Background: an optimization exercise with open tools, aiming at small area and a short achievable clock period. Do not read the settings as production practice. Where RTL was checked, it was by simulation tests only, not by an equivalence proof against the original. Not every run is shown, and edits may drop behaviour that the tests do not exercise. For runs 8 to 10, only the layout was checked, not whether the RTL still works.

## flow/design.v

```verilog
module MUX  #(parameter MUX_SIZE = 32)
(
 input   wire   [MUX_SIZE - 1 : 0]     IN_0,
 input   wire   [MUX_SIZE - 1 : 0]     IN_1,
 input   wire                          SEL,
 output  reg    [MUX_SIZE - 1 : 0]     OUT 
 );
  always @ (*)
    begin
     case(SEL)
	  1'b0 :  OUT = IN_0 ;       
	  1'b1 :  OUT = IN_1 ;     		
     endcase        	   
  end
endmodule
module Adder #(parameter W = 32)
(
  input  [W-1:0] a, b,
  input          cin,
  output [W-1:0] s,
  output         cout
);
localparam L = (W <= 2) ? 1 : (W <= 4) ? 2 : (W <= 8) ? 3 : (W <= 16) ? 4 : (W <= 32) ? 5 : 6;
wire [W-1:0] p = a ^ b;
reg  [W-1:0] g [0:L];
reg  [W-1:0] t [0:L];
integer l, i, j;
always @* begin
  g[0] = a & b;
  t[0] = p;
  g[0][0] = g[0][0] | (p[0] & cin);
  for (l = 0; l < L; l = l + 1) begin
    g[l+1] = g[l];
    t[l+1] = t[l];
    for (i = 0; i < W; i = i + 1)
      if ((i >> l) & 1) begin
        j = ((i >> l) << l) - 1;
        g[l+1][i] = g[l][i] | (t[l][i] & g[l][j]);
        t[l+1][i] = t[l][i] & t[l][j];
      end
  end
end
wire [W:0] c = {g[L], cin};
assign s    = p ^ c[W-1:0];
assign cout = c[W];
endmodule
module Sign_Extend #(parameter DATA_IN = 16 , DATA_OUT = 32 )
(
 input   [DATA_IN  - 1 : 0]  IN ,
 output  [DATA_OUT - 1 : 0]  OUT 
);
assign OUT = { {DATA_IN{IN[DATA_IN-1]} } , IN } ;  
endmodule
module Shift_left_twice #(parameter Shift_WIDTH = 32)
(
input   [Shift_WIDTH - 1 : 0]  Shift_IN ,
output  [Shift_WIDTH - 1 : 0]  Shift_OUT
);
assign Shift_OUT = Shift_IN << 2 ;
endmodule
module PC (
  input  [31:2] PC,
  input  [25:0] Target,       
  input  [29:0] Offset,       
  input         Jump,
  input         Taken,        
  output [31:2] PC_next
);
wire [31:2] pc4 = PC + 30'd1;
wire [31:2] pcb = pc4 + Offset;
assign PC_next = Jump ? {pc4[31:28], Target} : Taken ? pcb : pc4;
endmodule
module Register_File (
  input  [1023:0] Regs,       
  input  [31:0]   Sel,        
  input           Hit,        
  input  [31:0]   Byp,
  output [31:0]   RD
);
reg [31:0] r;
integer k;
always @* begin
  r = {32{Hit}} & Byp;
  for (k = 0; k < 32; k = k + 1)
    r = r | ({32{Sel[k]}} & Regs[32*k +: 32]);
end
assign RD = r;
endmodule
module ALU (
  input  [31:0] SrcA, RegB, Imm,
  input         ALUSrc, Sub,
  input         SelAnd, SelOr, SelSlt,
  output [31:0] Sum,
  output [31:0] ALUResult
);
wire [31:0] b  = ALUSrc ? Imm : RegB;
wire [31:0] bx = Sub ? ~b : b;
wire        co;
Adder #(32) add (.a(SrcA), .b(bx), .cin(Sub), .s(Sum), .cout(co));
assign ALUResult = SelAnd ? (SrcA & RegB) :
                   SelOr  ? (SrcA | RegB) :
                   SelSlt ? {31'b0, ~co} : Sum;
endmodule
module Multiplier (
  input  [31:0] a, b,
  output [31:0] ra, rb,
  output [2:0] rx       
);
wire t1;
wire t2;
wire p3;
wire p4;
wire p5;
wire p6;
wire p7;
wire p8;
wire p9;
wire p10;
wire p11;
wire p12;
wire p13;
wire p14;
wire p15;
wire p16;
wire p17;
wire p18;
wire p19;
wire p20;
wire p21;
wire p22;
wire p23;
wire p24;
wire p25;
wire p26;
wire p27;
wire p28;
wire p29;
wire p30;
wire p31;
wire p32;
wire p33;
wire t34;
wire t35;
wire p36;
wire p37;
wire p38;
wire p39;
wire p40;
wire p41;
wire p42;
wire p43;
wire p44;
wire p45;
wire p46;
wire p47;
wire p48;
wire p49;
wire p50;
wire p51;
wire p52;
wire p53;
wire p54;
wire p55;
wire p56;
wire p57;
wire p58;
wire p59;
wire p60;
wire p61;
wire p62;
wire p63;
wire p64;
wire t65;
wire t66;
wire p67;
wire p68;
wire p69;
wire p70;
wire p71;
wire p72;
wire p73;
wire p74;
wire p75;
wire p76;
wire p77;
wire p78;
wire p79;
wire p80;
wire p81;
wire p82;
wire p83;
wire p84;
wire p85;
wire p86;
wire p87;
wire p88;
wire p89;
wire p90;
wire p91;
wire p92;
wire p93;
wire t94;
wire t95;
wire p96;
wire p97;
wire p98;
wire p99;
wire p100;
wire p101;
wire p102;
wire p103;
wire p104;
wire p105;
wire p106;
wire p107;
wire p108;
wire p109;
wire p110;
wire p111;
wire p112;
wire p113;
wire p114;
wire p115;
wire p116;
wire p117;
wire p118;
wire p119;
wire p120;
wire t121;
wire t122;
wire p123;
wire p124;
wire p125;
wire p126;
wire p127;
wire p128;
wire p129;
wire p130;
wire p131;
wire p132;
wire p133;
wire p134;
wire p135;
wire p136;
wire p137;
wire p138;
wire p139;
wire p140;
wire p141;
wire p142;
wire p143;
wire p144;
wire p145;
wire t146;
wire t147;
wire p148;
wire p149;
wire p150;
wire p151;
wire p152;
wire p153;
wire p154;
wire p155;
wire p156;
wire p157;
wire p158;
wire p159;
wire p160;
wire p161;
wire p162;
wire p163;
wire p164;
wire p165;
wire p166;
wire p167;
wire p168;
wire t169;
wire t170;
wire p171;
wire p172;
wire p173;
wire p174;
wire p175;
wire p176;
wire p177;
wire p178;
wire p179;
wire p180;
wire p181;
wire p182;
wire p183;
wire p184;
wire p185;
wire p186;
wire p187;
wire p188;
wire p189;
wire t190;
wire t191;
wire p192;
wire p193;
wire p194;
wire p195;
wire p196;
wire p197;
wire p198;
wire p199;
wire p200;
wire p201;
wire p202;
wire p203;
wire p204;
wire p205;
wire p206;
wire p207;
wire p208;
wire t209;
wire t210;
wire p211;
wire p212;
wire p213;
wire p214;
wire p215;
wire p216;
wire p217;
wire p218;
wire p219;
wire p220;
wire p221;
wire p222;
wire p223;
wire p224;
wire p225;
wire t226;
wire t227;
wire p228;
wire p229;
wire p230;
wire p231;
wire p232;
wire p233;
wire p234;
wire p235;
wire p236;
wire p237;
wire p238;
wire p239;
wire p240;
wire t241;
wire t242;
wire p243;
wire p244;
wire p245;
wire p246;
wire p247;
wire p248;
wire p249;
wire p250;
wire p251;
wire p252;
wire p253;
wire t254;
wire t255;
wire p256;
wire p257;
wire p258;
wire p259;
wire p260;
wire p261;
wire p262;
wire p263;
wire p264;
wire t265;
wire t266;
wire p267;
wire p268;
wire p269;
wire p270;
wire p271;
wire p272;
wire p273;
wire t274;
wire t275;
wire p276;
wire p277;
wire p278;
wire p279;
wire p280;
wire t281;
wire t282;
wire p283;
wire p284;
wire p285;
wire t286;
wire t287;
wire p288;
wire s289;
wire c290;
wire s291;
wire c292;
wire s293;
wire c294;
wire s295;
wire c296;
wire s297;
wire c298;
wire s299;
wire c300;
wire s301;
wire c302;
wire s303;
wire c304;
wire s305;
wire c306;
wire s307;
wire c308;
wire s309;
wire c310;
wire s311;
wire c312;
wire s313;
wire c314;
wire s315;
wire c316;
wire s317;
wire c318;
wire s319;
wire c320;
wire s321;
wire c322;
wire s323;
wire c324;
wire s325;
wire c326;
wire s327;
wire c328;
wire s329;
wire c330;
wire s331;
wire c332;
wire s333;
wire c334;
wire s335;
wire c336;
wire s337;
wire c338;
wire s339;
wire c340;
wire s341;
wire c342;
wire s343;
wire c344;
wire s345;
wire c346;
wire s347;
wire c348;
wire s349;
wire c350;
wire s351;
wire c352;
wire s353;
wire c354;
wire s355;
wire c356;
wire s357;
wire c358;
wire s359;
wire c360;
wire s361;
wire c362;
wire s363;
wire c364;
wire s365;
wire c366;
wire s367;
wire c368;
wire s369;
wire c370;
wire s371;
wire c372;
wire s373;
wire c374;
wire s375;
wire c376;
wire s377;
wire c378;
wire s379;
wire c380;
wire s381;
wire c382;
wire s383;
wire c384;
wire s385;
wire c386;
wire s387;
wire c388;
wire s389;
wire c390;
wire s391;
wire c392;
wire s393;
wire c394;
wire s395;
wire c396;
wire s397;
wire c398;
wire s399;
wire c400;
wire s401;
wire c402;
wire s403;
wire c404;
wire s405;
wire c406;
wire s407;
wire c408;
wire s409;
wire c410;
wire s411;
wire c412;
wire s413;
wire c414;
wire s415;
wire c416;
wire s417;
wire c418;
wire s419;
wire c420;
wire s421;
wire c422;
wire s423;
wire c424;
wire s425;
wire c426;
wire s427;
wire c428;
wire s429;
wire c430;
wire s431;
wire c432;
wire s433;
wire c434;
wire s435;
wire c436;
wire s437;
wire c438;
wire s439;
wire c440;
wire s441;
wire c442;
wire s443;
wire c444;
wire s445;
wire c446;
wire s447;
wire c448;
wire s449;
wire c450;
wire s451;
wire c452;
wire s453;
wire c454;
wire s455;
wire c456;
wire s457;
wire c458;
wire s459;
wire c460;
wire s461;
wire c462;
wire s463;
wire c464;
wire s465;
wire c466;
wire s467;
wire c468;
wire s469;
wire c470;
wire s471;
wire c472;
wire s473;
wire c474;
wire s475;
wire c476;
wire s477;
wire c478;
wire s479;
wire c480;
wire s481;
wire c482;
wire s483;
wire c484;
wire s485;
wire c486;
wire s487;
wire c488;
wire s489;
wire c490;
wire s491;
wire c492;
wire s493;
wire c494;
wire s495;
wire c496;
wire s497;
wire c498;
wire s499;
wire c500;
wire s501;
wire c502;
wire s503;
wire c504;
wire s505;
wire c506;
wire s507;
wire c508;
wire s509;
wire c510;
wire s511;
wire c512;
wire s513;
wire c514;
wire s515;
wire c516;
wire s517;
wire c518;
wire s519;
wire c520;
wire s521;
wire c522;
wire s523;
wire c524;
wire s525;
wire c526;
wire s527;
wire c528;
wire s529;
wire c530;
wire s531;
wire c532;
wire s533;
wire c534;
wire s535;
wire c536;
wire s537;
wire c538;
wire s539;
wire c540;
wire s541;
wire c542;
wire s543;
wire c544;
wire s545;
wire c546;
wire s547;
wire c548;
wire s549;
wire c550;
wire s551;
wire c552;
wire s553;
wire c554;
wire s555;
wire c556;
wire s557;
wire c558;
wire s559;
wire c560;
wire s561;
wire c562;
wire s563;
wire c564;
wire s565;
wire c566;
wire s567;
wire c568;
wire s569;
wire c570;
wire s571;
wire c572;
wire s573;
wire c574;
wire s575;
wire c576;
wire s577;
wire c578;
wire s579;
wire c580;
wire s581;
wire c582;
wire s583;
wire c584;
wire s585;
wire c586;
wire s587;
wire c588;
wire s589;
wire c590;
wire s591;
wire c592;
wire s593;
wire c594;
wire s595;
wire c596;
wire s597;
wire c598;
wire s599;
wire c600;
wire s601;
wire c602;
wire s603;
wire c604;
wire s605;
wire c606;
wire s607;
wire c608;
wire s609;
wire c610;
wire s611;
wire c612;
wire s613;
wire c614;
wire s615;
wire c616;
wire s617;
wire c618;
wire s619;
wire c620;
wire s621;
wire c622;
wire s623;
wire c624;
wire s625;
wire c626;
wire s627;
wire c628;
wire s629;
wire c630;
wire s631;
wire c632;
wire s633;
wire c634;
wire s635;
wire c636;
wire s637;
wire c638;
wire s639;
wire c640;
wire s641;
wire c642;
wire s643;
wire c644;
wire s645;
wire c646;
wire s647;
wire c648;
wire s649;
wire c650;
wire s651;
wire c652;
wire s653;
wire c654;
wire s655;
wire c656;
wire s657;
wire c658;
wire s659;
wire c660;
wire s661;
wire c662;
wire s663;
wire c664;
wire s665;
wire c666;
wire s667;
wire c668;
wire s669;
wire c670;
wire s671;
wire c672;
wire s673;
wire c674;
wire s675;
wire c676;
wire s677;
wire c678;
wire s679;
wire c680;
wire s681;
wire c682;
wire s683;
wire c684;
wire s685;
wire c686;
wire s687;
wire c688;
wire s689;
wire c690;
wire s691;
wire c692;
wire s693;
wire c694;
wire s695;
wire c696;
wire s697;
wire c698;
wire s699;
wire c700;
wire s701;
wire c702;
wire s703;
wire c704;
wire s705;
wire c706;
wire s707;
wire c708;
wire x709;
wire x710;
wire x711;
wire x712;
wire x713;
wire x714;
wire x715;
wire x716;
wire x717;
wire x718;
wire x719;
wire x720;
wire x721;
wire x722;
wire x723;
wire x724;
wire x725;
wire x726;
wire x727;
wire x728;
wire x729;
wire x730;
wire x731;
wire x732;
wire x733;
wire x734;
wire x735;
wire x1_0, x2_0;
wire ng_0 = b[1];
Booth_Enc e0 (.b2(b[1]), .b1(b[0]), .b0(1'b0), .x1(x1_0), .x2(x2_0));
assign t1 = x1_0 & a[0];
assign t2 = ng_0 & ~(x1_0 & a[0]);
Booth_Sel2 sp3 (.x1(x1_0), .x2(x2_0), .ng(ng_0), .a0(a[0]), .a1(a[1]), .a2(a[2]), .p0(p3), .p1(p4));
Booth_Sel2 sp5 (.x1(x1_0), .x2(x2_0), .ng(ng_0), .a0(a[2]), .a1(a[3]), .a2(a[4]), .p0(p5), .p1(p6));
Booth_Sel2 sp7 (.x1(x1_0), .x2(x2_0), .ng(ng_0), .a0(a[4]), .a1(a[5]), .a2(a[6]), .p0(p7), .p1(p8));
Booth_Sel2 sp9 (.x1(x1_0), .x2(x2_0), .ng(ng_0), .a0(a[6]), .a1(a[7]), .a2(a[8]), .p0(p9), .p1(p10));
Booth_Sel2 sp11 (.x1(x1_0), .x2(x2_0), .ng(ng_0), .a0(a[8]), .a1(a[9]), .a2(a[10]), .p0(p11), .p1(p12));
Booth_Sel2 sp13 (.x1(x1_0), .x2(x2_0), .ng(ng_0), .a0(a[10]), .a1(a[11]), .a2(a[12]), .p0(p13), .p1(p14));
Booth_Sel2 sp15 (.x1(x1_0), .x2(x2_0), .ng(ng_0), .a0(a[12]), .a1(a[13]), .a2(a[14]), .p0(p15), .p1(p16));
Booth_Sel2 sp17 (.x1(x1_0), .x2(x2_0), .ng(ng_0), .a0(a[14]), .a1(a[15]), .a2(a[16]), .p0(p17), .p1(p18));
Booth_Sel2 sp19 (.x1(x1_0), .x2(x2_0), .ng(ng_0), .a0(a[16]), .a1(a[17]), .a2(a[18]), .p0(p19), .p1(p20));
Booth_Sel2 sp21 (.x1(x1_0), .x2(x2_0), .ng(ng_0), .a0(a[18]), .a1(a[19]), .a2(a[20]), .p0(p21), .p1(p22));
Booth_Sel2 sp23 (.x1(x1_0), .x2(x2_0), .ng(ng_0), .a0(a[20]), .a1(a[21]), .a2(a[22]), .p0(p23), .p1(p24));
Booth_Sel2 sp25 (.x1(x1_0), .x2(x2_0), .ng(ng_0), .a0(a[22]), .a1(a[23]), .a2(a[24]), .p0(p25), .p1(p26));
Booth_Sel2 sp27 (.x1(x1_0), .x2(x2_0), .ng(ng_0), .a0(a[24]), .a1(a[25]), .a2(a[26]), .p0(p27), .p1(p28));
Booth_Sel2 sp29 (.x1(x1_0), .x2(x2_0), .ng(ng_0), .a0(a[26]), .a1(a[27]), .a2(a[28]), .p0(p29), .p1(p30));
Booth_Sel2 sp31 (.x1(x1_0), .x2(x2_0), .ng(ng_0), .a0(a[28]), .a1(a[29]), .a2(a[30]), .p0(p31), .p1(p32));
Booth_Sel sp33 (.x1(x1_0), .x2(x2_0), .ng(ng_0), .a1(a[31]), .a2(a[30]), .p(p33));
wire x1_1, x2_1;
wire ng_1 = b[3];
Booth_Enc e1 (.b2(b[3]), .b1(b[2]), .b0(b[1]), .x1(x1_1), .x2(x2_1));
assign t34 = x1_1 & a[0];
assign t35 = ng_1 & ~(x1_1 & a[0]);
Booth_Sel2 sp36 (.x1(x1_1), .x2(x2_1), .ng(ng_1), .a0(a[0]), .a1(a[1]), .a2(a[2]), .p0(p36), .p1(p37));
Booth_Sel2 sp38 (.x1(x1_1), .x2(x2_1), .ng(ng_1), .a0(a[2]), .a1(a[3]), .a2(a[4]), .p0(p38), .p1(p39));
Booth_Sel2 sp40 (.x1(x1_1), .x2(x2_1), .ng(ng_1), .a0(a[4]), .a1(a[5]), .a2(a[6]), .p0(p40), .p1(p41));
Booth_Sel2 sp42 (.x1(x1_1), .x2(x2_1), .ng(ng_1), .a0(a[6]), .a1(a[7]), .a2(a[8]), .p0(p42), .p1(p43));
Booth_Sel2 sp44 (.x1(x1_1), .x2(x2_1), .ng(ng_1), .a0(a[8]), .a1(a[9]), .a2(a[10]), .p0(p44), .p1(p45));
Booth_Sel2 sp46 (.x1(x1_1), .x2(x2_1), .ng(ng_1), .a0(a[10]), .a1(a[11]), .a2(a[12]), .p0(p46), .p1(p47));
Booth_Sel2 sp48 (.x1(x1_1), .x2(x2_1), .ng(ng_1), .a0(a[12]), .a1(a[13]), .a2(a[14]), .p0(p48), .p1(p49));
Booth_Sel2 sp50 (.x1(x1_1), .x2(x2_1), .ng(ng_1), .a0(a[14]), .a1(a[15]), .a2(a[16]), .p0(p50), .p1(p51));
Booth_Sel2 sp52 (.x1(x1_1), .x2(x2_1), .ng(ng_1), .a0(a[16]), .a1(a[17]), .a2(a[18]), .p0(p52), .p1(p53));
Booth_Sel2 sp54 (.x1(x1_1), .x2(x2_1), .ng(ng_1), .a0(a[18]), .a1(a[19]), .a2(a[20]), .p0(p54), .p1(p55));
Booth_Sel2 sp56 (.x1(x1_1), .x2(x2_1), .ng(ng_1), .a0(a[20]), .a1(a[21]), .a2(a[22]), .p0(p56), .p1(p57));
Booth_Sel2 sp58 (.x1(x1_1), .x2(x2_1), .ng(ng_1), .a0(a[22]), .a1(a[23]), .a2(a[24]), .p0(p58), .p1(p59));
Booth_Sel2 sp60 (.x1(x1_1), .x2(x2_1), .ng(ng_1), .a0(a[24]), .a1(a[25]), .a2(a[26]), .p0(p60), .p1(p61));
Booth_Sel2 sp62 (.x1(x1_1), .x2(x2_1), .ng(ng_1), .a0(a[26]), .a1(a[27]), .a2(a[28]), .p0(p62), .p1(p63));
Booth_Sel sp64 (.x1(x1_1), .x2(x2_1), .ng(ng_1), .a1(a[29]), .a2(a[28]), .p(p64));
wire x1_2, x2_2;
wire ng_2 = b[5];
Booth_Enc e2 (.b2(b[5]), .b1(b[4]), .b0(b[3]), .x1(x1_2), .x2(x2_2));
assign t65 = x1_2 & a[0];
assign t66 = ng_2 & ~(x1_2 & a[0]);
Booth_Sel2 sp67 (.x1(x1_2), .x2(x2_2), .ng(ng_2), .a0(a[0]), .a1(a[1]), .a2(a[2]), .p0(p67), .p1(p68));
Booth_Sel2 sp69 (.x1(x1_2), .x2(x2_2), .ng(ng_2), .a0(a[2]), .a1(a[3]), .a2(a[4]), .p0(p69), .p1(p70));
Booth_Sel2 sp71 (.x1(x1_2), .x2(x2_2), .ng(ng_2), .a0(a[4]), .a1(a[5]), .a2(a[6]), .p0(p71), .p1(p72));
Booth_Sel2 sp73 (.x1(x1_2), .x2(x2_2), .ng(ng_2), .a0(a[6]), .a1(a[7]), .a2(a[8]), .p0(p73), .p1(p74));
Booth_Sel2 sp75 (.x1(x1_2), .x2(x2_2), .ng(ng_2), .a0(a[8]), .a1(a[9]), .a2(a[10]), .p0(p75), .p1(p76));
Booth_Sel2 sp77 (.x1(x1_2), .x2(x2_2), .ng(ng_2), .a0(a[10]), .a1(a[11]), .a2(a[12]), .p0(p77), .p1(p78));
Booth_Sel2 sp79 (.x1(x1_2), .x2(x2_2), .ng(ng_2), .a0(a[12]), .a1(a[13]), .a2(a[14]), .p0(p79), .p1(p80));
Booth_Sel2 sp81 (.x1(x1_2), .x2(x2_2), .ng(ng_2), .a0(a[14]), .a1(a[15]), .a2(a[16]), .p0(p81), .p1(p82));
Booth_Sel2 sp83 (.x1(x1_2), .x2(x2_2), .ng(ng_2), .a0(a[16]), .a1(a[17]), .a2(a[18]), .p0(p83), .p1(p84));
Booth_Sel2 sp85 (.x1(x1_2), .x2(x2_2), .ng(ng_2), .a0(a[18]), .a1(a[19]), .a2(a[20]), .p0(p85), .p1(p86));
Booth_Sel2 sp87 (.x1(x1_2), .x2(x2_2), .ng(ng_2), .a0(a[20]), .a1(a[21]), .a2(a[22]), .p0(p87), .p1(p88));
Booth_Sel2 sp89 (.x1(x1_2), .x2(x2_2), .ng(ng_2), .a0(a[22]), .a1(a[23]), .a2(a[24]), .p0(p89), .p1(p90));
Booth_Sel2 sp91 (.x1(x1_2), .x2(x2_2), .ng(ng_2), .a0(a[24]), .a1(a[25]), .a2(a[26]), .p0(p91), .p1(p92));
Booth_Sel sp93 (.x1(x1_2), .x2(x2_2), .ng(ng_2), .a1(a[27]), .a2(a[26]), .p(p93));
wire x1_3, x2_3;
wire ng_3 = b[7];
Booth_Enc e3 (.b2(b[7]), .b1(b[6]), .b0(b[5]), .x1(x1_3), .x2(x2_3));
assign t94 = x1_3 & a[0];
assign t95 = ng_3 & ~(x1_3 & a[0]);
Booth_Sel2 sp96 (.x1(x1_3), .x2(x2_3), .ng(ng_3), .a0(a[0]), .a1(a[1]), .a2(a[2]), .p0(p96), .p1(p97));
Booth_Sel2 sp98 (.x1(x1_3), .x2(x2_3), .ng(ng_3), .a0(a[2]), .a1(a[3]), .a2(a[4]), .p0(p98), .p1(p99));
Booth_Sel2 sp100 (.x1(x1_3), .x2(x2_3), .ng(ng_3), .a0(a[4]), .a1(a[5]), .a2(a[6]), .p0(p100), .p1(p101));
Booth_Sel2 sp102 (.x1(x1_3), .x2(x2_3), .ng(ng_3), .a0(a[6]), .a1(a[7]), .a2(a[8]), .p0(p102), .p1(p103));
Booth_Sel2 sp104 (.x1(x1_3), .x2(x2_3), .ng(ng_3), .a0(a[8]), .a1(a[9]), .a2(a[10]), .p0(p104), .p1(p105));
Booth_Sel2 sp106 (.x1(x1_3), .x2(x2_3), .ng(ng_3), .a0(a[10]), .a1(a[11]), .a2(a[12]), .p0(p106), .p1(p107));
Booth_Sel2 sp108 (.x1(x1_3), .x2(x2_3), .ng(ng_3), .a0(a[12]), .a1(a[13]), .a2(a[14]), .p0(p108), .p1(p109));
Booth_Sel2 sp110 (.x1(x1_3), .x2(x2_3), .ng(ng_3), .a0(a[14]), .a1(a[15]), .a2(a[16]), .p0(p110), .p1(p111));
Booth_Sel2 sp112 (.x1(x1_3), .x2(x2_3), .ng(ng_3), .a0(a[16]), .a1(a[17]), .a2(a[18]), .p0(p112), .p1(p113));
Booth_Sel2 sp114 (.x1(x1_3), .x2(x2_3), .ng(ng_3), .a0(a[18]), .a1(a[19]), .a2(a[20]), .p0(p114), .p1(p115));
Booth_Sel2 sp116 (.x1(x1_3), .x2(x2_3), .ng(ng_3), .a0(a[20]), .a1(a[21]), .a2(a[22]), .p0(p116), .p1(p117));
Booth_Sel2 sp118 (.x1(x1_3), .x2(x2_3), .ng(ng_3), .a0(a[22]), .a1(a[23]), .a2(a[24]), .p0(p118), .p1(p119));
Booth_Sel sp120 (.x1(x1_3), .x2(x2_3), .ng(ng_3), .a1(a[25]), .a2(a[24]), .p(p120));
wire x1_4, x2_4;
wire ng_4 = b[9];
Booth_Enc e4 (.b2(b[9]), .b1(b[8]), .b0(b[7]), .x1(x1_4), .x2(x2_4));
assign t121 = x1_4 & a[0];
assign t122 = ng_4 & ~(x1_4 & a[0]);
Booth_Sel2 sp123 (.x1(x1_4), .x2(x2_4), .ng(ng_4), .a0(a[0]), .a1(a[1]), .a2(a[2]), .p0(p123), .p1(p124));
Booth_Sel2 sp125 (.x1(x1_4), .x2(x2_4), .ng(ng_4), .a0(a[2]), .a1(a[3]), .a2(a[4]), .p0(p125), .p1(p126));
Booth_Sel2 sp127 (.x1(x1_4), .x2(x2_4), .ng(ng_4), .a0(a[4]), .a1(a[5]), .a2(a[6]), .p0(p127), .p1(p128));
Booth_Sel2 sp129 (.x1(x1_4), .x2(x2_4), .ng(ng_4), .a0(a[6]), .a1(a[7]), .a2(a[8]), .p0(p129), .p1(p130));
Booth_Sel2 sp131 (.x1(x1_4), .x2(x2_4), .ng(ng_4), .a0(a[8]), .a1(a[9]), .a2(a[10]), .p0(p131), .p1(p132));
Booth_Sel2 sp133 (.x1(x1_4), .x2(x2_4), .ng(ng_4), .a0(a[10]), .a1(a[11]), .a2(a[12]), .p0(p133), .p1(p134));
Booth_Sel2 sp135 (.x1(x1_4), .x2(x2_4), .ng(ng_4), .a0(a[12]), .a1(a[13]), .a2(a[14]), .p0(p135), .p1(p136));
Booth_Sel2 sp137 (.x1(x1_4), .x2(x2_4), .ng(ng_4), .a0(a[14]), .a1(a[15]), .a2(a[16]), .p0(p137), .p1(p138));
Booth_Sel2 sp139 (.x1(x1_4), .x2(x2_4), .ng(ng_4), .a0(a[16]), .a1(a[17]), .a2(a[18]), .p0(p139), .p1(p140));
Booth_Sel2 sp141 (.x1(x1_4), .x2(x2_4), .ng(ng_4), .a0(a[18]), .a1(a[19]), .a2(a[20]), .p0(p141), .p1(p142));
Booth_Sel2 sp143 (.x1(x1_4), .x2(x2_4), .ng(ng_4), .a0(a[20]), .a1(a[21]), .a2(a[22]), .p0(p143), .p1(p144));
Booth_Sel sp145 (.x1(x1_4), .x2(x2_4), .ng(ng_4), .a1(a[23]), .a2(a[22]), .p(p145));
wire x1_5, x2_5;
wire ng_5 = b[11];
Booth_Enc e5 (.b2(b[11]), .b1(b[10]), .b0(b[9]), .x1(x1_5), .x2(x2_5));
assign t146 = x1_5 & a[0];
assign t147 = ng_5 & ~(x1_5 & a[0]);
Booth_Sel2 sp148 (.x1(x1_5), .x2(x2_5), .ng(ng_5), .a0(a[0]), .a1(a[1]), .a2(a[2]), .p0(p148), .p1(p149));
Booth_Sel2 sp150 (.x1(x1_5), .x2(x2_5), .ng(ng_5), .a0(a[2]), .a1(a[3]), .a2(a[4]), .p0(p150), .p1(p151));
Booth_Sel2 sp152 (.x1(x1_5), .x2(x2_5), .ng(ng_5), .a0(a[4]), .a1(a[5]), .a2(a[6]), .p0(p152), .p1(p153));
Booth_Sel2 sp154 (.x1(x1_5), .x2(x2_5), .ng(ng_5), .a0(a[6]), .a1(a[7]), .a2(a[8]), .p0(p154), .p1(p155));
Booth_Sel2 sp156 (.x1(x1_5), .x2(x2_5), .ng(ng_5), .a0(a[8]), .a1(a[9]), .a2(a[10]), .p0(p156), .p1(p157));
Booth_Sel2 sp158 (.x1(x1_5), .x2(x2_5), .ng(ng_5), .a0(a[10]), .a1(a[11]), .a2(a[12]), .p0(p158), .p1(p159));
Booth_Sel2 sp160 (.x1(x1_5), .x2(x2_5), .ng(ng_5), .a0(a[12]), .a1(a[13]), .a2(a[14]), .p0(p160), .p1(p161));
Booth_Sel2 sp162 (.x1(x1_5), .x2(x2_5), .ng(ng_5), .a0(a[14]), .a1(a[15]), .a2(a[16]), .p0(p162), .p1(p163));
Booth_Sel2 sp164 (.x1(x1_5), .x2(x2_5), .ng(ng_5), .a0(a[16]), .a1(a[17]), .a2(a[18]), .p0(p164), .p1(p165));
Booth_Sel2 sp166 (.x1(x1_5), .x2(x2_5), .ng(ng_5), .a0(a[18]), .a1(a[19]), .a2(a[20]), .p0(p166), .p1(p167));
Booth_Sel sp168 (.x1(x1_5), .x2(x2_5), .ng(ng_5), .a1(a[21]), .a2(a[20]), .p(p168));
wire x1_6, x2_6;
wire ng_6 = b[13];
Booth_Enc e6 (.b2(b[13]), .b1(b[12]), .b0(b[11]), .x1(x1_6), .x2(x2_6));
assign t169 = x1_6 & a[0];
assign t170 = ng_6 & ~(x1_6 & a[0]);
Booth_Sel2 sp171 (.x1(x1_6), .x2(x2_6), .ng(ng_6), .a0(a[0]), .a1(a[1]), .a2(a[2]), .p0(p171), .p1(p172));
Booth_Sel2 sp173 (.x1(x1_6), .x2(x2_6), .ng(ng_6), .a0(a[2]), .a1(a[3]), .a2(a[4]), .p0(p173), .p1(p174));
Booth_Sel2 sp175 (.x1(x1_6), .x2(x2_6), .ng(ng_6), .a0(a[4]), .a1(a[5]), .a2(a[6]), .p0(p175), .p1(p176));
Booth_Sel2 sp177 (.x1(x1_6), .x2(x2_6), .ng(ng_6), .a0(a[6]), .a1(a[7]), .a2(a[8]), .p0(p177), .p1(p178));
Booth_Sel2 sp179 (.x1(x1_6), .x2(x2_6), .ng(ng_6), .a0(a[8]), .a1(a[9]), .a2(a[10]), .p0(p179), .p1(p180));
Booth_Sel2 sp181 (.x1(x1_6), .x2(x2_6), .ng(ng_6), .a0(a[10]), .a1(a[11]), .a2(a[12]), .p0(p181), .p1(p182));
Booth_Sel2 sp183 (.x1(x1_6), .x2(x2_6), .ng(ng_6), .a0(a[12]), .a1(a[13]), .a2(a[14]), .p0(p183), .p1(p184));
Booth_Sel2 sp185 (.x1(x1_6), .x2(x2_6), .ng(ng_6), .a0(a[14]), .a1(a[15]), .a2(a[16]), .p0(p185), .p1(p186));
Booth_Sel2 sp187 (.x1(x1_6), .x2(x2_6), .ng(ng_6), .a0(a[16]), .a1(a[17]), .a2(a[18]), .p0(p187), .p1(p188));
Booth_Sel sp189 (.x1(x1_6), .x2(x2_6), .ng(ng_6), .a1(a[19]), .a2(a[18]), .p(p189));
wire x1_7, x2_7;
wire ng_7 = b[15];
Booth_Enc e7 (.b2(b[15]), .b1(b[14]), .b0(b[13]), .x1(x1_7), .x2(x2_7));
assign t190 = x1_7 & a[0];
assign t191 = ng_7 & ~(x1_7 & a[0]);
Booth_Sel2 sp192 (.x1(x1_7), .x2(x2_7), .ng(ng_7), .a0(a[0]), .a1(a[1]), .a2(a[2]), .p0(p192), .p1(p193));
Booth_Sel2 sp194 (.x1(x1_7), .x2(x2_7), .ng(ng_7), .a0(a[2]), .a1(a[3]), .a2(a[4]), .p0(p194), .p1(p195));
Booth_Sel2 sp196 (.x1(x1_7), .x2(x2_7), .ng(ng_7), .a0(a[4]), .a1(a[5]), .a2(a[6]), .p0(p196), .p1(p197));
Booth_Sel2 sp198 (.x1(x1_7), .x2(x2_7), .ng(ng_7), .a0(a[6]), .a1(a[7]), .a2(a[8]), .p0(p198), .p1(p199));
Booth_Sel2 sp200 (.x1(x1_7), .x2(x2_7), .ng(ng_7), .a0(a[8]), .a1(a[9]), .a2(a[10]), .p0(p200), .p1(p201));
Booth_Sel2 sp202 (.x1(x1_7), .x2(x2_7), .ng(ng_7), .a0(a[10]), .a1(a[11]), .a2(a[12]), .p0(p202), .p1(p203));
Booth_Sel2 sp204 (.x1(x1_7), .x2(x2_7), .ng(ng_7), .a0(a[12]), .a1(a[13]), .a2(a[14]), .p0(p204), .p1(p205));
Booth_Sel2 sp206 (.x1(x1_7), .x2(x2_7), .ng(ng_7), .a0(a[14]), .a1(a[15]), .a2(a[16]), .p0(p206), .p1(p207));
Booth_Sel sp208 (.x1(x1_7), .x2(x2_7), .ng(ng_7), .a1(a[17]), .a2(a[16]), .p(p208));
wire x1_8, x2_8;
wire ng_8 = b[17];
Booth_Enc e8 (.b2(b[17]), .b1(b[16]), .b0(b[15]), .x1(x1_8), .x2(x2_8));
assign t209 = x1_8 & a[0];
assign t210 = ng_8 & ~(x1_8 & a[0]);
Booth_Sel2 sp211 (.x1(x1_8), .x2(x2_8), .ng(ng_8), .a0(a[0]), .a1(a[1]), .a2(a[2]), .p0(p211), .p1(p212));
Booth_Sel2 sp213 (.x1(x1_8), .x2(x2_8), .ng(ng_8), .a0(a[2]), .a1(a[3]), .a2(a[4]), .p0(p213), .p1(p214));
Booth_Sel2 sp215 (.x1(x1_8), .x2(x2_8), .ng(ng_8), .a0(a[4]), .a1(a[5]), .a2(a[6]), .p0(p215), .p1(p216));
Booth_Sel2 sp217 (.x1(x1_8), .x2(x2_8), .ng(ng_8), .a0(a[6]), .a1(a[7]), .a2(a[8]), .p0(p217), .p1(p218));
Booth_Sel2 sp219 (.x1(x1_8), .x2(x2_8), .ng(ng_8), .a0(a[8]), .a1(a[9]), .a2(a[10]), .p0(p219), .p1(p220));
Booth_Sel2 sp221 (.x1(x1_8), .x2(x2_8), .ng(ng_8), .a0(a[10]), .a1(a[11]), .a2(a[12]), .p0(p221), .p1(p222));
Booth_Sel2 sp223 (.x1(x1_8), .x2(x2_8), .ng(ng_8), .a0(a[12]), .a1(a[13]), .a2(a[14]), .p0(p223), .p1(p224));
Booth_Sel sp225 (.x1(x1_8), .x2(x2_8), .ng(ng_8), .a1(a[15]), .a2(a[14]), .p(p225));
wire x1_9, x2_9;
wire ng_9 = b[19];
Booth_Enc e9 (.b2(b[19]), .b1(b[18]), .b0(b[17]), .x1(x1_9), .x2(x2_9));
assign t226 = x1_9 & a[0];
assign t227 = ng_9 & ~(x1_9 & a[0]);
Booth_Sel2 sp228 (.x1(x1_9), .x2(x2_9), .ng(ng_9), .a0(a[0]), .a1(a[1]), .a2(a[2]), .p0(p228), .p1(p229));
Booth_Sel2 sp230 (.x1(x1_9), .x2(x2_9), .ng(ng_9), .a0(a[2]), .a1(a[3]), .a2(a[4]), .p0(p230), .p1(p231));
Booth_Sel2 sp232 (.x1(x1_9), .x2(x2_9), .ng(ng_9), .a0(a[4]), .a1(a[5]), .a2(a[6]), .p0(p232), .p1(p233));
Booth_Sel2 sp234 (.x1(x1_9), .x2(x2_9), .ng(ng_9), .a0(a[6]), .a1(a[7]), .a2(a[8]), .p0(p234), .p1(p235));
Booth_Sel2 sp236 (.x1(x1_9), .x2(x2_9), .ng(ng_9), .a0(a[8]), .a1(a[9]), .a2(a[10]), .p0(p236), .p1(p237));
Booth_Sel2 sp238 (.x1(x1_9), .x2(x2_9), .ng(ng_9), .a0(a[10]), .a1(a[11]), .a2(a[12]), .p0(p238), .p1(p239));
Booth_Sel sp240 (.x1(x1_9), .x2(x2_9), .ng(ng_9), .a1(a[13]), .a2(a[12]), .p(p240));
wire x1_10, x2_10;
wire ng_10 = b[21];
Booth_Enc e10 (.b2(b[21]), .b1(b[20]), .b0(b[19]), .x1(x1_10), .x2(x2_10));
assign t241 = x1_10 & a[0];
assign t242 = ng_10 & ~(x1_10 & a[0]);
Booth_Sel2 sp243 (.x1(x1_10), .x2(x2_10), .ng(ng_10), .a0(a[0]), .a1(a[1]), .a2(a[2]), .p0(p243), .p1(p244));
Booth_Sel2 sp245 (.x1(x1_10), .x2(x2_10), .ng(ng_10), .a0(a[2]), .a1(a[3]), .a2(a[4]), .p0(p245), .p1(p246));
Booth_Sel2 sp247 (.x1(x1_10), .x2(x2_10), .ng(ng_10), .a0(a[4]), .a1(a[5]), .a2(a[6]), .p0(p247), .p1(p248));
Booth_Sel2 sp249 (.x1(x1_10), .x2(x2_10), .ng(ng_10), .a0(a[6]), .a1(a[7]), .a2(a[8]), .p0(p249), .p1(p250));
Booth_Sel2 sp251 (.x1(x1_10), .x2(x2_10), .ng(ng_10), .a0(a[8]), .a1(a[9]), .a2(a[10]), .p0(p251), .p1(p252));
Booth_Sel sp253 (.x1(x1_10), .x2(x2_10), .ng(ng_10), .a1(a[11]), .a2(a[10]), .p(p253));
wire x1_11, x2_11;
wire ng_11 = b[23];
Booth_Enc e11 (.b2(b[23]), .b1(b[22]), .b0(b[21]), .x1(x1_11), .x2(x2_11));
assign t254 = x1_11 & a[0];
assign t255 = ng_11 & ~(x1_11 & a[0]);
Booth_Sel2 sp256 (.x1(x1_11), .x2(x2_11), .ng(ng_11), .a0(a[0]), .a1(a[1]), .a2(a[2]), .p0(p256), .p1(p257));
Booth_Sel2 sp258 (.x1(x1_11), .x2(x2_11), .ng(ng_11), .a0(a[2]), .a1(a[3]), .a2(a[4]), .p0(p258), .p1(p259));
Booth_Sel2 sp260 (.x1(x1_11), .x2(x2_11), .ng(ng_11), .a0(a[4]), .a1(a[5]), .a2(a[6]), .p0(p260), .p1(p261));
Booth_Sel2 sp262 (.x1(x1_11), .x2(x2_11), .ng(ng_11), .a0(a[6]), .a1(a[7]), .a2(a[8]), .p0(p262), .p1(p263));
Booth_Sel sp264 (.x1(x1_11), .x2(x2_11), .ng(ng_11), .a1(a[9]), .a2(a[8]), .p(p264));
wire x1_12, x2_12;
wire ng_12 = b[25];
Booth_Enc e12 (.b2(b[25]), .b1(b[24]), .b0(b[23]), .x1(x1_12), .x2(x2_12));
assign t265 = x1_12 & a[0];
assign t266 = ng_12 & ~(x1_12 & a[0]);
Booth_Sel2 sp267 (.x1(x1_12), .x2(x2_12), .ng(ng_12), .a0(a[0]), .a1(a[1]), .a2(a[2]), .p0(p267), .p1(p268));
Booth_Sel2 sp269 (.x1(x1_12), .x2(x2_12), .ng(ng_12), .a0(a[2]), .a1(a[3]), .a2(a[4]), .p0(p269), .p1(p270));
Booth_Sel2 sp271 (.x1(x1_12), .x2(x2_12), .ng(ng_12), .a0(a[4]), .a1(a[5]), .a2(a[6]), .p0(p271), .p1(p272));
Booth_Sel sp273 (.x1(x1_12), .x2(x2_12), .ng(ng_12), .a1(a[7]), .a2(a[6]), .p(p273));
wire x1_13, x2_13;
wire ng_13 = b[27];
Booth_Enc e13 (.b2(b[27]), .b1(b[26]), .b0(b[25]), .x1(x1_13), .x2(x2_13));
assign t274 = x1_13 & a[0];
assign t275 = ng_13 & ~(x1_13 & a[0]);
Booth_Sel2 sp276 (.x1(x1_13), .x2(x2_13), .ng(ng_13), .a0(a[0]), .a1(a[1]), .a2(a[2]), .p0(p276), .p1(p277));
Booth_Sel2 sp278 (.x1(x1_13), .x2(x2_13), .ng(ng_13), .a0(a[2]), .a1(a[3]), .a2(a[4]), .p0(p278), .p1(p279));
Booth_Sel sp280 (.x1(x1_13), .x2(x2_13), .ng(ng_13), .a1(a[5]), .a2(a[4]), .p(p280));
wire x1_14, x2_14;
wire ng_14 = b[29];
Booth_Enc e14 (.b2(b[29]), .b1(b[28]), .b0(b[27]), .x1(x1_14), .x2(x2_14));
assign t281 = x1_14 & a[0];
assign t282 = ng_14 & ~(x1_14 & a[0]);
Booth_Sel2 sp283 (.x1(x1_14), .x2(x2_14), .ng(ng_14), .a0(a[0]), .a1(a[1]), .a2(a[2]), .p0(p283), .p1(p284));
Booth_Sel sp285 (.x1(x1_14), .x2(x2_14), .ng(ng_14), .a1(a[3]), .a2(a[2]), .p(p285));
wire x1_15, x2_15;
wire ng_15 = b[31];
Booth_Enc e15 (.b2(b[31]), .b1(b[30]), .b0(b[29]), .x1(x1_15), .x2(x2_15));
assign t286 = x1_15 & a[0];
assign t287 = ng_15 & ~(x1_15 & a[0]);
Booth_Sel sp288 (.x1(x1_15), .x2(x2_15), .ng(ng_15), .a1(a[1]), .a2(a[0]), .p(p288));
Full_Add fs289 (.a(t35), .b(p36), .c(p5), .s(s289), .co(c290));
Full_Add fs291 (.a(t65), .b(p37), .c(p6), .s(s291), .co(c292));
Full_Add fs293 (.a(t66), .b(p38), .c(p67), .s(s293), .co(c294));
Full_Add fs295 (.a(p7), .b(c292), .c(s293), .s(s295), .co(c296));
Full_Add fs297 (.a(t94), .b(p39), .c(p68), .s(s297), .co(c298));
Full_Add fs299 (.a(p8), .b(c294), .c(s297), .s(s299), .co(c300));
Full_Add fs301 (.a(t95), .b(p40), .c(p69), .s(s301), .co(c302));
Full_Add fs303 (.a(p9), .b(p96), .c(c298), .s(s303), .co(c304));
Full_Add fs305 (.a(s301), .b(c300), .c(s303), .s(s305), .co(c306));
Full_Add fs307 (.a(t121), .b(p10), .c(p41), .s(s307), .co(c308));
Full_Add fs309 (.a(p70), .b(p97), .c(c302), .s(s309), .co(c310));
Full_Add fs311 (.a(s307), .b(c304), .c(s309), .s(s311), .co(c312));
Full_Add fs313 (.a(t122), .b(p11), .c(p123), .s(s313), .co(c314));
Full_Add fs315 (.a(p42), .b(p71), .c(p98), .s(s315), .co(c316));
Full_Add fs317 (.a(c308), .b(s313), .c(s315), .s(s317), .co(c318));
Full_Add fs319 (.a(c310), .b(s317), .c(c312), .s(s319), .co(c320));
Full_Add fs321 (.a(t146), .b(p12), .c(p124), .s(s321), .co(c322));
Full_Add fs323 (.a(p43), .b(p72), .c(p99), .s(s323), .co(c324));
Full_Add fs325 (.a(c314), .b(c316), .c(s321), .s(s325), .co(c326));
Full_Add fs327 (.a(s323), .b(c318), .c(s325), .s(s327), .co(c328));
Full_Add fs329 (.a(t147), .b(p100), .c(p125), .s(s329), .co(c330));
Full_Add fs331 (.a(p13), .b(p148), .c(p44), .s(s331), .co(c332));
Full_Add fs333 (.a(p73), .b(c322), .c(c324), .s(s333), .co(c334));
Full_Add fs335 (.a(s329), .b(s331), .c(c326), .s(s335), .co(c336));
Full_Add fs337 (.a(s333), .b(s335), .c(c328), .s(s337), .co(c338));
Full_Add fs339 (.a(t169), .b(p101), .c(p126), .s(s339), .co(c340));
Full_Add fs341 (.a(p14), .b(p149), .c(p45), .s(s341), .co(c342));
Full_Add fs343 (.a(p74), .b(c330), .c(c332), .s(s343), .co(c344));
Full_Add fs345 (.a(s339), .b(s341), .c(c334), .s(s345), .co(c346));
Full_Add fs347 (.a(s343), .b(s345), .c(c336), .s(s347), .co(c348));
Full_Add fs349 (.a(t170), .b(p102), .c(p127), .s(s349), .co(c350));
Full_Add fs351 (.a(p15), .b(p150), .c(p171), .s(s351), .co(c352));
Full_Add fs353 (.a(p46), .b(p75), .c(c340), .s(s353), .co(c354));
Full_Add fs355 (.a(c342), .b(s349), .c(s351), .s(s355), .co(c356));
Full_Add fs357 (.a(c344), .b(s353), .c(s355), .s(s357), .co(c358));
Full_Add fs359 (.a(c346), .b(s357), .c(c348), .s(s359), .co(c360));
Full_Add fs361 (.a(t190), .b(p103), .c(p128), .s(s361), .co(c362));
Full_Add fs363 (.a(p151), .b(p16), .c(p172), .s(s363), .co(c364));
Full_Add fs365 (.a(p47), .b(p76), .c(c350), .s(s365), .co(c366));
Full_Add fs367 (.a(c352), .b(s361), .c(s363), .s(s367), .co(c368));
Full_Add fs369 (.a(c354), .b(c356), .c(s365), .s(s369), .co(c370));
Full_Add fs371 (.a(s367), .b(s369), .c(c358), .s(s371), .co(c372));
Full_Add fs373 (.a(t191), .b(p104), .c(p129), .s(s373), .co(c374));
Full_Add fs375 (.a(p152), .b(p17), .c(p173), .s(s375), .co(c376));
Full_Add fs377 (.a(p192), .b(p48), .c(p77), .s(s377), .co(c378));
Full_Add fs379 (.a(c362), .b(c364), .c(s373), .s(s379), .co(c380));
Full_Add fs381 (.a(s375), .b(s377), .c(c366), .s(s381), .co(c382));
Full_Add fs383 (.a(c368), .b(s379), .c(s381), .s(s383), .co(c384));
Full_Add fs385 (.a(c370), .b(s383), .c(c372), .s(s385), .co(c386));
Full_Add fs387 (.a(t209), .b(p105), .c(p130), .s(s387), .co(c388));
Full_Add fs389 (.a(p153), .b(p174), .c(p18), .s(s389), .co(c390));
Full_Add fs391 (.a(p193), .b(p49), .c(p78), .s(s391), .co(c392));
Full_Add fs393 (.a(c374), .b(c376), .c(c378), .s(s393), .co(c394));
Full_Add fs395 (.a(s387), .b(s389), .c(s391), .s(s395), .co(c396));
Full_Add fs397 (.a(c380), .b(s393), .c(s395), .s(s397), .co(c398));
Full_Add fs399 (.a(c382), .b(s397), .c(c384), .s(s399), .co(c400));
Full_Add fs401 (.a(t210), .b(p106), .c(p131), .s(s401), .co(c402));
Full_Add fs403 (.a(p154), .b(p175), .c(p19), .s(s403), .co(c404));
Full_Add fs405 (.a(p194), .b(p211), .c(p50), .s(s405), .co(c406));
Full_Add fs407 (.a(p79), .b(c388), .c(c390), .s(s407), .co(c408));
Full_Add fs409 (.a(c392), .b(s401), .c(s403), .s(s409), .co(c410));
Full_Add fs411 (.a(s405), .b(c394), .c(c396), .s(s411), .co(c412));
Full_Add fs413 (.a(s407), .b(s409), .c(s411), .s(s413), .co(c414));
Full_Add fs415 (.a(c398), .b(s413), .c(c400), .s(s415), .co(c416));
Full_Add fs417 (.a(t226), .b(p107), .c(p132), .s(s417), .co(c418));
Full_Add fs419 (.a(p155), .b(p176), .c(p195), .s(s419), .co(c420));
Full_Add fs421 (.a(p20), .b(p212), .c(p51), .s(s421), .co(c422));
Full_Add fs423 (.a(p80), .b(c402), .c(c404), .s(s423), .co(c424));
Full_Add fs425 (.a(c406), .b(s417), .c(s419), .s(s425), .co(c426));
Full_Add fs427 (.a(s421), .b(c408), .c(c410), .s(s427), .co(c428));
Full_Add fs429 (.a(s423), .b(s425), .c(c412), .s(s429), .co(c430));
Full_Add fs431 (.a(s427), .b(c414), .c(s429), .s(s431), .co(c432));
Full_Add fs433 (.a(t227), .b(p108), .c(p133), .s(s433), .co(c434));
Full_Add fs435 (.a(p156), .b(p177), .c(p196), .s(s435), .co(c436));
Full_Add fs437 (.a(p21), .b(p213), .c(p228), .s(s437), .co(c438));
Full_Add fs439 (.a(p52), .b(p81), .c(c418), .s(s439), .co(c440));
Full_Add fs441 (.a(c420), .b(c422), .c(s433), .s(s441), .co(c442));
Full_Add fs443 (.a(s435), .b(s437), .c(c424), .s(s443), .co(c444));
Full_Add fs445 (.a(c426), .b(s439), .c(s441), .s(s445), .co(c446));
Full_Add fs447 (.a(s443), .b(c428), .c(s445), .s(s447), .co(c448));
Full_Add fs449 (.a(c430), .b(s447), .c(c432), .s(s449), .co(c450));
Full_Add fs451 (.a(t241), .b(p109), .c(p134), .s(s451), .co(c452));
Full_Add fs453 (.a(p157), .b(p178), .c(p197), .s(s453), .co(c454));
Full_Add fs455 (.a(p214), .b(p22), .c(p229), .s(s455), .co(c456));
Full_Add fs457 (.a(p53), .b(p82), .c(c434), .s(s457), .co(c458));
Full_Add fs459 (.a(c436), .b(c438), .c(s451), .s(s459), .co(c460));
Full_Add fs461 (.a(s453), .b(s455), .c(c440), .s(s461), .co(c462));
Full_Add fs463 (.a(c442), .b(s457), .c(s459), .s(s463), .co(c464));
Full_Add fs465 (.a(c444), .b(s461), .c(c446), .s(s465), .co(c466));
Full_Add fs467 (.a(s463), .b(c448), .c(s465), .s(s467), .co(c468));
Full_Add fs469 (.a(t242), .b(p110), .c(p135), .s(s469), .co(c470));
Full_Add fs471 (.a(p158), .b(p179), .c(p198), .s(s471), .co(c472));
Full_Add fs473 (.a(p215), .b(p23), .c(p230), .s(s473), .co(c474));
Full_Add fs475 (.a(p243), .b(p54), .c(p83), .s(s475), .co(c476));
Full_Add fs477 (.a(c452), .b(c454), .c(c456), .s(s477), .co(c478));
Full_Add fs479 (.a(s469), .b(s471), .c(s473), .s(s479), .co(c480));
Full_Add fs481 (.a(s475), .b(c458), .c(c460), .s(s481), .co(c482));
Full_Add fs483 (.a(s477), .b(s479), .c(c462), .s(s483), .co(c484));
Full_Add fs485 (.a(s481), .b(c464), .c(s483), .s(s485), .co(c486));
Full_Add fs487 (.a(c466), .b(s485), .c(c468), .s(s487), .co(c488));
Full_Add fs489 (.a(t254), .b(p111), .c(p136), .s(s489), .co(c490));
Full_Add fs491 (.a(p159), .b(p180), .c(p199), .s(s491), .co(c492));
Full_Add fs493 (.a(p216), .b(p231), .c(p24), .s(s493), .co(c494));
Full_Add fs495 (.a(p244), .b(p55), .c(p84), .s(s495), .co(c496));
Full_Add fs497 (.a(c470), .b(c472), .c(c474), .s(s497), .co(c498));
Full_Add fs499 (.a(c476), .b(s489), .c(s491), .s(s499), .co(c500));
Full_Add fs501 (.a(s493), .b(s495), .c(c478), .s(s501), .co(c502));
Full_Add fs503 (.a(c480), .b(s497), .c(s499), .s(s503), .co(c504));
Full_Add fs505 (.a(s501), .b(c482), .c(s503), .s(s505), .co(c506));
Full_Add fs507 (.a(c484), .b(s505), .c(c486), .s(s507), .co(c508));
Full_Add fs509 (.a(t255), .b(p112), .c(p137), .s(s509), .co(c510));
Full_Add fs511 (.a(p160), .b(p181), .c(p200), .s(s511), .co(c512));
Full_Add fs513 (.a(p217), .b(p232), .c(p245), .s(s513), .co(c514));
Full_Add fs515 (.a(p25), .b(p256), .c(p56), .s(s515), .co(c516));
Full_Add fs517 (.a(p85), .b(c490), .c(c492), .s(s517), .co(c518));
Full_Add fs519 (.a(c494), .b(c496), .c(s509), .s(s519), .co(c520));
Full_Add fs521 (.a(s511), .b(s513), .c(s515), .s(s521), .co(c522));
Full_Add fs523 (.a(c498), .b(c500), .c(s517), .s(s523), .co(c524));
Full_Add fs525 (.a(s519), .b(s521), .c(c502), .s(s525), .co(c526));
Full_Add fs527 (.a(s523), .b(c504), .c(s525), .s(s527), .co(c528));
Full_Add fs529 (.a(c506), .b(s527), .c(c508), .s(s529), .co(c530));
Full_Add fs531 (.a(t265), .b(p113), .c(p138), .s(s531), .co(c532));
Full_Add fs533 (.a(p161), .b(p182), .c(p201), .s(s533), .co(c534));
Full_Add fs535 (.a(p218), .b(p233), .c(p246), .s(s535), .co(c536));
Full_Add fs537 (.a(p257), .b(p26), .c(p57), .s(s537), .co(c538));
Full_Add fs539 (.a(p86), .b(c510), .c(c512), .s(s539), .co(c540));
Full_Add fs541 (.a(c514), .b(c516), .c(s531), .s(s541), .co(c542));
Full_Add fs543 (.a(s533), .b(s535), .c(s537), .s(s543), .co(c544));
Full_Add fs545 (.a(c518), .b(c520), .c(c522), .s(s545), .co(c546));
Full_Add fs547 (.a(s539), .b(s541), .c(s543), .s(s547), .co(c548));
Full_Add fs549 (.a(c524), .b(s545), .c(s547), .s(s549), .co(c550));
Full_Add fs551 (.a(c526), .b(s549), .c(c528), .s(s551), .co(c552));
Full_Add fs553 (.a(t266), .b(p114), .c(p139), .s(s553), .co(c554));
Full_Add fs555 (.a(p162), .b(p183), .c(p202), .s(s555), .co(c556));
Full_Add fs557 (.a(p219), .b(p234), .c(p247), .s(s557), .co(c558));
Full_Add fs559 (.a(p258), .b(p267), .c(p27), .s(s559), .co(c560));
Full_Add fs561 (.a(p58), .b(p87), .c(c532), .s(s561), .co(c562));
Full_Add fs563 (.a(c534), .b(c536), .c(c538), .s(s563), .co(c564));
Full_Add fs565 (.a(s553), .b(s555), .c(s557), .s(s565), .co(c566));
Full_Add fs567 (.a(s559), .b(c540), .c(c542), .s(s567), .co(c568));
Full_Add fs569 (.a(c544), .b(s561), .c(s563), .s(s569), .co(c570));
Full_Add fs571 (.a(s565), .b(c546), .c(s567), .s(s571), .co(c572));
Full_Add fs573 (.a(s569), .b(c548), .c(c550), .s(s573), .co(c574));
Full_Add fs575 (.a(s571), .b(s573), .c(c552), .s(s575), .co(c576));
Full_Add fs577 (.a(t274), .b(p115), .c(p140), .s(s577), .co(c578));
Full_Add fs579 (.a(p163), .b(p184), .c(p203), .s(s579), .co(c580));
Full_Add fs581 (.a(p220), .b(p235), .c(p248), .s(s581), .co(c582));
Full_Add fs583 (.a(p259), .b(p268), .c(p28), .s(s583), .co(c584));
Full_Add fs585 (.a(p59), .b(p88), .c(c554), .s(s585), .co(c586));
Full_Add fs587 (.a(c556), .b(c558), .c(c560), .s(s587), .co(c588));
Full_Add fs589 (.a(s577), .b(s579), .c(s581), .s(s589), .co(c590));
Full_Add fs591 (.a(s583), .b(c562), .c(c564), .s(s591), .co(c592));
Full_Add fs593 (.a(c566), .b(s585), .c(s587), .s(s593), .co(c594));
Full_Add fs595 (.a(s589), .b(s591), .c(c568), .s(s595), .co(c596));
Full_Add fs597 (.a(c570), .b(s593), .c(c572), .s(s597), .co(c598));
Full_Add fs599 (.a(s595), .b(c574), .c(s597), .s(s599), .co(c600));
Full_Add fs601 (.a(t275), .b(p116), .c(p141), .s(s601), .co(c602));
Full_Add fs603 (.a(p164), .b(p185), .c(p204), .s(s603), .co(c604));
Full_Add fs605 (.a(p221), .b(p236), .c(p249), .s(s605), .co(c606));
Full_Add fs607 (.a(p260), .b(p269), .c(p276), .s(s607), .co(c608));
Full_Add fs609 (.a(p29), .b(p60), .c(p89), .s(s609), .co(c610));
Full_Add fs611 (.a(c578), .b(c580), .c(c582), .s(s611), .co(c612));
Full_Add fs613 (.a(c584), .b(s601), .c(s603), .s(s613), .co(c614));
Full_Add fs615 (.a(s605), .b(s607), .c(s609), .s(s615), .co(c616));
Full_Add fs617 (.a(c586), .b(c588), .c(c590), .s(s617), .co(c618));
Full_Add fs619 (.a(s611), .b(s613), .c(s615), .s(s619), .co(c620));
Full_Add fs621 (.a(c592), .b(c594), .c(s617), .s(s621), .co(c622));
Full_Add fs623 (.a(s619), .b(c596), .c(s621), .s(s623), .co(c624));
Full_Add fs625 (.a(c598), .b(s623), .c(c600), .s(s625), .co(c626));
Full_Add fs627 (.a(t281), .b(p117), .c(p142), .s(s627), .co(c628));
Full_Add fs629 (.a(p165), .b(p186), .c(p205), .s(s629), .co(c630));
Full_Add fs631 (.a(p222), .b(p237), .c(p250), .s(s631), .co(c632));
Full_Add fs633 (.a(p261), .b(p270), .c(p277), .s(s633), .co(c634));
Full_Add fs635 (.a(p30), .b(p61), .c(p90), .s(s635), .co(c636));
Full_Add fs637 (.a(c602), .b(c604), .c(c606), .s(s637), .co(c638));
Full_Add fs639 (.a(c608), .b(c610), .c(s627), .s(s639), .co(c640));
Full_Add fs641 (.a(s629), .b(s631), .c(s633), .s(s641), .co(c642));
Full_Add fs643 (.a(s635), .b(c612), .c(c614), .s(s643), .co(c644));
Full_Add fs645 (.a(c616), .b(s637), .c(s639), .s(s645), .co(c646));
Full_Add fs647 (.a(s641), .b(c618), .c(s643), .s(s647), .co(c648));
Full_Add fs649 (.a(c620), .b(s645), .c(c622), .s(s649), .co(c650));
Full_Add fs651 (.a(s647), .b(c624), .c(s649), .s(s651), .co(c652));
Full_Add fs653 (.a(t282), .b(p118), .c(p143), .s(s653), .co(c654));
Full_Add fs655 (.a(p166), .b(p187), .c(p206), .s(s655), .co(c656));
Full_Add fs657 (.a(p223), .b(p238), .c(p251), .s(s657), .co(c658));
Full_Add fs659 (.a(p262), .b(p271), .c(p278), .s(s659), .co(c660));
Full_Add fs661 (.a(p283), .b(p31), .c(p62), .s(s661), .co(c662));
Full_Add fs663 (.a(p91), .b(c628), .c(c630), .s(s663), .co(c664));
Full_Add fs665 (.a(c632), .b(c634), .c(c636), .s(s665), .co(c666));
Full_Add fs667 (.a(s653), .b(s655), .c(s657), .s(s667), .co(c668));
Full_Add fs669 (.a(s659), .b(s661), .c(c638), .s(s669), .co(c670));
Full_Add fs671 (.a(c640), .b(c642), .c(s663), .s(s671), .co(c672));
Full_Add fs673 (.a(s665), .b(s667), .c(s669), .s(s673), .co(c674));
Full_Add fs675 (.a(c644), .b(s671), .c(c646), .s(s675), .co(c676));
Full_Add fs677 (.a(c648), .b(s673), .c(s675), .s(s677), .co(c678));
Full_Add fs679 (.a(c650), .b(s677), .c(c652), .s(s679), .co(c680));
Full_Add fs681 (.a(t286), .b(p119), .c(p144), .s(s681), .co(c682));
Full_Add fs683 (.a(p167), .b(p188), .c(p207), .s(s683), .co(c684));
Full_Add fs685 (.a(p224), .b(p239), .c(p252), .s(s685), .co(c686));
Full_Add fs687 (.a(p263), .b(p272), .c(p279), .s(s687), .co(c688));
Full_Add fs689 (.a(p284), .b(p32), .c(p63), .s(s689), .co(c690));
Full_Add fs691 (.a(p92), .b(c654), .c(c656), .s(s691), .co(c692));
Full_Add fs693 (.a(c658), .b(c660), .c(c662), .s(s693), .co(c694));
Full_Add fs695 (.a(s681), .b(s683), .c(s685), .s(s695), .co(c696));
Full_Add fs697 (.a(s687), .b(s689), .c(c664), .s(s697), .co(c698));
Full_Add fs699 (.a(c666), .b(c668), .c(s691), .s(s699), .co(c700));
Full_Add fs701 (.a(s693), .b(s695), .c(c670), .s(s701), .co(c702));
Full_Add fs703 (.a(s697), .b(c672), .c(s699), .s(s703), .co(c704));
Full_Add fs705 (.a(c674), .b(s701), .c(c676), .s(s705), .co(c706));
Full_Add fs707 (.a(s703), .b(c678), .c(s705), .s(s707), .co(c708));
Xor_2 gx709 (.a(t287), .b(p120), .y(x709));
Xor_2 gx710 (.a(p145), .b(p168), .y(x710));
Xor_2 gx711 (.a(p189), .b(p208), .y(x711));
Xor_2 gx712 (.a(p225), .b(p240), .y(x712));
Xor_2 gx713 (.a(p253), .b(p264), .y(x713));
Xor_2 gx714 (.a(p273), .b(p280), .y(x714));
Xor_2 gx715 (.a(p285), .b(p288), .y(x715));
Xor_2 gx716 (.a(p33), .b(p64), .y(x716));
Xor_2 gx717 (.a(p93), .b(x709), .y(x717));
Xor_2 gx718 (.a(x710), .b(x711), .y(x718));
Xor_2 gx719 (.a(x712), .b(x713), .y(x719));
Xor_2 gx720 (.a(x714), .b(x715), .y(x720));
Xor_2 gx721 (.a(x716), .b(c682), .y(x721));
Xor_2 gx722 (.a(c684), .b(c686), .y(x722));
Xor_2 gx723 (.a(c688), .b(c690), .y(x723));
Xor_2 gx724 (.a(x717), .b(x718), .y(x724));
Xor_2 gx725 (.a(x719), .b(x720), .y(x725));
Xor_2 gx726 (.a(x721), .b(x722), .y(x726));
Xor_2 gx727 (.a(x723), .b(x724), .y(x727));
Xor_2 gx728 (.a(x725), .b(c692), .y(x728));
Xor_2 gx729 (.a(c694), .b(x726), .y(x729));
Xor_2 gx730 (.a(c696), .b(x727), .y(x730));
Xor_2 gx731 (.a(x728), .b(x729), .y(x731));
Xor_2 gx732 (.a(x730), .b(c698), .y(x732));
Xor_2 gx733 (.a(x731), .b(c700), .y(x733));
Xor_2 gx734 (.a(x732), .b(x733), .y(x734));
Xor_2 gx735 (.a(c702), .b(x734), .y(x735));
assign ra[0] = t1;
assign rb[0] = 1'b0;
assign ra[1] = t2;
assign rb[1] = p3;
assign ra[2] = t34;
assign rb[2] = p4;
assign ra[3] = s289;
assign rb[3] = 1'b0;
assign ra[4] = c290;
assign rb[4] = s291;
assign ra[5] = s295;
assign rb[5] = 1'b0;
assign ra[6] = c296;
assign rb[6] = s299;
assign ra[7] = s305;
assign rb[7] = 1'b0;
assign ra[8] = c306;
assign rb[8] = s311;
assign ra[9] = s319;
assign rb[9] = 1'b0;
assign ra[10] = s327;
assign rb[10] = c320;
assign ra[11] = s337;
assign rb[11] = 1'b0;
assign ra[12] = c338;
assign rb[12] = s347;
assign ra[13] = s359;
assign rb[13] = 1'b0;
assign ra[14] = s371;
assign rb[14] = c360;
assign ra[15] = s385;
assign rb[15] = 1'b0;
assign ra[16] = s399;
assign rb[16] = c386;
assign ra[17] = s415;
assign rb[17] = 1'b0;
assign ra[18] = s431;
assign rb[18] = c416;
assign ra[19] = s449;
assign rb[19] = 1'b0;
assign ra[20] = s467;
assign rb[20] = c450;
assign ra[21] = s487;
assign rb[21] = 1'b0;
assign ra[22] = s507;
assign rb[22] = c488;
assign ra[23] = s529;
assign rb[23] = 1'b0;
assign ra[24] = s551;
assign rb[24] = c530;
assign ra[25] = s575;
assign rb[25] = 1'b0;
assign ra[26] = s599;
assign rb[26] = c576;
assign ra[27] = s625;
assign rb[27] = 1'b0;
assign ra[28] = s651;
assign rb[28] = c626;
assign ra[29] = s679;
assign rb[29] = 1'b0;
assign ra[30] = s707;
assign rb[30] = c680;
assign ra[31] = x735;
assign rb[31] = 1'b0;
assign rx[0] = c704;
assign rx[1] = c706;
assign rx[2] = c708;
endmodule
module Booth_Enc (input b2, b1, b0, output x1, x2);
assign x1 = b1 ^ b0;
assign x2 = (b2 ^ b1) & ~(b1 ^ b0);
endmodule
module Booth_Sel (input x1, x2, ng, a1, a2, output p);
assign p = ((x1 & a1) | (x2 & a2)) ^ ng;
endmodule
module Booth_Sel2 (input x1, x2, ng, a0, a1, a2, output p0, p1);
assign p0 = ((x1 & a1) | (x2 & a0)) ^ ng;
assign p1 = ((x1 & a2) | (x2 & a1)) ^ ng;
endmodule
module Full_Add (input a, b, c, output s, co);
assign s  = a ^ b ^ c;
assign co = (a & b) | (a & c) | (b & c);
endmodule
module Xor_2 (input a, b, output y);
assign y = a ^ b;
endmodule
module Control_Unit (
  input      [5:0] OpCode,
  input      [5:0] Funct,
  output           MemtoReg,    
  output           MemWrite,    
  output           ALUSrc,      
  output           RegDst,      
  output           RegWrite,    
  output           Branch,      
  output           Jump,        
  output           Sub,         
  output           SelAnd, SelOr, SelSlt,
  output           Mul          
);
wire rtype = OpCode == 6'b000000;
wire addi  = OpCode == 6'b001000;
wire lw    = OpCode == 6'b100011;
wire sw    = OpCode == 6'b101011;
assign Branch   = OpCode == 6'b000100;
assign Jump     = OpCode == 6'b000010;
assign MemtoReg = lw;
assign MemWrite = sw;
assign ALUSrc   = addi | lw | sw;
assign RegDst   = rtype;
wire f_sub = Funct == 6'b100010;
wire f_slt = Funct == 6'b101010;
assign Mul      = rtype & (Funct == 6'b011100);
assign RegWrite = rtype | addi | lw;
assign SelAnd   = rtype & (Funct == 6'b100100);
assign SelOr    = rtype & (Funct == 6'b100101);
assign SelSlt   = rtype & f_slt;
assign Sub      = (rtype & (f_sub | f_slt)) | Branch;
endmodule
module Data_Path (
  input         CLK, RST,
  input  [31:0] instr,
  input  [31:0] ReadData,
  output [31:0] PC,
  output [31:0] ALUOut,
  output [31:0] WriteData,
  input         MemtoReg, ALUSrc, RegDst, RegWrite, Branch, Jump, Sub,
  input         SelAnd, SelOr, SelSlt, Mul
);
wire [4:0]  rs = instr[25:21];
wire [4:0]  rt = instr[20:16];
wire [4:0]  rd = instr[15:11];
wire [31:0] imm;
Sign_Extend SE (.IN(instr[15:0]), .OUT(imm));
reg  [31:0] wa, wb;
reg  [1:0]  wx;
reg  [4:0]  wd;
reg         wv;
wire [31:0] wsum, wres;
Adder #(32) wadd (.a(wa), .b(wb), .cin(1'b0), .s(wsum), .cout());
assign wres = {wsum[31] ^ wx[1] ^ wx[0], wsum[30:0]};
reg  [31:0]   RegFile [0:31];
reg  [31:0]   valid;
wire [31:0]   wsel = wv ? (32'b1 << wd) : 32'b0;
integer i;
always @(posedge CLK)
  for (i = 0; i < 32; i = i + 1)
    if (wsel[i]) RegFile[i] <= wres;
always @(posedge CLK or negedge RST)
  if (!RST) valid <= 32'b0;
  else      valid <= valid | wsel;
reg [1023:0] regs;
always @* for (i = 0; i < 32; i = i + 1) regs[32*i +: 32] = RegFile[i];
wire [31:0] rok = valid & ~wsel;           
wire [31:0] A, B;
Register_File RP1 (.Regs(regs), .Sel((32'b1 << rs) & rok),
                   .Hit(wv && rs == wd), .Byp(wres), .RD(A));
Register_File RP2 (.Regs(regs), .Sel((32'b1 << rt) & rok),
                   .Hit(wv && rt == wd), .Byp(wres), .RD(B));
assign WriteData = B;
Adder #(32) aadd (.a(A), .b(imm), .cin(1'b0), .s(ALUOut), .cout());
wire [31:0] result, ra, rb;
wire [2:0]  rx;
ALU alu (
  .SrcA(A), .RegB(B), .Imm(imm), .ALUSrc(ALUSrc), .Sub(Sub),
  .SelAnd(SelAnd), .SelOr(SelOr), .SelSlt(SelSlt),
  .Sum(), .ALUResult(result)
);
Multiplier mult (.a(A), .b(B), .ra(ra), .rb(rb), .rx(rx));
always @(posedge CLK) begin
  wa <= Mul ? ra : MemtoReg ? ReadData : result;
  wb <= Mul ? {rx[2], rb[30:0]} : 32'b0;     
  wx <= Mul ? rx[1:0] : 2'b0;
  wd <= RegDst ? rd : rt;
end
always @(posedge CLK or negedge RST)
  if (!RST) wv <= 1'b0;
  else      wv <= RegWrite;
reg  [31:2] pcq;
wire [31:2] pcn;
PC npc (.PC(pcq), .Target(instr[25:0]), .Offset(imm[29:0]), .Jump(Jump),
        .Taken(Branch && A == B), .PC_next(pcn));
always @(posedge CLK or negedge RST)
  if (!RST) pcq <= 30'b0;
  else      pcq <= pcn;
assign PC = {pcq, 2'b00};
endmodule
module MIPS (
  input  wire        CLK,
  input  wire        RST,
  input  wire [31:0] instr,
  input  wire [31:0] ReadData,
  output wire [31:0] PC,
  output wire [31:0] ALUOut,
  output wire [31:0] WriteData,
  output wire        MemWrite
);
wire MemtoReg, ALUSrc, RegDst, RegWrite, Branch, Jump, Sub;
wire SelAnd, SelOr, SelSlt, Mul;
Control_Unit CU (
  .OpCode(instr[31:26]), .Funct(instr[5:0]),
  .MemtoReg(MemtoReg), .MemWrite(MemWrite), .ALUSrc(ALUSrc),
  .RegDst(RegDst), .RegWrite(RegWrite), .Branch(Branch), .Jump(Jump),
  .Sub(Sub), .SelAnd(SelAnd), .SelOr(SelOr), .SelSlt(SelSlt), .Mul(Mul)
);
Data_Path DP (
  .CLK(CLK), .RST(RST), .instr(instr), .ReadData(ReadData),
  .PC(PC), .ALUOut(ALUOut), .WriteData(WriteData),
  .MemtoReg(MemtoReg), .ALUSrc(ALUSrc), .RegDst(RegDst), .RegWrite(RegWrite),
  .Branch(Branch), .Jump(Jump), .Sub(Sub),
  .SelAnd(SelAnd), .SelOr(SelOr), .SelSlt(SelSlt), .Mul(Mul)
);
endmodule
```

## flow/flow/run.sh

```bash
#!/bin/bash
# Layout flow: the standard synthesis and layout (standard.sh), with two
# changes to how the layout is made:
#  - the port buffers are buf_4 cells (the default choice is a slow delay
#    buffer whose footprint the resizer may not change);
#  - timing repair aims for 6 ns of setup slack instead of 5.
# Each step's full output goes to a log file of its own in this folder.
set -euo pipefail
export BUFFER_PORTS_ARGS="-buffer_cell sky130_fd_sc_hd__buf_4"
bash standard.sh synth > synth.log 2>&1
bash standard.sh SETUP_SLACK_MARGIN=6 finish > layout.log 2>&1
```

## flow/standard.sh

```bash
#!/bin/bash
# synth_recipe.tcl (not shown) runs the flow's synth.tcl, then flattens the netlist and writes it again
# the make line also repeats each setting of config.mk as NAME=value (left out here)
make -C /OpenROAD-flow-scripts/flow DESIGN_CONFIG=/design/flow/config.mk WORK_HOME=/design/flow/orfs CLKGATE_MAP_FILE= SYNTH_SCRIPT=/design/flow/synth_recipe.tcl "${@:-finish}"
```

## flow/config.mk

```make
export PLATFORM = sky130hd
export DESIGN_NAME = MIPS
export DESIGN_NICKNAME = MIPS
export VERILOG_FILES = /design/flow/design.v
export SDC_FILE = /design/flow/constraint.sdc
export NUM_CORES = 8
export LEC_CHECK = 0
export CAP_MARGIN = 20
export CORE_MARGIN = 2
export CORE_UTILIZATION = 55
export CTS_BUF_LIST = sky130_fd_sc_hd__clkbuf_8
export CTS_CLUSTER_DIAMETER = 60
export CTS_CLUSTER_SIZE = 20
export PLACE_DENSITY = 0.7
export SETUP_SLACK_MARGIN = 5
export SLEW_MARGIN = 20
export SYNTH_HIERARCHICAL = 1
```

## flow/constraint.sdc

```tcl
create_clock -name core_clock -period 17.0 [get_ports {CLK}]
set_input_delay 3.4000 -clock core_clock [delete_from_list [all_inputs] [get_ports {CLK}]]
set_output_delay 3.4000 -clock core_clock [all_outputs]
set_load 0.01 [all_outputs]
```

==> out/metrics.cfg, run 1 <==
[place]
numPortBuffers = 160
hpwl_um = 164500
gp_congestion = 0.9918
dp_slack_ns = 4.564
dp_cells = 6981
placedInstanceArea_um2 = 70260

[floorplan]
die_h_um = 351.8
initial_core_util = 0.5545
die_area_um2 = 123700
io_pins = 163
taps = 1612
core_area_um2 = 120000
num_rows = 127

[global_route]
gr-usage-met1 = 0.5505
grt_pass1_wl_um = 397800
grt.total_usage = 0.4571
use_met2 = 0.6352
top_usage_layer = met2
grt_max_degree = 99
grt_use_met3 = 0.2092
antenna_found_initial = 9
grt_pass1_vias = 54799
grt-ovfl-total = 0

[min_path]
worstHoldEndpoint = DP.valid[22]
min_delay_path_depth = 1
hold_start = DP.valid[22]
hold_path.class = flip-flop to flip-flop

[run_status]
status = timing/DRC/antenna clean

[timing]
setup_tns_ns = 0
fin_hold_ws_ns = 0.4721
fin_crit_ns = 11.31
setup_viol = 0
timing.final.crit_share = 0.6655
rsz0062_at_grt = true
fmax_mhz = 88.39
worst_pin_slew_ns = 1.333
report.final.hold_viol_count = 0
slew_viol_final = 0
worst_slack_ns = 5.686
relSlewSlack = 0.1022

[route]
wl_met3_um = 51960
top_layer = met5
vias = 56663
drt-initial-drc-count = 12072
wl_per_cell_um = 39.67
vias_per_cell = 7.829
m1WireLength_um = 90170
dr_wl_met2_um = 114500
routed_wl_um = 287100
drc_errors = 0
postRouteAntennaNets = 0
drtPass1Iterations = 13

[layout]
post-route-cell-area_um2 = 74180
top_register = DP.RegFile
post-route-util = 0.6183
area_delta_synth_final_pct = 11.51
layout_commonest_cell = a22oi_1
multi_input_area_share = 0.4277
drive_gt1_frac = 0.1894
clk_share = 0.02771
area_dominant_class = sequential cells
antenna_cells = 4
buf_share = 0.05892
nets = 5972
filler_cell_count = 9217
multi_input_cells = 3735
layout_common_cells = a22oi_1 (1189), edfxtp_1 (1024), buf_4 (408), xnor2_1 (354), fa_1 (226)
fin_cells = 7238
seq_share = 0.4549
largest_reg_flops = 1024
inverters_excl_clock = 66
seq_area_um2 = 33750

[worst_setup_path]
cpMostUsedCell = buf_6
cp.required_ns = 13.60
worstPathMaxFanout = 24
reg2reg_depth = 24
start_kind = input port
cp.arrival_ns = 7.91
timing.critical_path.max_delay_family = simple AND/OR/NAND/NOR gates
regToRegSetupSlack_ns = 6.84
timing.critical_path.buf_inv = 6
critPathMaxStageDelay_ns = 0.49
cp_slowest_cell = nor4_1
r2r_start = DP.wd[3]
cp_num_cells = 21
end_kind = primary output
critPathCapture = ALUOut[23]
path_class = input port to primary output
worst_r2r_endpoint = DP.wa[27]

[cts]
cts_tree = done
ctsRootBufferMaster = clkbuf_8
post-cts-setup-buffers = 60
cts_buffer_depth = 3
cts_resized = 144
clkTransAtPathRegs_ns = 0.09
ctsHtreeMaxLevel = 3
cts_hold_buffers = 0

[synth]
netlist_instances = 5315
synth.avg_cell_area_um2 = 12.52
yosysWarningCount = 12
netlist_area_um2 = 66520

Run 1, layout detail:
Window x 68 to 108, y 68 to 108 um. Cells in grey, sequential cells in the stronger grey; small squares are vias.
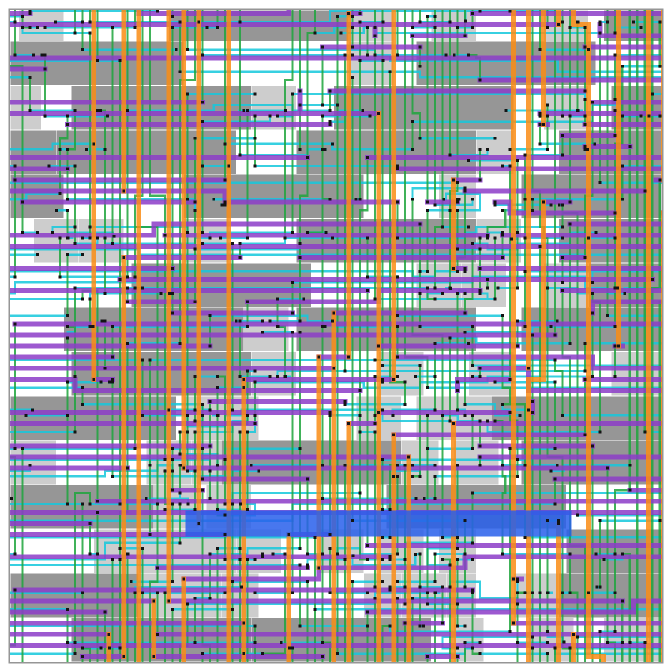
- met3: purple
- met4: orange
- met2: green
- met1: cyan
- met5: blue
- netlist names of flops here include: `DP.RegFile` (28)
- cells with their middle in the window: 74
- most frequent: edfxtp_1 (28), a22oi_1 (28), nand4_1 (5)
- sequential cells in the window: 28

Run 1, wiring heat map:
Scale bar: 100 um. 35 x 35 tiles, from white (low) to dark blue (high), scaled to the fullest tile. Values are wire area over tile area, all layers added.
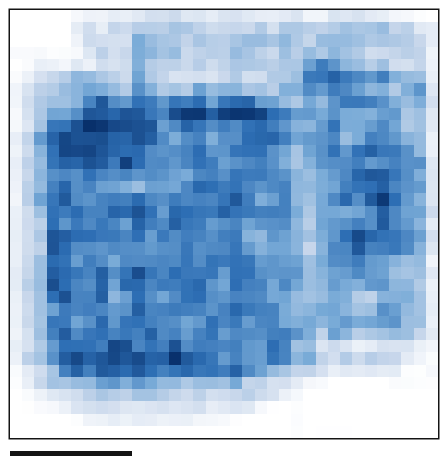
- mean over tiles: 0.45
- nearly empty tiles: 9.4%
- fullest tile: 1.0

Run 1, floorplan with the power grid:
Pins as bars on the die edge.
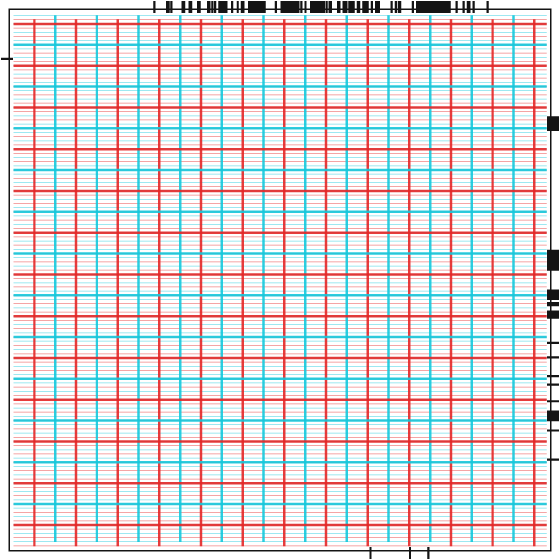
- VDD: cyan
- VSS: red
- met5 straps: 25
- signal pins: 163
- rows: 127

Run 1, clock wiring as the flow saved it:
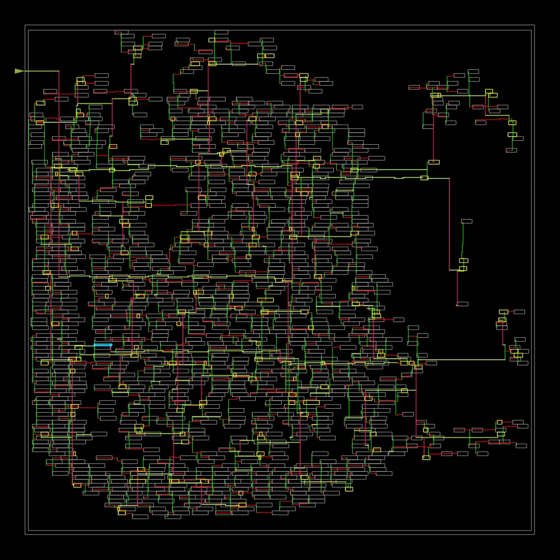
clock skew: 0.09077 ns
CTS buffer count: 92
Clock Sinks: 1158
Worst-Skew Late Latency: 0.92 ns
seq_cells: 1158

Run 1, sequential cells grouped by signal name:
Scale bar: 100 um.
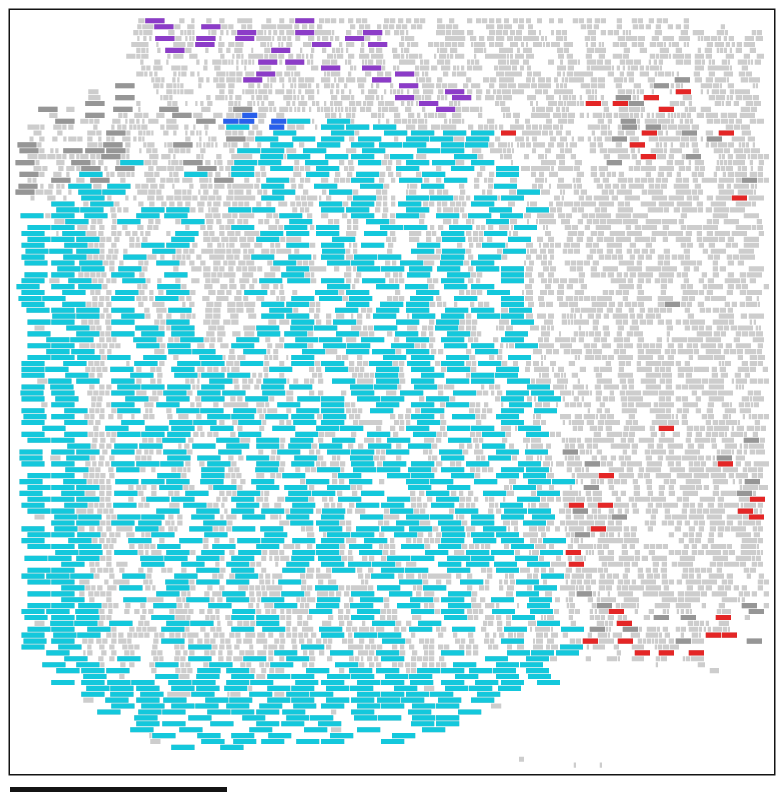

==> run 2, diff against run 1 <==
--- a/flow/design.v
+++ b/flow/design.v
@@ -45,4 +45,640 @@
 assign cout = c[W];
 endmodule
+module Adder_KS (
+  input  [31:0] a, b,
+  output [31:0] s
+);
+wire g0_0;
+wire t0_0;
+wire p_0;
+wire g0_1;
+wire t0_1;
+wire p_1;
+wire g0_2;
+wire t0_2;
+wire p_2;
+wire g0_3;
+wire t0_3;
+wire p_3;
+wire g0_4;
+wire t0_4;
+wire p_4;
+wire g0_5;
+wire t0_5;
+wire p_5;
+wire g0_6;
+wire t0_6;
+wire p_6;
+wire g0_7;
+wire t0_7;
+wire p_7;
+wire g0_8;
+wire t0_8;
+wire p_8;
+wire g0_9;
+wire t0_9;
+wire p_9;
+wire g0_10;
+wire t0_10;
+wire p_10;
+wire g0_11;
+wire t0_11;
+wire p_11;
+wire g0_12;
+wire t0_12;
+wire p_12;
+wire g0_13;
+wire t0_13;
+wire p_13;
+wire g0_14;
+wire t0_14;
+wire p_14;
+wire g0_15;
+wire t0_15;
+wire p_15;
+wire g0_16;
+wire t0_16;
+wire p_16;
+wire g0_17;
+wire t0_17;
+wire p_17;
+wire g0_18;
+wire t0_18;
+wire p_18;
+wire g0_19;
+wire t0_19;
+wire p_19;
+wire g0_20;
+wire t0_20;
+wire p_20;
+wire g0_21;
+wire t0_21;
+wire p_21;
+wire g0_22;
+wire t0_22;
+wire p_22;
+wire g0_23;
+wire t0_23;
+wire p_23;
+wire g0_24;
+wire t0_24;
+wire p_24;
+wire g0_25;
+wire t0_25;
+wire p_25;
+wire g0_26;
+wire t0_26;
+wire p_26;
+wire g0_27;
+wire t0_27;
+wire p_27;
+wire g0_28;
+wire t0_28;
+wire p_28;
+wire g0_29;
+wire t0_29;
+wire p_29;
+wire g0_30;
+wire t0_30;
+wire p_30;
+wire g0_31;
+wire t0_31;
+wire p_31;
+wire g1_0;
+wire g1_1;
+wire g1_2;
+wire t1_2;
+wire g1_3;
+wire t1_3;
+wire g1_4;
+wire t1_4;
+wire g1_5;
+wire t1_5;
+wire g1_6;
+wire t1_6;
+wire g1_7;
+wire t1_7;
+wire g1_8;
+wire t1_8;
+wire g1_9;
+wire t1_9;
+wire g1_10;
+wire t1_10;
+wire g1_11;
+wire t1_11;
+wire g1_12;
+wire t1_12;
+wire g1_13;
+wire t1_13;
+wire g1_14;
+wire t1_14;
+wire g1_15;
+wire t1_15;
+wire g1_16;
+wire t1_16;
+wire g1_17;
+wire t1_17;
+wire g1_18;
+wire t1_18;
+wire g1_19;
+wire t1_19;
+wire g1_20;
+wire t1_20;
+wire g1_21;
+wire t1_21;
+wire g1_22;
+wire t1_22;
+wire g1_23;
+wire t1_23;
+wire g1_24;
+wire t1_24;
+wire g1_25;
+wire t1_25;
+wire g1_26;
+wire t1_26;
+wire g1_27;
+wire t1_27;
+wire g1_28;
+wire t1_28;
+wire g1_29;
+wire t1_29;
+wire g1_30;
+wire t1_30;
+wire g1_31;
+wire t1_31;
+wire g2_0;
+wire g2_1;
+wire g2_2;
+wire g2_3;
+wire g2_4;
+wire t2_4;
+wire g2_5;
+wire t2_5;
+wire g2_6;
+wire t2_6;
+wire g2_7;
+wire t2_7;
+wire g2_8;
+wire t2_8;
+wire g2_9;
+wire t2_9;
+wire g2_10;
+wire t2_10;
+wire g2_11;
+wire t2_11;
+wire g2_12;
+wire t2_12;
+wire g2_13;
+wire t2_13;
+wire g2_14;
+wire t2_14;
+wire g2_15;
+wire t2_15;
+wire g2_16;
+wire t2_16;
+wire g2_17;
+wire t2_17;
+wire g2_18;
+wire t2_18;
+wire g2_19;
+wire t2_19;
+wire g2_20;
+wire t2_20;
+wire g2_21;
+wire t2_21;
+wire g2_22;
+wire t2_22;
+wire g2_23;
+wire t2_23;
+wire g2_24;
+wire t2_24;
+wire g2_25;
+wire t2_25;
+wire g2_26;
+wire t2_26;
+wire g2_27;
+wire t2_27;
+wire g2_28;
+wire t2_28;
+wire g2_29;
+wire t2_29;
+wire g2_30;
+wire t2_30;
+wire g2_31;
+wire t2_31;
+wire g3_0;
+wire g3_1;
+wire g3_2;
+wire g3_3;
+wire g3_4;
+wire g3_5;
+wire g3_6;
+wire g3_7;
+wire g3_8;
+wire t3_8;
+wire g3_9;
+wire t3_9;
+wire g3_10;
+wire t3_10;
+wire g3_11;
+wire t3_11;
+wire g3_12;
+wire t3_12;
+wire g3_13;
+wire t3_13;
+wire g3_14;
+wire t3_14;
+wire g3_15;
+wire t3_15;
+wire g3_16;
+wire t3_16;
+wire g3_17;
+wire t3_17;
+wire g3_18;
+wire t3_18;
+wire g3_19;
+wire t3_19;
+wire g3_20;
+wire t3_20;
+wire g3_21;
+wire t3_21;
+wire g3_22;
+wire t3_22;
+wire g3_23;
+wire t3_23;
+wire g3_24;
+wire t3_24;
+wire g3_25;
+wire t3_25;
+wire g3_26;
+wire t3_26;
+wire g3_27;
+wire t3_27;
+wire g3_28;
+wire t3_28;
+wire g3_29;
+wire t3_29;
+wire g3_30;
+wire t3_30;
+wire g3_31;
+wire t3_31;
+wire g4_0;
+wire g4_1;
+wire g4_2;
+wire g4_3;
+wire g4_4;
+wire g4_5;
+wire g4_6;
+wire g4_7;
+wire g4_8;
+wire g4_9;
+wire g4_10;
+wire g4_11;
+wire g4_12;
+wire g4_13;
+wire g4_14;
+wire g4_15;
+wire g4_16;
+wire t4_16;
+wire g4_17;
+wire t4_17;
+wire g4_18;
+wire t4_18;
+wire g4_19;
+wire t4_19;
+wire g4_20;
+wire t4_20;
+wire g4_21;
+wire t4_21;
+wire g4_22;
+wire t4_22;
+wire g4_23;
+wire t4_23;
+wire g4_24;
+wire t4_24;
+wire g4_25;
+wire t4_25;
+wire g4_26;
+wire t4_26;
+wire g4_27;
+wire t4_27;
+wire g4_28;
+wire t4_28;
+wire g4_29;
+wire t4_29;
+wire g4_30;
+wire t4_30;
+wire g4_31;
+wire t4_31;
+wire g5_0;
+wire g5_1;
+wire g5_2;
+wire g5_3;
+wire g5_4;
+wire g5_5;
+wire g5_6;
+wire g5_7;
+wire g5_8;
+wire g5_9;
+wire g5_10;
+wire g5_11;
+wire g5_12;
+wire g5_13;
+wire g5_14;
+wire g5_15;
+wire g5_16;
+wire g5_17;
+wire g5_18;
+wire g5_19;
+wire g5_20;
+wire g5_21;
+wire g5_22;
+wire g5_23;
+wire g5_24;
+wire g5_25;
+wire g5_26;
+wire g5_27;
+wire g5_28;
+wire g5_29;
+wire g5_30;
+wire g5_31;
+PG_N pg0 (.a(a[0]), .b(b[0]), .gn(g0_0), .tn(t0_0));
+Xor_2 px0 (.a(a[0]), .b(b[0]), .y(p_0));
+PG_N pg1 (.a(a[1]), .b(b[1]), .gn(g0_1), .tn(t0_1));
+Xor_2 px1 (.a(a[1]), .b(b[1]), .y(p_1));
+PG_N pg2 (.a(a[2]), .b(b[2]), .gn(g0_2), .tn(t0_2));
+Xor_2 px2 (.a(a[2]), .b(b[2]), .y(p_2));
+PG_N pg3 (.a(a[3]), .b(b[3]), .gn(g0_3), .tn(t0_3));
+Xor_2 px3 (.a(a[3]), .b(b[3]), .y(p_3));
+PG_N pg4 (.a(a[4]), .b(b[4]), .gn(g0_4), .tn(t0_4));
+Xor_2 px4 (.a(a[4]), .b(b[4]), .y(p_4));
+PG_N pg5 (.a(a[5]), .b(b[5]), .gn(g0_5), .tn(t0_5));
+Xor_2 px5 (.a(a[5]), .b(b[5]), .y(p_5));
+PG_N pg6 (.a(a[6]), .b(b[6]), .gn(g0_6), .tn(t0_6));
+Xor_2 px6 (.a(a[6]), .b(b[6]), .y(p_6));
+PG_N pg7 (.a(a[7]), .b(b[7]), .gn(g0_7), .tn(t0_7));
+Xor_2 px7 (.a(a[7]), .b(b[7]), .y(p_7));
+PG_N pg8 (.a(a[8]), .b(b[8]), .gn(g0_8), .tn(t0_8));
+Xor_2 px8 (.a(a[8]), .b(b[8]), .y(p_8));
+PG_N pg9 (.a(a[9]), .b(b[9]), .gn(g0_9), .tn(t0_9));
+Xor_2 px9 (.a(a[9]), .b(b[9]), .y(p_9));
+PG_N pg10 (.a(a[10]), .b(b[10]), .gn(g0_10), .tn(t0_10));
+Xor_2 px10 (.a(a[10]), .b(b[10]), .y(p_10));
+PG_N pg11 (.a(a[11]), .b(b[11]), .gn(g0_11), .tn(t0_11));
+Xor_2 px11 (.a(a[11]), .b(b[11]), .y(p_11));
+PG_N pg12 (.a(a[12]), .b(b[12]), .gn(g0_12), .tn(t0_12));
+Xor_2 px12 (.a(a[12]), .b(b[12]), .y(p_12));
+PG_N pg13 (.a(a[13]), .b(b[13]), .gn(g0_13), .tn(t0_13));
+Xor_2 px13 (.a(a[13]), .b(b[13]), .y(p_13));
+PG_N pg14 (.a(a[14]), .b(b[14]), .gn(g0_14), .tn(t0_14));
+Xor_2 px14 (.a(a[14]), .b(b[14]), .y(p_14));
+PG_N pg15 (.a(a[15]), .b(b[15]), .gn(g0_15), .tn(t0_15));
+Xor_2 px15 (.a(a[15]), .b(b[15]), .y(p_15));
+PG_N pg16 (.a(a[16]), .b(b[16]), .gn(g0_16), .tn(t0_16));
+Xor_2 px16 (.a(a[16]), .b(b[16]), .y(p_16));
+PG_N pg17 (.a(a[17]), .b(b[17]), .gn(g0_17), .tn(t0_17));
+Xor_2 px17 (.a(a[17]), .b(b[17]), .y(p_17));
+PG_N pg18 (.a(a[18]), .b(b[18]), .gn(g0_18), .tn(t0_18));
+Xor_2 px18 (.a(a[18]), .b(b[18]), .y(p_18));
+PG_N pg19 (.a(a[19]), .b(b[19]), .gn(g0_19), .tn(t0_19));
+Xor_2 px19 (.a(a[19]), .b(b[19]), .y(p_19));
+PG_N pg20 (.a(a[20]), .b(b[20]), .gn(g0_20), .tn(t0_20));
+Xor_2 px20 (.a(a[20]), .b(b[20]), .y(p_20));
+PG_N pg21 (.a(a[21]), .b(b[21]), .gn(g0_21), .tn(t0_21));
+Xor_2 px21 (.a(a[21]), .b(b[21]), .y(p_21));
+PG_N pg22 (.a(a[22]), .b(b[22]), .gn(g0_22), .tn(t0_22));
+Xor_2 px22 (.a(a[22]), .b(b[22]), .y(p_22));
+PG_N pg23 (.a(a[23]), .b(b[23]), .gn(g0_23), .tn(t0_23));
+Xor_2 px23 (.a(a[23]), .b(b[23]), .y(p_23));
+PG_N pg24 (.a(a[24]), .b(b[24]), .gn(g0_24), .tn(t0_24));
+Xor_2 px24 (.a(a[24]), .b(b[24]), .y(p_24));
+PG_N pg25 (.a(a[25]), .b(b[25]), .gn(g0_25), .tn(t0_25));
+Xor_2 px25 (.a(a[25]), .b(b[25]), .y(p_25));
+PG_N pg26 (.a(a[26]), .b(b[26]), .gn(g0_26), .tn(t0_26));
+Xor_2 px26 (.a(a[26]), .b(b[26]), .y(p_26));
+PG_N pg27 (.a(a[27]), .b(b[27]), .gn(g0_27), .tn(t0_27));
+Xor_2 px27 (.a(a[27]), .b(b[27]), .y(p_27));
+PG_N pg28 (.a(a[28]), .b(b[28]), .gn(g0_28), .tn(t0_28));
+Xor_2 px28 (.a(a[28]), .b(b[28]), .y(p_28));
+PG_N pg29 (.a(a[29]), .b(b[29]), .gn(g0_29), .tn(t0_29));
+Xor_2 px29 (.a(a[29]), .b(b[29]), .y(p_29));
+PG_N pg30 (.a(a[30]), .b(b[30]), .gn(g0_30), .tn(t0_30));
+Xor_2 px30 (.a(a[30]), .b(b[30]), .y(p_30));
+PG_N pg31 (.a(a[31]), .b(b[31]), .gn(g0_31), .tn(t0_31));
+Xor_2 px31 (.a(a[31]), .b(b[31]), .y(p_31));
+Inv_1 v1_0 (.a(g0_0), .y(g1_0));
+Gray_N b1_1 (.gn_hi(g0_1), .tn_hi(t0_1), .gn_lo(g0_0), .g(g1_1));
+Black_N b1_2 (.gn_hi(g0_2), .tn_hi(t0_2), .gn_lo(g0_1), .tn_lo(t0_1), .g(g1_2), .t(t1_2));
+Black_N b1_3 (.gn_hi(g0_3), .tn_hi(t0_3), .gn_lo(g0_2), .tn_lo(t0_2), .g(g1_3), .t(t1_3));
+Black_N b1_4 (.gn_hi(g0_4), .tn_hi(t0_4), .gn_lo(g0_3), .tn_lo(t0_3), .g(g1_4), .t(t1_4));
+Black_N b1_5 (.gn_hi(g0_5), .tn_hi(t0_5), .gn_lo(g0_4), .tn_lo(t0_4), .g(g1_5), .t(t1_5));
+Black_N b1_6 (.gn_hi(g0_6), .tn_hi(t0_6), .gn_lo(g0_5), .tn_lo(t0_5), .g(g1_6), .t(t1_6));
+Black_N b1_7 (.gn_hi(g0_7), .tn_hi(t0_7), .gn_lo(g0_6), .tn_lo(t0_6), .g(g1_7), .t(t1_7));
+Black_N b1_8 (.gn_hi(g0_8), .tn_hi(t0_8), .gn_lo(g0_7), .tn_lo(t0_7), .g(g1_8), .t(t1_8));
+Black_N b1_9 (.gn_hi(g0_9), .tn_hi(t0_9), .gn_lo(g0_8), .tn_lo(t0_8), .g(g1_9), .t(t1_9));
+Black_N b1_10 (.gn_hi(g0_10), .tn_hi(t0_10), .gn_lo(g0_9), .tn_lo(t0_9), .g(g1_10), .t(t1_10));
+Black_N b1_11 (.gn_hi(g0_11), .tn_hi(t0_11), .gn_lo(g0_10), .tn_lo(t0_10), .g(g1_11), .t(t1_11));
+Black_N b1_12 (.gn_hi(g0_12), .tn_hi(t0_12), .gn_lo(g0_11), .tn_lo(t0_11), .g(g1_12), .t(t1_12));
+Black_N b1_13 (.gn_hi(g0_13), .tn_hi(t0_13), .gn_lo(g0_12), .tn_lo(t0_12), .g(g1_13), .t(t1_13));
+Black_N b1_14 (.gn_hi(g0_14), .tn_hi(t0_14), .gn_lo(g0_13), .tn_lo(t0_13), .g(g1_14), .t(t1_14));
+Black_N b1_15 (.gn_hi(g0_15), .tn_hi(t0_15), .gn_lo(g0_14), .tn_lo(t0_14), .g(g1_15), .t(t1_15));
+Black_N b1_16 (.gn_hi(g0_16), .tn_hi(t0_16), .gn_lo(g0_15), .tn_lo(t0_15), .g(g1_16), .t(t1_16));
+Black_N b1_17 (.gn_hi(g0_17), .tn_hi(t0_17), .gn_lo(g0_16), .tn_lo(t0_16), .g(g1_17), .t(t1_17));
+Black_N b1_18 (.gn_hi(g0_18), .tn_hi(t0_18), .gn_lo(g0_17), .tn_lo(t0_17), .g(g1_18), .t(t1_18));
+Black_N b1_19 (.gn_hi(g0_19), .tn_hi(t0_19), .gn_lo(g0_18), .tn_lo(t0_18), .g(g1_19), .t(t1_19));
+Black_N b1_20 (.gn_hi(g0_20), .tn_hi(t0_20), .gn_lo(g0_19), .tn_lo(t0_19), .g(g1_20), .t(t1_20));
+Black_N b1_21 (.gn_hi(g0_21), .tn_hi(t0_21), .gn_lo(g0_20), .tn_lo(t0_20), .g(g1_21), .t(t1_21));
+Black_N b1_22 (.gn_hi(g0_22), .tn_hi(t0_22), .gn_lo(g0_21), .tn_lo(t0_21), .g(g1_22), .t(t1_22));
+Black_N b1_23 (.gn_hi(g0_23), .tn_hi(t0_23), .gn_lo(g0_22), .tn_lo(t0_22), .g(g1_23), .t(t1_23));
+Black_N b1_24 (.gn_hi(g0_24), .tn_hi(t0_24), .gn_lo(g0_23), .tn_lo(t0_23), .g(g1_24), .t(t1_24));
+Black_N b1_25 (.gn_hi(g0_25), .tn_hi(t0_25), .gn_lo(g0_24), .tn_lo(t0_24), .g(g1_25), .t(t1_25));
+Black_N b1_26 (.gn_hi(g0_26), .tn_hi(t0_26), .gn_lo(g0_25), .tn_lo(t0_25), .g(g1_26), .t(t1_26));
+Black_N b1_27 (.gn_hi(g0_27), .tn_hi(t0_27), .gn_lo(g0_26), .tn_lo(t0_26), .g(g1_27), .t(t1_27));
+Black_N b1_28 (.gn_hi(g0_28), .tn_hi(t0_28), .gn_lo(g0_27), .tn_lo(t0_27), .g(g1_28), .t(t1_28));
+Black_N b1_29 (.gn_hi(g0_29), .tn_hi(t0_29), .gn_lo(g0_28), .tn_lo(t0_28), .g(g1_29), .t(t1_29));
+Black_N b1_30 (.gn_hi(g0_30), .tn_hi(t0_30), .gn_lo(g0_29), .tn_lo(t0_29), .g(g1_30), .t(t1_30));
+Black_N b1_31 (.gn_hi(g0_31), .tn_hi(t0_31), .gn_lo(g0_30), .tn_lo(t0_30), .g(g1_31), .t(t1_31));
+Inv_1 v2_0 (.a(g1_0), .y(g2_0));
+Inv_1 v2_1 (.a(g1_1), .y(g2_1));
+Gray_P b2_2 (.g_hi(g1_2), .t_hi(t1_2), .g_lo(g1_0), .gn(g2_2));
+Gray_P b2_3 (.g_hi(g1_3), .t_hi(t1_3), .g_lo(g1_1), .gn(g2_3));
+Black_P b2_4 (.g_hi(g1_4), .t_hi(t1_4), .g_lo(g1_2), .t_lo(t1_2), .gn(g2_4), .tn(t2_4));
+Black_P b2_5 (.g_hi(g1_5), .t_hi(t1_5), .g_lo(g1_3), .t_lo(t1_3), .gn(g2_5), .tn(t2_5));
+Black_P b2_6 (.g_hi(g1_6), .t_hi(t1_6), .g_lo(g1_4), .t_lo(t1_4), .gn(g2_6), .tn(t2_6));
+Black_P b2_7 (.g_hi(g1_7), .t_hi(t1_7), .g_lo(g1_5), .t_lo(t1_5), .gn(g2_7), .tn(t2_7));
+Black_P b2_8 (.g_hi(g1_8), .t_hi(t1_8), .g_lo(g1_6), .t_lo(t1_6), .gn(g2_8), .tn(t2_8));
+Black_P b2_9 (.g_hi(g1_9), .t_hi(t1_9), .g_lo(g1_7), .t_lo(t1_7), .gn(g2_9), .tn(t2_9));
+Black_P b2_10 (.g_hi(g1_10), .t_hi(t1_10), .g_lo(g1_8), .t_lo(t1_8), .gn(g2_10), .tn(t2_10));
+Black_P b2_11 (.g_hi(g1_11), .t_hi(t1_11), .g_lo(g1_9), .t_lo(t1_9), .gn(g2_11), .tn(t2_11));
+Black_P b2_12 (.g_hi(g1_12), .t_hi(t1_12), .g_lo(g1_10), .t_lo(t1_10), .gn(g2_12), .tn(t2_12));
+Black_P b2_13 (.g_hi(g1_13), .t_hi(t1_13), .g_lo(g1_11), .t_lo(t1_11), .gn(g2_13), .tn(t2_13));
+Black_P b2_14 (.g_hi(g1_14), .t_hi(t1_14), .g_lo(g1_12), .t_lo(t1_12), .gn(g2_14), .tn(t2_14));
+Black_P b2_15 (.g_hi(g1_15), .t_hi(t1_15), .g_lo(g1_13), .t_lo(t1_13), .gn(g2_15), .tn(t2_15));
+Black_P b2_16 (.g_hi(g1_16), .t_hi(t1_16), .g_lo(g1_14), .t_lo(t1_14), .gn(g2_16), .tn(t2_16));
+Black_P b2_17 (.g_hi(g1_17), .t_hi(t1_17), .g_lo(g1_15), .t_lo(t1_15), .gn(g2_17), .tn(t2_17));
+Black_P b2_18 (.g_hi(g1_18), .t_hi(t1_18), .g_lo(g1_16), .t_lo(t1_16), .gn(g2_18), .tn(t2_18));
+Black_P b2_19 (.g_hi(g1_19), .t_hi(t1_19), .g_lo(g1_17), .t_lo(t1_17), .gn(g2_19), .tn(t2_19));
+Black_P b2_20 (.g_hi(g1_20), .t_hi(t1_20), .g_lo(g1_18), .t_lo(t1_18), .gn(g2_20), .tn(t2_20));
+Black_P b2_21 (.g_hi(g1_21), .t_hi(t1_21), .g_lo(g1_19), .t_lo(t1_19), .gn(g2_21), .tn(t2_21));
+Black_P b2_22 (.g_hi(g1_22), .t_hi(t1_22), .g_lo(g1_20), .t_lo(t1_20), .gn(g2_22), .tn(t2_22));
+Black_P b2_23 (.g_hi(g1_23), .t_hi(t1_23), .g_lo(g1_21), .t_lo(t1_21), .gn(g2_23), .tn(t2_23));
+Black_P b2_24 (.g_hi(g1_24), .t_hi(t1_24), .g_lo(g1_22), .t_lo(t1_22), .gn(g2_24), .tn(t2_24));
+Black_P b2_25 (.g_hi(g1_25), .t_hi(t1_25), .g_lo(g1_23), .t_lo(t1_23), .gn(g2_25), .tn(t2_25));
+Black_P b2_26 (.g_hi(g1_26), .t_hi(t1_26), .g_lo(g1_24), .t_lo(t1_24), .gn(g2_26), .tn(t2_26));
+Black_P b2_27 (.g_hi(g1_27), .t_hi(t1_27), .g_lo(g1_25), .t_lo(t1_25), .gn(g2_27), .tn(t2_27));
+Black_P b2_28 (.g_hi(g1_28), .t_hi(t1_28), .g_lo(g1_26), .t_lo(t1_26), .gn(g2_28), .tn(t2_28));
+Black_P b2_29 (.g_hi(g1_29), .t_hi(t1_29), .g_lo(g1_27), .t_lo(t1_27), .gn(g2_29), .tn(t2_29));
+Black_P b2_30 (.g_hi(g1_30), .t_hi(t1_30), .g_lo(g1_28), .t_lo(t1_28), .gn(g2_30), .tn(t2_30));
+Black_P b2_31 (.g_hi(g1_31), .t_hi(t1_31), .g_lo(g1_29), .t_lo(t1_29), .gn(g2_31), .tn(t2_31));
+Inv_1 v3_0 (.a(g2_0), .y(g3_0));
+Inv_1 v3_1 (.a(g2_1), .y(g3_1));
+Inv_1 v3_2 (.a(g2_2), .y(g3_2));
+Inv_1 v3_3 (.a(g2_3), .y(g3_3));
+Gray_N b3_4 (.gn_hi(g2_4), .tn_hi(t2_4), .gn_lo(g2_0), .g(g3_4));
+Gray_N b3_5 (.gn_hi(g2_5), .tn_hi(t2_5), .gn_lo(g2_1), .g(g3_5));
+Gray_N b3_6 (.gn_hi(g2_6), .tn_hi(t2_6), .gn_lo(g2_2), .g(g3_6));
+Gray_N b3_7 (.gn_hi(g2_7), .tn_hi(t2_7), .gn_lo(g2_3), .g(g3_7));
+Black_N b3_8 (.gn_hi(g2_8), .tn_hi(t2_8), .gn_lo(g2_4), .tn_lo(t2_4), .g(g3_8), .t(t3_8));
+Black_N b3_9 (.gn_hi(g2_9), .tn_hi(t2_9), .gn_lo(g2_5), .tn_lo(t2_5), .g(g3_9), .t(t3_9));
+Black_N b3_10 (.gn_hi(g2_10), .tn_hi(t2_10), .gn_lo(g2_6), .tn_lo(t2_6), .g(g3_10), .t(t3_10));
+Black_N b3_11 (.gn_hi(g2_11), .tn_hi(t2_11), .gn_lo(g2_7), .tn_lo(t2_7), .g(g3_11), .t(t3_11));
+Black_N b3_12 (.gn_hi(g2_12), .tn_hi(t2_12), .gn_lo(g2_8), .tn_lo(t2_8), .g(g3_12), .t(t3_12));
+Black_N b3_13 (.gn_hi(g2_13), .tn_hi(t2_13), .gn_lo(g2_9), .tn_lo(t2_9), .g(g3_13), .t(t3_13));
+Black_N b3_14 (.gn_hi(g2_14), .tn_hi(t2_14), .gn_lo(g2_10), .tn_lo(t2_10), .g(g3_14), .t(t3_14));
+Black_N b3_15 (.gn_hi(g2_15), .tn_hi(t2_15), .gn_lo(g2_11), .tn_lo(t2_11), .g(g3_15), .t(t3_15));
+Black_N b3_16 (.gn_hi(g2_16), .tn_hi(t2_16), .gn_lo(g2_12), .tn_lo(t2_12), .g(g3_16), .t(t3_16));
+Black_N b3_17 (.gn_hi(g2_17), .tn_hi(t2_17), .gn_lo(g2_13), .tn_lo(t2_13), .g(g3_17), .t(t3_17));
+Black_N b3_18 (.gn_hi(g2_18), .tn_hi(t2_18), .gn_lo(g2_14), .tn_lo(t2_14), .g(g3_18), .t(t3_18));
+Black_N b3_19 (.gn_hi(g2_19), .tn_hi(t2_19), .gn_lo(g2_15), .tn_lo(t2_15), .g(g3_19), .t(t3_19));
+Black_N b3_20 (.gn_hi(g2_20), .tn_hi(t2_20), .gn_lo(g2_16), .tn_lo(t2_16), .g(g3_20), .t(t3_20));
+Black_N b3_21 (.gn_hi(g2_21), .tn_hi(t2_21), .gn_lo(g2_17), .tn_lo(t2_17), .g(g3_21), .t(t3_21));
+Black_N b3_22 (.gn_hi(g2_22), .tn_hi(t2_22), .gn_lo(g2_18), .tn_lo(t2_18), .g(g3_22), .t(t3_22));
+Black_N b3_23 (.gn_hi(g2_23), .tn_hi(t2_23), .gn_lo(g2_19), .tn_lo(t2_19), .g(g3_23), .t(t3_23));
+Black_N b3_24 (.gn_hi(g2_24), .tn_hi(t2_24), .gn_lo(g2_20), .tn_lo(t2_20), .g(g3_24), .t(t3_24));
+Black_N b3_25 (.gn_hi(g2_25), .tn_hi(t2_25), .gn_lo(g2_21), .tn_lo(t2_21), .g(g3_25), .t(t3_25));
+Black_N b3_26 (.gn_hi(g2_26), .tn_hi(t2_26), .gn_lo(g2_22), .tn_lo(t2_22), .g(g3_26), .t(t3_26));
+Black_N b3_27 (.gn_hi(g2_27), .tn_hi(t2_27), .gn_lo(g2_23), .tn_lo(t2_23), .g(g3_27), .t(t3_27));
+Black_N b3_28 (.gn_hi(g2_28), .tn_hi(t2_28), .gn_lo(g2_24), .tn_lo(t2_24), .g(g3_28), .t(t3_28));
+Black_N b3_29 (.gn_hi(g2_29), .tn_hi(t2_29), .gn_lo(g2_25), .tn_lo(t2_25), .g(g3_29), .t(t3_29));
+Black_N b3_30 (.gn_hi(g2_30), .tn_hi(t2_30), .gn_lo(g2_26), .tn_lo(t2_26), .g(g3_30), .t(t3_30));
+Black_N b3_31 (.gn_hi(g2_31), .tn_hi(t2_31), .gn_lo(g2_27), .tn_lo(t2_27), .g(g3_31), .t(t3_31));
+Inv_1 v4_0 (.a(g3_0), .y(g4_0));
+Inv_1 v4_1 (.a(g3_1), .y(g4_1));
+Inv_1 v4_2 (.a(g3_2), .y(g4_2));
+Inv_1 v4_3 (.a(g3_3), .y(g4_3));
+Inv_1 v4_4 (.a(g3_4), .y(g4_4));
+Inv_1 v4_5 (.a(g3_5), .y(g4_5));
+Inv_1 v4_6 (.a(g3_6), .y(g4_6));
+Inv_1 v4_7 (.a(g3_7), .y(g4_7));
+Gray_P b4_8 (.g_hi(g3_8), .t_hi(t3_8), .g_lo(g3_0), .gn(g4_8));
+Gray_P b4_9 (.g_hi(g3_9), .t_hi(t3_9), .g_lo(g3_1), .gn(g4_9));
+Gray_P b4_10 (.g_hi(g3_10), .t_hi(t3_10), .g_lo(g3_2), .gn(g4_10));
+Gray_P b4_11 (.g_hi(g3_11), .t_hi(t3_11), .g_lo(g3_3), .gn(g4_11));
+Gray_P b4_12 (.g_hi(g3_12), .t_hi(t3_12), .g_lo(g3_4), .gn(g4_12));
+Gray_P b4_13 (.g_hi(g3_13), .t_hi(t3_13), .g_lo(g3_5), .gn(g4_13));
+Gray_P b4_14 (.g_hi(g3_14), .t_hi(t3_14), .g_lo(g3_6), .gn(g4_14));
+Gray_P b4_15 (.g_hi(g3_15), .t_hi(t3_15), .g_lo(g3_7), .gn(g4_15));
+Black_P b4_16 (.g_hi(g3_16), .t_hi(t3_16), .g_lo(g3_8), .t_lo(t3_8), .gn(g4_16), .tn(t4_16));
+Black_P b4_17 (.g_hi(g3_17), .t_hi(t3_17), .g_lo(g3_9), .t_lo(t3_9), .gn(g4_17), .tn(t4_17));
+Black_P b4_18 (.g_hi(g3_18), .t_hi(t3_18), .g_lo(g3_10), .t_lo(t3_10), .gn(g4_18), .tn(t4_18));
+Black_P b4_19 (.g_hi(g3_19), .t_hi(t3_19), .g_lo(g3_11), .t_lo(t3_11), .gn(g4_19), .tn(t4_19));
+Black_P b4_20 (.g_hi(g3_20), .t_hi(t3_20), .g_lo(g3_12), .t_lo(t3_12), .gn(g4_20), .tn(t4_20));
+Black_P b4_21 (.g_hi(g3_21), .t_hi(t3_21), .g_lo(g3_13), .t_lo(t3_13), .gn(g4_21), .tn(t4_21));
+Black_P b4_22 (.g_hi(g3_22), .t_hi(t3_22), .g_lo(g3_14), .t_lo(t3_14), .gn(g4_22), .tn(t4_22));
+Black_P b4_23 (.g_hi(g3_23), .t_hi(t3_23), .g_lo(g3_15), .t_lo(t3_15), .gn(g4_23), .tn(t4_23));
+Black_P b4_24 (.g_hi(g3_24), .t_hi(t3_24), .g_lo(g3_16), .t_lo(t3_16), .gn(g4_24), .tn(t4_24));
+Black_P b4_25 (.g_hi(g3_25), .t_hi(t3_25), .g_lo(g3_17), .t_lo(t3_17), .gn(g4_25), .tn(t4_25));
+Black_P b4_26 (.g_hi(g3_26), .t_hi(t3_26), .g_lo(g3_18), .t_lo(t3_18), .gn(g4_26), .tn(t4_26));
+Black_P b4_27 (.g_hi(g3_27), .t_hi(t3_27), .g_lo(g3_19), .t_lo(t3_19), .gn(g4_27), .tn(t4_27));
+Black_P b4_28 (.g_hi(g3_28), .t_hi(t3_28), .g_lo(g3_20), .t_lo(t3_20), .gn(g4_28), .tn(t4_28));
+Black_P b4_29 (.g_hi(g3_29), .t_hi(t3_29), .g_lo(g3_21), .t_lo(t3_21), .gn(g4_29), .tn(t4_29));
+Black_P b4_30 (.g_hi(g3_30), .t_hi(t3_30), .g_lo(g3_22), .t_lo(t3_22), .gn(g4_30), .tn(t4_30));
+Black_P b4_31 (.g_hi(g3_31), .t_hi(t3_31), .g_lo(g3_23), .t_lo(t3_23), .gn(g4_31), .tn(t4_31));
+Inv_1 v5_0 (.a(g4_0), .y(g5_0));
+Inv_1 v5_1 (.a(g4_1), .y(g5_1));
+Inv_1 v5_2 (.a(g4_2), .y(g5_2));
+Inv_1 v5_3 (.a(g4_3), .y(g5_3));
+Inv_1 v5_4 (.a(g4_4), .y(g5_4));
+Inv_1 v5_5 (.a(g4_5), .y(g5_5));
+Inv_1 v5_6 (.a(g4_6), .y(g5_6));
+Inv_1 v5_7 (.a(g4_7), .y(g5_7));
+Inv_1 v5_8 (.a(g4_8), .y(g5_8));
+Inv_1 v5_9 (.a(g4_9), .y(g5_9));
+Inv_1 v5_10 (.a(g4_10), .y(g5_10));
+Inv_1 v5_11 (.a(g4_11), .y(g5_11));
+Inv_1 v5_12 (.a(g4_12), .y(g5_12));
+Inv_1 v5_13 (.a(g4_13), .y(g5_13));
+Inv_1 v5_14 (.a(g4_14), .y(g5_14));
+Inv_1 v5_15 (.a(g4_15), .y(g5_15));
+Gray_N b5_16 (.gn_hi(g4_16), .tn_hi(t4_16), .gn_lo(g4_0), .g(g5_16));
+Gray_N b5_17 (.gn_hi(g4_17), .tn_hi(t4_17), .gn_lo(g4_1), .g(g5_17));
+Gray_N b5_18 (.gn_hi(g4_18), .tn_hi(t4_18), .gn_lo(g4_2), .g(g5_18));
+Gray_N b5_19 (.gn_hi(g4_19), .tn_hi(t4_19), .gn_lo(g4_3), .g(g5_19));
+Gray_N b5_20 (.gn_hi(g4_20), .tn_hi(t4_20), .gn_lo(g4_4), .g(g5_20));
+Gray_N b5_21 (.gn_hi(g4_21), .tn_hi(t4_21), .gn_lo(g4_5), .g(g5_21));
+Gray_N b5_22 (.gn_hi(g4_22), .tn_hi(t4_22), .gn_lo(g4_6), .g(g5_22));
+Gray_N b5_23 (.gn_hi(g4_23), .tn_hi(t4_23), .gn_lo(g4_7), .g(g5_23));
+Gray_N b5_24 (.gn_hi(g4_24), .tn_hi(t4_24), .gn_lo(g4_8), .g(g5_24));
+Gray_N b5_25 (.gn_hi(g4_25), .tn_hi(t4_25), .gn_lo(g4_9), .g(g5_25));
+Gray_N b5_26 (.gn_hi(g4_26), .tn_hi(t4_26), .gn_lo(g4_10), .g(g5_26));
+Gray_N b5_27 (.gn_hi(g4_27), .tn_hi(t4_27), .gn_lo(g4_11), .g(g5_27));
+Gray_N b5_28 (.gn_hi(g4_28), .tn_hi(t4_28), .gn_lo(g4_12), .g(g5_28));
+Gray_N b5_29 (.gn_hi(g4_29), .tn_hi(t4_29), .gn_lo(g4_13), .g(g5_29));
+Gray_N b5_30 (.gn_hi(g4_30), .tn_hi(t4_30), .gn_lo(g4_14), .g(g5_30));
+Gray_N b5_31 (.gn_hi(g4_31), .tn_hi(t4_31), .gn_lo(g4_15), .g(g5_31));
+assign s[0] = p_0;
+Xor_2 sx1 (.a(p_1), .b(g5_0), .y(s[1]));
+Xor_2 sx2 (.a(p_2), .b(g5_1), .y(s[2]));
+Xor_2 sx3 (.a(p_3), .b(g5_2), .y(s[3]));
+Xor_2 sx4 (.a(p_4), .b(g5_3), .y(s[4]));
+Xor_2 sx5 (.a(p_5), .b(g5_4), .y(s[5]));
+Xor_2 sx6 (.a(p_6), .b(g5_5), .y(s[6]));
+Xor_2 sx7 (.a(p_7), .b(g5_6), .y(s[7]));
+Xor_2 sx8 (.a(p_8), .b(g5_7), .y(s[8]));
+Xor_2 sx9 (.a(p_9), .b(g5_8), .y(s[9]));
+Xor_2 sx10 (.a(p_10), .b(g5_9), .y(s[10]));
+Xor_2 sx11 (.a(p_11), .b(g5_10), .y(s[11]));
+Xor_2 sx12 (.a(p_12), .b(g5_11), .y(s[12]));
+Xor_2 sx13 (.a(p_13), .b(g5_12), .y(s[13]));
+Xor_2 sx14 (.a(p_14), .b(g5_13), .y(s[14]));
+Xor_2 sx15 (.a(p_15), .b(g5_14), .y(s[15]));
+Xor_2 sx16 (.a(p_16), .b(g5_15), .y(s[16]));
+Xor_2 sx17 (.a(p_17), .b(g5_16), .y(s[17]));
+Xor_2 sx18 (.a(p_18), .b(g5_17), .y(s[18]));
+Xor_2 sx19 (.a(p_19), .b(g5_18), .y(s[19]));
+Xor_2 sx20 (.a(p_20), .b(g5_19), .y(s[20]));
+Xor_2 sx21 (.a(p_21), .b(g5_20), .y(s[21]));
+Xor_2 sx22 (.a(p_22), .b(g5_21), .y(s[22]));
+Xor_2 sx23 (.a(p_23), .b(g5_22), .y(s[23]));
+Xor_2 sx24 (.a(p_24), .b(g5_23), .y(s[24]));
+Xor_2 sx25 (.a(p_25), .b(g5_24), .y(s[25]));
+Xor_2 sx26 (.a(p_26), .b(g5_25), .y(s[26]));
+Xor_2 sx27 (.a(p_27), .b(g5_26), .y(s[27]));
+Xor_2 sx28 (.a(p_28), .b(g5_27), .y(s[28]));
+Xor_2 sx29 (.a(p_29), .b(g5_28), .y(s[29]));
+Xor_2 sx30 (.a(p_30), .b(g5_29), .y(s[30]));
+Xor_2 sx31 (.a(p_31), .b(g5_30), .y(s[31]));
+endmodule
+module PG_N (input a, b, output gn, tn);
+assign gn = ~(a & b);
+assign tn = ~(a | b);
+endmodule
+module Black_N (input gn_hi, tn_hi, gn_lo, tn_lo, output g, t);
+assign g = ~(gn_hi & (tn_hi | gn_lo));
+assign t = ~(tn_hi | tn_lo);
+endmodule
+module Black_P (input g_hi, t_hi, g_lo, t_lo, output gn, tn);
+assign gn = ~(g_hi | (t_hi & g_lo));
+assign tn = ~(t_hi & t_lo);
+endmodule
+module Gray_N (input gn_hi, tn_hi, gn_lo, output g);
+assign g = ~(gn_hi & (tn_hi | gn_lo));
+endmodule
+module Gray_P (input g_hi, t_hi, g_lo, output gn);
+assign gn = ~(g_hi | (t_hi & g_lo));
+endmodule
+module Inv_1 (input a, output y);
+assign y = ~a;
+endmodule
 module Sign_Extend #(parameter DATA_IN = 16 , DATA_OUT = 32 )
 (
@@ -60,5 +696,5 @@
 endmodule
 module PC (
-  input  [31:2] PC,
+  input  [31:2] Cur,          
   input  [25:0] Target,       
   input  [29:0] Offset,       
@@ -67,8 +703,19 @@
   output [31:2] PC_next
 );
-wire [31:2] pc4 = PC + 30'd1;
-wire [31:2] pcb = pc4 + Offset;
+wire [31:2] pc4;
+wire [30:0] c;
+assign c[0] = 1'b1;
+genvar i;
+generate for (i = 0; i < 30; i = i + 1) begin : inc
+  Half_Add h (.a(Cur[i+2]), .b(c[i]), .s(pc4[i+2]), .co(c[i+1]));
+end endgenerate
+wire [31:2] pcb;
+Adder #(30) add (.a(Cur), .b(Offset), .cin(1'b1), .s(pcb), .cout());
 assign PC_next = Jump ? {pc4[31:28], Target} : Taken ? pcb : pc4;
 endmodule
+module Half_Add (input a, b, output s, co);
+assign s  = a ^ b;
+assign co = a & b;
+endmodule
 module Register_File (
   input  [1023:0] Regs,       
@@ -88,17 +735,16 @@
 endmodule
 module ALU (
-  input  [31:0] SrcA, RegB, Imm,
-  input         ALUSrc, Sub,
+  input  [31:0] SrcA, SrcB,
+  input         Sub,
   input         SelAnd, SelOr, SelSlt,
-  output [31:0] Sum,
   output [31:0] ALUResult
 );
-wire [31:0] b  = ALUSrc ? Imm : RegB;
-wire [31:0] bx = Sub ? ~b : b;
+wire [31:0] bx = Sub ? ~SrcB : SrcB;
+wire [31:0] sum;
 wire        co;
-Adder #(32) add (.a(SrcA), .b(bx), .cin(Sub), .s(Sum), .cout(co));
-assign ALUResult = SelAnd ? (SrcA & RegB) :
-                   SelOr  ? (SrcA | RegB) :
-                   SelSlt ? {31'b0, ~co} : Sum;
+Adder #(32) add (.a(SrcA), .b(bx), .cin(Sub), .s(sum), .cout(co));
+assign ALUResult = SelAnd ? (SrcA & SrcB) :
+                   SelOr  ? (SrcA | SrcB) :
+                   SelSlt ? {31'b0, ~co} : sum;
 endmodule
 module Multiplier (
@@ -1412,5 +2058,5 @@
 assign SelOr    = rtype & (Funct == 6'b100101);
 assign SelSlt   = rtype & f_slt;
-assign Sub      = (rtype & (f_sub | f_slt)) | Branch;
+assign Sub      = rtype & (f_sub | f_slt);
 endmodule
 module Data_Path (
@@ -1434,13 +2080,16 @@
 reg         wv;
 wire [31:0] wsum, wres;
-Adder #(32) wadd (.a(wa), .b(wb), .cin(1'b0), .s(wsum), .cout());
+Adder_KS wadd (.a(wa), .b(wb), .s(wsum));
 assign wres = {wsum[31] ^ wx[1] ^ wx[0], wsum[30:0]};
 reg  [31:0]   RegFile [0:31];
 reg  [31:0]   valid;
 wire [31:0]   wsel = wv ? (32'b1 << wd) : 32'b0;
+wire [31:0]   nwres = ~wres;
+wire [31:0]   nwsel = ~wsel;
+wire [1023:0] rnext;
 integer i;
 always @(posedge CLK)
   for (i = 0; i < 32; i = i + 1)
-    if (wsel[i]) RegFile[i] <= wres;
+    RegFile[i] <= rnext[32*i +: 32];
 always @(posedge CLK or negedge RST)
   if (!RST) valid <= 32'b0;
@@ -1448,4 +2097,11 @@
 reg [1023:0] regs;
 always @* for (i = 0; i < 32; i = i + 1) regs[32*i +: 32] = RegFile[i];
+genvar gi, gj;
+generate for (gi = 0; gi < 32; gi = gi + 1) begin : hr
+  for (gj = 0; gj < 32; gj = gj + 1) begin : hb
+    Reg_Hold h (.nwe(nwsel[gi]), .nd(nwres[gj]), .q(regs[32*gi + gj]),
+                .y(rnext[32*gi + gj]));
+  end
+end endgenerate
 wire [31:0] rok = valid & ~wsel;           
 wire [31:0] A, B;
@@ -1455,15 +2111,15 @@
                    .Hit(wv && rt == wd), .Byp(wres), .RD(B));
 assign WriteData = B;
-Adder #(32) aadd (.a(A), .b(imm), .cin(1'b0), .s(ALUOut), .cout());
+Adder_KS aadd (.a(A), .b(imm), .s(ALUOut));
 wire [31:0] result, ra, rb;
 wire [2:0]  rx;
 ALU alu (
-  .SrcA(A), .RegB(B), .Imm(imm), .ALUSrc(ALUSrc), .Sub(Sub),
+  .SrcA(A), .SrcB(B), .Sub(Sub),
   .SelAnd(SelAnd), .SelOr(SelOr), .SelSlt(SelSlt),
-  .Sum(), .ALUResult(result)
+  .ALUResult(result)
 );
 Multiplier mult (.a(A), .b(B), .ra(ra), .rb(rb), .rx(rx));
 always @(posedge CLK) begin
-  wa <= Mul ? ra : MemtoReg ? ReadData : result;
+  wa <= Mul ? ra : MemtoReg ? ReadData : ALUSrc ? ALUOut : result;
   wb <= Mul ? {rx[2], rb[30:0]} : 32'b0;     
   wx <= Mul ? rx[1:0] : 2'b0;
@@ -1475,5 +2131,5 @@
 reg  [31:2] pcq;
 wire [31:2] pcn;
-PC npc (.PC(pcq), .Target(instr[25:0]), .Offset(imm[29:0]), .Jump(Jump),
+PC npc (.Cur(pcq), .Target(instr[25:0]), .Offset(imm[29:0]), .Jump(Jump),
         .Taken(Branch && A == B), .PC_next(pcn));
 always @(posedge CLK or negedge RST)
@@ -1482,4 +2138,7 @@
 assign PC = {pcq, 2'b00};
 endmodule
+module Reg_Hold (input nwe, nd, q, output y);
+assign y = ~((nd | nwe) & ~(q & nwe));
+endmodule
 module MIPS (
   input  wire        CLK,
==> flow/flow/run.sh (replaced) <==
#!/bin/bash
# Layout flow: the standard synthesis and layout (standard.sh), with two
# changes to how the layout is made:
#  - the port buffers are buf_2 cells (the default choice is a slow delay
#    buffer whose footprint the resizer may not change);
#  - timing repair aims for 6 ns of setup slack instead of 5.
# Each step's full output goes to a log file of its own in this folder.
set -euo pipefail
export BUFFER_PORTS_ARGS="-buffer_cell sky130_fd_sc_hd__buf_2"
bash standard.sh synth > synth.log 2>&1
bash standard.sh SETUP_SLACK_MARGIN=6 finish > layout.log 2>&1
--- a/flow/config.mk
+++ b/flow/config.mk
@@ -10,6 +10,6 @@
 export CORE_UTILIZATION = 55
 export CTS_BUF_LIST = sky130_fd_sc_hd__clkbuf_8
-export CTS_CLUSTER_DIAMETER = 60
-export CTS_CLUSTER_SIZE = 20
+export CTS_CLUSTER_DIAMETER = 50
+export CTS_CLUSTER_SIZE = 16
 export PLACE_DENSITY = 0.7
 export SETUP_SLACK_MARGIN = 5
Run 2, sequential cells grouped by signal name:
Scale bar: 100 um.
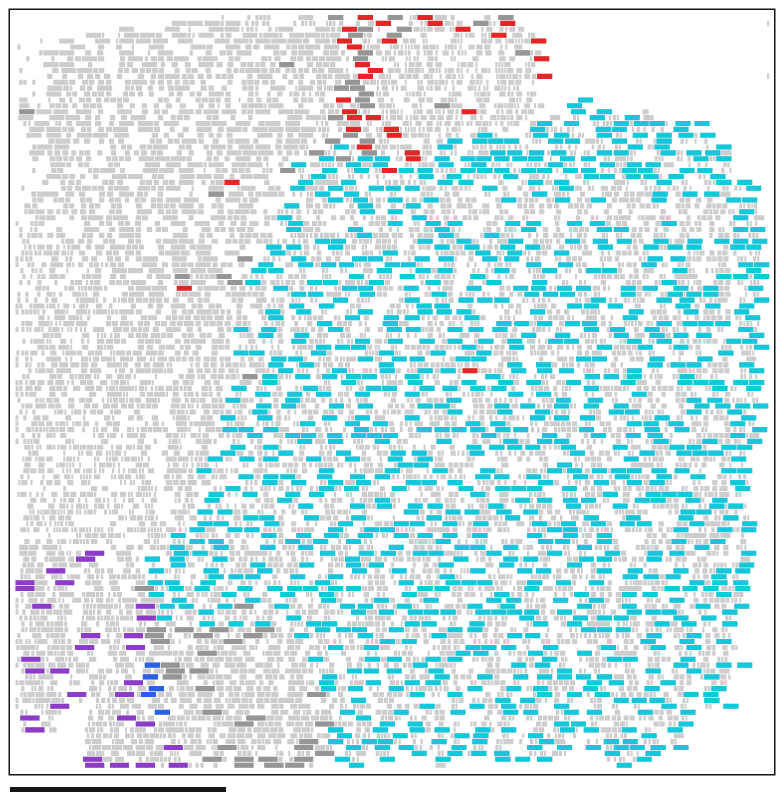
- `DP.wb`: red (placed flops 32; where north)
- `DP.RegFile`: cyan (placed flops 1024)
- `DP.wd`: blue (placed flops 5; where south-west)
- `DP.pcq`: purple (placed flops 30; where south-west)
- not coloured: 67

Run 2, layout detail:
Window x 68 to 108, y 68 to 108 um. Cells in grey, sequential cells in the stronger grey; small squares are vias.
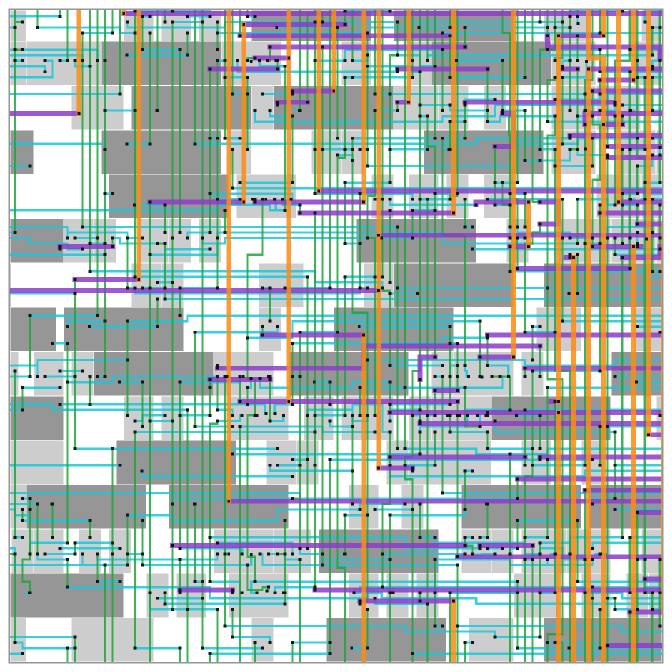
- met1: cyan
- met3: purple
- met4: orange
- met2: green
- sequential cells in the window: 25
- most frequent: nand2_1 (34), dfxtp_1 (25), o21ai_1 (25)
- netlist names of flops here include: `DP.RegFile` (25)
- cells with their middle in the window: 117

==> out/metrics.cfg, run 2 <==
[run_status]
status = timing/DRC/antenna clean

[cts]
ctsHtreeMaxLevel = 3
clock_latency_ns = 0.93
clkTransAtPathRegs_ns = 0.07
cts_buffer_depth = 3
ctsRootBufferMaster = clkbuf_8
cts_sinks = 1158
cts_tree = done
post-cts-setup-buffers = 1
cts_hold_buffers = 0
cts_resized = 20
cts_buffers = 113

[timing]
worst_pin_slew_ns = 1.317
report.final.hold_viol_count = 0
worst_slack_ns = 5.952
setup_viol = 0
setup_tns_ns = 0
fin_hold_ws_ns = 0.4645
rsz0062_at_grt = false
relSlewSlack = 0.1220
fin_crit_ns = 11.05
timing.final.crit_share = 0.6499
slew_viol_final = 0
fmax_mhz = 90.51
finClkSkew_ns = 0.08130

[place]
gp_congestion = 0.9933
placedInstanceArea_um2 = 69760
numPortBuffers = 160
hpwl_um = 185300
dp_slack_ns = 5.560
dp_cells = 9375

[worst_setup_path]
cp_slowest_cell = nand3b_1
worstPathMaxFanout = 36
timing.critical_path.max_delay_family = simple AND/OR/NAND/NOR gates
cp_num_cells = 18
worst_r2r_endpoint = DP.wa[29]
cp-startpoint = instr[24]
worstPathCellList = buf_2 -> nand3b_1 -> nor3_2 -> buf_4 -> buf_12 -> a22oi_1 -> nand4_1 -> nor4_1 -> nand2_2 -> buf_12 -> nor2_1 -> nor2_1 -> nand2_1 -> o21ai_1 -> a21oi_2 -> o21ai_1 -> xor2_1 -> buf_2
cp.required_ns = 13.60
regToRegSetupSlack_ns = 7.09
reg2reg_depth = 23
timing.critical_path.buf_inv = 5
start_kind = input port
path_class = input port to primary output
r2r_start = DP.wd[3]
cp.arrival_ns = 7.65
end_kind = primary output
critPathMaxStageDelay_ns = 0.39
critPathCapture = ALUOut[31]

[global_route]
gr-usage-met1 = 0.5921
antenna_found_initial = 19
grt_pass1_wl_um = 437000
grt.total_usage = 0.4747
grt_use_met3 = 0.1925
grt-ovfl-total = 0
top_usage_layer = met2
grt_pass1_vias = 63697
use_met2 = 0.6599
grt_max_degree = 89

[layout]
top_register = DP.RegFile
multi_input_cells = 6097
drive_gt1_frac = 0.1311
largest_reg_flops = 1024
flops_and_latches = 1158
nonClockBufferCount = 366
clk_share = 0.03584
layout_common_cells = nand2_1 (1363), a22oi_1 (1198), dfxtp_1 (1095), o21ai_1 (1088), xnor2_1 (283)
buf_share = 0.03566
post-route-util = 0.5994
filler_cell_count = 10858
area_delta_synth_final_pct = 8.620
area_dominant_class = multi-input combinational cells
multi_input_area_share = 0.5702
post-route-cell-area_um2 = 72760
antenna_cells = 13
fin_cells = 9595
clockBufferCount = 122
seq_area_um2 = 23500
multi_input_area_um2 = 41490
layout_commonest_cell = nand2_1
nets = 8247
inverters_excl_clock = 135
seq_share = 0.3229

[route]
drtPass1Iterations = 12
postRouteAntennaNets = 0
dr_wl_met2_um = 118900
vias = 67993
top_layer = met5
routed_wl_um = 306600
drc_errors = 0
vias_per_cell = 7.086
wl_per_cell_um = 31.95
drt-initial-drc-count = 12226
wl_met3_um = 52730
m1WireLength_um = 105700

[floorplan]
die_area_um2 = 124600
num_rows = 128
core_area_um2 = 121400
fp.dieW_um = 353.0
taps = 1625
initial_core_util = 0.5518
io_pins = 163
die_h_um = 353.0

[min_path]
hold_path.class = flip-flop to flip-flop
hold_start = DP.RegFile[29][26]
worstHoldEndpoint = DP.RegFile[29][26]
min_delay_path_depth = 2

[synth]
netlist_area_um2 = 66990
netlist_instances = 7743
synth.avg_cell_area_um2 = 8.651
yosysWarningCount = 15

[run]
drv_cap = 0

Run 2, floorplan with the power grid:
Pins as bars on the die edge.
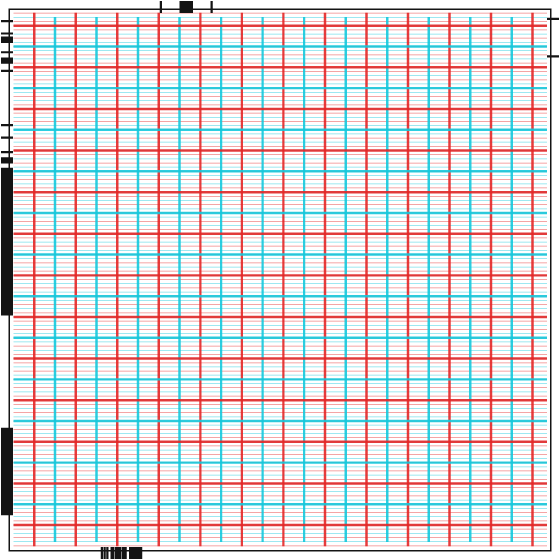
- VSS: red
- VDD: cyan
- signal pins: 163
- met5 straps: 25
- met1 rails: 129

Run 2, wiring heat map:
Scale bar: 100 um. 35 x 35 tiles, from white (low) to dark blue (high), scaled to the fullest tile. Values are wire area over tile area, all layers added.
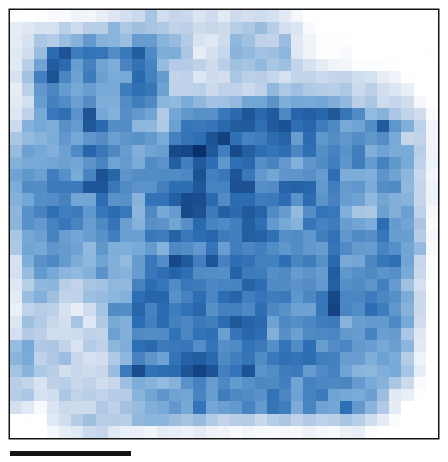
- emptiest ninth of the die: north-east
- densest ninth of the die: centre
- mean over tiles: 0.47

Run 2, clock wiring as the flow saved it:
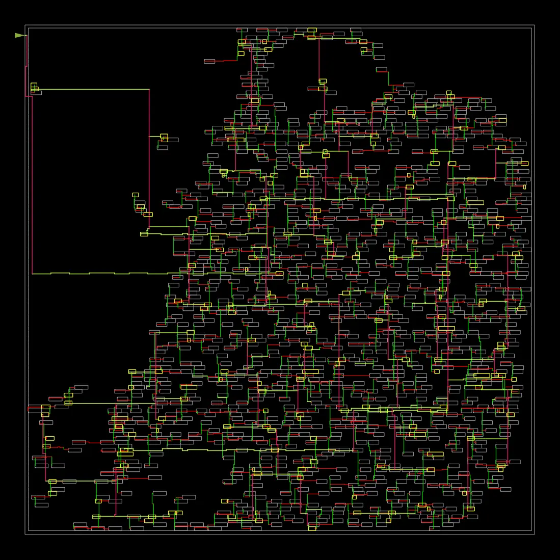

## Run 3: large edit since run 2, in outline
flow/design.v: 2168 -> 3150 lines; modules unchanged: 20
  Adder_A: new, 573 lines
  Adder_W: new, 357 lines
  Adder_L: new, 360 lines
  Adder_P: new, 329 lines
  Nor_Or: new, 3 lines
  PG_C: new, 3 lines
  Xnor_2: new, 3 lines
  PC: edited, 19 -> 19 lines
  ALU: edited, 14 -> 14 lines
  Data_Path: edited, 78 -> 78 lines
  removed: Adder, Adder_KS
==> module Adder_L as of run 3 <==
module Adder_L (
  input  [31:0] a, b,
  input         cin,
  output        cout,
  output [31:0] s
);
wire g1;
wire t2;
wire p3;
wire g4;
wire t5;
wire p6;
wire g7;
wire t8;
wire p9;
wire g10;
wire t11;
wire p12;
wire g13;
wire t14;
wire p15;
wire g16;
wire t17;
wire p18;
wire g19;
wire t20;
wire p21;
wire g22;
wire t23;
wire p24;
wire g25;
wire t26;
wire p27;
wire g28;
wire t29;
wire p30;
wire g31;
wire t32;
wire p33;
wire g34;
wire t35;
wire p36;
wire g37;
wire t38;
wire p39;
wire g40;
wire t41;
wire p42;
wire g43;
wire t44;
wire p45;
wire g46;
wire t47;
wire p48;
wire g49;
wire t50;
wire p51;
wire g52;
wire t53;
wire p54;
wire g55;
wire t56;
wire p57;
wire g58;
wire t59;
wire p60;
wire g61;
wire t62;
wire p63;
wire g64;
wire t65;
wire p66;
wire g67;
wire t68;
wire p69;
wire g70;
wire t71;
wire p72;
wire g73;
wire t74;
wire p75;
wire g76;
wire t77;
wire p78;
wire g79;
wire t80;
wire p81;
wire g82;
wire t83;
wire p84;
wire g85;
wire t86;
wire p87;
wire g88;
wire t89;
wire p90;
wire g91;
wire t92;
wire p93;
wire g94;
wire t95;
wire p96;
wire g97;
wire g98;
wire t99;
wire g100;
wire t101;
wire g102;
wire t103;
wire g104;
wire t105;
wire g106;
wire t107;
wire g108;
wire t109;
wire g110;
wire t111;
wire g112;
wire t113;
wire g114;
wire t115;
wire g116;
wire t117;
wire g118;
wire t119;
wire g120;
wire t121;
wire g122;
wire t123;
wire g124;
wire t125;
wire g126;
wire t127;
wire g128;
wire g129;
wire t130;
wire g131;
wire t132;
wire g133;
wire t134;
wire g135;
wire t136;
wire g137;
wire t138;
wire g139;
wire t140;
wire g141;
wire t142;
wire g143;
wire g144;
wire t145;
wire g146;
wire t147;
wire g148;
wire t149;
wire g150;
wire g151;
wire t152;
wire g153;
wire v154;
wire g155;
wire v156;
wire g157;
wire g158;
wire g159;
wire v160;
wire g161;
wire g162;
wire g163;
wire v164;
wire g165;
wire g166;
wire v167;
wire g168;
wire g169;
wire v170;
wire g171;
wire g172;
wire g173;
wire v174;
wire g175;
wire g176;
wire v177;
wire g178;
wire g179;
wire g180;
wire g181;
wire v182;
wire g183;
wire g184;
wire g185;
wire g186;
wire v187;
wire g188;
wire g189;
PG_C pg0 (.a(a[0]), .b(b[0]), .c(cin), .gn(g1));
Xor_2 px0 (.a(a[0]), .b(b[0]), .y(p3));
PG_N pg1 (.a(a[1]), .b(b[1]), .gn(g4), .tn(t5));
Xor_2 px1 (.a(a[1]), .b(b[1]), .y(p6));
PG_N pg2 (.a(a[2]), .b(b[2]), .gn(g7), .tn(t8));
Xor_2 px2 (.a(a[2]), .b(b[2]), .y(p9));
PG_N pg3 (.a(a[3]), .b(b[3]), .gn(g10), .tn(t11));
Xor_2 px3 (.a(a[3]), .b(b[3]), .y(p12));
PG_N pg4 (.a(a[4]), .b(b[4]), .gn(g13), .tn(t14));
Xor_2 px4 (.a(a[4]), .b(b[4]), .y(p15));
PG_N pg5 (.a(a[5]), .b(b[5]), .gn(g16), .tn(t17));
Xor_2 px5 (.a(a[5]), .b(b[5]), .y(p18));
PG_N pg6 (.a(a[6]), .b(b[6]), .gn(g19), .tn(t20));
Xor_2 px6 (.a(a[6]), .b(b[6]), .y(p21));
PG_N pg7 (.a(a[7]), .b(b[7]), .gn(g22), .tn(t23));
Xor_2 px7 (.a(a[7]), .b(b[7]), .y(p24));
PG_N pg8 (.a(a[8]), .b(b[8]), .gn(g25), .tn(t26));
Xor_2 px8 (.a(a[8]), .b(b[8]), .y(p27));
PG_N pg9 (.a(a[9]), .b(b[9]), .gn(g28), .tn(t29));
Xor_2 px9 (.a(a[9]), .b(b[9]), .y(p30));
PG_N pg10 (.a(a[10]), .b(b[10]), .gn(g31), .tn(t32));
Xor_2 px10 (.a(a[10]), .b(b[10]), .y(p33));
PG_N pg11 (.a(a[11]), .b(b[11]), .gn(g34), .tn(t35));
Xor_2 px11 (.a(a[11]), .b(b[11]), .y(p36));
PG_N pg12 (.a(a[12]), .b(b[12]), .gn(g37), .tn(t38));
Xor_2 px12 (.a(a[12]), .b(b[12]), .y(p39));
PG_N pg13 (.a(a[13]), .b(b[13]), .gn(g40), .tn(t41));
Xor_2 px13 (.a(a[13]), .b(b[13]), .y(p42));
PG_N pg14 (.a(a[14]), .b(b[14]), .gn(g43), .tn(t44));
Xor_2 px14 (.a(a[14]), .b(b[14]), .y(p45));
PG_N pg15 (.a(a[15]), .b(b[15]), .gn(g46), .tn(t47));
Xor_2 px15 (.a(a[15]), .b(b[15]), .y(p48));
PG_N pg16 (.a(a[16]), .b(b[16]), .gn(g49), .tn(t50));
Xor_2 px16 (.a(a[16]), .b(b[16]), .y(p51));
PG_N pg17 (.a(a[17]), .b(b[17]), .gn(g52), .tn(t53));
Xor_2 px17 (.a(a[17]), .b(b[17]), .y(p54));
PG_N pg18 (.a(a[18]), .b(b[18]), .gn(g55), .tn(t56));
Xor_2 px18 (.a(a[18]), .b(b[18]), .y(p57));
PG_N pg19 (.a(a[19]), .b(b[19]), .gn(g58), .tn(t59));
Xor_2 px19 (.a(a[19]), .b(b[19]), .y(p60));
PG_N pg20 (.a(a[20]), .b(b[20]), .gn(g61), .tn(t62));
Xor_2 px20 (.a(a[20]), .b(b[20]), .y(p63));
PG_N pg21 (.a(a[21]), .b(b[21]), .gn(g64), .tn(t65));
Xor_2 px21 (.a(a[21]), .b(b[21]), .y(p66));
PG_N pg22 (.a(a[22]), .b(b[22]), .gn(g67), .tn(t68));
Xor_2 px22 (.a(a[22]), .b(b[22]), .y(p69));
PG_N pg23 (.a(a[23]), .b(b[23]), .gn(g70), .tn(t71));
Xor_2 px23 (.a(a[23]), .b(b[23]), .y(p72));
PG_N pg24 (.a(a[24]), .b(b[24]), .gn(g73), .tn(t74));
Xor_2 px24 (.a(a[24]), .b(b[24]), .y(p75));
PG_N pg25 (.a(a[25]), .b(b[25]), .gn(g76), .tn(t77));
Xor_2 px25 (.a(a[25]), .b(b[25]), .y(p78));
PG_N pg26 (.a(a[26]), .b(b[26]), .gn(g79), .tn(t80));
Xor_2 px26 (.a(a[26]), .b(b[26]), .y(p81));
PG_N pg27 (.a(a[27]), .b(b[27]), .gn(g82), .tn(t83));
Xor_2 px27 (.a(a[27]), .b(b[27]), .y(p84));
PG_N pg28 (.a(a[28]), .b(b[28]), .gn(g85), .tn(t86));
Xor_2 px28 (.a(a[28]), .b(b[28]), .y(p87));
PG_N pg29 (.a(a[29]), .b(b[29]), .gn(g88), .tn(t89));
Xor_2 px29 (.a(a[29]), .b(b[29]), .y(p90));
PG_N pg30 (.a(a[30]), .b(b[30]), .gn(g91), .tn(t92));
Xor_2 px30 (.a(a[30]), .b(b[30]), .y(p93));
PG_N pg31 (.a(a[31]), .b(b[31]), .gn(g94), .tn(t95));
Xor_2 px31 (.a(a[31]), .b(b[31]), .y(p96));
Gray_N cg97 (.gn_hi(g4), .tn_hi(t5), .gn_lo(g1), .g(g97));
Black_N cg98 (.gn_hi(g10), .tn_hi(t11), .gn_lo(g7), .tn_lo(t8), .g(g98), .t(t99));
Black_N cg100 (.gn_hi(g16), .tn_hi(t17), .gn_lo(g13), .tn_lo(t14), .g(g100), .t(t101));
Black_N cg102 (.gn_hi(g22), .tn_hi(t23), .gn_lo(g19), .tn_lo(t20), .g(g102), .t(t103));
Black_N cg104 (.gn_hi(g28), .tn_hi(t29), .gn_lo(g25), .tn_lo(t26), .g(g104), .t(t105));
Black_N cg106 (.gn_hi(g34), .tn_hi(t35), .gn_lo(g31), .tn_lo(t32), .g(g106), .t(t107));
Black_N cg108 (.gn_hi(g40), .tn_hi(t41), .gn_lo(g37), .tn_lo(t38), .g(g108), .t(t109));
Black_N cg110 (.gn_hi(g46), .tn_hi(t47), .gn_lo(g43), .tn_lo(t44), .g(g110), .t(t111));
Black_N cg112 (.gn_hi(g52), .tn_hi(t53), .gn_lo(g49), .tn_lo(t50), .g(g112), .t(t113));
Black_N cg114 (.gn_hi(g58), .tn_hi(t59), .gn_lo(g55), .tn_lo(t56), .g(g114), .t(t115));
Black_N cg116 (.gn_hi(g64), .tn_hi(t65), .gn_lo(g61), .tn_lo(t62), .g(g116), .t(t117));
Black_N cg118 (.gn_hi(g70), .tn_hi(t71), .gn_lo(g67), .tn_lo(t68), .g(g118), .t(t119));
Black_N cg120 (.gn_hi(g76), .tn_hi(t77), .gn_lo(g73), .tn_lo(t74), .g(g120), .t(t121));
Black_N cg122 (.gn_hi(g82), .tn_hi(t83), .gn_lo(g79), .tn_lo(t80), .g(g122), .t(t123));
Black_N cg124 (.gn_hi(g88), .tn_hi(t89), .gn_lo(g85), .tn_lo(t86), .g(g124), .t(t125));
Black_N cg126 (.gn_hi(g94), .tn_hi(t95), .gn_lo(g91), .tn_lo(t92), .g(g126), .t(t127));
Gray_P cg128 (.g_hi(g98), .t_hi(t99), .g_lo(g97), .gn(g128));
Black_P cg129 (.g_hi(g102), .t_hi(t103), .g_lo(g100), .t_lo(t101), .gn(g129), .tn(t130));
Black_P cg131 (.g_hi(g106), .t_hi(t107), .g_lo(g104), .t_lo(t105), .gn(g131), .tn(t132));
Black_P cg133 (.g_hi(g110), .t_hi(t111), .g_lo(g108), .t_lo(t109), .gn(g133), .tn(t134));
Black_P cg135 (.g_hi(g114), .t_hi(t115), .g_lo(g112), .t_lo(t113), .gn(g135), .tn(t136));
Black_P cg137 (.g_hi(g118), .t_hi(t119), .g_lo(g116), .t_lo(t117), .gn(g137), .tn(t138));
Black_P cg139 (.g_hi(g122), .t_hi(t123), .g_lo(g120), .t_lo(t121), .gn(g139), .tn(t140));
Black_P cg141 (.g_hi(g126), .t_hi(t127), .g_lo(g124), .t_lo(t125), .gn(g141), .tn(t142));
Gray_N cg143 (.gn_hi(g129), .tn_hi(t130), .gn_lo(g128), .g(g143));
Black_N cg144 (.gn_hi(g133), .tn_hi(t134), .gn_lo(g131), .tn_lo(t132), .g(g144), .t(t145));
Black_N cg146 (.gn_hi(g137), .tn_hi(t138), .gn_lo(g135), .tn_lo(t136), .g(g146), .t(t147));
Black_N cg148 (.gn_hi(g141), .tn_hi(t142), .gn_lo(g139), .tn_lo(t140), .g(g148), .t(t149));
Gray_P cg150 (.g_hi(g144), .t_hi(t145), .g_lo(g143), .gn(g150));
Black_P cg151 (.g_hi(g148), .t_hi(t149), .g_lo(g146), .t_lo(t147), .gn(g151), .tn(t152));
Gray_N cg153 (.gn_hi(g151), .tn_hi(t152), .gn_lo(g150), .g(g153));
Inv_1 iv154 (.a(g150), .y(v154));
Gray_P cg155 (.g_hi(g146), .t_hi(t147), .g_lo(v154), .gn(g155));
Inv_1 iv156 (.a(g143), .y(v156));
Gray_N cg157 (.gn_hi(g131), .tn_hi(t132), .gn_lo(v156), .g(g157));
Gray_N cg158 (.gn_hi(g135), .tn_hi(t136), .gn_lo(g150), .g(g158));
Gray_N cg159 (.gn_hi(g139), .tn_hi(t140), .gn_lo(g155), .g(g159));
Inv_1 iv160 (.a(g128), .y(v160));
Gray_P cg161 (.g_hi(g100), .t_hi(t101), .g_lo(v160), .gn(g161));
Gray_P cg162 (.g_hi(g104), .t_hi(t105), .g_lo(g143), .gn(g162));
Gray_P cg163 (.g_hi(g108), .t_hi(t109), .g_lo(g157), .gn(g163));
Inv_1 iv164 (.a(g150), .y(v164));
Gray_P cg165 (.g_hi(g112), .t_hi(t113), .g_lo(v164), .gn(g165));
Gray_P cg166 (.g_hi(g116), .t_hi(t117), .g_lo(g158), .gn(g166));
Inv_1 iv167 (.a(g155), .y(v167));
Gray_P cg168 (.g_hi(g120), .t_hi(t121), .g_lo(v167), .gn(g168));
Gray_P cg169 (.g_hi(g124), .t_hi(t125), .g_lo(g159), .gn(g169));
Inv_1 iv170 (.a(g97), .y(v170));
Gray_N cg171 (.gn_hi(g7), .tn_hi(t8), .gn_lo(v170), .g(g171));
Gray_N cg172 (.gn_hi(g13), .tn_hi(t14), .gn_lo(g128), .g(g172));
Gray_N cg173 (.gn_hi(g19), .tn_hi(t20), .gn_lo(g161), .g(g173));
Inv_1 iv174 (.a(g143), .y(v174));
Gray_N cg175 (.gn_hi(g25), .tn_hi(t26), .gn_lo(v174), .g(g175));
Gray_N cg176 (.gn_hi(g31), .tn_hi(t32), .gn_lo(g162), .g(g176));
Inv_1 iv177 (.a(g157), .y(v177));
Gray_N cg178 (.gn_hi(g37), .tn_hi(t38), .gn_lo(v177), .g(g178));
Gray_N cg179 (.gn_hi(g43), .tn_hi(t44), .gn_lo(g163), .g(g179));
Gray_N cg180 (.gn_hi(g49), .tn_hi(t50), .gn_lo(g150), .g(g180));
Gray_N cg181 (.gn_hi(g55), .tn_hi(t56), .gn_lo(g165), .g(g181));
Inv_1 iv182 (.a(g158), .y(v182));
Gray_N cg183 (.gn_hi(g61), .tn_hi(t62), .gn_lo(v182), .g(g183));
Gray_N cg184 (.gn_hi(g67), .tn_hi(t68), .gn_lo(g166), .g(g184));
Gray_N cg185 (.gn_hi(g73), .tn_hi(t74), .gn_lo(g155), .g(g185));
Gray_N cg186 (.gn_hi(g79), .tn_hi(t80), .gn_lo(g168), .g(g186));
Inv_1 iv187 (.a(g159), .y(v187));
Gray_N cg188 (.gn_hi(g85), .tn_hi(t86), .gn_lo(v187), .g(g188));
Gray_N cg189 (.gn_hi(g91), .tn_hi(t92), .gn_lo(g169), .g(g189));
Xor_2 s0 (.a(p3), .b(cin), .y(s[0]));
Xnor_2 s1 (.a(p6), .b(g1), .y(s[1]));
Xor_2 s2 (.a(p9), .b(g97), .y(s[2]));
Xor_2 s3 (.a(p12), .b(g171), .y(s[3]));
Xnor_2 s4 (.a(p15), .b(g128), .y(s[4]));
Xor_2 s5 (.a(p18), .b(g172), .y(s[5]));
Xnor_2 s6 (.a(p21), .b(g161), .y(s[6]));
Xor_2 s7 (.a(p24), .b(g173), .y(s[7]));
Xor_2 s8 (.a(p27), .b(g143), .y(s[8]));
Xor_2 s9 (.a(p30), .b(g175), .y(s[9]));
Xnor_2 s10 (.a(p33), .b(g162), .y(s[10]));
Xor_2 s11 (.a(p36), .b(g176), .y(s[11]));
Xor_2 s12 (.a(p39), .b(g157), .y(s[12]));
Xor_2 s13 (.a(p42), .b(g178), .y(s[13]));
Xnor_2 s14 (.a(p45), .b(g163), .y(s[14]));
Xor_2 s15 (.a(p48), .b(g179), .y(s[15]));
Xnor_2 s16 (.a(p51), .b(g150), .y(s[16]));
Xor_2 s17 (.a(p54), .b(g180), .y(s[17]));
Xnor_2 s18 (.a(p57), .b(g165), .y(s[18]));
Xor_2 s19 (.a(p60), .b(g181), .y(s[19]));
Xor_2 s20 (.a(p63), .b(g158), .y(s[20]));
Xor_2 s21 (.a(p66), .b(g183), .y(s[21]));
Xnor_2 s22 (.a(p69), .b(g166), .y(s[22]));
Xor_2 s23 (.a(p72), .b(g184), .y(s[23]));
Xnor_2 s24 (.a(p75), .b(g155), .y(s[24]));
Xor_2 s25 (.a(p78), .b(g185), .y(s[25]));
Xnor_2 s26 (.a(p81), .b(g168), .y(s[26]));
Xor_2 s27 (.a(p84), .b(g186), .y(s[27]));
Xor_2 s28 (.a(p87), .b(g159), .y(s[28]));
Xor_2 s29 (.a(p90), .b(g188), .y(s[29]));
Xnor_2 s30 (.a(p93), .b(g169), .y(s[30]));
Xor_2 s31 (.a(p96), .b(g189), .y(s[31]));
assign cout = g153;
endmodule
==> module ALU as of run 3 <==
module ALU (
  input  [31:0] SrcA, SrcB,
  input         Sub,
  input         SelAnd, SelOr, SelSlt,
  output [31:0] ALUResult
);
wire [31:0] bx = Sub ? ~SrcB : SrcB;
wire [31:0] sum;
wire        co;
Adder_L add (.a(SrcA), .b(bx), .cin(Sub), .s(sum), .cout(co));
assign ALUResult = SelAnd ? (SrcA & SrcB) :
                   SelOr  ? (SrcA | SrcB) :
                   SelSlt ? {31'b0, ~co} : sum;
endmodule
==> module Xnor_2 as of run 3 <==
module Xnor_2 (input a, b, output y);
assign y = ~(a ^ b);
endmodule
==> module PC as of run 3 <==
module PC (
  input  [31:2] Cur,          
  input  [25:0] Target,       
  input  [29:0] Offset,       
  input         Jump,
  input         Taken,        
  output [31:2] PC_next
);
wire [31:2] pc4;
wire [30:0] c;
assign c[0] = 1'b1;
genvar i;
generate for (i = 0; i < 30; i = i + 1) begin : inc
  Half_Add h (.a(Cur[i+2]), .b(c[i]), .s(pc4[i+2]), .co(c[i+1]));
end endgenerate
wire [31:2] pcb;
Adder_P add (.a(Cur), .b(Offset), .s(pcb));
assign PC_next = Jump ? {pc4[31:28], Target} : Taken ? pcb : pc4;
endmodule
==> module PG_C as of run 3 <==
module PG_C (input a, b, c, output gn);
assign gn = ~((a & b) | (a & c) | (b & c));
endmodule
==> module Nor_Or as of run 3 <==
module Nor_Or (input a, b, output gn);
assign gn = ~(a | b);
endmodule
==> flow/flow/run.sh (replaced) <==
#!/bin/bash
# Layout flow: the standard synthesis and layout (standard.sh), with two
# changes to how the layout is made:
#  - the port buffers are buf_2 cells (the default choice is a slow delay
#    buffer whose footprint the resizer may not change);
#  - timing repair aims for 6.5 ns of setup slack instead of 5.
# Each step's full output goes to a log file of its own in this folder.
set -euo pipefail
export BUFFER_PORTS_ARGS="-buffer_cell sky130_fd_sc_hd__buf_2"
bash standard.sh synth > synth.log 2>&1
bash standard.sh SETUP_SLACK_MARGIN=6.5 finish > layout.log 2>&1
Run 3, clock wiring as the flow saved it:
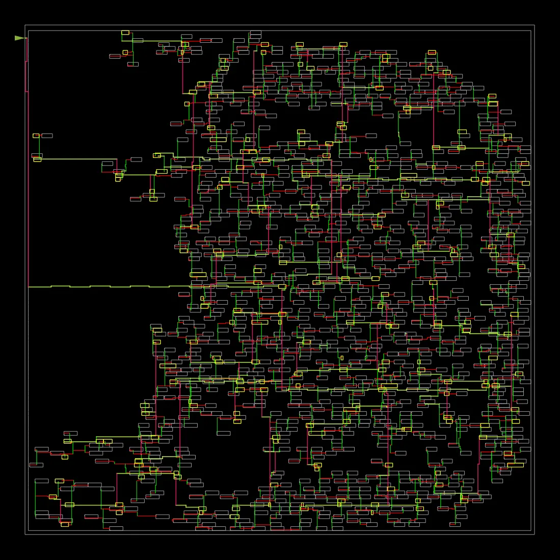
Worst-Skew Late Latency: 0.96 ns
clock skew: 0.09888 ns
CLK BUF: 131
CTS buffer count: 117

Run 3, floorplan with the power grid:
Pins as bars on the die edge.
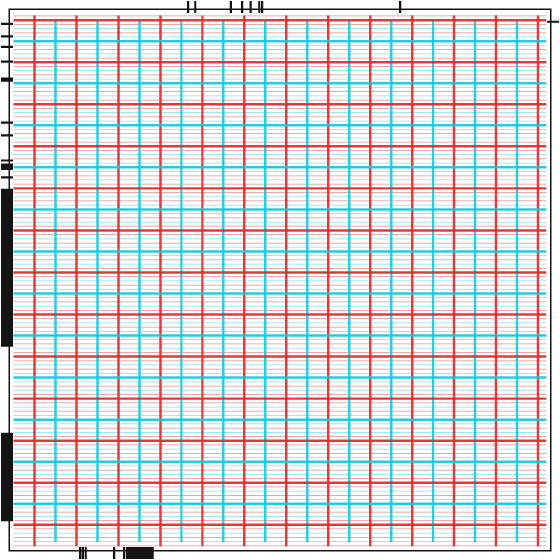
- VSS: red
- VDD: cyan
- signal pins: 163
- met1 rails: 127

Run 3, wiring heat map:
Scale bar: 100 um. 35 x 35 tiles, from white (low) to dark blue (high), scaled to the fullest tile. Values are wire area over tile area, all layers added.
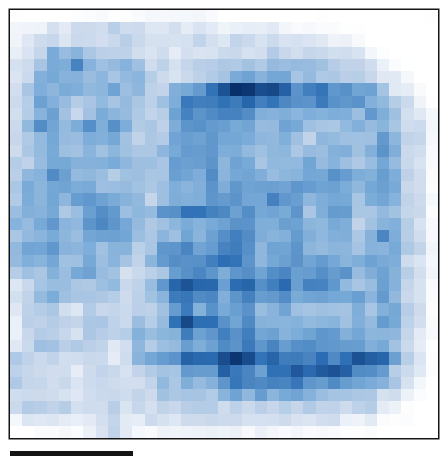
- fullest tile: 1.3
- tiles over half the peak: 28%
- mean over tiles: 0.47

Run 3, layout detail:
Window x 67 to 107, y 67 to 107 um. Cells in grey, sequential cells in the stronger grey; small squares are vias.
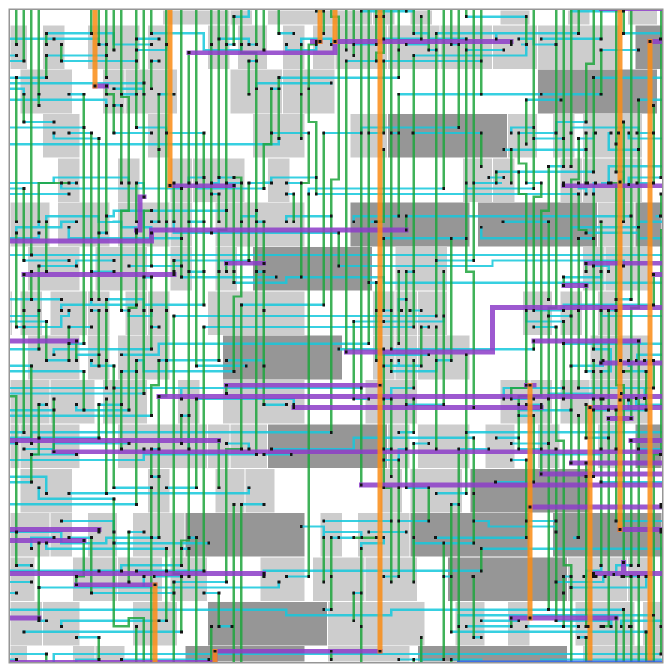
- met2: green
- met4: orange
- met3: purple
- met5: blue
- met1: cyan
- sequential cells in the window: 13
- netlist names of flops here include: `DP.RegFile` (7), `DP.wa` (3), `DP.wb` (3)
- most frequent: nand2_1 (24), nor2_1 (16), dfxtp_1 (13)
- cells with their middle in the window: 127

==> out/metrics.cfg, run 3 <==
[run_status]
status = timing/DRC/antenna clean

[floorplan]
io_pins = 163
die_h_um = 349.3
num_rows = 126
initial_core_util = 0.5554

[layout]
drive_gt1_frac = 0.1398
seq_share = 0.3251
area_dominant_class = multi-input combinational cells
multi_input_cells = 6020
area_delta_synth_final_pct = 10.23
antenna_cells = 15
post-route-cell-area_um2 = 72290
multi_input_area_share = 0.5619
flops_and_latches = 1158
multi_input_area_um2 = 40620
top_register = DP.RegFile
largest_reg_flops = 1024
layout_commonest_cell = nand2_1
clk_share = 0.03858
fin_cells = 9400
buf_share = 0.04346
seq_area_um2 = 23500
layout_common_cells = nand2_1 (1376), a22oi_1 (1196), o21ai_1 (1119), dfxtp_1 (1095), xor2_1 (310)
post-route-util = 0.6122

[global_route]
grt.total_usage = 0.4765
top_usage_layer = met2
grt_pass1_wl_um = 424700
antenna_found_initial = 18
grt_pass1_vias = 61718
grt_max_degree = 70
grt_use_met3 = 0.2121
use_met2 = 0.6731
grt-ovfl-total = 0

[worst_setup_path]
end_kind = primary output
worst_r2r_endpoint = DP.wa[29]
timing.critical_path.buf_inv = 5
worstPathMaxFanout = 39
critPathMaxStageDelay_ns = 0.69
cp.arrival_ns = 7.22
timing.critical_path.max_delay_family = simple AND/OR/NAND/NOR gates
cp.required_ns = 13.60
r2r_start = DP.wd[4]
path_class = input port to primary output
worstPathCellList = clkbuf_4 -> nand3b_1 -> buf_4 -> nor3_2 -> clkbuf_8 -> a22oi_2 -> nand4_1 -> nor4_4 -> nand2_2 -> buf_12 -> nor2_2 -> nor2_1 -> a21oi_2 -> o21ai_2 -> a21oi_2 -> o21ai_1 -> xor2_1 -> buf_2
start_kind = input port
reg2reg_depth = 23
critPathCapture = ALUOut[31]
cpMostUsedCell = a21oi_2
cp_num_cells = 18

[timing]
rsz0062_at_grt = true
timing.final.crit_share = 0.6247
worst_pin_slew_ns = 1.301
fin_hold_ws_ns = 0.4658
setup_tns_ns = 0

[cts]
cts_tree = done
ctsHtreeMaxLevel = 3
cts_resized = 109
clkTransAtPathRegs_ns = 0.10
post-cts-setup-buffers = 2

[place]
dp_cells = 9139
hpwl_um = 176200

[synth]
synth.avg_cell_area_um2 = 8.626
yosysWarningCount = 9
netlist_area_um2 = 65580

[route]
top_layer = met5
drt-initial-drc-count = 11778
routed_wl_um = 299200
drc_errors = 0
dr_wl_met2_um = 117300
m1WireLength_um = 104400
drtPass1Iterations = 17
vias = 67027

[min_path]
hold_start = DP.RegFile[29][25]
worstHoldEndpoint = DP.RegFile[29][25]
hold_path.class = flip-flop to flip-flop
min_delay_path_depth = 2

Run 3, sequential cells grouped by signal name:
Scale bar: 100 um.
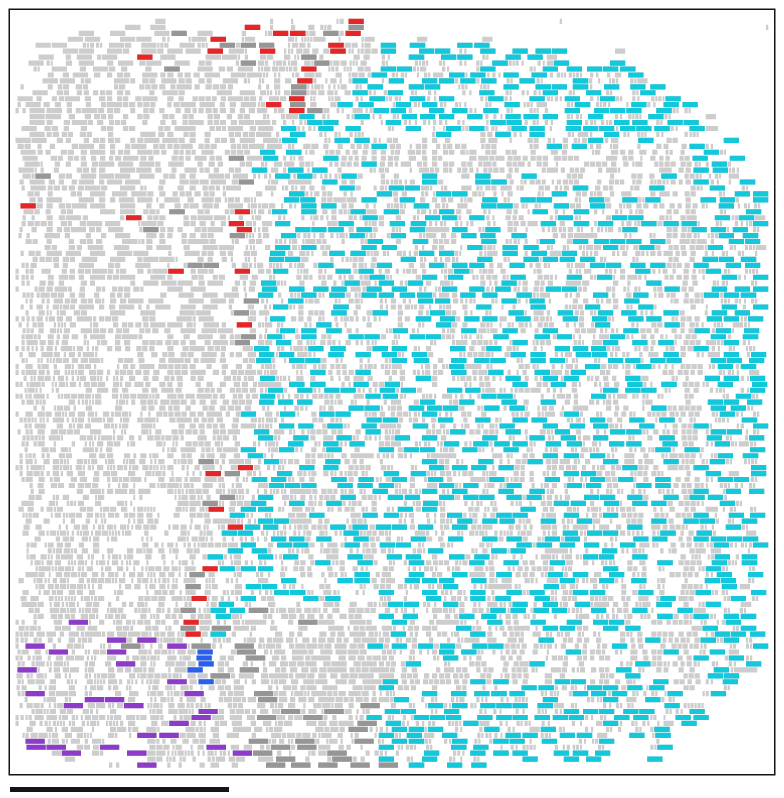

==> run 4, diff against run 3 <==
--- a/flow/design.v
+++ b/flow/design.v
@@ -1710,12 +1710,30 @@
   output [31:0]   RD
 );
-reg [31:0] r;
-integer k;
-always @* begin
-  r = {32{Hit}} & Byp;
-  for (k = 0; k < 32; k = k + 1)
-    r = r | ({32{Sel[k]}} & Regs[32*k +: 32]);
-end
-assign RD = r;
+wire [32:0]   s = {Hit, Sel};
+wire [1055:0] d = {Byp, Regs};            
+wire [351:0]  y;                          
+genvar t, b;
+generate
+  for (t = 0; t < 11; t = t + 1) begin : tr
+    for (b = 0; b < 32; b = b + 2) begin : bt
+      Read_Cell c (
+        .s0(s[3*t]), .s1(s[3*t+1]), .s2(s[3*t+2]),
+        .d0({d[32*(3*t)   + b + 1], d[32*(3*t)   + b]}),
+        .d1({d[32*(3*t+1) + b + 1], d[32*(3*t+1) + b]}),
+        .d2({d[32*(3*t+2) + b + 1], d[32*(3*t+2) + b]}),
+        .y ({y[11*(b+1) + t], y[11*b + t]})
+      );
+    end
+  end
+  for (b = 0; b < 32; b = b + 1) begin : nd
+    Read_Nand n (.y(y[11*b +: 11]), .o(RD[b]));
+  end
+endgenerate
+endmodule
+module Read_Cell (input s0, s1, s2, input [1:0] d0, d1, d2, output [1:0] y);
+assign y = ~(({2{s0}} & d0) | ({2{s1}} & d1) | ({2{s2}} & d2));
+endmodule
+module Read_Nand (input [10:0] y, output o);
+assign o = ~&y;
 endmodule
 module ALU (
Run 4, sequential cells grouped by signal name:
Scale bar: 100 um.
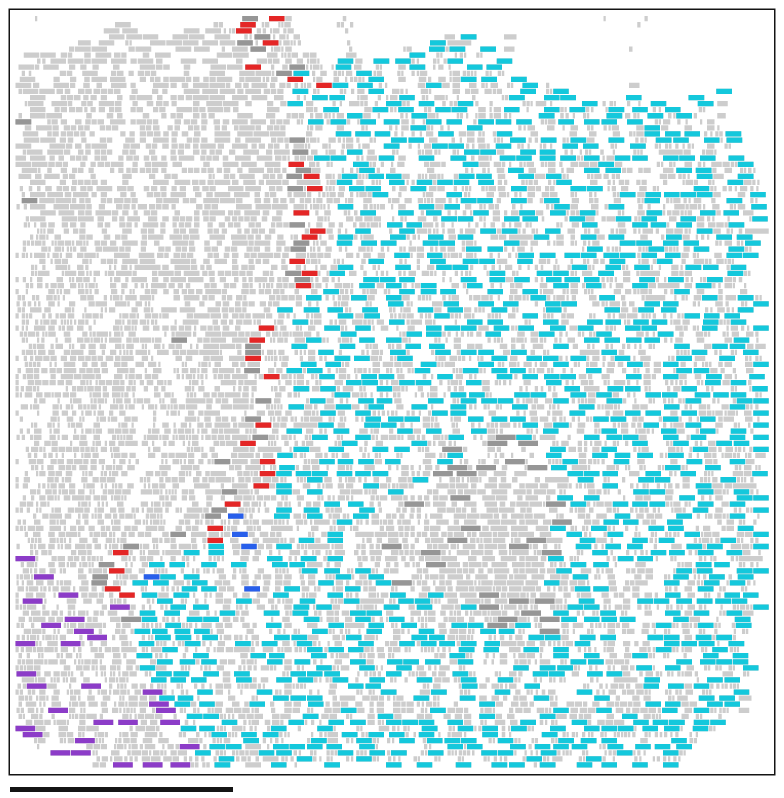
- `DP.wb`: red (placed flops 32)
- `DP.RegFile`: cyan (placed flops 1024)
- `DP.pcq`: purple (placed flops 30; where south-west)
- `DP.wd`: blue (placed flops 5)
- not coloured: 67

Run 4, floorplan with the power grid:
Pins as bars on the die edge.
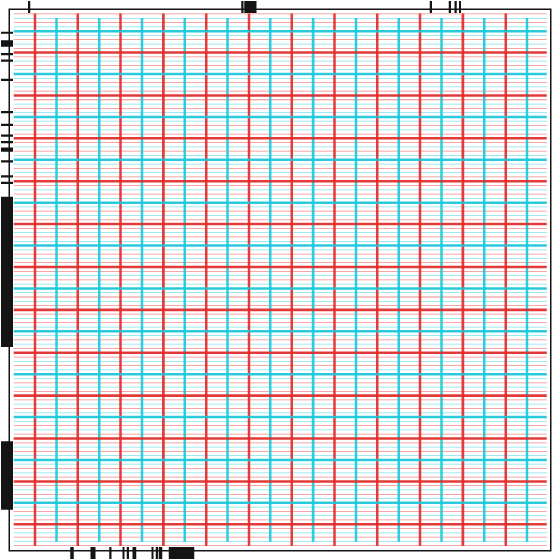
- VDD: cyan
- VSS: red
- met4 straps: 24
- rows: 124
- signal pins: 163
- met1 rails: 125

Run 4, layout detail:
Window x 66 to 106, y 66 to 106 um. Cells in grey, sequential cells in the stronger grey; small squares are vias.
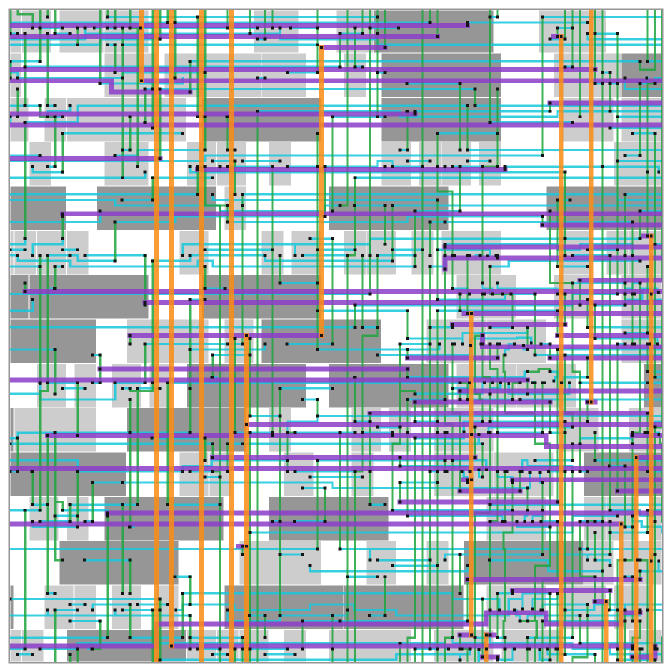
- met4: orange
- met2: green
- met3: purple
- met1: cyan
- cells with their middle in the window: 116
- sequential cells in the window: 23
- most frequent: nand2_1 (27), dfxtp_1 (23), o21ai_1 (23)
- netlist names of flops here include: `DP.RegFile` (22), `DP.wb` (1)

Run 4, wiring heat map:
Scale bar: 100 um. 34 x 34 tiles, from white (low) to dark blue (high), scaled to the fullest tile. Values are wire area over tile area, all layers added.
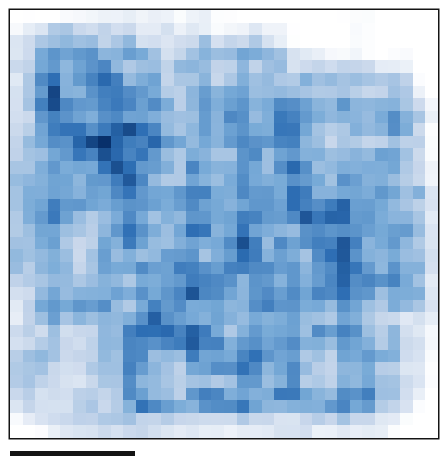
- densest ninth of the die: centre
- fullest tile: 1.0
- mean over tiles: 0.42
- nearly empty tiles: 5.7%

==> out/metrics.cfg, run 4 <==
[run_status]
status = timing/DRC/antenna clean

[worst_setup_path]
critPathCapture = ALUOut[29]
critPathMaxStageDelay_ns = 0.53
cp_slowest_cell = or3_4
cp.required_ns = 13.60
cpMostUsedCell = a21oi_2
worst_r2r_endpoint = DP.wa[27]
cp_num_cells = 17
regToRegSetupSlack_ns = 7.71
reg2reg_depth = 24
timing.critical_path.max_delay_family = simple AND/OR/NAND/NOR gates
timing.critical_path.buf_inv = 5
path_class = input port to primary output
r2r_start = DP.wd[4]
worstPathMaxFanout = 37
end_kind = primary output
cp-startpoint = instr[25]
start_kind = input port
worstPathCellList = buf_12 -> or3b_4 -> nor3_4 -> buf_6 -> clkbuf_16 -> a222oi_1 -> nand4_1 -> or3_4 -> buf_8 -> nor2_2 -> nor2_1 -> a21oi_2 -> o21ai_1 -> a21oi_2 -> o21ai_2 -> xor2_1 -> buf_2
cp.arrival_ns = 7.23

[route]
dr_wl_met2_um = 109000
drc_errors = 0
m1WireLength_um = 96290
postRouteAntennaNets = 0
vias = 62911
drtPass1Iterations = 14
vias_per_cell = 7.014
top_layer = met5
drt-initial-drc-count = 12885
wl_met3_um = 39550
routed_wl_um = 265300
wl_per_cell_um = 29.58

[synth]
netlist_instances = 6956
synth.avg_cell_area_um2 = 9.061
yosysWarningCount = 8
netlist_area_um2 = 63030

[layout]
nonClockBufferCount = 437
drive_gt1_frac = 0.1605
top_register = DP.RegFile
multi_input_area_share = 0.5526
area_delta_synth_final_pct = 13.62
largest_reg_flops = 1024
multi_input_area_um2 = 39570
inverters_excl_clock = 74
area_dominant_class = multi-input combinational cells
clockBufferCount = 123
filler_cell_count = 9857
seq_area_um2 = 23500
antenna_cells = 10
multi_input_cells = 5572
fin_cells = 8969
layout_commonest_cell = nand2_1
clk_share = 0.03765
post-route-cell-area_um2 = 71610
layout_common_cells = nand2_1 (1320), o21ai_1 (1114), dfxtp_1 (1095), a222oi_1 (704), xor2_1 (307)
post-route-util = 0.6280
nets = 7661
flops_and_latches = 1158
seq_share = 0.3281
buf_share = 0.05102

[floorplan]
die_h_um = 342.5
die_area_um2 = 117300
core_area_um2 = 114000
fp.dieW_um = 342.5
num_rows = 124
initial_core_util = 0.5527
io_pins = 163
taps = 1512

[cts]
ctsRootBufferMaster = clkbuf_8
clock_latency_ns = 0.92
clkTransAtPathRegs_ns = 0.09
post-cts-setup-buffers = 44
ctsHtreeMaxLevel = 3
cts_tree = done
cts_buffers = 112
cts_buffer_depth = 3
cts_resized = 135
cts_sinks = 1158
cts_hold_buffers = 0

[timing]
setup_viol = 0
timing.final.crit_share = 0.6254
slew_viol_final = 0
worst_pin_slew_ns = 1.082
setup_tns_ns = 0
report.final.hold_viol_count = 0
fmax_mhz = 94.06
finClkSkew_ns = 0.08854
worst_slack_ns = 6.369
fin_hold_ws_ns = 0.4663
rsz0062_at_grt = true
fin_crit_ns = 10.63
relSlewSlack = 0.2732

[global_route]
grt.total_usage = 0.4345
grt_pass1_wl_um = 383300
grt_use_met3 = 0.1412
grt_pass1_vias = 59283
top_usage_layer = met2
gr-usage-met1 = 0.5543
antenna_found_initial = 22
grt-ovfl-total = 0
use_met2 = 0.6276
grt_max_degree = 67

[min_path]
hold_start = DP.RegFile[20][21]
min_delay_path_depth = 2
hold_path.class = flip-flop to flip-flop
worstHoldEndpoint = DP.RegFile[20][21]

[place]
gp_congestion = 1.021
numPortBuffers = 160
dp_cells = 8675
hpwl_um = 165300
placedInstanceArea_um2 = 67000
dp_slack_ns = 5.256

[run]
drv_cap = 0

Run 4, clock wiring as the flow saved it:
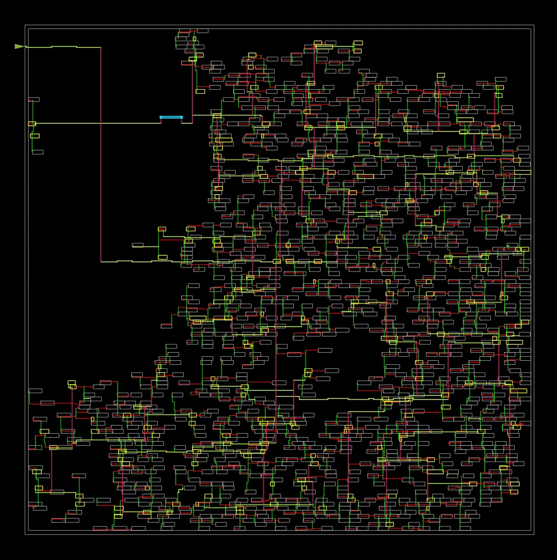

--- run 5: outline of the changes from run 4 ---
flow/design.v: 3168 -> 3150 lines; modules unchanged: 28
  Register_File: edited, 28 -> 16 lines
  Multiplier: edited, 1261 -> 1261 lines
  removed: Read_Cell, Read_Nand
==> module Register_File as of run 5 <==
module Register_File (
  input  [1023:0] Regs,       
  input  [31:0]   Sel,        
  input           Hit,        
  input  [31:0]   Byp,
  output [31:0]   RD
);
reg [31:0] r;
integer k;
always @* begin
  r = {32{Hit}} & Byp;
  for (k = 0; k < 32; k = k + 1)
    r = r | ({32{Sel[k]}} & Regs[32*k +: 32]);
end
assign RD = r;
endmodule
Run 5, clock wiring as the flow saved it:
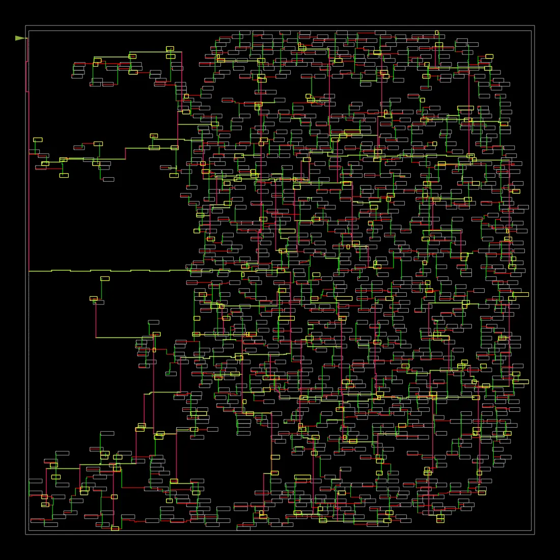
Worst-Skew Late Latency: 0.97 ns
clock skew: 0.1250 ns

Run 5, layout detail:
Window x 67 to 107, y 67 to 107 um. Cells in grey, sequential cells in the stronger grey; small squares are vias.
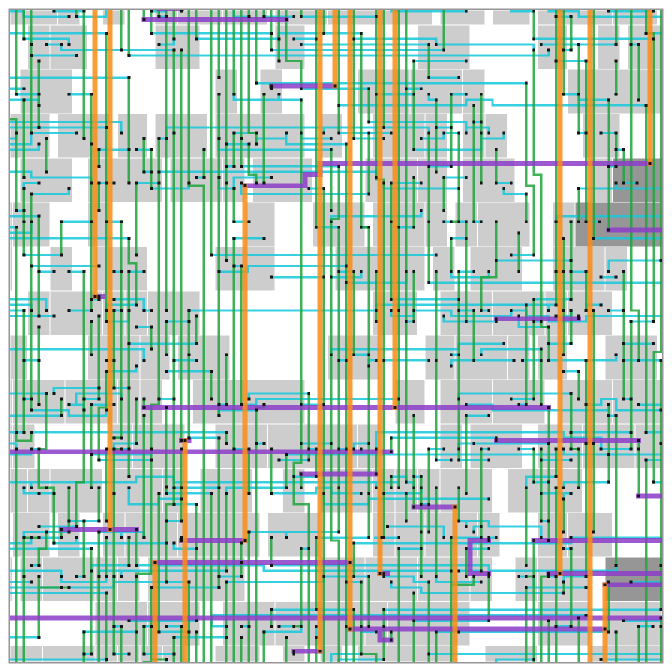
- met1: cyan
- met4: orange
- met3: purple
- met2: green
- netlist names of flops here include: `DP.wa` (1)
- most frequent: nor2_1 (25), nand2_1 (24), xor2_1 (22)
- sequential cells in the window: 1
- cells with their middle in the window: 142

Run 5, wiring heat map:
Scale bar: 100 um. 35 x 35 tiles, from white (low) to dark blue (high), scaled to the fullest tile. Values are wire area over tile area, all layers added.
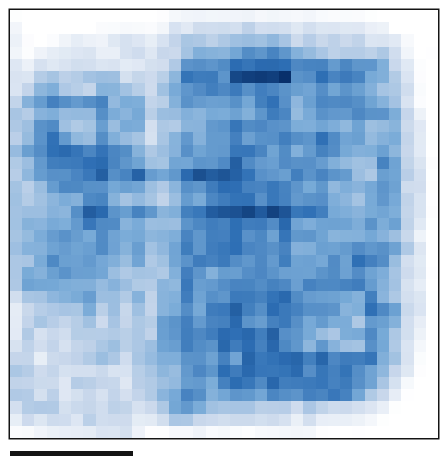
- fullest tile: 1.2
- mean over tiles: 0.49
- tiles over half the peak: 42%
- densest ninth of the die: centre
- nearly empty tiles: 7.7%

Run 5, sequential cells grouped by signal name:
Scale bar: 100 um.
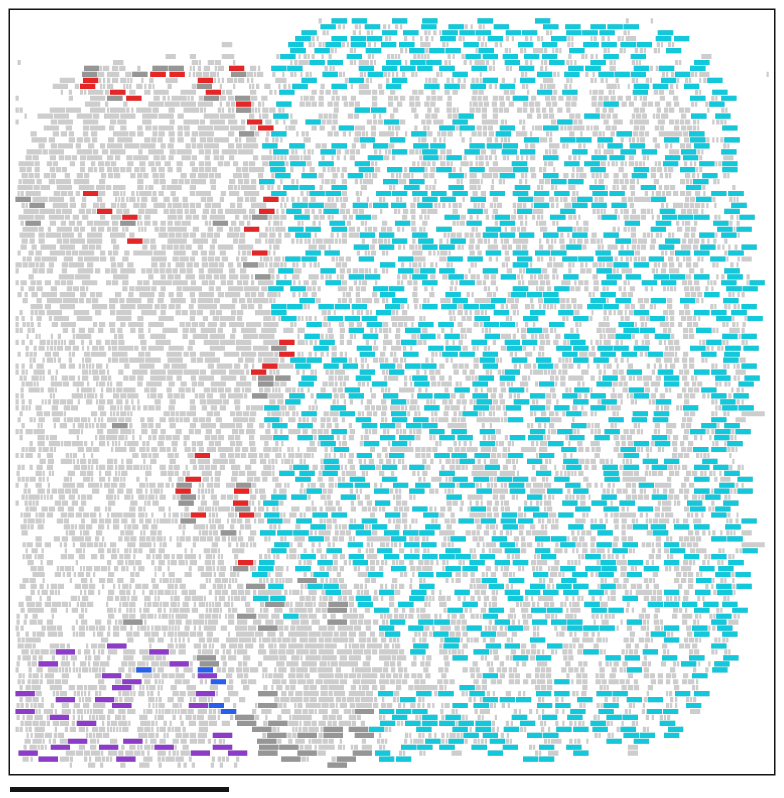
- `DP.pcq`: purple (placed flops 30; where south-west)
- `DP.wd`: blue (placed flops 5; where south-west)
- `DP.RegFile`: cyan (placed flops 1024)
- `DP.wb`: red (placed flops 32)
- not coloured: 67

==> out/metrics.cfg, run 5 <==
[global_route]
top_usage_layer = met2
use_met2 = 0.6769
grt-ovfl-total = 0
grt_pass1_wl_um = 424300
grt_use_met3 = 0.1977
grt_max_degree = 99
grt_pass1_vias = 61940

[layout]
clk_share = 0.03801
filler_cell_count = 10367
nonClockBufferCount = 402
area_dominant_class = multi-input combinational cells
multi_input_cells = 6005
nets = 8063
multi_input_area_um2 = 40620
antenna_cells = 11
seq_area_um2 = 23500
clockBufferCount = 123
largest_reg_flops = 1024
multi_input_area_share = 0.5596
fin_cells = 9392
drive_gt1_frac = 0.1461
area_delta_synth_final_pct = 10.85
seq_share = 0.3238

[synth]
synth.avg_cell_area_um2 = 8.612
netlist_area_um2 = 65470
yosysWarningCount = 9
netlist_instances = 7602

[place]
dp_cells = 9129
numPortBuffers = 160
gp_congestion = 0.9759
placedInstanceArea_um2 = 68070
hpwl_um = 175400

[floorplan]
num_rows = 126
fp.dieW_um = 349.0
initial_core_util = 0.5545
core_area_um2 = 118100
taps = 1536
die_area_um2 = 121800

[route]
dr_wl_met2_um = 119300
drtPass1Iterations = 11
drt-initial-drc-count = 12074
wl_per_cell_um = 32.54
postRouteAntennaNets = 0
routed_wl_um = 305700
top_layer = met5
wl_met3_um = 52150
drc_errors = 0
vias_per_cell = 7.176
vias = 67395

[worst_setup_path]
cp_num_cells = 18
timing.critical_path.max_delay_family = simple AND/OR/NAND/NOR gates
timing.critical_path.buf_inv = 5
path_class = input port to primary output
cp.arrival_ns = 7.21
cp_slowest_cell = nor4_2
critPathMaxStageDelay_ns = 0.59
start_kind = input port
reg2reg_depth = 20
worstPathCellList = buf_2 -> nand3b_1 -> buf_4 -> nor3_4 -> buf_4 -> buf_6 -> a22oi_1 -> nand4_1 -> nor4_2 -> nand2_2 -> nor2_1 -> nor2_1 -> a21oi_2 -> o21ai_2 -> a21oi_2 -> o21ai_2 -> xor2_2 -> buf_2
worstPathMaxFanout = 16
end_kind = primary output
cp.required_ns = 13.60
cp-startpoint = instr[23]
r2r_start = DP.wv
worst_r2r_endpoint = DP.wb[29]

[timing]
worst_slack_ns = 6.392
report.final.hold_viol_count = 0
fin_crit_ns = 10.61
slew_viol_final = 0
rsz0062_at_grt = true
fin_hold_ws_ns = 0.4692
fmax_mhz = 94.26
worst_pin_slew_ns = 1.283
setup_tns_ns = 0

[cts]
cts_tree = done
ctsRootBufferMaster = clkbuf_8
cts_hold_buffers = 0
ctsHtreeMaxLevel = 3
post-cts-setup-buffers = 4
cts_sinks = 1158
clkTransAtPathRegs_ns = 0.08
cts_buffer_depth = 3
cts_buffers = 116

[run_status]
status = timing/DRC/antenna clean

[min_path]
min_delay_path_depth = 2
hold_path.class = flip-flop to flip-flop

[run]
drv_cap = 0

Run 5, floorplan with the power grid:
Pins as bars on the die edge.
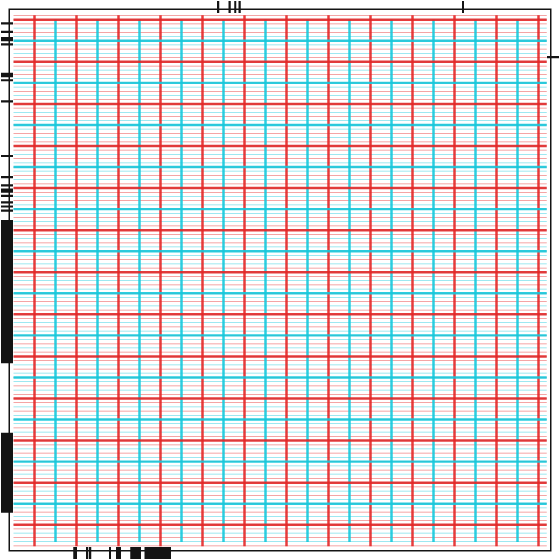

==> run 6, diff against run 5 <==
--- a/flow/design.v
+++ b/flow/design.v
@@ -1710,12 +1710,53 @@
   output [31:0]   RD
 );
-reg [31:0] r;
-integer k;
-always @* begin
-  r = {32{Hit}} & Byp;
-  for (k = 0; k < 32; k = k + 1)
-    r = r | ({32{Sel[k]}} & Regs[32*k +: 32]);
-end
-assign RD = r;
+wire [32:0]   s = {Hit, Sel};
+wire [1055:0] d = {Byp, Regs};            
+wire [351:0]  y;                          
+genvar t, b;
+generate
+  for (t = 0; t < 11; t = t + 1) begin : tr
+    for (b = 0; b < 32; b = b + 2) begin : bt
+      Read_Cell c (
+        .s0(s[3*t]), .s1(s[3*t+1]), .s2(s[3*t+2]),
+        .d0({d[32*(3*t)   + b + 1], d[32*(3*t)   + b]}),
+        .d1({d[32*(3*t+1) + b + 1], d[32*(3*t+1) + b]}),
+        .d2({d[32*(3*t+2) + b + 1], d[32*(3*t+2) + b]}),
+        .y ({y[11*(b+1) + t], y[11*b + t]})
+      );
+    end
+  end
+  for (b = 0; b < 32; b = b + 1) begin : nd
+    Read_Nand n (.y(y[11*b +: 11]), .o(RD[b]));
+  end
+endgenerate
+endmodule
+module Read_Cell (input s0, s1, s2, input [1:0] d0, d1, d2, output [1:0] y);
+assign y = ~(({2{s0}} & d0) | ({2{s1}} & d1) | ({2{s2}} & d2));
+endmodule
+module Read_Nand (input [10:0] y, output o);
+assign o = ~&y;
+endmodule
+module Reg_Decode (
+  input  [4:0]  A,
+  input  [31:0] OKn,
+  output [31:0] Sel
+);
+wire [3:0] lo_n;
+wire [7:0] hi_n;
+Reg_Pre2 p2 (.a(A[1:0]), .yn(lo_n));
+Reg_Pre3 p3 (.a(A[4:2]), .yn(hi_n));
+genvar k;
+generate for (k = 0; k < 32; k = k + 1) begin : sl
+  Reg_Sel s (.an(lo_n[k % 4]), .bn(hi_n[k / 4]), .okn(OKn[k]), .y(Sel[k]));
+end endgenerate
+endmodule
+module Reg_Pre2 (input [1:0] a, output [3:0] yn);
+assign yn = ~(4'b1 << a);
+endmodule
+module Reg_Pre3 (input [2:0] a, output [7:0] yn);
+assign yn = ~(8'b1 << a);
+endmodule
+module Reg_Sel (input an, bn, okn, output y);
+assign y = ~(an | bn | okn);
 endmodule
 module ALU (
@@ -3087,8 +3128,10 @@
 end endgenerate
 wire [31:0] rok = valid & ~wsel;           
-wire [31:0] A, B;
-Register_File RP1 (.Regs(regs), .Sel((32'b1 << rs) & rok),
+wire [31:0] A, B, sel1, sel2;
+Reg_Decode d1 (.A(rs), .OKn(~rok), .Sel(sel1));
+Reg_Decode d2 (.A(rt), .OKn(~rok), .Sel(sel2));
+Register_File RP1 (.Regs(regs), .Sel(sel1),
                    .Hit(wv && rs == wd), .Byp(wres), .RD(A));
-Register_File RP2 (.Regs(regs), .Sel((32'b1 << rt) & rok),
+Register_File RP2 (.Regs(regs), .Sel(sel2),
                    .Hit(wv && rt == wd), .Byp(wres), .RD(B));
 assign WriteData = B;
==> flow/flow/run.sh (replaced) <==
#!/bin/bash
# Layout flow: the standard synthesis and layout (standard.sh), with two
# changes to how the layout is made:
#  - the port buffers are buf_2 cells (the default choice is a slow delay
#    buffer whose footprint the resizer may not change);
#  - timing repair aims for 6.25 ns of setup slack instead of 5.
# Each step's full output goes to a log file of its own in this folder.
set -euo pipefail
export BUFFER_PORTS_ARGS="-buffer_cell sky130_fd_sc_hd__buf_2"
bash standard.sh synth > synth.log 2>&1
bash standard.sh SETUP_SLACK_MARGIN=6.25 finish > layout.log 2>&1
Run 6, floorplan with the power grid:
Pins as bars on the die edge.
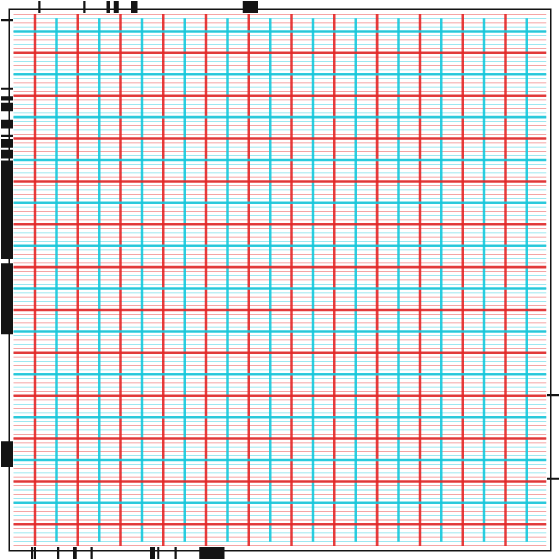
- VDD: cyan
- VSS: red
- rows: 124
- signal pins: 163
- met4 straps: 24

Run 6, clock wiring as the flow saved it:
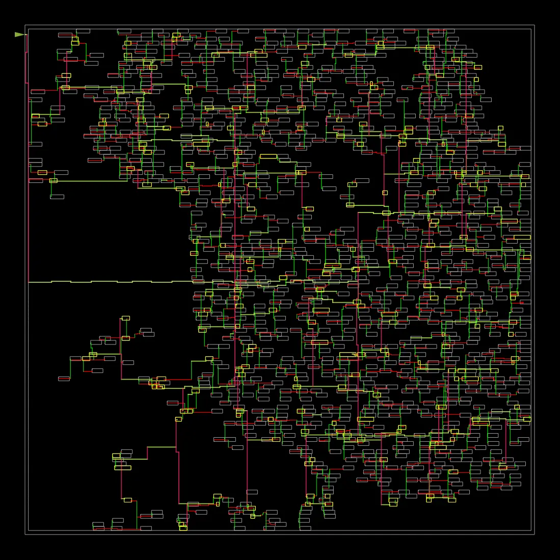
CTS buffer count: 130
Worst-Skew Late Latency: 0.90 ns
clock skew: 0.08740 ns

Run 6, sequential cells grouped by signal name:
Scale bar: 100 um.
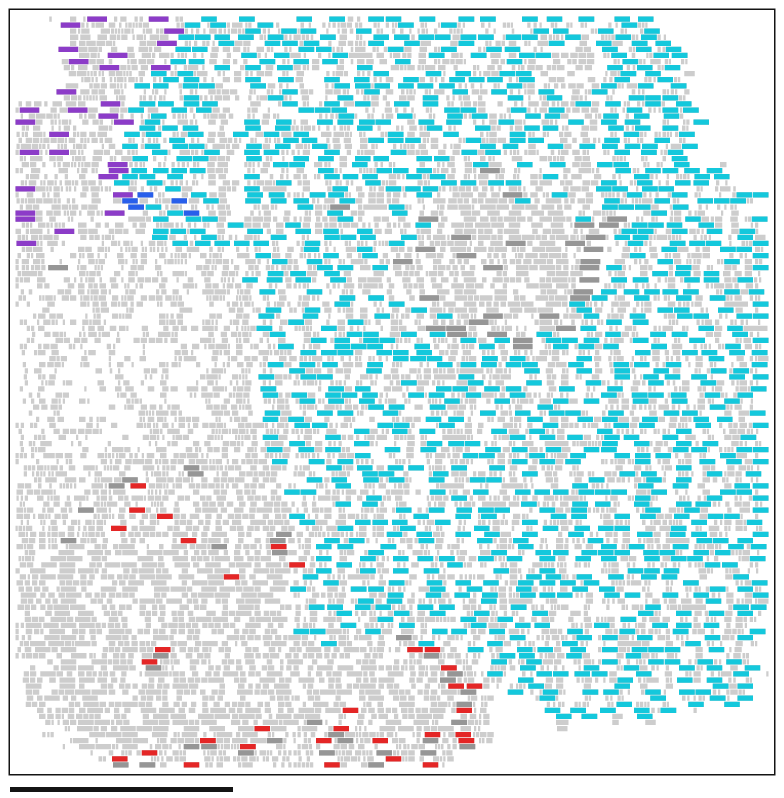
- `DP.wb`: red (placed flops 32)
- `DP.pcq`: purple (placed flops 30; where north-west)
- `DP.wd`: blue (placed flops 5; where north-west)
- `DP.RegFile`: cyan (placed flops 1024)
- not coloured: 67

Run 6, wiring heat map:
Scale bar: 100 um. 34 x 34 tiles, from white (low) to dark blue (high), scaled to the fullest tile. Values are wire area over tile area, all layers added.
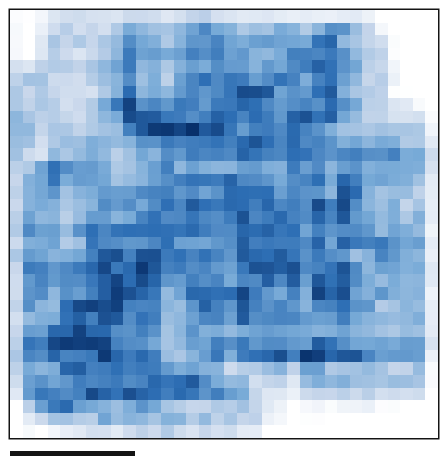
- fullest tile: 0.86
- nearly empty tiles: 5.9%
- densest ninth of the die: centre
- tiles over half the peak: 52%
- mean over tiles: 0.42

==> out/metrics.cfg, run 6 <==
[timing]
fmax_mhz = 92.59
setup_tns_ns = 0
slew_viol_final = 0
setup_viol = 0
relSlewSlack = 0.2012
timing.final.crit_share = 0.6353
fin_hold_ws_ns = 0.4660
worst_slack_ns = 6.199
worst_pin_slew_ns = 1.194
fin_crit_ns = 10.80

[floorplan]
die_h_um = 342.7
taps = 1512
fp.dieW_um = 342.7
num_rows = 124

[worst_setup_path]
regToRegSetupSlack_ns = 7.67
end_kind = primary output
path_class = input port to primary output
timing.critical_path.max_delay_family = simple AND/OR/NAND/NOR gates
cp.required_ns = 13.60
reg2reg_depth = 29
cp_num_cells = 17
cp.arrival_ns = 7.40
worstPathCellList = clkbuf_4 -> or2_4 -> buf_4 -> nor3_4 -> buf_6 -> a222oi_1 -> nand4_1 -> or3_1 -> buf_4 -> nor2_2 -> nor2_1 -> a21oi_2 -> o21ai_2 -> a21oi_2 -> o21ai_1 -> xor2_2 -> buf_2
critPathCapture = ALUOut[21]
worst_r2r_endpoint = DP.wa[31]
timing.critical_path.buf_inv = 5

[layout]
post-route-util = 0.6211
area_delta_synth_final_pct = 12.25
nets = 7617
multi_input_area_share = 0.5526
buf_share = 0.04125
layout_common_cells = nand2_1 (1323), o21ai_1 (1121), dfxtp_1 (1095), a222oi_1 (704), xor2_1 (311)
clockBufferCount = 139
drive_gt1_frac = 0.1496
top_register = DP.RegFile
layout_commonest_cell = nand2_1
multi_input_cells = 5556
seq_share = 0.3318
seq_area_um2 = 23500
largest_reg_flops = 1024
flops_and_latches = 1158
clk_share = 0.04355
filler_cell_count = 9985

[min_path]
hold_path.class = flip-flop to flip-flop
hold_start = DP.RegFile[17][27]
min_delay_path_depth = 2

[synth]
netlist_instances = 6942
yosysWarningCount = 8
synth.avg_cell_area_um2 = 9.089
netlist_area_um2 = 63100

[cts]
ctsHtreeMaxLevel = 4
cts_buffer_depth = 3
clkTransAtPathRegs_ns = 0.08
cts_tree = done
cts_sinks = 1158
cts_resized = 70
ctsRootBufferMaster = clkbuf_8

[global_route]
grt-ovfl-total = 0
grt_max_degree = 82
use_met2 = 0.6152
antenna_found_initial = 14
grt.total_usage = 0.4362
top_usage_layer = met2
grt_pass1_wl_um = 381900
gr-usage-met1 = 0.5565
grt_use_met3 = 0.1430

[route]
top_layer = met5
vias = 62508
drt-initial-drc-count = 12029
m1WireLength_um = 95160
drc_errors = 0
wl_per_cell_um = 29.59
routed_wl_um = 264300
postRouteAntennaNets = 0
drtPass1Iterations = 15
wl_met3_um = 40290
vias_per_cell = 6.998

[place]
placedInstanceArea_um2 = 66840
dp_cells = 8661
numPortBuffers = 160
hpwl_um = 167600
gp_congestion = 0.9751

[run_status]
status = timing/DRC/antenna clean

[run]
drv_cap = 0

Run 6, layout detail:
Window x 66 to 106, y 66 to 106 um. Cells in grey, sequential cells in the stronger grey; small squares are vias.
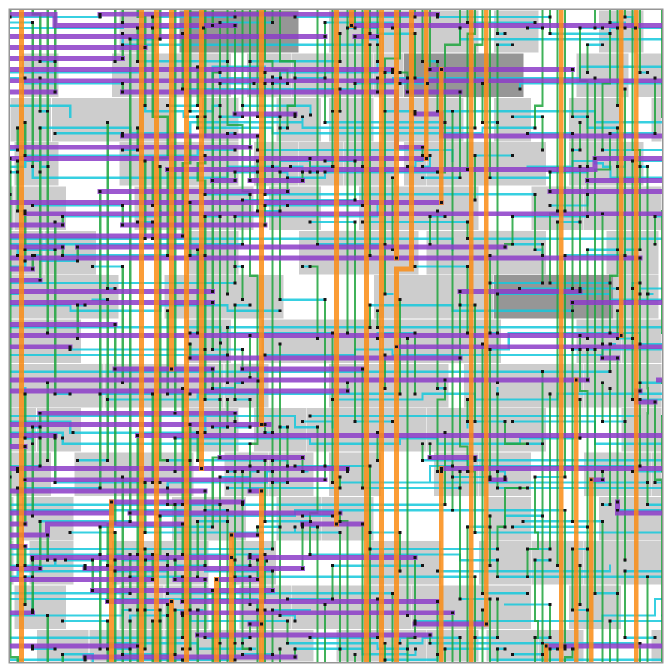

==> run 7, diff against run 6 <==
--- a/flow/design.v
+++ b/flow/design.v
@@ -1710,30 +1710,41 @@
   output [31:0]   RD
 );
-wire [32:0]   s = {Hit, Sel};
-wire [1055:0] d = {Byp, Regs};            
-wire [351:0]  y;                          
-genvar t, b;
+wire [511:0] y;                           
+wire [127:0] g;                           
+wire [63:0]  h;                           
+genvar p, b;
 generate
-  for (t = 0; t < 11; t = t + 1) begin : tr
+  for (p = 0; p < 16; p = p + 1) begin : pr
     for (b = 0; b < 32; b = b + 2) begin : bt
-      Read_Cell c (
-        .s0(s[3*t]), .s1(s[3*t+1]), .s2(s[3*t+2]),
-        .d0({d[32*(3*t)   + b + 1], d[32*(3*t)   + b]}),
-        .d1({d[32*(3*t+1) + b + 1], d[32*(3*t+1) + b]}),
-        .d2({d[32*(3*t+2) + b + 1], d[32*(3*t+2) + b]}),
-        .y ({y[11*(b+1) + t], y[11*b + t]})
+      Read_AO c (
+        .s0(Sel[2*p]), .s1(Sel[2*p+1]),
+        .d0({Regs[32*(2*p)   + b + 1], Regs[32*(2*p)   + b]}),
+        .d1({Regs[32*(2*p+1) + b + 1], Regs[32*(2*p+1) + b]}),
+        .y ({y[16*(b+1) + p], y[16*b + p]})
       );
     end
   end
-  for (b = 0; b < 32; b = b + 1) begin : nd
-    Read_Nand n (.y(y[11*b +: 11]), .o(RD[b]));
+  for (b = 0; b < 32; b = b + 1) begin : tl
+    Read_Nand4 n0 (.a(y[16*b +: 4]),      .y(g[4*b]));
+    Read_Nand4 n1 (.a(y[16*b + 4 +: 4]),  .y(g[4*b + 1]));
+    Read_Nand4 n2 (.a(y[16*b + 8 +: 4]),  .y(g[4*b + 2]));
+    Read_Nand4 n3 (.a(y[16*b + 12 +: 4]), .y(g[4*b + 3]));
+    Read_Nor2  r0 (.a(g[4*b]),     .b(g[4*b + 1]), .y(h[2*b]));
+    Read_Nor2  r1 (.a(g[4*b + 2]), .b(g[4*b + 3]), .y(h[2*b + 1]));
+    Read_Last  l  (.h0(h[2*b]), .h1(h[2*b + 1]), .hit(Hit), .byp(Byp[b]), .o(RD[b]));
   end
 endgenerate
 endmodule
-module Read_Cell (input s0, s1, s2, input [1:0] d0, d1, d2, output [1:0] y);
-assign y = ~(({2{s0}} & d0) | ({2{s1}} & d1) | ({2{s2}} & d2));
+module Read_AO (input s0, s1, input [1:0] d0, d1, output [1:0] y);
+assign y = ~(({2{s0}} & d0) | ({2{s1}} & d1));
 endmodule
-module Read_Nand (input [10:0] y, output o);
-assign o = ~&y;
+module Read_Nand4 (input [3:0] a, output y);
+assign y = ~&a;
+endmodule
+module Read_Nor2 (input a, b, output y);
+assign y = ~(a | b);
+endmodule
+module Read_Last (input h0, h1, hit, byp, output o);
+assign o = ~(h0 & h1 & ~(hit & byp));
 endmodule
 module Reg_Decode (
==> flow/flow/run.sh (replaced) <==
#!/bin/bash
# Layout flow: the standard synthesis and layout (standard.sh), with two
# changes to how the layout is made:
#  - the port buffers are buf_2 cells (the default choice is a slow delay
#    buffer whose footprint the resizer may not change);
#  - timing repair aims for 6.75 ns of setup slack instead of 5.
# Each step's full output goes to a log file of its own in this folder.
set -euo pipefail
export BUFFER_PORTS_ARGS="-buffer_cell sky130_fd_sc_hd__buf_2"
bash standard.sh synth > synth.log 2>&1
bash standard.sh SETUP_SLACK_MARGIN=6.75 finish > layout.log 2>&1
Run 7, layout detail:
Window x 67 to 107, y 67 to 107 um. Cells in grey, sequential cells in the stronger grey; small squares are vias.
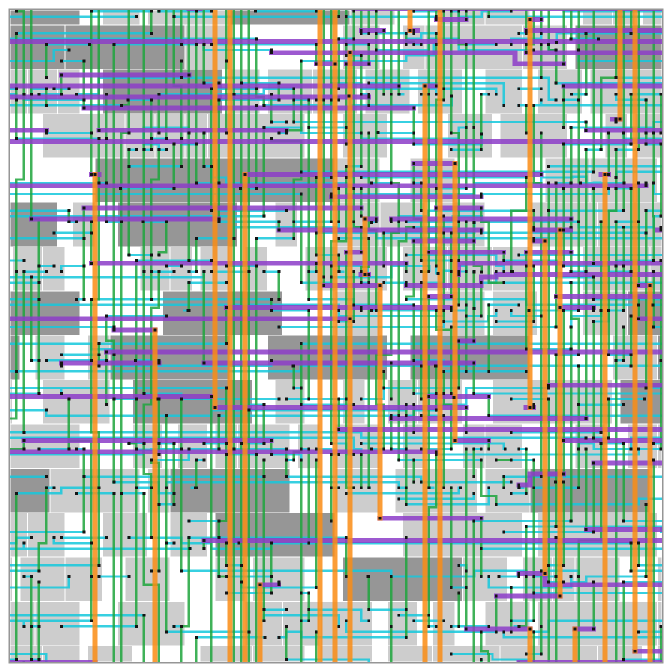
- met4: orange
- met3: purple
- met1: cyan
- met2: green
- most frequent: a22oi_1 (25), o21ai_1 (17)
- sequential cells in the window: 16
- netlist names of flops here include: `DP.RegFile` (16)
- cells with their middle in the window: 122

Run 7, clock wiring as the flow saved it:
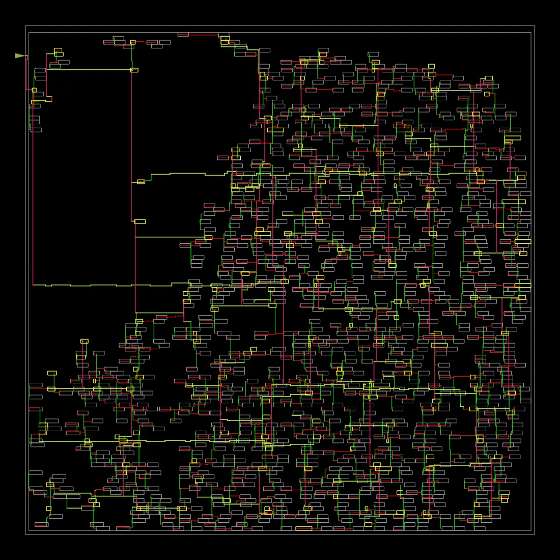
Worst-Skew Late Latency: 0.91 ns
CTS buffer count: 112

==> out/metrics.cfg, run 7 <==
[route]
m1WireLength_um = 97160
vias_per_cell = 6.744
top_layer = met5
drtPass1Iterations = 9
routed_wl_um = 263200
vias = 64208
drt-initial-drc-count = 9284
wl_met3_um = 38330
dr_wl_met2_um = 108500

[floorplan]
core_area_um2 = 116500
die_h_um = 347.4
fp.dieW_um = 347.4
initial_core_util = 0.5566
io_pins = 163
taps = 1524
die_area_um2 = 120700

[place]
dp_cells = 9244
dp_slack_ns = 5.777

[timing]
setup_viol = 0
fmax_mhz = 97.08
slew_viol_final = 0
worst_slack_ns = 6.699
setup_tns_ns = 0
report.final.hold_viol_count = 0
fin_hold_ws_ns = 0.4660
finClkSkew_ns = 0.06448
timing.final.crit_share = 0.6059
worst_pin_slew_ns = 1.220
rsz0062_at_grt = true

[global_route]
use_met2 = 0.6084
grt_max_degree = 99
grt_pass1_wl_um = 383100
grt.total_usage = 0.4174
gr-usage-met1 = 0.5362
grt-ovfl-total = 0
antenna_found_initial = 11
grt_use_met3 = 0.1343
grt_pass1_vias = 60608

[cts]
cts_hold_buffers = 0
ctsRootBufferMaster = clkbuf_8
post-cts-setup-buffers = 21
clkTransAtPathRegs_ns = 0.09
cts_sinks = 1158
cts_tree = done
cts_resized = 222

[layout]
filler_cell_count = 10036
layout_commonest_cell = nand2_1
flops_and_latches = 1158
multi_input_cells = 6132
post-route-util = 0.6333
drive_gt1_frac = 0.1534
nonClockBufferCount = 426
clockBufferCount = 123
top_register = DP.RegFile
buf_share = 0.05340
post-route-cell-area_um2 = 73790
nets = 8210
antenna_cells = 5
area_delta_synth_final_pct = 13.77
layout_common_cells = nand2_1 (1378), a22oi_1 (1264), o21ai_1 (1117), dfxtp_1 (1095), xor2_1 (314)
largest_reg_flops = 1024

[worst_setup_path]
critPathMaxStageDelay_ns = 0.51
critPathCapture = ALUOut[25]
worstPathMaxFanout = 32
timing.critical_path.max_delay_family = simple AND/OR/NAND/NOR gates
cp.required_ns = 13.60
end_kind = primary output
path_class = input port to primary output
r2r_start = DP.wd[2]
start_kind = input port
worstPathCellList = buf_4 -> or3b_4 -> nor3_4 -> buf_12 -> a22oi_1 -> nand4_1 -> nor2_4 -> nand3_4 -> buf_12 -> nand2_1 -> o21ai_2 -> a21oi_2 -> o21ai_2 -> a21oi_2 -> o21ai_1 -> xor2_1 -> buf_2
cp.arrival_ns = 6.90
cp-startpoint = instr[25]
reg2reg_depth = 19
cp_num_cells = 17
regToRegSetupSlack_ns = 8.06

[run_status]
status = timing/DRC/antenna clean

[synth]
synth.avg_cell_area_um2 = 8.627

[min_path]
min_delay_path_depth = 2
worstHoldEndpoint = DP.RegFile[21][16]

Run 7, floorplan with the power grid:
Pins as bars on the die edge.
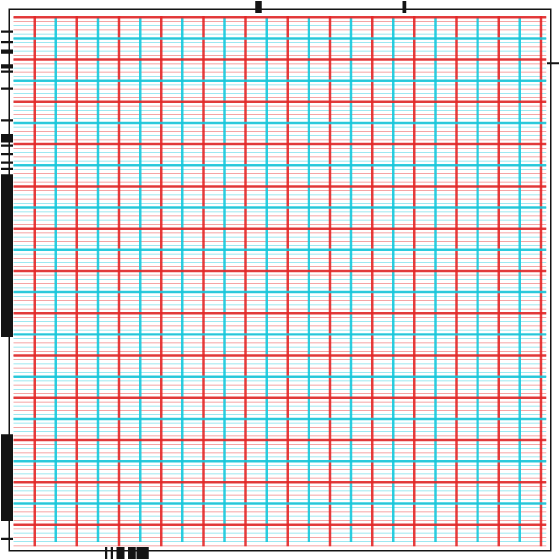
- VSS: red
- VDD: cyan
- signal pins: 163
- met1 rails: 126
- met5 straps: 25

Run 7, sequential cells grouped by signal name:
Scale bar: 100 um.
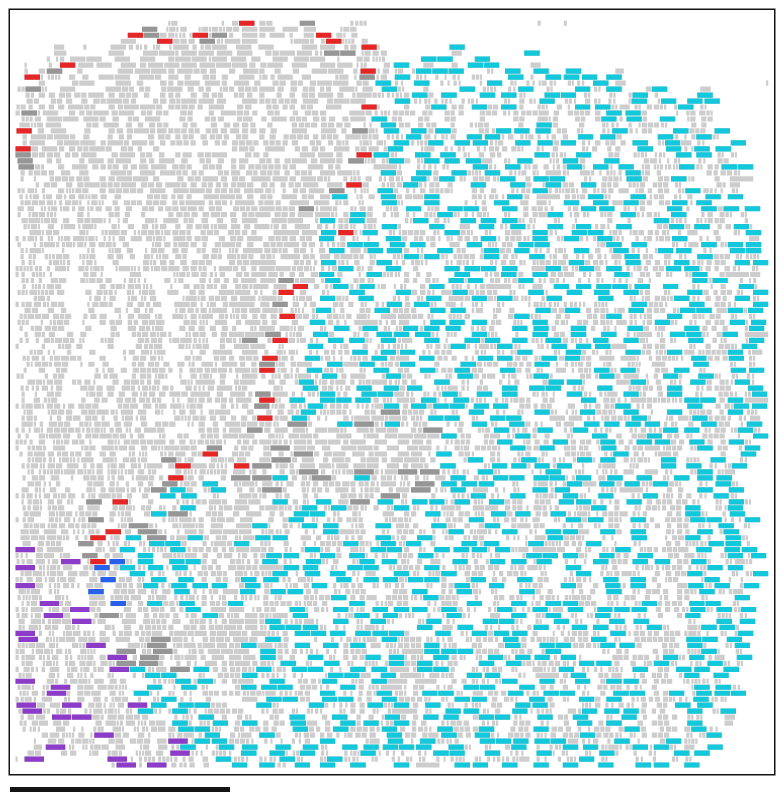
- `DP.pcq`: purple (placed flops 30; where south-west)
- `DP.RegFile`: cyan (placed flops 1024)
- `DP.wd`: blue (placed flops 5; where south-west)
- `DP.wb`: red (placed flops 32)
- not coloured: 67

Run 7, wiring heat map:
Scale bar: 100 um. 35 x 35 tiles, from white (low) to dark blue (high), scaled to the fullest tile. Values are wire area over tile area, all layers added.
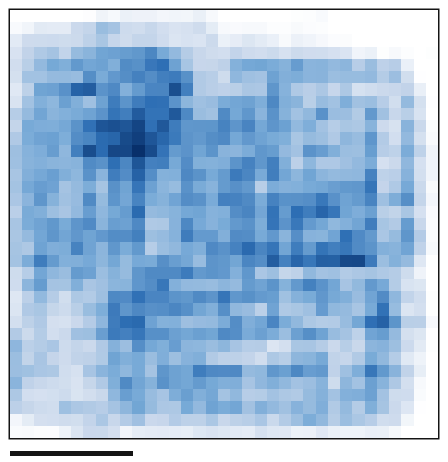

==> run 8: a larger rewrite; changed files in full <==
removed: flow/flow/run.sh
removed: flow/standard.sh
==> flow/design.v <==
module MUX  #(parameter MUX_SIZE = 32)
(
 input   wire   [MUX_SIZE - 1 : 0]     IN_0,
 input   wire   [MUX_SIZE - 1 : 0]     IN_1,
 input   wire                          SEL,
 output  reg    [MUX_SIZE - 1 : 0]     OUT 
 );
  always @ (*)
    begin
     case(SEL)
	  1'b0 :  OUT = IN_0 ;       
	  1'b1 :  OUT = IN_1 ;     		
     endcase        	   
  end
endmodule
module Adder #(parameter ADDER_WIDTH = 32)
(
input  [ADDER_WIDTH - 1 : 0] IN_1 , IN_2 ,
output [ADDER_WIDTH - 1 : 0] OUT  
);
assign OUT = IN_1 + IN_2 ;
endmodule
module Sign_Extend #(parameter DATA_IN = 16 , DATA_OUT = 32 )
(
 input   [DATA_IN  - 1 : 0]  IN ,
 output  [DATA_OUT - 1 : 0]  OUT 
);
assign OUT = { {DATA_IN{IN[DATA_IN-1]} } , IN } ;  
endmodule
module Shift_left_twice #(parameter Shift_WIDTH = 32)
(
input   [Shift_WIDTH - 1 : 0]  Shift_IN ,
output  [Shift_WIDTH - 1 : 0]  Shift_OUT
);
assign Shift_OUT = Shift_IN << 2 ;
endmodule
module PC #(parameter PC_WIDTH = 32)
(
input                          CLK ,RST,
input      [PC_WIDTH - 1 : 0]   PC_reg ,
output reg [PC_WIDTH - 1 : 0]   PC 
);
always @( posedge CLK or negedge RST )
begin
if (!RST)
  PC <= 32'b0 ;
else 
  PC <= PC_reg ;
end
endmodule
module Register_File #(parameter RegAdd_WIDTH = 5 , RegFile_WIDTH = 32 , RegFile_DEPTH = 32)
(
 input                                  CLK ,RST ,
 input                                  WE3 ,
 input      [RegAdd_WIDTH - 1 : 0]      A1 , A2 , A3 ,
 input      [RegFile_WIDTH - 1 : 0]     WD3 ,
 output reg [RegFile_WIDTH - 1 : 0]     RD1 ,RD2
);
reg [RegFile_WIDTH - 1 : 0] RegFile [RegFile_DEPTH - 1 : 0] ;
integer I ;
always @(posedge CLK or negedge RST)
begin
if(!RST)   
    begin
      for (I = 0 ; I < RegFile_DEPTH ; I = I +1)
        begin
          RegFile[I] <= {RegFile_WIDTH{1'b0}}; 
        end
     end
else if (WE3) 
   RegFile[A3] <= WD3 ;
end 
always @*
begin
   RD1 = RegFile[A1] ;
   RD2 = RegFile[A2] ;
end
endmodule
module ALU #(parameter ALUResult_WIDTH = 32 ,
                       ALUIN_WIDTH   = 32 ,
					             ALUControl_WIDTH = 3  
	        )
(
input          [ALUIN_WIDTH - 1 : 0]         SrcA , SrcB , 
input          [ALUControl_WIDTH - 1 : 0]    ALUControl ,
output reg     [ALUResult_WIDTH - 1 : 0]     ALUResult ,
output reg                                   Zero_flag 
) ;
always @(*)
begin
 ALUResult = 32'b0 ;
 case (ALUControl)
 3'b000 : ALUResult = SrcA & SrcB ;
 3'b001 : ALUResult = SrcA | SrcB ;
 3'b010 : ALUResult = SrcA + SrcB ;
 3'b100 : ALUResult = SrcA - SrcB ;
 3'b101 : ALUResult = SrcA * SrcB ;
 3'b110 : begin 
           if(SrcA < SrcB)
             ALUResult = 32'b1 ; 
		   else
		     ALUResult = 32'b0 ; 
		  end
default : ALUResult = 32'b0 ;
 endcase
end
always @(*) begin
 Zero_flag = (ALUResult == 32'b0);
end 
endmodule
module Control_Unit #(parameter OpCode_WIDTH = 6 ,Funct_Width = 6 , ALUControl_WIDTH = 3 , ALUOp_WIDTH = 2)
(
 input       [OpCode_WIDTH - 1 : 0]         OpCode ,
 input       [Funct_Width  - 1 : 0]          Funct ,
 input                                       Zero_flag ,
 output  reg                                 MemtoReg ,
 output  reg                                 MemWrite ,
 output  reg                                 PCSrc ,
 output  reg [ALUControl_WIDTH - 1 : 0]      ALUControl ,
 output  reg                                 ALUSrc ,
 output  reg                                 RegDst ,
 output  reg                                 RegWrite  ,
 output  reg                                 Jump
); 
  reg [ALUOp_WIDTH - 1 : 0] ALUOp ;
  reg Branch ;
  always @(*)
  begin
    Jump     = 1'b0 ;
    ALUOp    = 2'b00 ;
    MemWrite = 1'b0 ;
    RegWrite = 1'b0 ;
    RegDst   = 1'b0 ;
    ALUSrc   = 1'b0 ;
    MemtoReg = 1'b0 ;
    Branch   = 1'b0 ;
    case (OpCode) 
      6'b10_0011 : begin      
        RegWrite = 1'b1 ;
        ALUSrc   = 1'b1 ;
        MemtoReg = 1'b1 ;
      end
      6'b10_1011 : begin    
        MemWrite = 1'b1 ;
        ALUSrc   = 1'b1 ;
        MemtoReg = 1'b1 ;
      end
      6'b00_0000 : begin    
        ALUOp    = 2'b10 ;
        RegWrite = 1'b1 ;
        RegDst   = 1'b1 ;
      end
      6'b00_1000 : begin    
        RegWrite = 1'b1 ;
        ALUSrc   = 1'b1 ;
      end
      6'b00_0100 : begin      
        ALUOp  = 2'b01 ;
        Branch = 1'b1 ;
      end
      6'b00_0010 : begin      
        Jump     = 1'b1 ;
      end
      default : begin    
        Jump     = 1'b0 ;
        ALUOp    = 2'b00 ;
        MemWrite = 1'b0 ;
        RegWrite = 1'b0 ;
        RegDst   = 1'b0 ;
        ALUSrc   = 1'b0 ;
        MemtoReg = 1'b0 ;
        Branch   = 1'b0 ;
      end
    endcase 
  end
  always @(*)
  begin
    case(ALUOp)
      2'b00 : ALUControl = 3'b010 ;
      2'b01 : ALUControl = 3'b100 ;
      2'b10 : begin 
        case (Funct)
          6'b10_0000 : ALUControl = 3'b010;
          6'b10_0010 : ALUControl = 3'b100;
          6'b10_0100 : ALUControl = 3'b000;
          6'b10_0101 : ALUControl = 3'b001;
          6'b10_1010 : ALUControl = 3'b110;
          6'b01_1100 : ALUControl = 3'b101; 
          default :    ALUControl = 3'b010;
        endcase 
      end
      default: ALUControl = 3'b010;
    endcase
  end
always @(*) begin
 PCSrc = Branch & Zero_flag ;
end
endmodule
module Data_Path 
   #(parameter MIPS_SIZE = 32 , 
			   ALUControl_WIDTH = 3 ,
			   RegAdd_WIDTH = 5  
    )
(
 input                                 CLK , RST ,
 input   [MIPS_SIZE - 1 : 0 ]          ReadData ,
 output  [MIPS_SIZE - 1 : 0 ]          WriteData ,
 output  [MIPS_SIZE - 1 : 0]           PC ,
 input   [MIPS_SIZE - 1 : 0]           instr ,
 output  [MIPS_SIZE - 1 : 0]           ALUResult ,
 output                                Zero_flag ,
 input                                 MemtoReg ,
 input                                 PCSrc ,
 input   [ALUControl_WIDTH - 1 : 0]    ALUControl ,
 input                                 ALUSrc ,
 input                                 RegDst ,
 input                                 RegWrite  ,
 input                                 Jump
);
wire  [RegAdd_WIDTH - 1 : 0]   A3_mux ;
wire  [MIPS_SIZE - 1 : 0]      WD3_Result ;
wire  [MIPS_SIZE - 1 : 0]      RD1_SrcA ;
wire  [MIPS_SIZE - 1 : 0]      SrcB_mux ;
wire  [MIPS_SIZE - 1 : 0]      Signlmm ; 
wire  [MIPS_SIZE - 1 : 0]      Signlmm_Shift ; 
wire  [MIPS_SIZE - 1 : 0]      PCPlus4 ;
wire  [MIPS_SIZE - 1 : 0]      PCBranch ;
wire  [MIPS_SIZE - 1 : 0]      Branch_mux ;
wire  [MIPS_SIZE - 1 : 0]      Shift_mux ;
wire  [MIPS_SIZE - 1 : 0]      PC_mux ;
Register_File RegFile (
.CLK(CLK) ,
.RST(RST) ,
.A1(instr[25:21]) ,
.A2(instr[20:16]) ,
.A3(A3_mux) ,
.WE3(RegWrite) ,
.WD3(WD3_Result) ,
.RD1(RD1_SrcA) ,
.RD2(WriteData)
);
MUX #(.MUX_SIZE(5)) MUX_A3 (
.IN_0(instr[20:16]) ,
.IN_1(instr[15:11]) ,
.SEL(RegDst) ,
.OUT(A3_mux)
);
MUX  MUX_Result (
.IN_0(ALUResult) ,
.IN_1(ReadData) ,
.SEL(MemtoReg) ,
.OUT(WD3_Result)
);
Sign_Extend Sign_Extend (
.IN(instr[15:0]) ,
.OUT(Signlmm) 
);
MUX  MUX_SrcB (
.IN_0(WriteData) ,
.IN_1(Signlmm) ,
.SEL(ALUSrc) ,
.OUT(SrcB_mux)
);
ALU ALU1 (
.SrcA(RD1_SrcA) ,
.SrcB(SrcB_mux) ,
.ALUControl(ALUControl) ,
.ALUResult(ALUResult) ,
.Zero_flag(Zero_flag)
);
Shift_left_twice SLT_Signlmm (
.Shift_IN(Signlmm) ,
.Shift_OUT(Signlmm_Shift)
);
Shift_left_twice SLT_PCJump (
.Shift_IN({6'd0 ,instr[25:0] }) ,
.Shift_OUT(Shift_mux)
);
Adder Adder_PCBranch(
.IN_1(Signlmm_Shift) ,
.IN_2(PCPlus4) ,
.OUT(PCBranch)
);
Adder Adder_PCPlus4(
.IN_1(PC) ,
.IN_2(32'd4) ,
.OUT(PCPlus4)
);
MUX MUX_Branch (
.IN_0(PCPlus4) ,
.IN_1(PCBranch) ,
.SEL(PCSrc) ,
.OUT(Branch_mux)
);
MUX MUX_PCJump (
.IN_0(Branch_mux) ,
.IN_1({PCPlus4[31:28],Shift_mux[27:0]}) ,
.SEL(Jump) ,
.OUT(PC_mux)
);
PC PC1 (
.CLK(CLK) ,
.RST(RST) ,
.PC_reg(PC_mux) ,
.PC(PC)
);
endmodule
module MIPS 
#( parameter    MIPS_SIZE = 32 , 
			    ALUControl_WIDTH = 3 	 
)            
(
input  wire                           CLK ,
input  wire                           RST ,
input  wire [MIPS_SIZE - 1 : 0]       instr ,
input  wire [MIPS_SIZE - 1 : 0]       ReadData ,
output wire [MIPS_SIZE - 1 : 0]       PC ,
output wire [MIPS_SIZE - 1 : 0]       ALUOut ,
output wire [MIPS_SIZE - 1 : 0]       WriteData ,
output wire                           MemWrite
);
 wire                                 Zero_flag ;
 wire                                 MemtoReg ;
 wire                                 PCSrc ;
 wire   [ALUControl_WIDTH - 1 : 0]    ALUControl ;
 wire                                 ALUSrc ;
 wire                                 RegDst ;
 wire                                 RegWrite  ;
 wire                                 Jump ;
Data_Path DP (
.CLK(CLK) ,
.RST(RST) ,
.ReadData(ReadData) ,
.WriteData(WriteData) ,
.PC(PC) ,
.instr(instr) ,
.ALUResult(ALUOut) ,
.Zero_flag(Zero_flag) ,
.MemtoReg(MemtoReg) ,
.PCSrc(PCSrc) ,
.ALUControl(ALUControl) ,
.ALUSrc(ALUSrc) ,
.RegDst(RegDst) ,
.RegWrite(RegWrite) ,
.Jump(Jump) 
);
Control_Unit CU (
.OpCode(instr[31:26]) ,
.Funct(instr[5:0]) ,
.Zero_flag(Zero_flag) ,
.MemtoReg(MemtoReg) ,
.MemWrite(MemWrite) ,
.PCSrc(PCSrc) ,
.ALUControl(ALUControl) ,
.ALUSrc(ALUSrc) ,
.RegDst(RegDst) ,
.RegWrite(RegWrite)  ,
.Jump(Jump)
);
endmodule
==> flow/run.sh <==
#!/bin/bash
# synth_recipe.tcl (not shown) runs the flow's synth.tcl, then flattens the netlist and writes it again
# the make line also repeats each setting of config.mk as NAME=value (left out here)
make -C /OpenROAD-flow-scripts/flow DESIGN_CONFIG=/design/flow/config.mk WORK_HOME=/design/flow/orfs CLKGATE_MAP_FILE= SYNTH_SCRIPT=/design/flow/synth_recipe.tcl finish
==> flow/config.mk <==
export PLATFORM = sky130hd
export DESIGN_NAME = MIPS
export DESIGN_NICKNAME = MIPS
export VERILOG_FILES = /design/flow/design.v
export SDC_FILE = /design/flow/constraint.sdc
export NUM_CORES = 8
export LEC_CHECK = 0
export CAP_MARGIN = 20
export CORE_MARGIN = 2
export CORE_UTILIZATION = 40
export PLACE_DENSITY = 0.6
export SETUP_SLACK_MARGIN = 0.5
export SLEW_MARGIN = 20
Run 8, wiring heat map:
Scale bar: 100 um. 22 x 22 tiles, from white (low) to dark blue (high), scaled to the fullest tile. Values are wire area over tile area, all layers added.
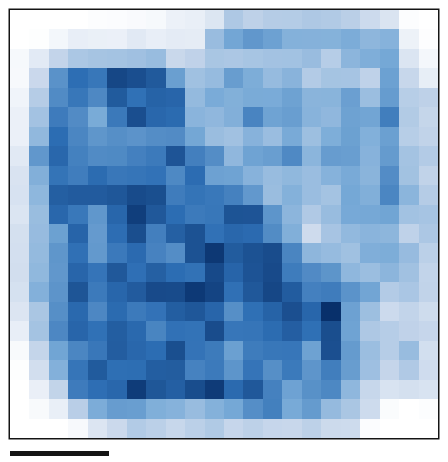
- mean over tiles: 0.41
- nearly empty tiles: 4.8%
- densest ninth of the die: centre
- fullest tile: 0.83

Run 8, layout detail:
Window x 89 to 129, y 89 to 129 um. Cells in grey, sequential cells in the stronger grey; small squares are vias.
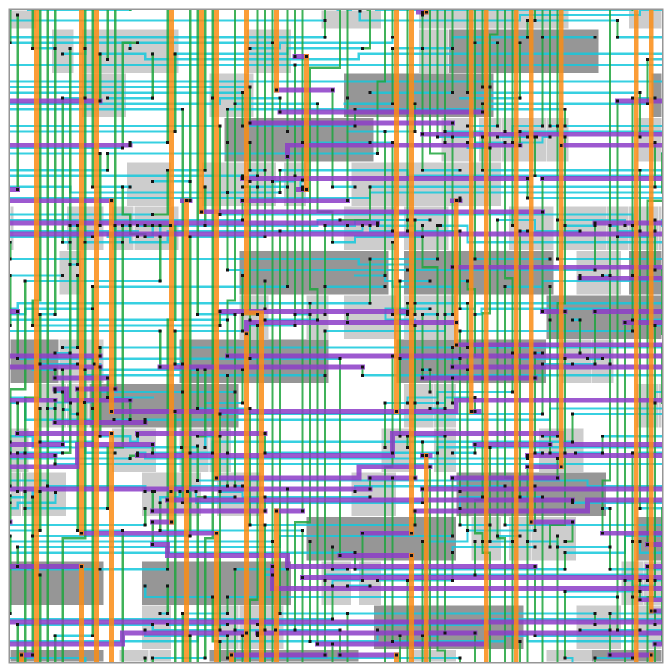
- met3: purple
- met1: cyan
- met2: green
- met4: orange
- netlist names of flops here include: `DP.RegFile.RegFile` (14)
- most frequent: nand2_1 (17), dfrtp_1 (14), buf_4 (14)
- cells with their middle in the window: 77
- sequential cells in the window: 14

==> out/metrics.cfg, run 8 <==
[run_status]
status = timing/DRC/antenna clean

[layout]
multi_input_cells = 6297
nets = 10089
area_delta_synth_final_pct = 22.99
drive_gt1_frac = 0.1745
clk_share = 0.04390
antenna_cells = 20
fin_cells = 11945
post-route-util = 0.4965
buf_share = 0.1218
seq_share = 0.2895
layout_commonest_cell = nand2_1
layout_common_cells = nand2_1 (1438), o21ai_0 (1071), dfrtp_1 (1054), buf_4 (933), inv_1 (620)
multi_input_area_um2 = 44030
inverters_excl_clock = 650
seq_area_um2 = 26380
area_dominant_class = multi-input combinational cells
largest_reg_flops = 1024
filler_cell_count = 17773
multi_input_area_share = 0.4833
post-route-cell-area_um2 = 91100
nonClockBufferCount = 1242

[place]
placedInstanceArea_um2 = 85260
numPortBuffers = 160
hpwl_um = 315900
gp_congestion = 1.063
dp_cells = 11617
dp_slack_ns = -0.5746

[synth]
synth_most_common_cell = nand2_1
synth_edf_count = 0
ys_ff_latch = 1054
netlist_instances = 8679
synth.area.top_cells = dfrtp_1 (36%), fa_1 (11%), nand2_1 (7.5%)
yosys.area_share.simple = 0.1839
synth_adder_area_share = 0.1535
synth_top_family_by_area = compound AO/OA/AOI/OAI gates
synth_seq_area_share = 0.3561
synth-xor-area-share = 0.01870
netlist.area_leader.share = 0.3561
async_flop_share = 1.000
synth_largest_area_cell = dfrtp_1
yosys_most_used_dff = dfrtp_1
synth_compound_area_frac = 0.2011
synth_mux_area_frac = 0.01492
ys_types = 107
netlist_area_um2 = 74070
yosysWarningCount = 7
yosys-top-cells-count = nand2_1 (1472), o21ai_0 (1095), dfrtp_1 (1054), inv_1 (633), a22oi_1 (559)
synth.avg_cell_area_um2 = 8.535

[cts]
cts_sinks = 1054
ctsRootBufferMaster = clkbuf_16
cts_resized = 88
cts_buffer_depth = 3
cts_hold_buffers = 0
cts_tree = done
ctsHtreeMaxLevel = 3
post-cts-setup-buffers = 25
cts_buffers = 116
clkTransAtPathRegs_ns = 0.06

[route]
drc_errors = 0
drt-initial-drc-count = 11760
wl_met3_um = 57670
routed_wl_um = 429500
dr_wl_met2_um = 172300
vias_per_cell = 6.475
top_layer = met5
postRouteAntennaNets = 0
wl_per_cell_um = 35.95
drtPass1Iterations = 12
m1WireLength_um = 160700
vias = 77348

[global_route]
grt_pass1_wl_um = 592500
gr-usage-met1 = 0.5741
grt_max_degree = 167
grt_pass1_vias = 74795
top_usage_layer = met2
antenna_found_initial = 33
grt.total_usage = 0.4501
use_met2 = 0.6391
grt_use_met3 = 0.1568
grt-ovfl-total = 0

[floorplan]
die_h_um = 434.3
num_rows = 157
taps = 2464
fp.dieW_um = 434.3
io_pins = 163
core_area_um2 = 183500
die_area_um2 = 188600
initial_core_util = 0.4037

[worst_setup_path]
cpMostUsedCell = fa_1
worst_r2r_endpoint = DP.PC1.PC[25]
timing.critical_path.max_delay_family = adder cells
reg2reg_depth = 45
critPathMaxStageDelay_ns = 0.60
cp_num_cells = 44
worstPathMaxFanout = 11
critPathCapture = ALUOut[27]
cp.required_ns = 13.60
start_kind = input port
regToRegSetupSlack_ns = 4.90
timing.critical_path.buf_inv = 18
r2r_start = DP.RegFile.RegFile[12][12]
cp.arrival_ns = 12.92
end_kind = primary output
cp-startpoint = instr[16]
cp_slowest_cell = fa_1
path_class = input port to primary output

[timing]
slew_viol_final = 0
rsz0062_at_grt = true
worst_slack_ns = 0.6753
fmax_mhz = 61.26
worst_pin_slew_ns = 1.298
fin_hold_ws_ns = 0.5044
setup_tns_ns = 0
timing.final.crit_share = 0.9603
report.final.hold_viol_count = 0
setup_viol = 0
relSlewSlack = 0.1344
fin_crit_ns = 16.32

[min_path]
hold_start = DP.RegFile.RegFile[30][5]
worstHoldEndpoint = DP.RegFile.RegFile[30][5]
hold_path.class = flip-flop to flip-flop
min_delay_path_depth = 2

[run]
drv_cap = 0

Run 8, clock wiring as the flow saved it:
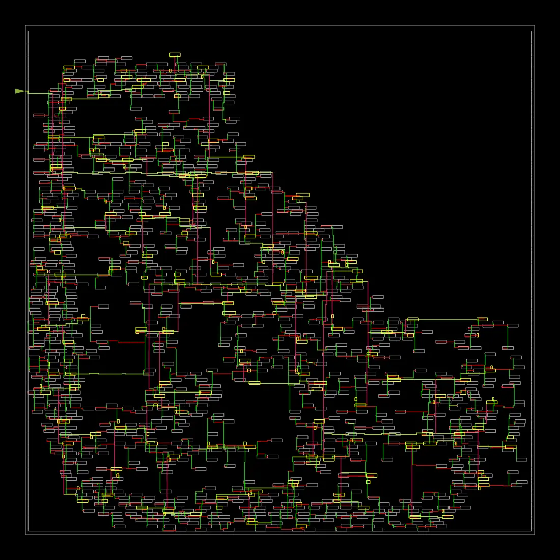
clock skew: 0.08916 ns
CLK BUF: 174
seq_cells: 1054
Worst-Skew Late Latency: 0.82 ns

Run 8, sequential cells grouped by signal name:
Scale bar: 100 um.
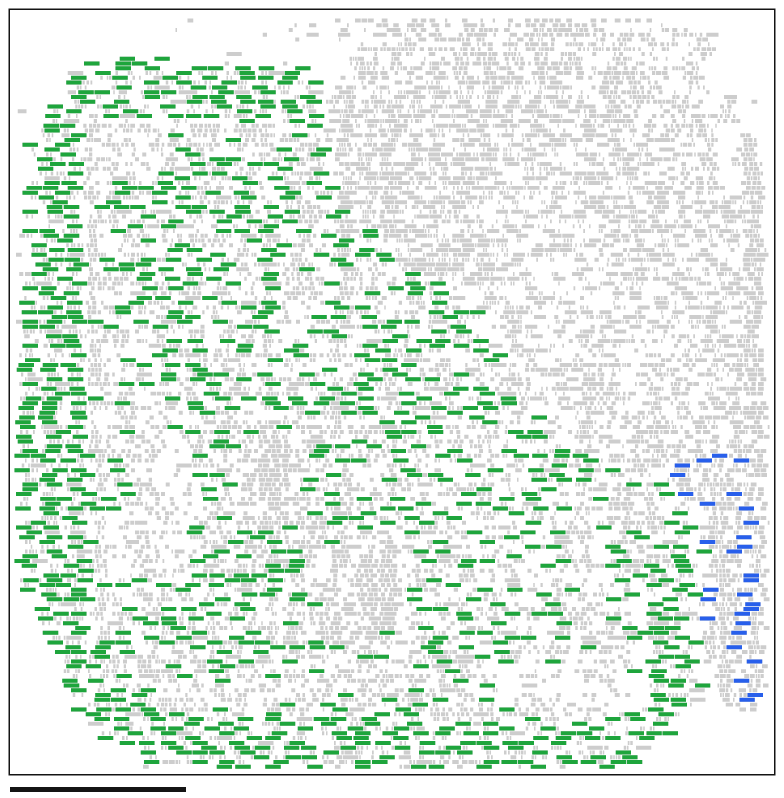
- `DP.RegFile.RegFile`: green (placed flops 1024; where widely spread)
- `DP.PC1.PC`: blue (placed flops 30; where south-east)

Run 8, floorplan with the power grid:
Pins as bars on the die edge.
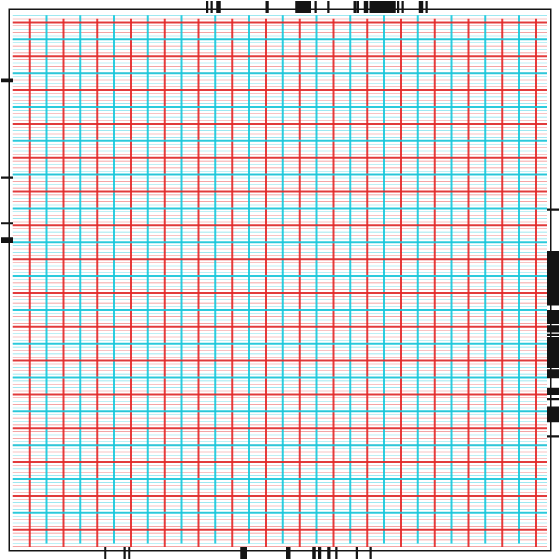

## Run 9: files that changed since run 8, shown whole
==> flow/design.v <==
module MUX  #(parameter MUX_SIZE = 32)
(
 input   wire   [MUX_SIZE - 1 : 0]     IN_0,
 input   wire   [MUX_SIZE - 1 : 0]     IN_1,
 input   wire                          SEL,
 output  reg    [MUX_SIZE - 1 : 0]     OUT 
 );
  always @ (*)
    begin
     case(SEL)
	  1'b0 :  OUT = IN_0 ;       
	  1'b1 :  OUT = IN_1 ;     		
     endcase        	   
  end
endmodule
module Adder #(parameter ADDER_WIDTH = 32)
(
input  [ADDER_WIDTH - 1 : 0] IN_1 , IN_2 ,
output [ADDER_WIDTH - 1 : 0] OUT  
);
assign OUT = IN_1 + IN_2 ;
endmodule
module Sign_Extend #(parameter DATA_IN = 16 , DATA_OUT = 32 )
(
 input   [DATA_IN  - 1 : 0]  IN ,
 output  [DATA_OUT - 1 : 0]  OUT 
);
assign OUT = { {DATA_IN{IN[DATA_IN-1]} } , IN } ;  
endmodule
module Shift_left_twice #(parameter Shift_WIDTH = 32)
(
input   [Shift_WIDTH - 1 : 0]  Shift_IN ,
output  [Shift_WIDTH - 1 : 0]  Shift_OUT
);
assign Shift_OUT = Shift_IN << 2 ;
endmodule
module PC (
  input             CLK, RST,
  input      [31:2] PC_next,
  output reg [31:2] PC
);
always @(posedge CLK or negedge RST)
  if (!RST) PC <= 30'b0;
  else      PC <= PC_next;
endmodule
module Register_File (
  input             CLK, RST,
  input             WE3,
  input      [4:0]  A1, A2, A3,
  input      [31:0] WD3,
  output     [31:0] RD1, RD2
);
reg [31:0] RegFile [0:31];
reg [31:0] valid;
wire [31:0] we = WE3 ? (32'b1 << A3) : 32'b0;
integer i;
always @(posedge CLK)
  for (i = 0; i < 32; i = i + 1)
    if (we[i]) RegFile[i] <= WD3;
always @(posedge CLK or negedge RST)
  if (!RST) valid <= 32'b0;
  else      valid <= valid | we;
wire [31:0] sel1 = (32'b1 << A1) & valid;
wire [31:0] sel2 = (32'b1 << A2) & valid;
reg  [31:0] r1, r2;
integer k;
always @* begin
  r1 = 32'b0; r2 = 32'b0;
  for (k = 0; k < 32; k = k + 1) begin
    r1 = r1 | ({32{sel1[k]}} & RegFile[k]);
    r2 = r2 | ({32{sel2[k]}} & RegFile[k]);
  end
end
assign RD1 = r1;
assign RD2 = r2;
endmodule
module ALU (
  input  [31:0] SrcA, RegB, Imm,
  input         ALUSrc, Sub,
  input         SelAnd, SelOr, SelSlt, SelMul,
  output [31:0] Sum,
  output [31:0] ALUResult
);
wire [31:0] b   = ALUSrc ? Imm : RegB;
wire [31:0] bx  = Sub ? ~b : b;
wire [32:0] s   = {1'b0, SrcA} + {1'b0, bx} + {32'b0, Sub};
assign Sum = s[31:0];
wire        ltu = ~s[32];
wire [31:0] prod = SrcA * RegB;
assign ALUResult = SelMul ? prod :
                   SelAnd ? (SrcA & RegB) :
                   SelOr  ? (SrcA | RegB) :
                   SelSlt ? {31'b0, ltu} : s[31:0];
endmodule
module Control_Unit (
  input      [5:0] OpCode,
  input      [5:0] Funct,
  output           MemtoReg,    
  output           MemWrite,    
  output           ALUSrc,      
  output           RegDst,      
  output           RegWrite,
  output           Branch,      
  output           Jump,        
  output           Sub,         
  output           SelAnd, SelOr, SelSlt, SelMul
);
wire rtype = OpCode == 6'b000000;
wire addi  = OpCode == 6'b001000;
wire lw    = OpCode == 6'b100011;
wire sw    = OpCode == 6'b101011;
assign Branch   = OpCode == 6'b000100;
assign Jump     = OpCode == 6'b000010;
assign MemtoReg = lw;
assign MemWrite = sw;
assign ALUSrc   = addi | lw | sw;
assign RegDst   = rtype;
assign RegWrite = rtype | addi | lw;
wire f_sub = Funct == 6'b100010;
wire f_slt = Funct == 6'b101010;
assign SelAnd = rtype & (Funct == 6'b100100);
assign SelOr  = rtype & (Funct == 6'b100101);
assign SelSlt = rtype & f_slt;
assign SelMul = rtype & (Funct == 6'b011100);
assign Sub    = (rtype & (f_sub | f_slt)) | Branch;
endmodule
module Data_Path (
  input         CLK, RST,
  input  [31:0] instr,
  input  [31:0] ReadData,
  output [31:0] PC,
  output [31:0] ALUOut,
  output [31:0] WriteData,
  input         MemtoReg, ALUSrc, RegDst, RegWrite, Branch, Jump, Sub,
  input         SelAnd, SelOr, SelSlt, SelMul
);
wire [31:0] A, B, result;
wire [31:0] imm;
Sign_Extend SE (.IN(instr[15:0]), .OUT(imm));
Register_File RF (
  .CLK(CLK), .RST(RST), .WE3(RegWrite),
  .A1(instr[25:21]), .A2(instr[20:16]),
  .A3(RegDst ? instr[15:11] : instr[20:16]),
  .WD3(MemtoReg ? ReadData : result),
  .RD1(A), .RD2(B)
);
assign WriteData = B;
ALU alu (
  .SrcA(A), .RegB(B), .Imm(imm), .ALUSrc(ALUSrc), .Sub(Sub),
  .SelAnd(SelAnd), .SelOr(SelOr), .SelSlt(SelSlt), .SelMul(SelMul),
  .Sum(ALUOut), .ALUResult(result)
);
wire [31:2] pc;
wire [31:2] pc4 = pc + 30'd1;
wire [31:2] pcb = pc4 + imm[29:0];
wire        taken = Branch & (A == B);
wire [31:2] pcn = Jump ? {pc4[31:28], instr[25:0]} : taken ? pcb : pc4;
PC pcreg (.CLK(CLK), .RST(RST), .PC_next(pcn), .PC(pc));
assign PC = {pc, 2'b00};
endmodule
module MIPS (
  input  wire        CLK,
  input  wire        RST,
  input  wire [31:0] instr,
  input  wire [31:0] ReadData,
  output wire [31:0] PC,
  output wire [31:0] ALUOut,
  output wire [31:0] WriteData,
  output wire        MemWrite
);
wire MemtoReg, ALUSrc, RegDst, RegWrite, Branch, Jump, Sub;
wire SelAnd, SelOr, SelSlt, SelMul;
Control_Unit CU (
  .OpCode(instr[31:26]), .Funct(instr[5:0]),
  .MemtoReg(MemtoReg), .MemWrite(MemWrite), .ALUSrc(ALUSrc),
  .RegDst(RegDst), .RegWrite(RegWrite), .Branch(Branch), .Jump(Jump),
  .Sub(Sub), .SelAnd(SelAnd), .SelOr(SelOr), .SelSlt(SelSlt), .SelMul(SelMul)
);
Data_Path DP (
  .CLK(CLK), .RST(RST), .instr(instr), .ReadData(ReadData),
  .PC(PC), .ALUOut(ALUOut), .WriteData(WriteData),
  .MemtoReg(MemtoReg), .ALUSrc(ALUSrc), .RegDst(RegDst), .RegWrite(RegWrite),
  .Branch(Branch), .Jump(Jump), .Sub(Sub),
  .SelAnd(SelAnd), .SelOr(SelOr), .SelSlt(SelSlt), .SelMul(SelMul)
);
endmodule
Run 9, floorplan with the power grid:
Pins as bars on the die edge.
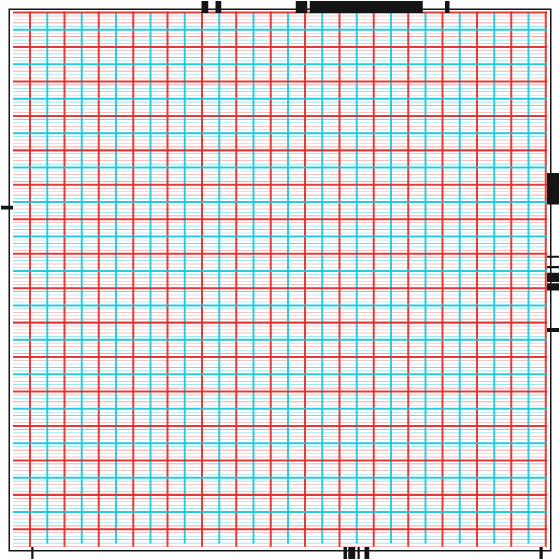
- VDD: cyan
- VSS: red
- signal pins: 163
- met4 straps: 31
- met1 rails: 156
- met5 straps: 31

Run 9, clock wiring as the flow saved it:
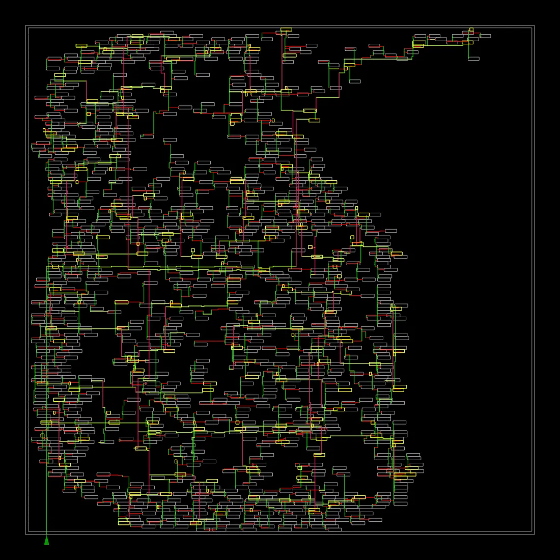
seq_cells: 1086
CTS buffer count: 117
Clock Sinks: 1086
Worst-Skew Late Latency: 0.84 ns
CLK BUF: 136

Run 9, layout detail:
Window x 87 to 127, y 87 to 127 um. Cells in grey, sequential cells in the stronger grey; small squares are vias.
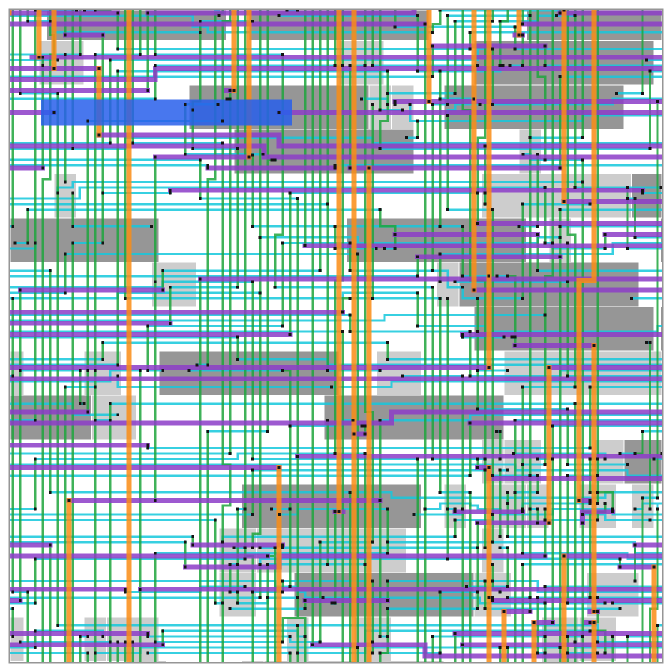
- met4: orange
- met1: cyan
- met2: green
- met5: blue
- met3: purple
- sequential cells in the window: 15
- most frequent: edfxtp_1 (15), nand2_1 (14), o22ai_1 (7)
- cells with their middle in the window: 50
- netlist names of flops here include: `DP.RF.RegFile` (15)

Run 9, wiring heat map:
Scale bar: 100 um. 21 x 21 tiles, from white (low) to dark blue (high), scaled to the fullest tile. Values are wire area over tile area, all layers added.
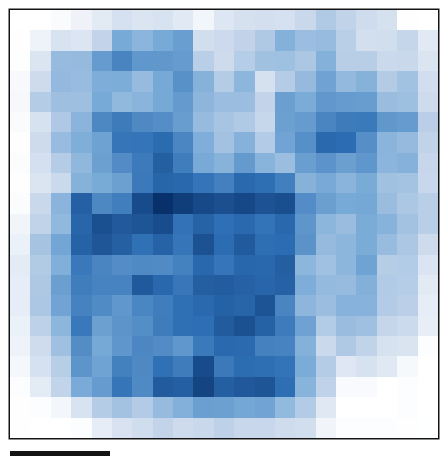
- mean over tiles: 0.46
- fullest tile: 1.0
- emptiest ninth of the die: south-east

==> out/metrics.cfg, run 9 <==
[run_status]
status = timing/DRC/antenna clean

[layout]
multi_input_area_um2 = 35210
layout_common_cells = nand2_1 (1079), edfxtp_1 (1024), o22ai_1 (602), inv_1 (562), nor2_1 (442)
clk_share = 0.05008
seq_area_um2 = 32340
nets = 7956
inverters_excl_clock = 579
seq_share = 0.3956
post-route-cell-area_um2 = 81750
layout_commonest_cell = nand2_1
largest_reg_flops = 1024
nonClockBufferCount = 588
multi_input_cells = 4860

[worst_setup_path]
regToRegSetupSlack_ns = 4.80
path_class = input port to primary output
timing.critical_path.buf_inv = 4
cp_num_cells = 20
cp.arrival_ns = 12.67
cp.required_ns = 13.60
worstPathMaxFanout = 19
timing.critical_path.max_delay_family = simple AND/OR/NAND/NOR gates
cp-startpoint = instr[25]
cp_slowest_cell = clkdlybuf4s50_1
worst_r2r_endpoint = DP.RF.RegFile[14][29]
reg2reg_depth = 35
critPathMaxStageDelay_ns = 1.23
r2r_start = DP.RF.valid[7]
worstPathCellList = clkdlybuf4s50_1 -> nor2b_2 -> nand2_1 -> buf_4 -> o2111ai_1 -> or4_1 -> or3_1 -> buf_4 -> ha_1 -> a21o_1 -> a21oi_1 -> o21ai_0 -> a311o_1 -> a21oi_1 -> a211oi_1 -> or3_1 -> o31a_1 -> a211oi_1 -> xnor2_2 -> clkdlybuf4s50_1

[timing]
fmax_mhz = 62.22
fin_hold_ws_ns = 0.6227
rsz0062_at_grt = false
setup_viol = 0
relSlewSlack = 0.08835
worst_slack_ns = 0.9275
timing.final.crit_share = 0.9454
worst_pin_slew_ns = 1.364
fin_crit_ns = 16.07

[floorplan]
die_h_um = 426.3
core_area_um2 = 177800
initial_core_util = 0.4012
num_rows = 155
io_pins = 163
fp.dieW_um = 426.3
taps = 2355

[route]
wl_met3_um = 73830
top_layer = met5
vias = 70864
drtPass1Iterations = 11
drc_errors = 0
vias_per_cell = 7.297
m1WireLength_um = 150300
routed_wl_um = 441700

[synth]
synth.area.top_cells = edfxtp_1 (43%), fa_1 (12%), nand2_1 (5.7%)
async_flop_share = 0.05709
netlist.area_leader.share = 0.4310
netlist_instances = 7037
synth_seq_area_share = 0.4527
synth_compound_area_frac = 0.1129
ys_types = 97
yosysWarningCount = 3
synth_largest_area_cell = edfxtp_1
yosys.area_share.simple = 0.1869
yosys-top-cells-count = nand2_1 (1081), edfxtp_1 (1024), o22ai_1 (602), inv_1 (562), nor2_1 (474)
synth.avg_cell_area_um2 = 10.14
synth_mux_area_frac = 0.002420

[cts]
ctsRootBufferMaster = clkbuf_16
cts_resized = 0
ctsHtreeMaxLevel = 3
cts_hold_buffers = 0
post-cts-setup-buffers = 0

[run]
drv_cap = 0

[min_path]
worstHoldEndpoint = DP.pcreg.PC[31]
hold_start = DP.pcreg.PC[31]

[global_route]
grt-ovfl-total = 0
use_met2 = 0.6474
grt_use_met3 = 0.2463
gr-usage-met1 = 0.5608

[place]
numPortBuffers = 160
hpwl_um = 298600
dp_slack_ns = 0.9224
gp_congestion = 1.083
placedInstanceArea_um2 = 77510

Run 9, sequential cells grouped by signal name:
Scale bar: 100 um.
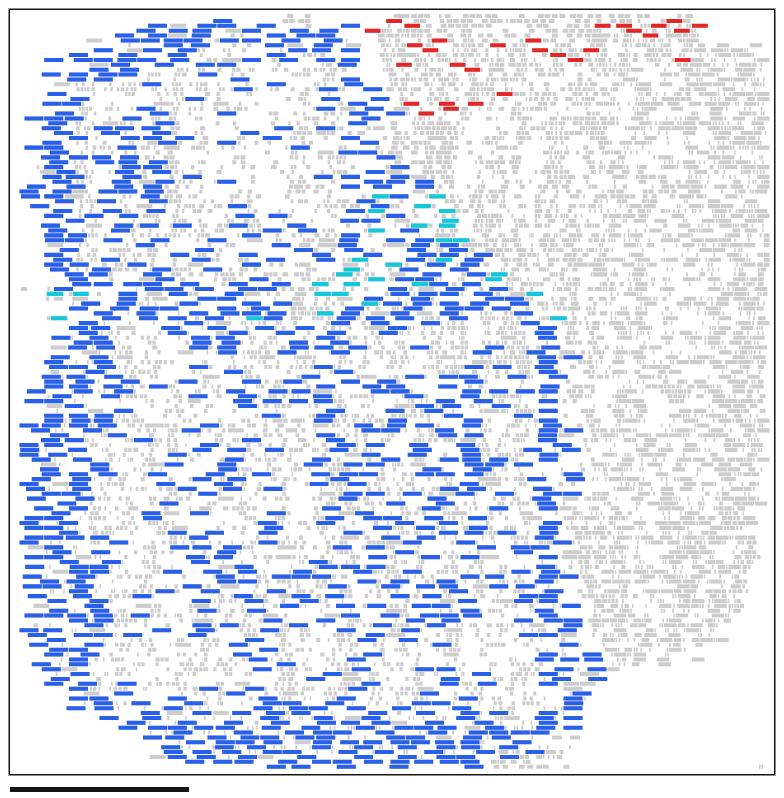

==> run 10: too many edits to list; what changed since run 9 <==
flow/design.v: 186 -> 1746 lines; modules unchanged: 5
  Register_File: edited, 31 -> 37 lines
  ALU: edited, 18 -> 16 lines
  Multiplier: new, 1533 lines
  Control_Unit: edited, 32 -> 33 lines
  Data_Path: edited, 34 -> 56 lines
  MIPS: edited, 26 -> 26 lines
==> module MIPS as of run 10 <==
module MIPS (
  input  wire        CLK,
  input  wire        RST,
  input  wire [31:0] instr,
  input  wire [31:0] ReadData,
  output wire [31:0] PC,
  output wire [31:0] ALUOut,
  output wire [31:0] WriteData,
  output wire        MemWrite
);
wire MemtoReg, ALUSrc, RegDst, RegWrite, Branch, Jump, Sub;
wire SelAnd, SelOr, SelSlt, Mul;
Control_Unit CU (
  .OpCode(instr[31:26]), .Funct(instr[5:0]),
  .MemtoReg(MemtoReg), .MemWrite(MemWrite), .ALUSrc(ALUSrc),
  .RegDst(RegDst), .RegWrite(RegWrite), .Branch(Branch), .Jump(Jump),
  .Sub(Sub), .SelAnd(SelAnd), .SelOr(SelOr), .SelSlt(SelSlt), .Mul(Mul)
);
Data_Path DP (
  .CLK(CLK), .RST(RST), .instr(instr), .ReadData(ReadData),
  .PC(PC), .ALUOut(ALUOut), .WriteData(WriteData),
  .MemtoReg(MemtoReg), .ALUSrc(ALUSrc), .RegDst(RegDst), .RegWrite(RegWrite),
  .Branch(Branch), .Jump(Jump), .Sub(Sub),
  .SelAnd(SelAnd), .SelOr(SelOr), .SelSlt(SelSlt), .Mul(Mul)
);
endmodule
==> module Register_File as of run 10 <==
module Register_File (
  input         CLK, RST,
  input         WE3,
  input  [4:0]  A1, A2, A3,
  input  [31:0] WD3,
  input         Inval,         
  input  [4:0]  AI,
  input         Hit1, Hit2,
  input  [31:0] BypVal,
  output [31:0] RD1, RD2
);
reg [31:0] RegFile [0:31];
reg [31:0] valid;
wire [31:0] we  = WE3   ? (32'b1 << A3) : 32'b0;
wire [31:0] inv = Inval ? (32'b1 << AI) : 32'b0;
integer i;
always @(posedge CLK)
  for (i = 0; i < 32; i = i + 1)
    if (we[i]) RegFile[i] <= WD3;
always @(posedge CLK or negedge RST)
  if (!RST) valid <= 32'b0;
  else      valid <= (valid | we) & ~inv;
wire [31:0] sel1 = (32'b1 << A1) & valid;
wire [31:0] sel2 = (32'b1 << A2) & valid;
reg  [31:0] r1, r2;
integer k;
always @* begin
  r1 = {32{Hit1}} & BypVal;
  r2 = {32{Hit2}} & BypVal;
  for (k = 0; k < 32; k = k + 1) begin
    r1 = r1 | ({32{sel1[k]}} & RegFile[k]);
    r2 = r2 | ({32{sel2[k]}} & RegFile[k]);
  end
end
assign RD1 = r1;
assign RD2 = r2;
endmodule
==> module Control_Unit as of run 10 <==
module Control_Unit (
  input      [5:0] OpCode,
  input      [5:0] Funct,
  output           MemtoReg,    
  output           MemWrite,    
  output           ALUSrc,      
  output           RegDst,      
  output           RegWrite,    
  output           Branch,      
  output           Jump,        
  output           Sub,         
  output           SelAnd, SelOr, SelSlt,
  output           Mul          
);
wire rtype = OpCode == 6'b000000;
wire addi  = OpCode == 6'b001000;
wire lw    = OpCode == 6'b100011;
wire sw    = OpCode == 6'b101011;
assign Branch   = OpCode == 6'b000100;
assign Jump     = OpCode == 6'b000010;
assign MemtoReg = lw;
assign MemWrite = sw;
assign ALUSrc   = addi | lw | sw;
assign RegDst   = rtype;
wire f_sub = Funct == 6'b100010;
wire f_slt = Funct == 6'b101010;
assign Mul      = rtype & (Funct == 6'b011100);
assign RegWrite = (rtype & ~Mul) | addi | lw;
assign SelAnd   = rtype & (Funct == 6'b100100);
assign SelOr    = rtype & (Funct == 6'b100101);
assign SelSlt   = rtype & f_slt;
assign Sub      = (rtype & (f_sub | f_slt)) | Branch;
endmodule
==> module Data_Path as of run 10 <==
module Data_Path (
  input         CLK, RST,
  input  [31:0] instr,
  input  [31:0] ReadData,
  output [31:0] PC,
  output [31:0] ALUOut,
  output [31:0] WriteData,
  input         MemtoReg, ALUSrc, RegDst, RegWrite, Branch, Jump, Sub,
  input         SelAnd, SelOr, SelSlt, Mul
);
wire [4:0]  rs = instr[25:21];
wire [4:0]  rt = instr[20:16];
wire [4:0]  rd = instr[15:11];
wire [31:0] A, B, result, imm;
Sign_Extend SE (.IN(instr[15:0]), .OUT(imm));
reg  [31:0] pra, prb;
reg  [4:0]  prd;
reg         pend;
wire [31:0] pfin = pra + prb;
wire [31:0] ra, rb;
Multiplier mult (.a(A), .b(B), .ra(ra), .rb(rb));
wire [4:0] a3 = RegDst ? rd : rt;
always @(posedge CLK)
  if (Mul) begin
    pra <= ra;
    prb <= rb;
    prd <= rd;
  end
always @(posedge CLK or negedge RST)
  if (!RST)                          pend <= 1'b0;
  else if (Mul)                      pend <= 1'b1;
  else if (RegWrite && a3 == prd)    pend <= 1'b0;
Register_File RF (
  .CLK(CLK), .RST(RST),
  .WE3(RegWrite | (Mul & pend)),
  .A1(rs), .A2(rt),
  .A3(Mul ? prd : a3),
  .WD3(Mul ? pfin : MemtoReg ? ReadData : result),
  .Inval(Mul), .AI(rd),
  .Hit1(pend && rs == prd), .Hit2(pend && rt == prd), .BypVal(pfin),
  .RD1(A), .RD2(B)
);
assign WriteData = B;
ALU alu (
  .SrcA(A), .RegB(B), .Imm(imm), .ALUSrc(ALUSrc), .Sub(Sub),
  .SelAnd(SelAnd), .SelOr(SelOr), .SelSlt(SelSlt),
  .Sum(ALUOut), .ALUResult(result)
);
wire [31:2] pcq;
wire [31:2] pc4 = pcq + 30'd1;
wire [31:2] pcb = pc4 + imm[29:0];
wire        taken = Branch & (A == B);
wire [31:2] pcn = Jump ? {pc4[31:28], instr[25:0]} : taken ? pcb : pc4;
PC pcreg (.CLK(CLK), .RST(RST), .PC_next(pcn), .PC(pcq));
assign PC = {pcq, 2'b00};
endmodule
==> module ALU as of run 10 <==
module ALU (
  input  [31:0] SrcA, RegB, Imm,
  input         ALUSrc, Sub,
  input         SelAnd, SelOr, SelSlt,
  output [31:0] Sum,
  output [31:0] ALUResult
);
wire [31:0] b   = ALUSrc ? Imm : RegB;
wire [31:0] bx  = Sub ? ~b : b;
wire [32:0] s   = {1'b0, SrcA} + {1'b0, bx} + {32'b0, Sub};
wire        ltu = ~s[32];
assign Sum = s[31:0];
assign ALUResult = SelAnd ? (SrcA & RegB) :
                   SelOr  ? (SrcA | RegB) :
                   SelSlt ? {31'b0, ltu} : s[31:0];
endmodule
--- a/flow/config.mk
+++ b/flow/config.mk
@@ -10,4 +10,4 @@
 export CORE_UTILIZATION = 40
 export PLACE_DENSITY = 0.6
-export SETUP_SLACK_MARGIN = 0.5
+export SETUP_SLACK_MARGIN = 4.5
 export SLEW_MARGIN = 20
Run 10, sequential cells grouped by signal name:
Scale bar: 100 um.
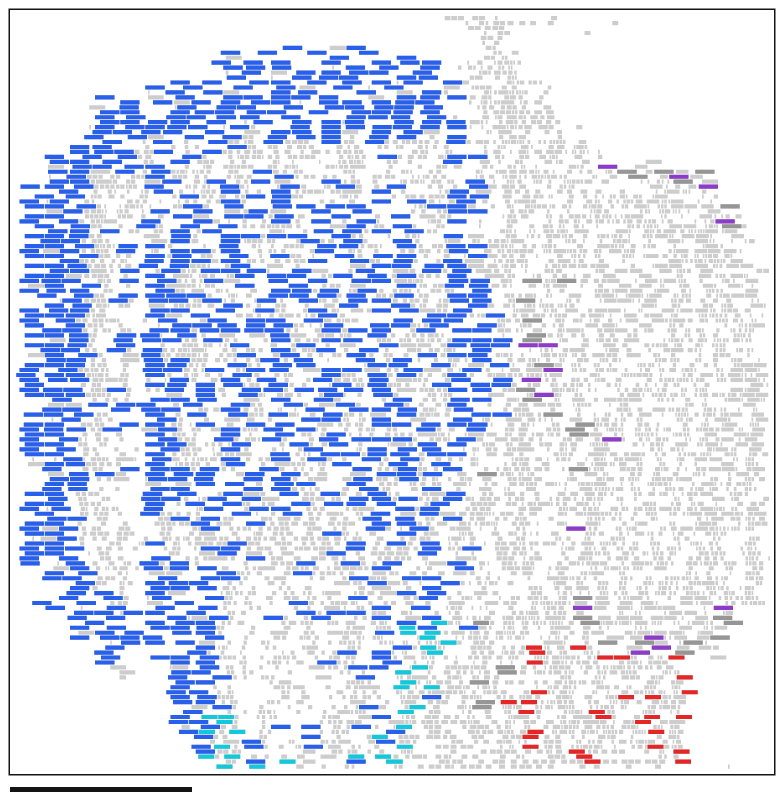
- `DP.RF.RegFile`: blue (placed flops 1024)
- `DP.pcreg.PC`: red (placed flops 30; where south-east)
- `DP.prb`: purple (placed flops 16)
- `DP.RF.valid`: cyan (placed flops 32; where south)

Run 10, floorplan with the power grid:
Pins as bars on the die edge.
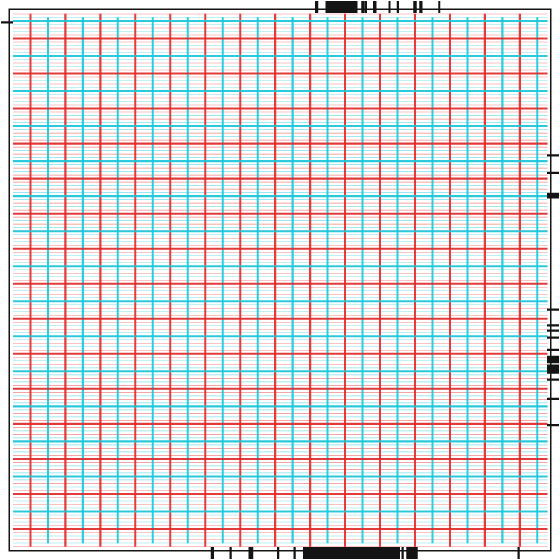
- VDD: cyan
- VSS: red
- rows: 152
- met5 straps: 30

==> out/metrics.cfg, run 10 <==
[worst_setup_path]
critPathMaxStageDelay_ns = 0.47
r2r_start = DP.prb[1]
cp_slowest_cell = ha_1
reg2reg_depth = 32
worstPathCellList = buf_2 -> and3b_2 -> buf_4 -> and3_4 -> buf_4 -> a22o_1 -> a221oi_1 -> nand4_1 -> nor3_1 -> nand2_1 -> a21oi_2 -> buf_4 -> clkinv_2 -> ha_1 -> and2_1 -> a41oi_4 -> buf_12 -> buf_4 -> o31ai_4 -> o311ai_2 -> a21oi_1 -> xor2_1 -> buf_2
path_class = input port to primary output
timing.critical_path.max_delay_family = buffers and inverters
worstPathMaxFanout = 21
end_kind = primary output
worst_r2r_endpoint = DP.pra[31]
timing.critical_path.buf_inv = 8
regToRegSetupSlack_ns = 6.61
start_kind = input port

[place]
hpwl_um = 239600
placedInstanceArea_um2 = 74260
dp_slack_ns = 1.862
gp_congestion = 1.068
numPortBuffers = 160

[floorplan]
num_rows = 152
die_h_um = 419.2
io_pins = 163
taps = 2310
core_area_um2 = 171500
die_area_um2 = 175800

[route]
postRouteAntennaNets = 0
drtPass1Iterations = 16
routed_wl_um = 394200
drc_errors = 0
drt-initial-drc-count = 16412
m1WireLength_um = 127600

[timing]
setup_viol = 0
fin_crit_ns = 12.55
worst_pin_slew_ns = 1.313
timing.final.crit_share = 0.7385

[layout]
flops_and_latches = 1140
largest_reg_flops = 1024
post-route-cell-area_um2 = 81600
fin_cells = 9033
buf_share = 0.07455
filler_cell_count = 15492
layout_common_cells = edfxtp_1 (1077), a22oi_1 (541), a21oi_1 (481), buf_4 (438), nand2_1 (359)
layout_commonest_cell = edfxtp_1
area_dominant_class = sequential cells
multi_input_area_um2 = 33580
seq_share = 0.4157
post-route-util = 0.4757
inverters_excl_clock = 283
multi_input_cells = 4366
seq_area_um2 = 33920

[synth]
yosys-top-cells-count = edfxtp_1 (1077), a22oi_1 (547), a21oi_1 (511), clkbuf_1 (473), nand2_1 (368)
ys_types = 98
synth_compound_area_frac = 0.2259
synth_mux_area_frac = 0.006712
synth_most_common_cell = edfxtp_1
netlist_instances = 6357
synth_adder_area_share = 0.08871
ys_ff_latch = 1140
synth_largest_area_cell = edfxtp_1

[cts]
cts_buffers = 121
cts_tree = done
clock_latency_ns = 0.81
cts_hold_buffers = 0
ctsRootBufferMaster = clkbuf_16

[global_route]
top_usage_layer = met2
antenna_found_initial = 35
gr-usage-met1 = 0.5055
grt_use_met3 = 0.2108
grt_pass1_vias = 63339

[min_path]
worstHoldEndpoint = DP.pcreg.PC[31]
hold_start = DP.pcreg.PC[31]

[run_status]
status = timing/DRC/antenna clean

Run 10, wiring heat map:
Scale bar: 100 um. 21 x 21 tiles, from white (low) to dark blue (high), scaled to the fullest tile. Values are wire area over tile area, all layers added.
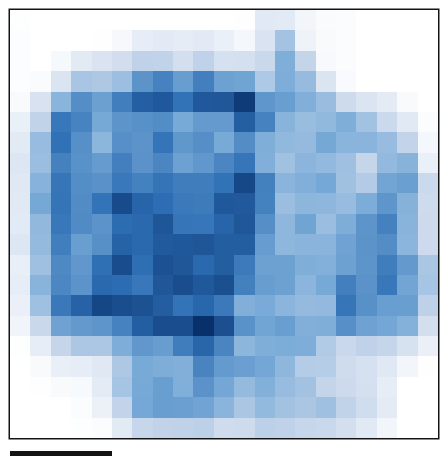
- nearly empty tiles: 13%
- tiles over half the peak: 41%
- mean over tiles: 0.44
- emptiest ninth of the die: north-east
- fullest tile: 1.1

Run 10, layout detail:
Window x 85 to 125, y 85 to 125 um. Cells in grey, sequential cells in the stronger grey; small squares are vias.
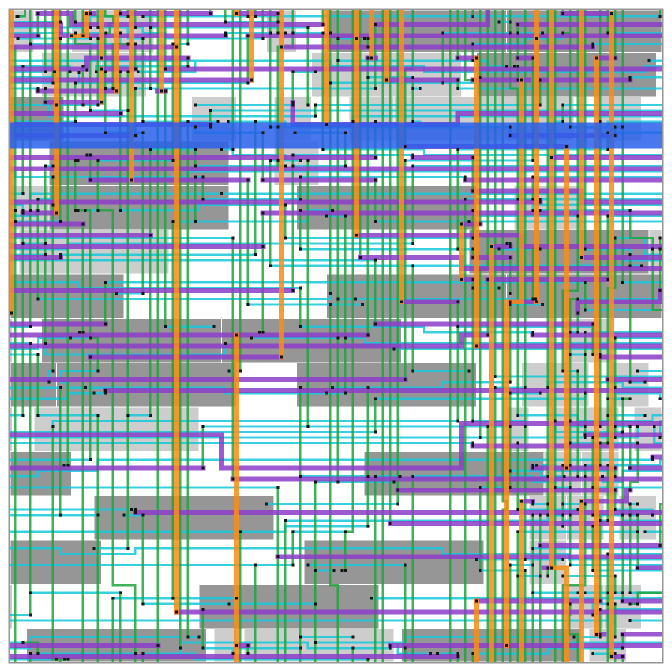
- met3: purple
- met2: green
- met1: cyan
- met5: blue
- met4: orange
- sequential cells in the window: 21
- netlist names of flops here include: `DP.RF.RegFile` (21)
- most frequent: edfxtp_1 (21), nand4_1 (12), a22oi_1 (4)
- cells with their middle in the window: 56

-- afterwards: timing with drivers on the ports --
The results above use ideal ports. As a check the final layouts listed here were re-extracted and re-timed, cells and wires unchanged. Step 1 (the two cells are an assumption about what drives the block):
set clk [get_ports {CLK}]
set_driving_cell -lib_cell sky130_fd_sc_hd__clkbuf_16 $clk
set_driving_cell -lib_cell sky130_fd_sc_hd__buf_2 [delete_from_list [all_inputs] $clk]
Step 2 also shifts input and output timing later by t, the mid clock arrival at the registers, as if the neighbouring blocks saw the same clock. a / b / c = ideal ports / drivers / drivers and shift; a / b = the first two.
run	t (ns)	setup WS [ns]	worst hold slack (ns)	pins driven straight from the clock port
run 1	0.958	5.686 / 5.493 / 5.222	0.472 / 0.472 / 0.472	1
run 2	0.972	5.952 / 5.930 / 5.271	0.464 / 0.464 / 0.464	1
run 3	0.994	6.380 / 6.357 / 5.543	0.466 / 0.466 / 0.466	1
run 4	0.955	6.369 / 6.256 / 5.504	0.466 / 0.466 / 0.466	1
run 5	0.998	6.392 / 6.351 / 5.797	0.469 / 0.469 / 0.469	1
run 6	0.937	6.199 / 6.173 / 5.735	0.466 / 0.466 / 0.466	1
run 7	0.961	6.699 / 6.672 / 6.139	0.466 / 0.466 / 0.466	1
run 8	0.871	0.675 / 0.537 / 0.537	0.504 / 0.504 / 0.504	1
run 9	0.891	0.927 / 0.904 / 0.291	0.623 / 0.623 / 0.623	1
run 10	0.862	4.446 / 4.420 / 3.844	0.626 / 0.626 / 0.626	1
After both steps setup and hold are still met in every run listed. For run 4, which loses most, drivers alone change the setup slack by -0.113 ns; drivers and shift together by -0.865 ns.
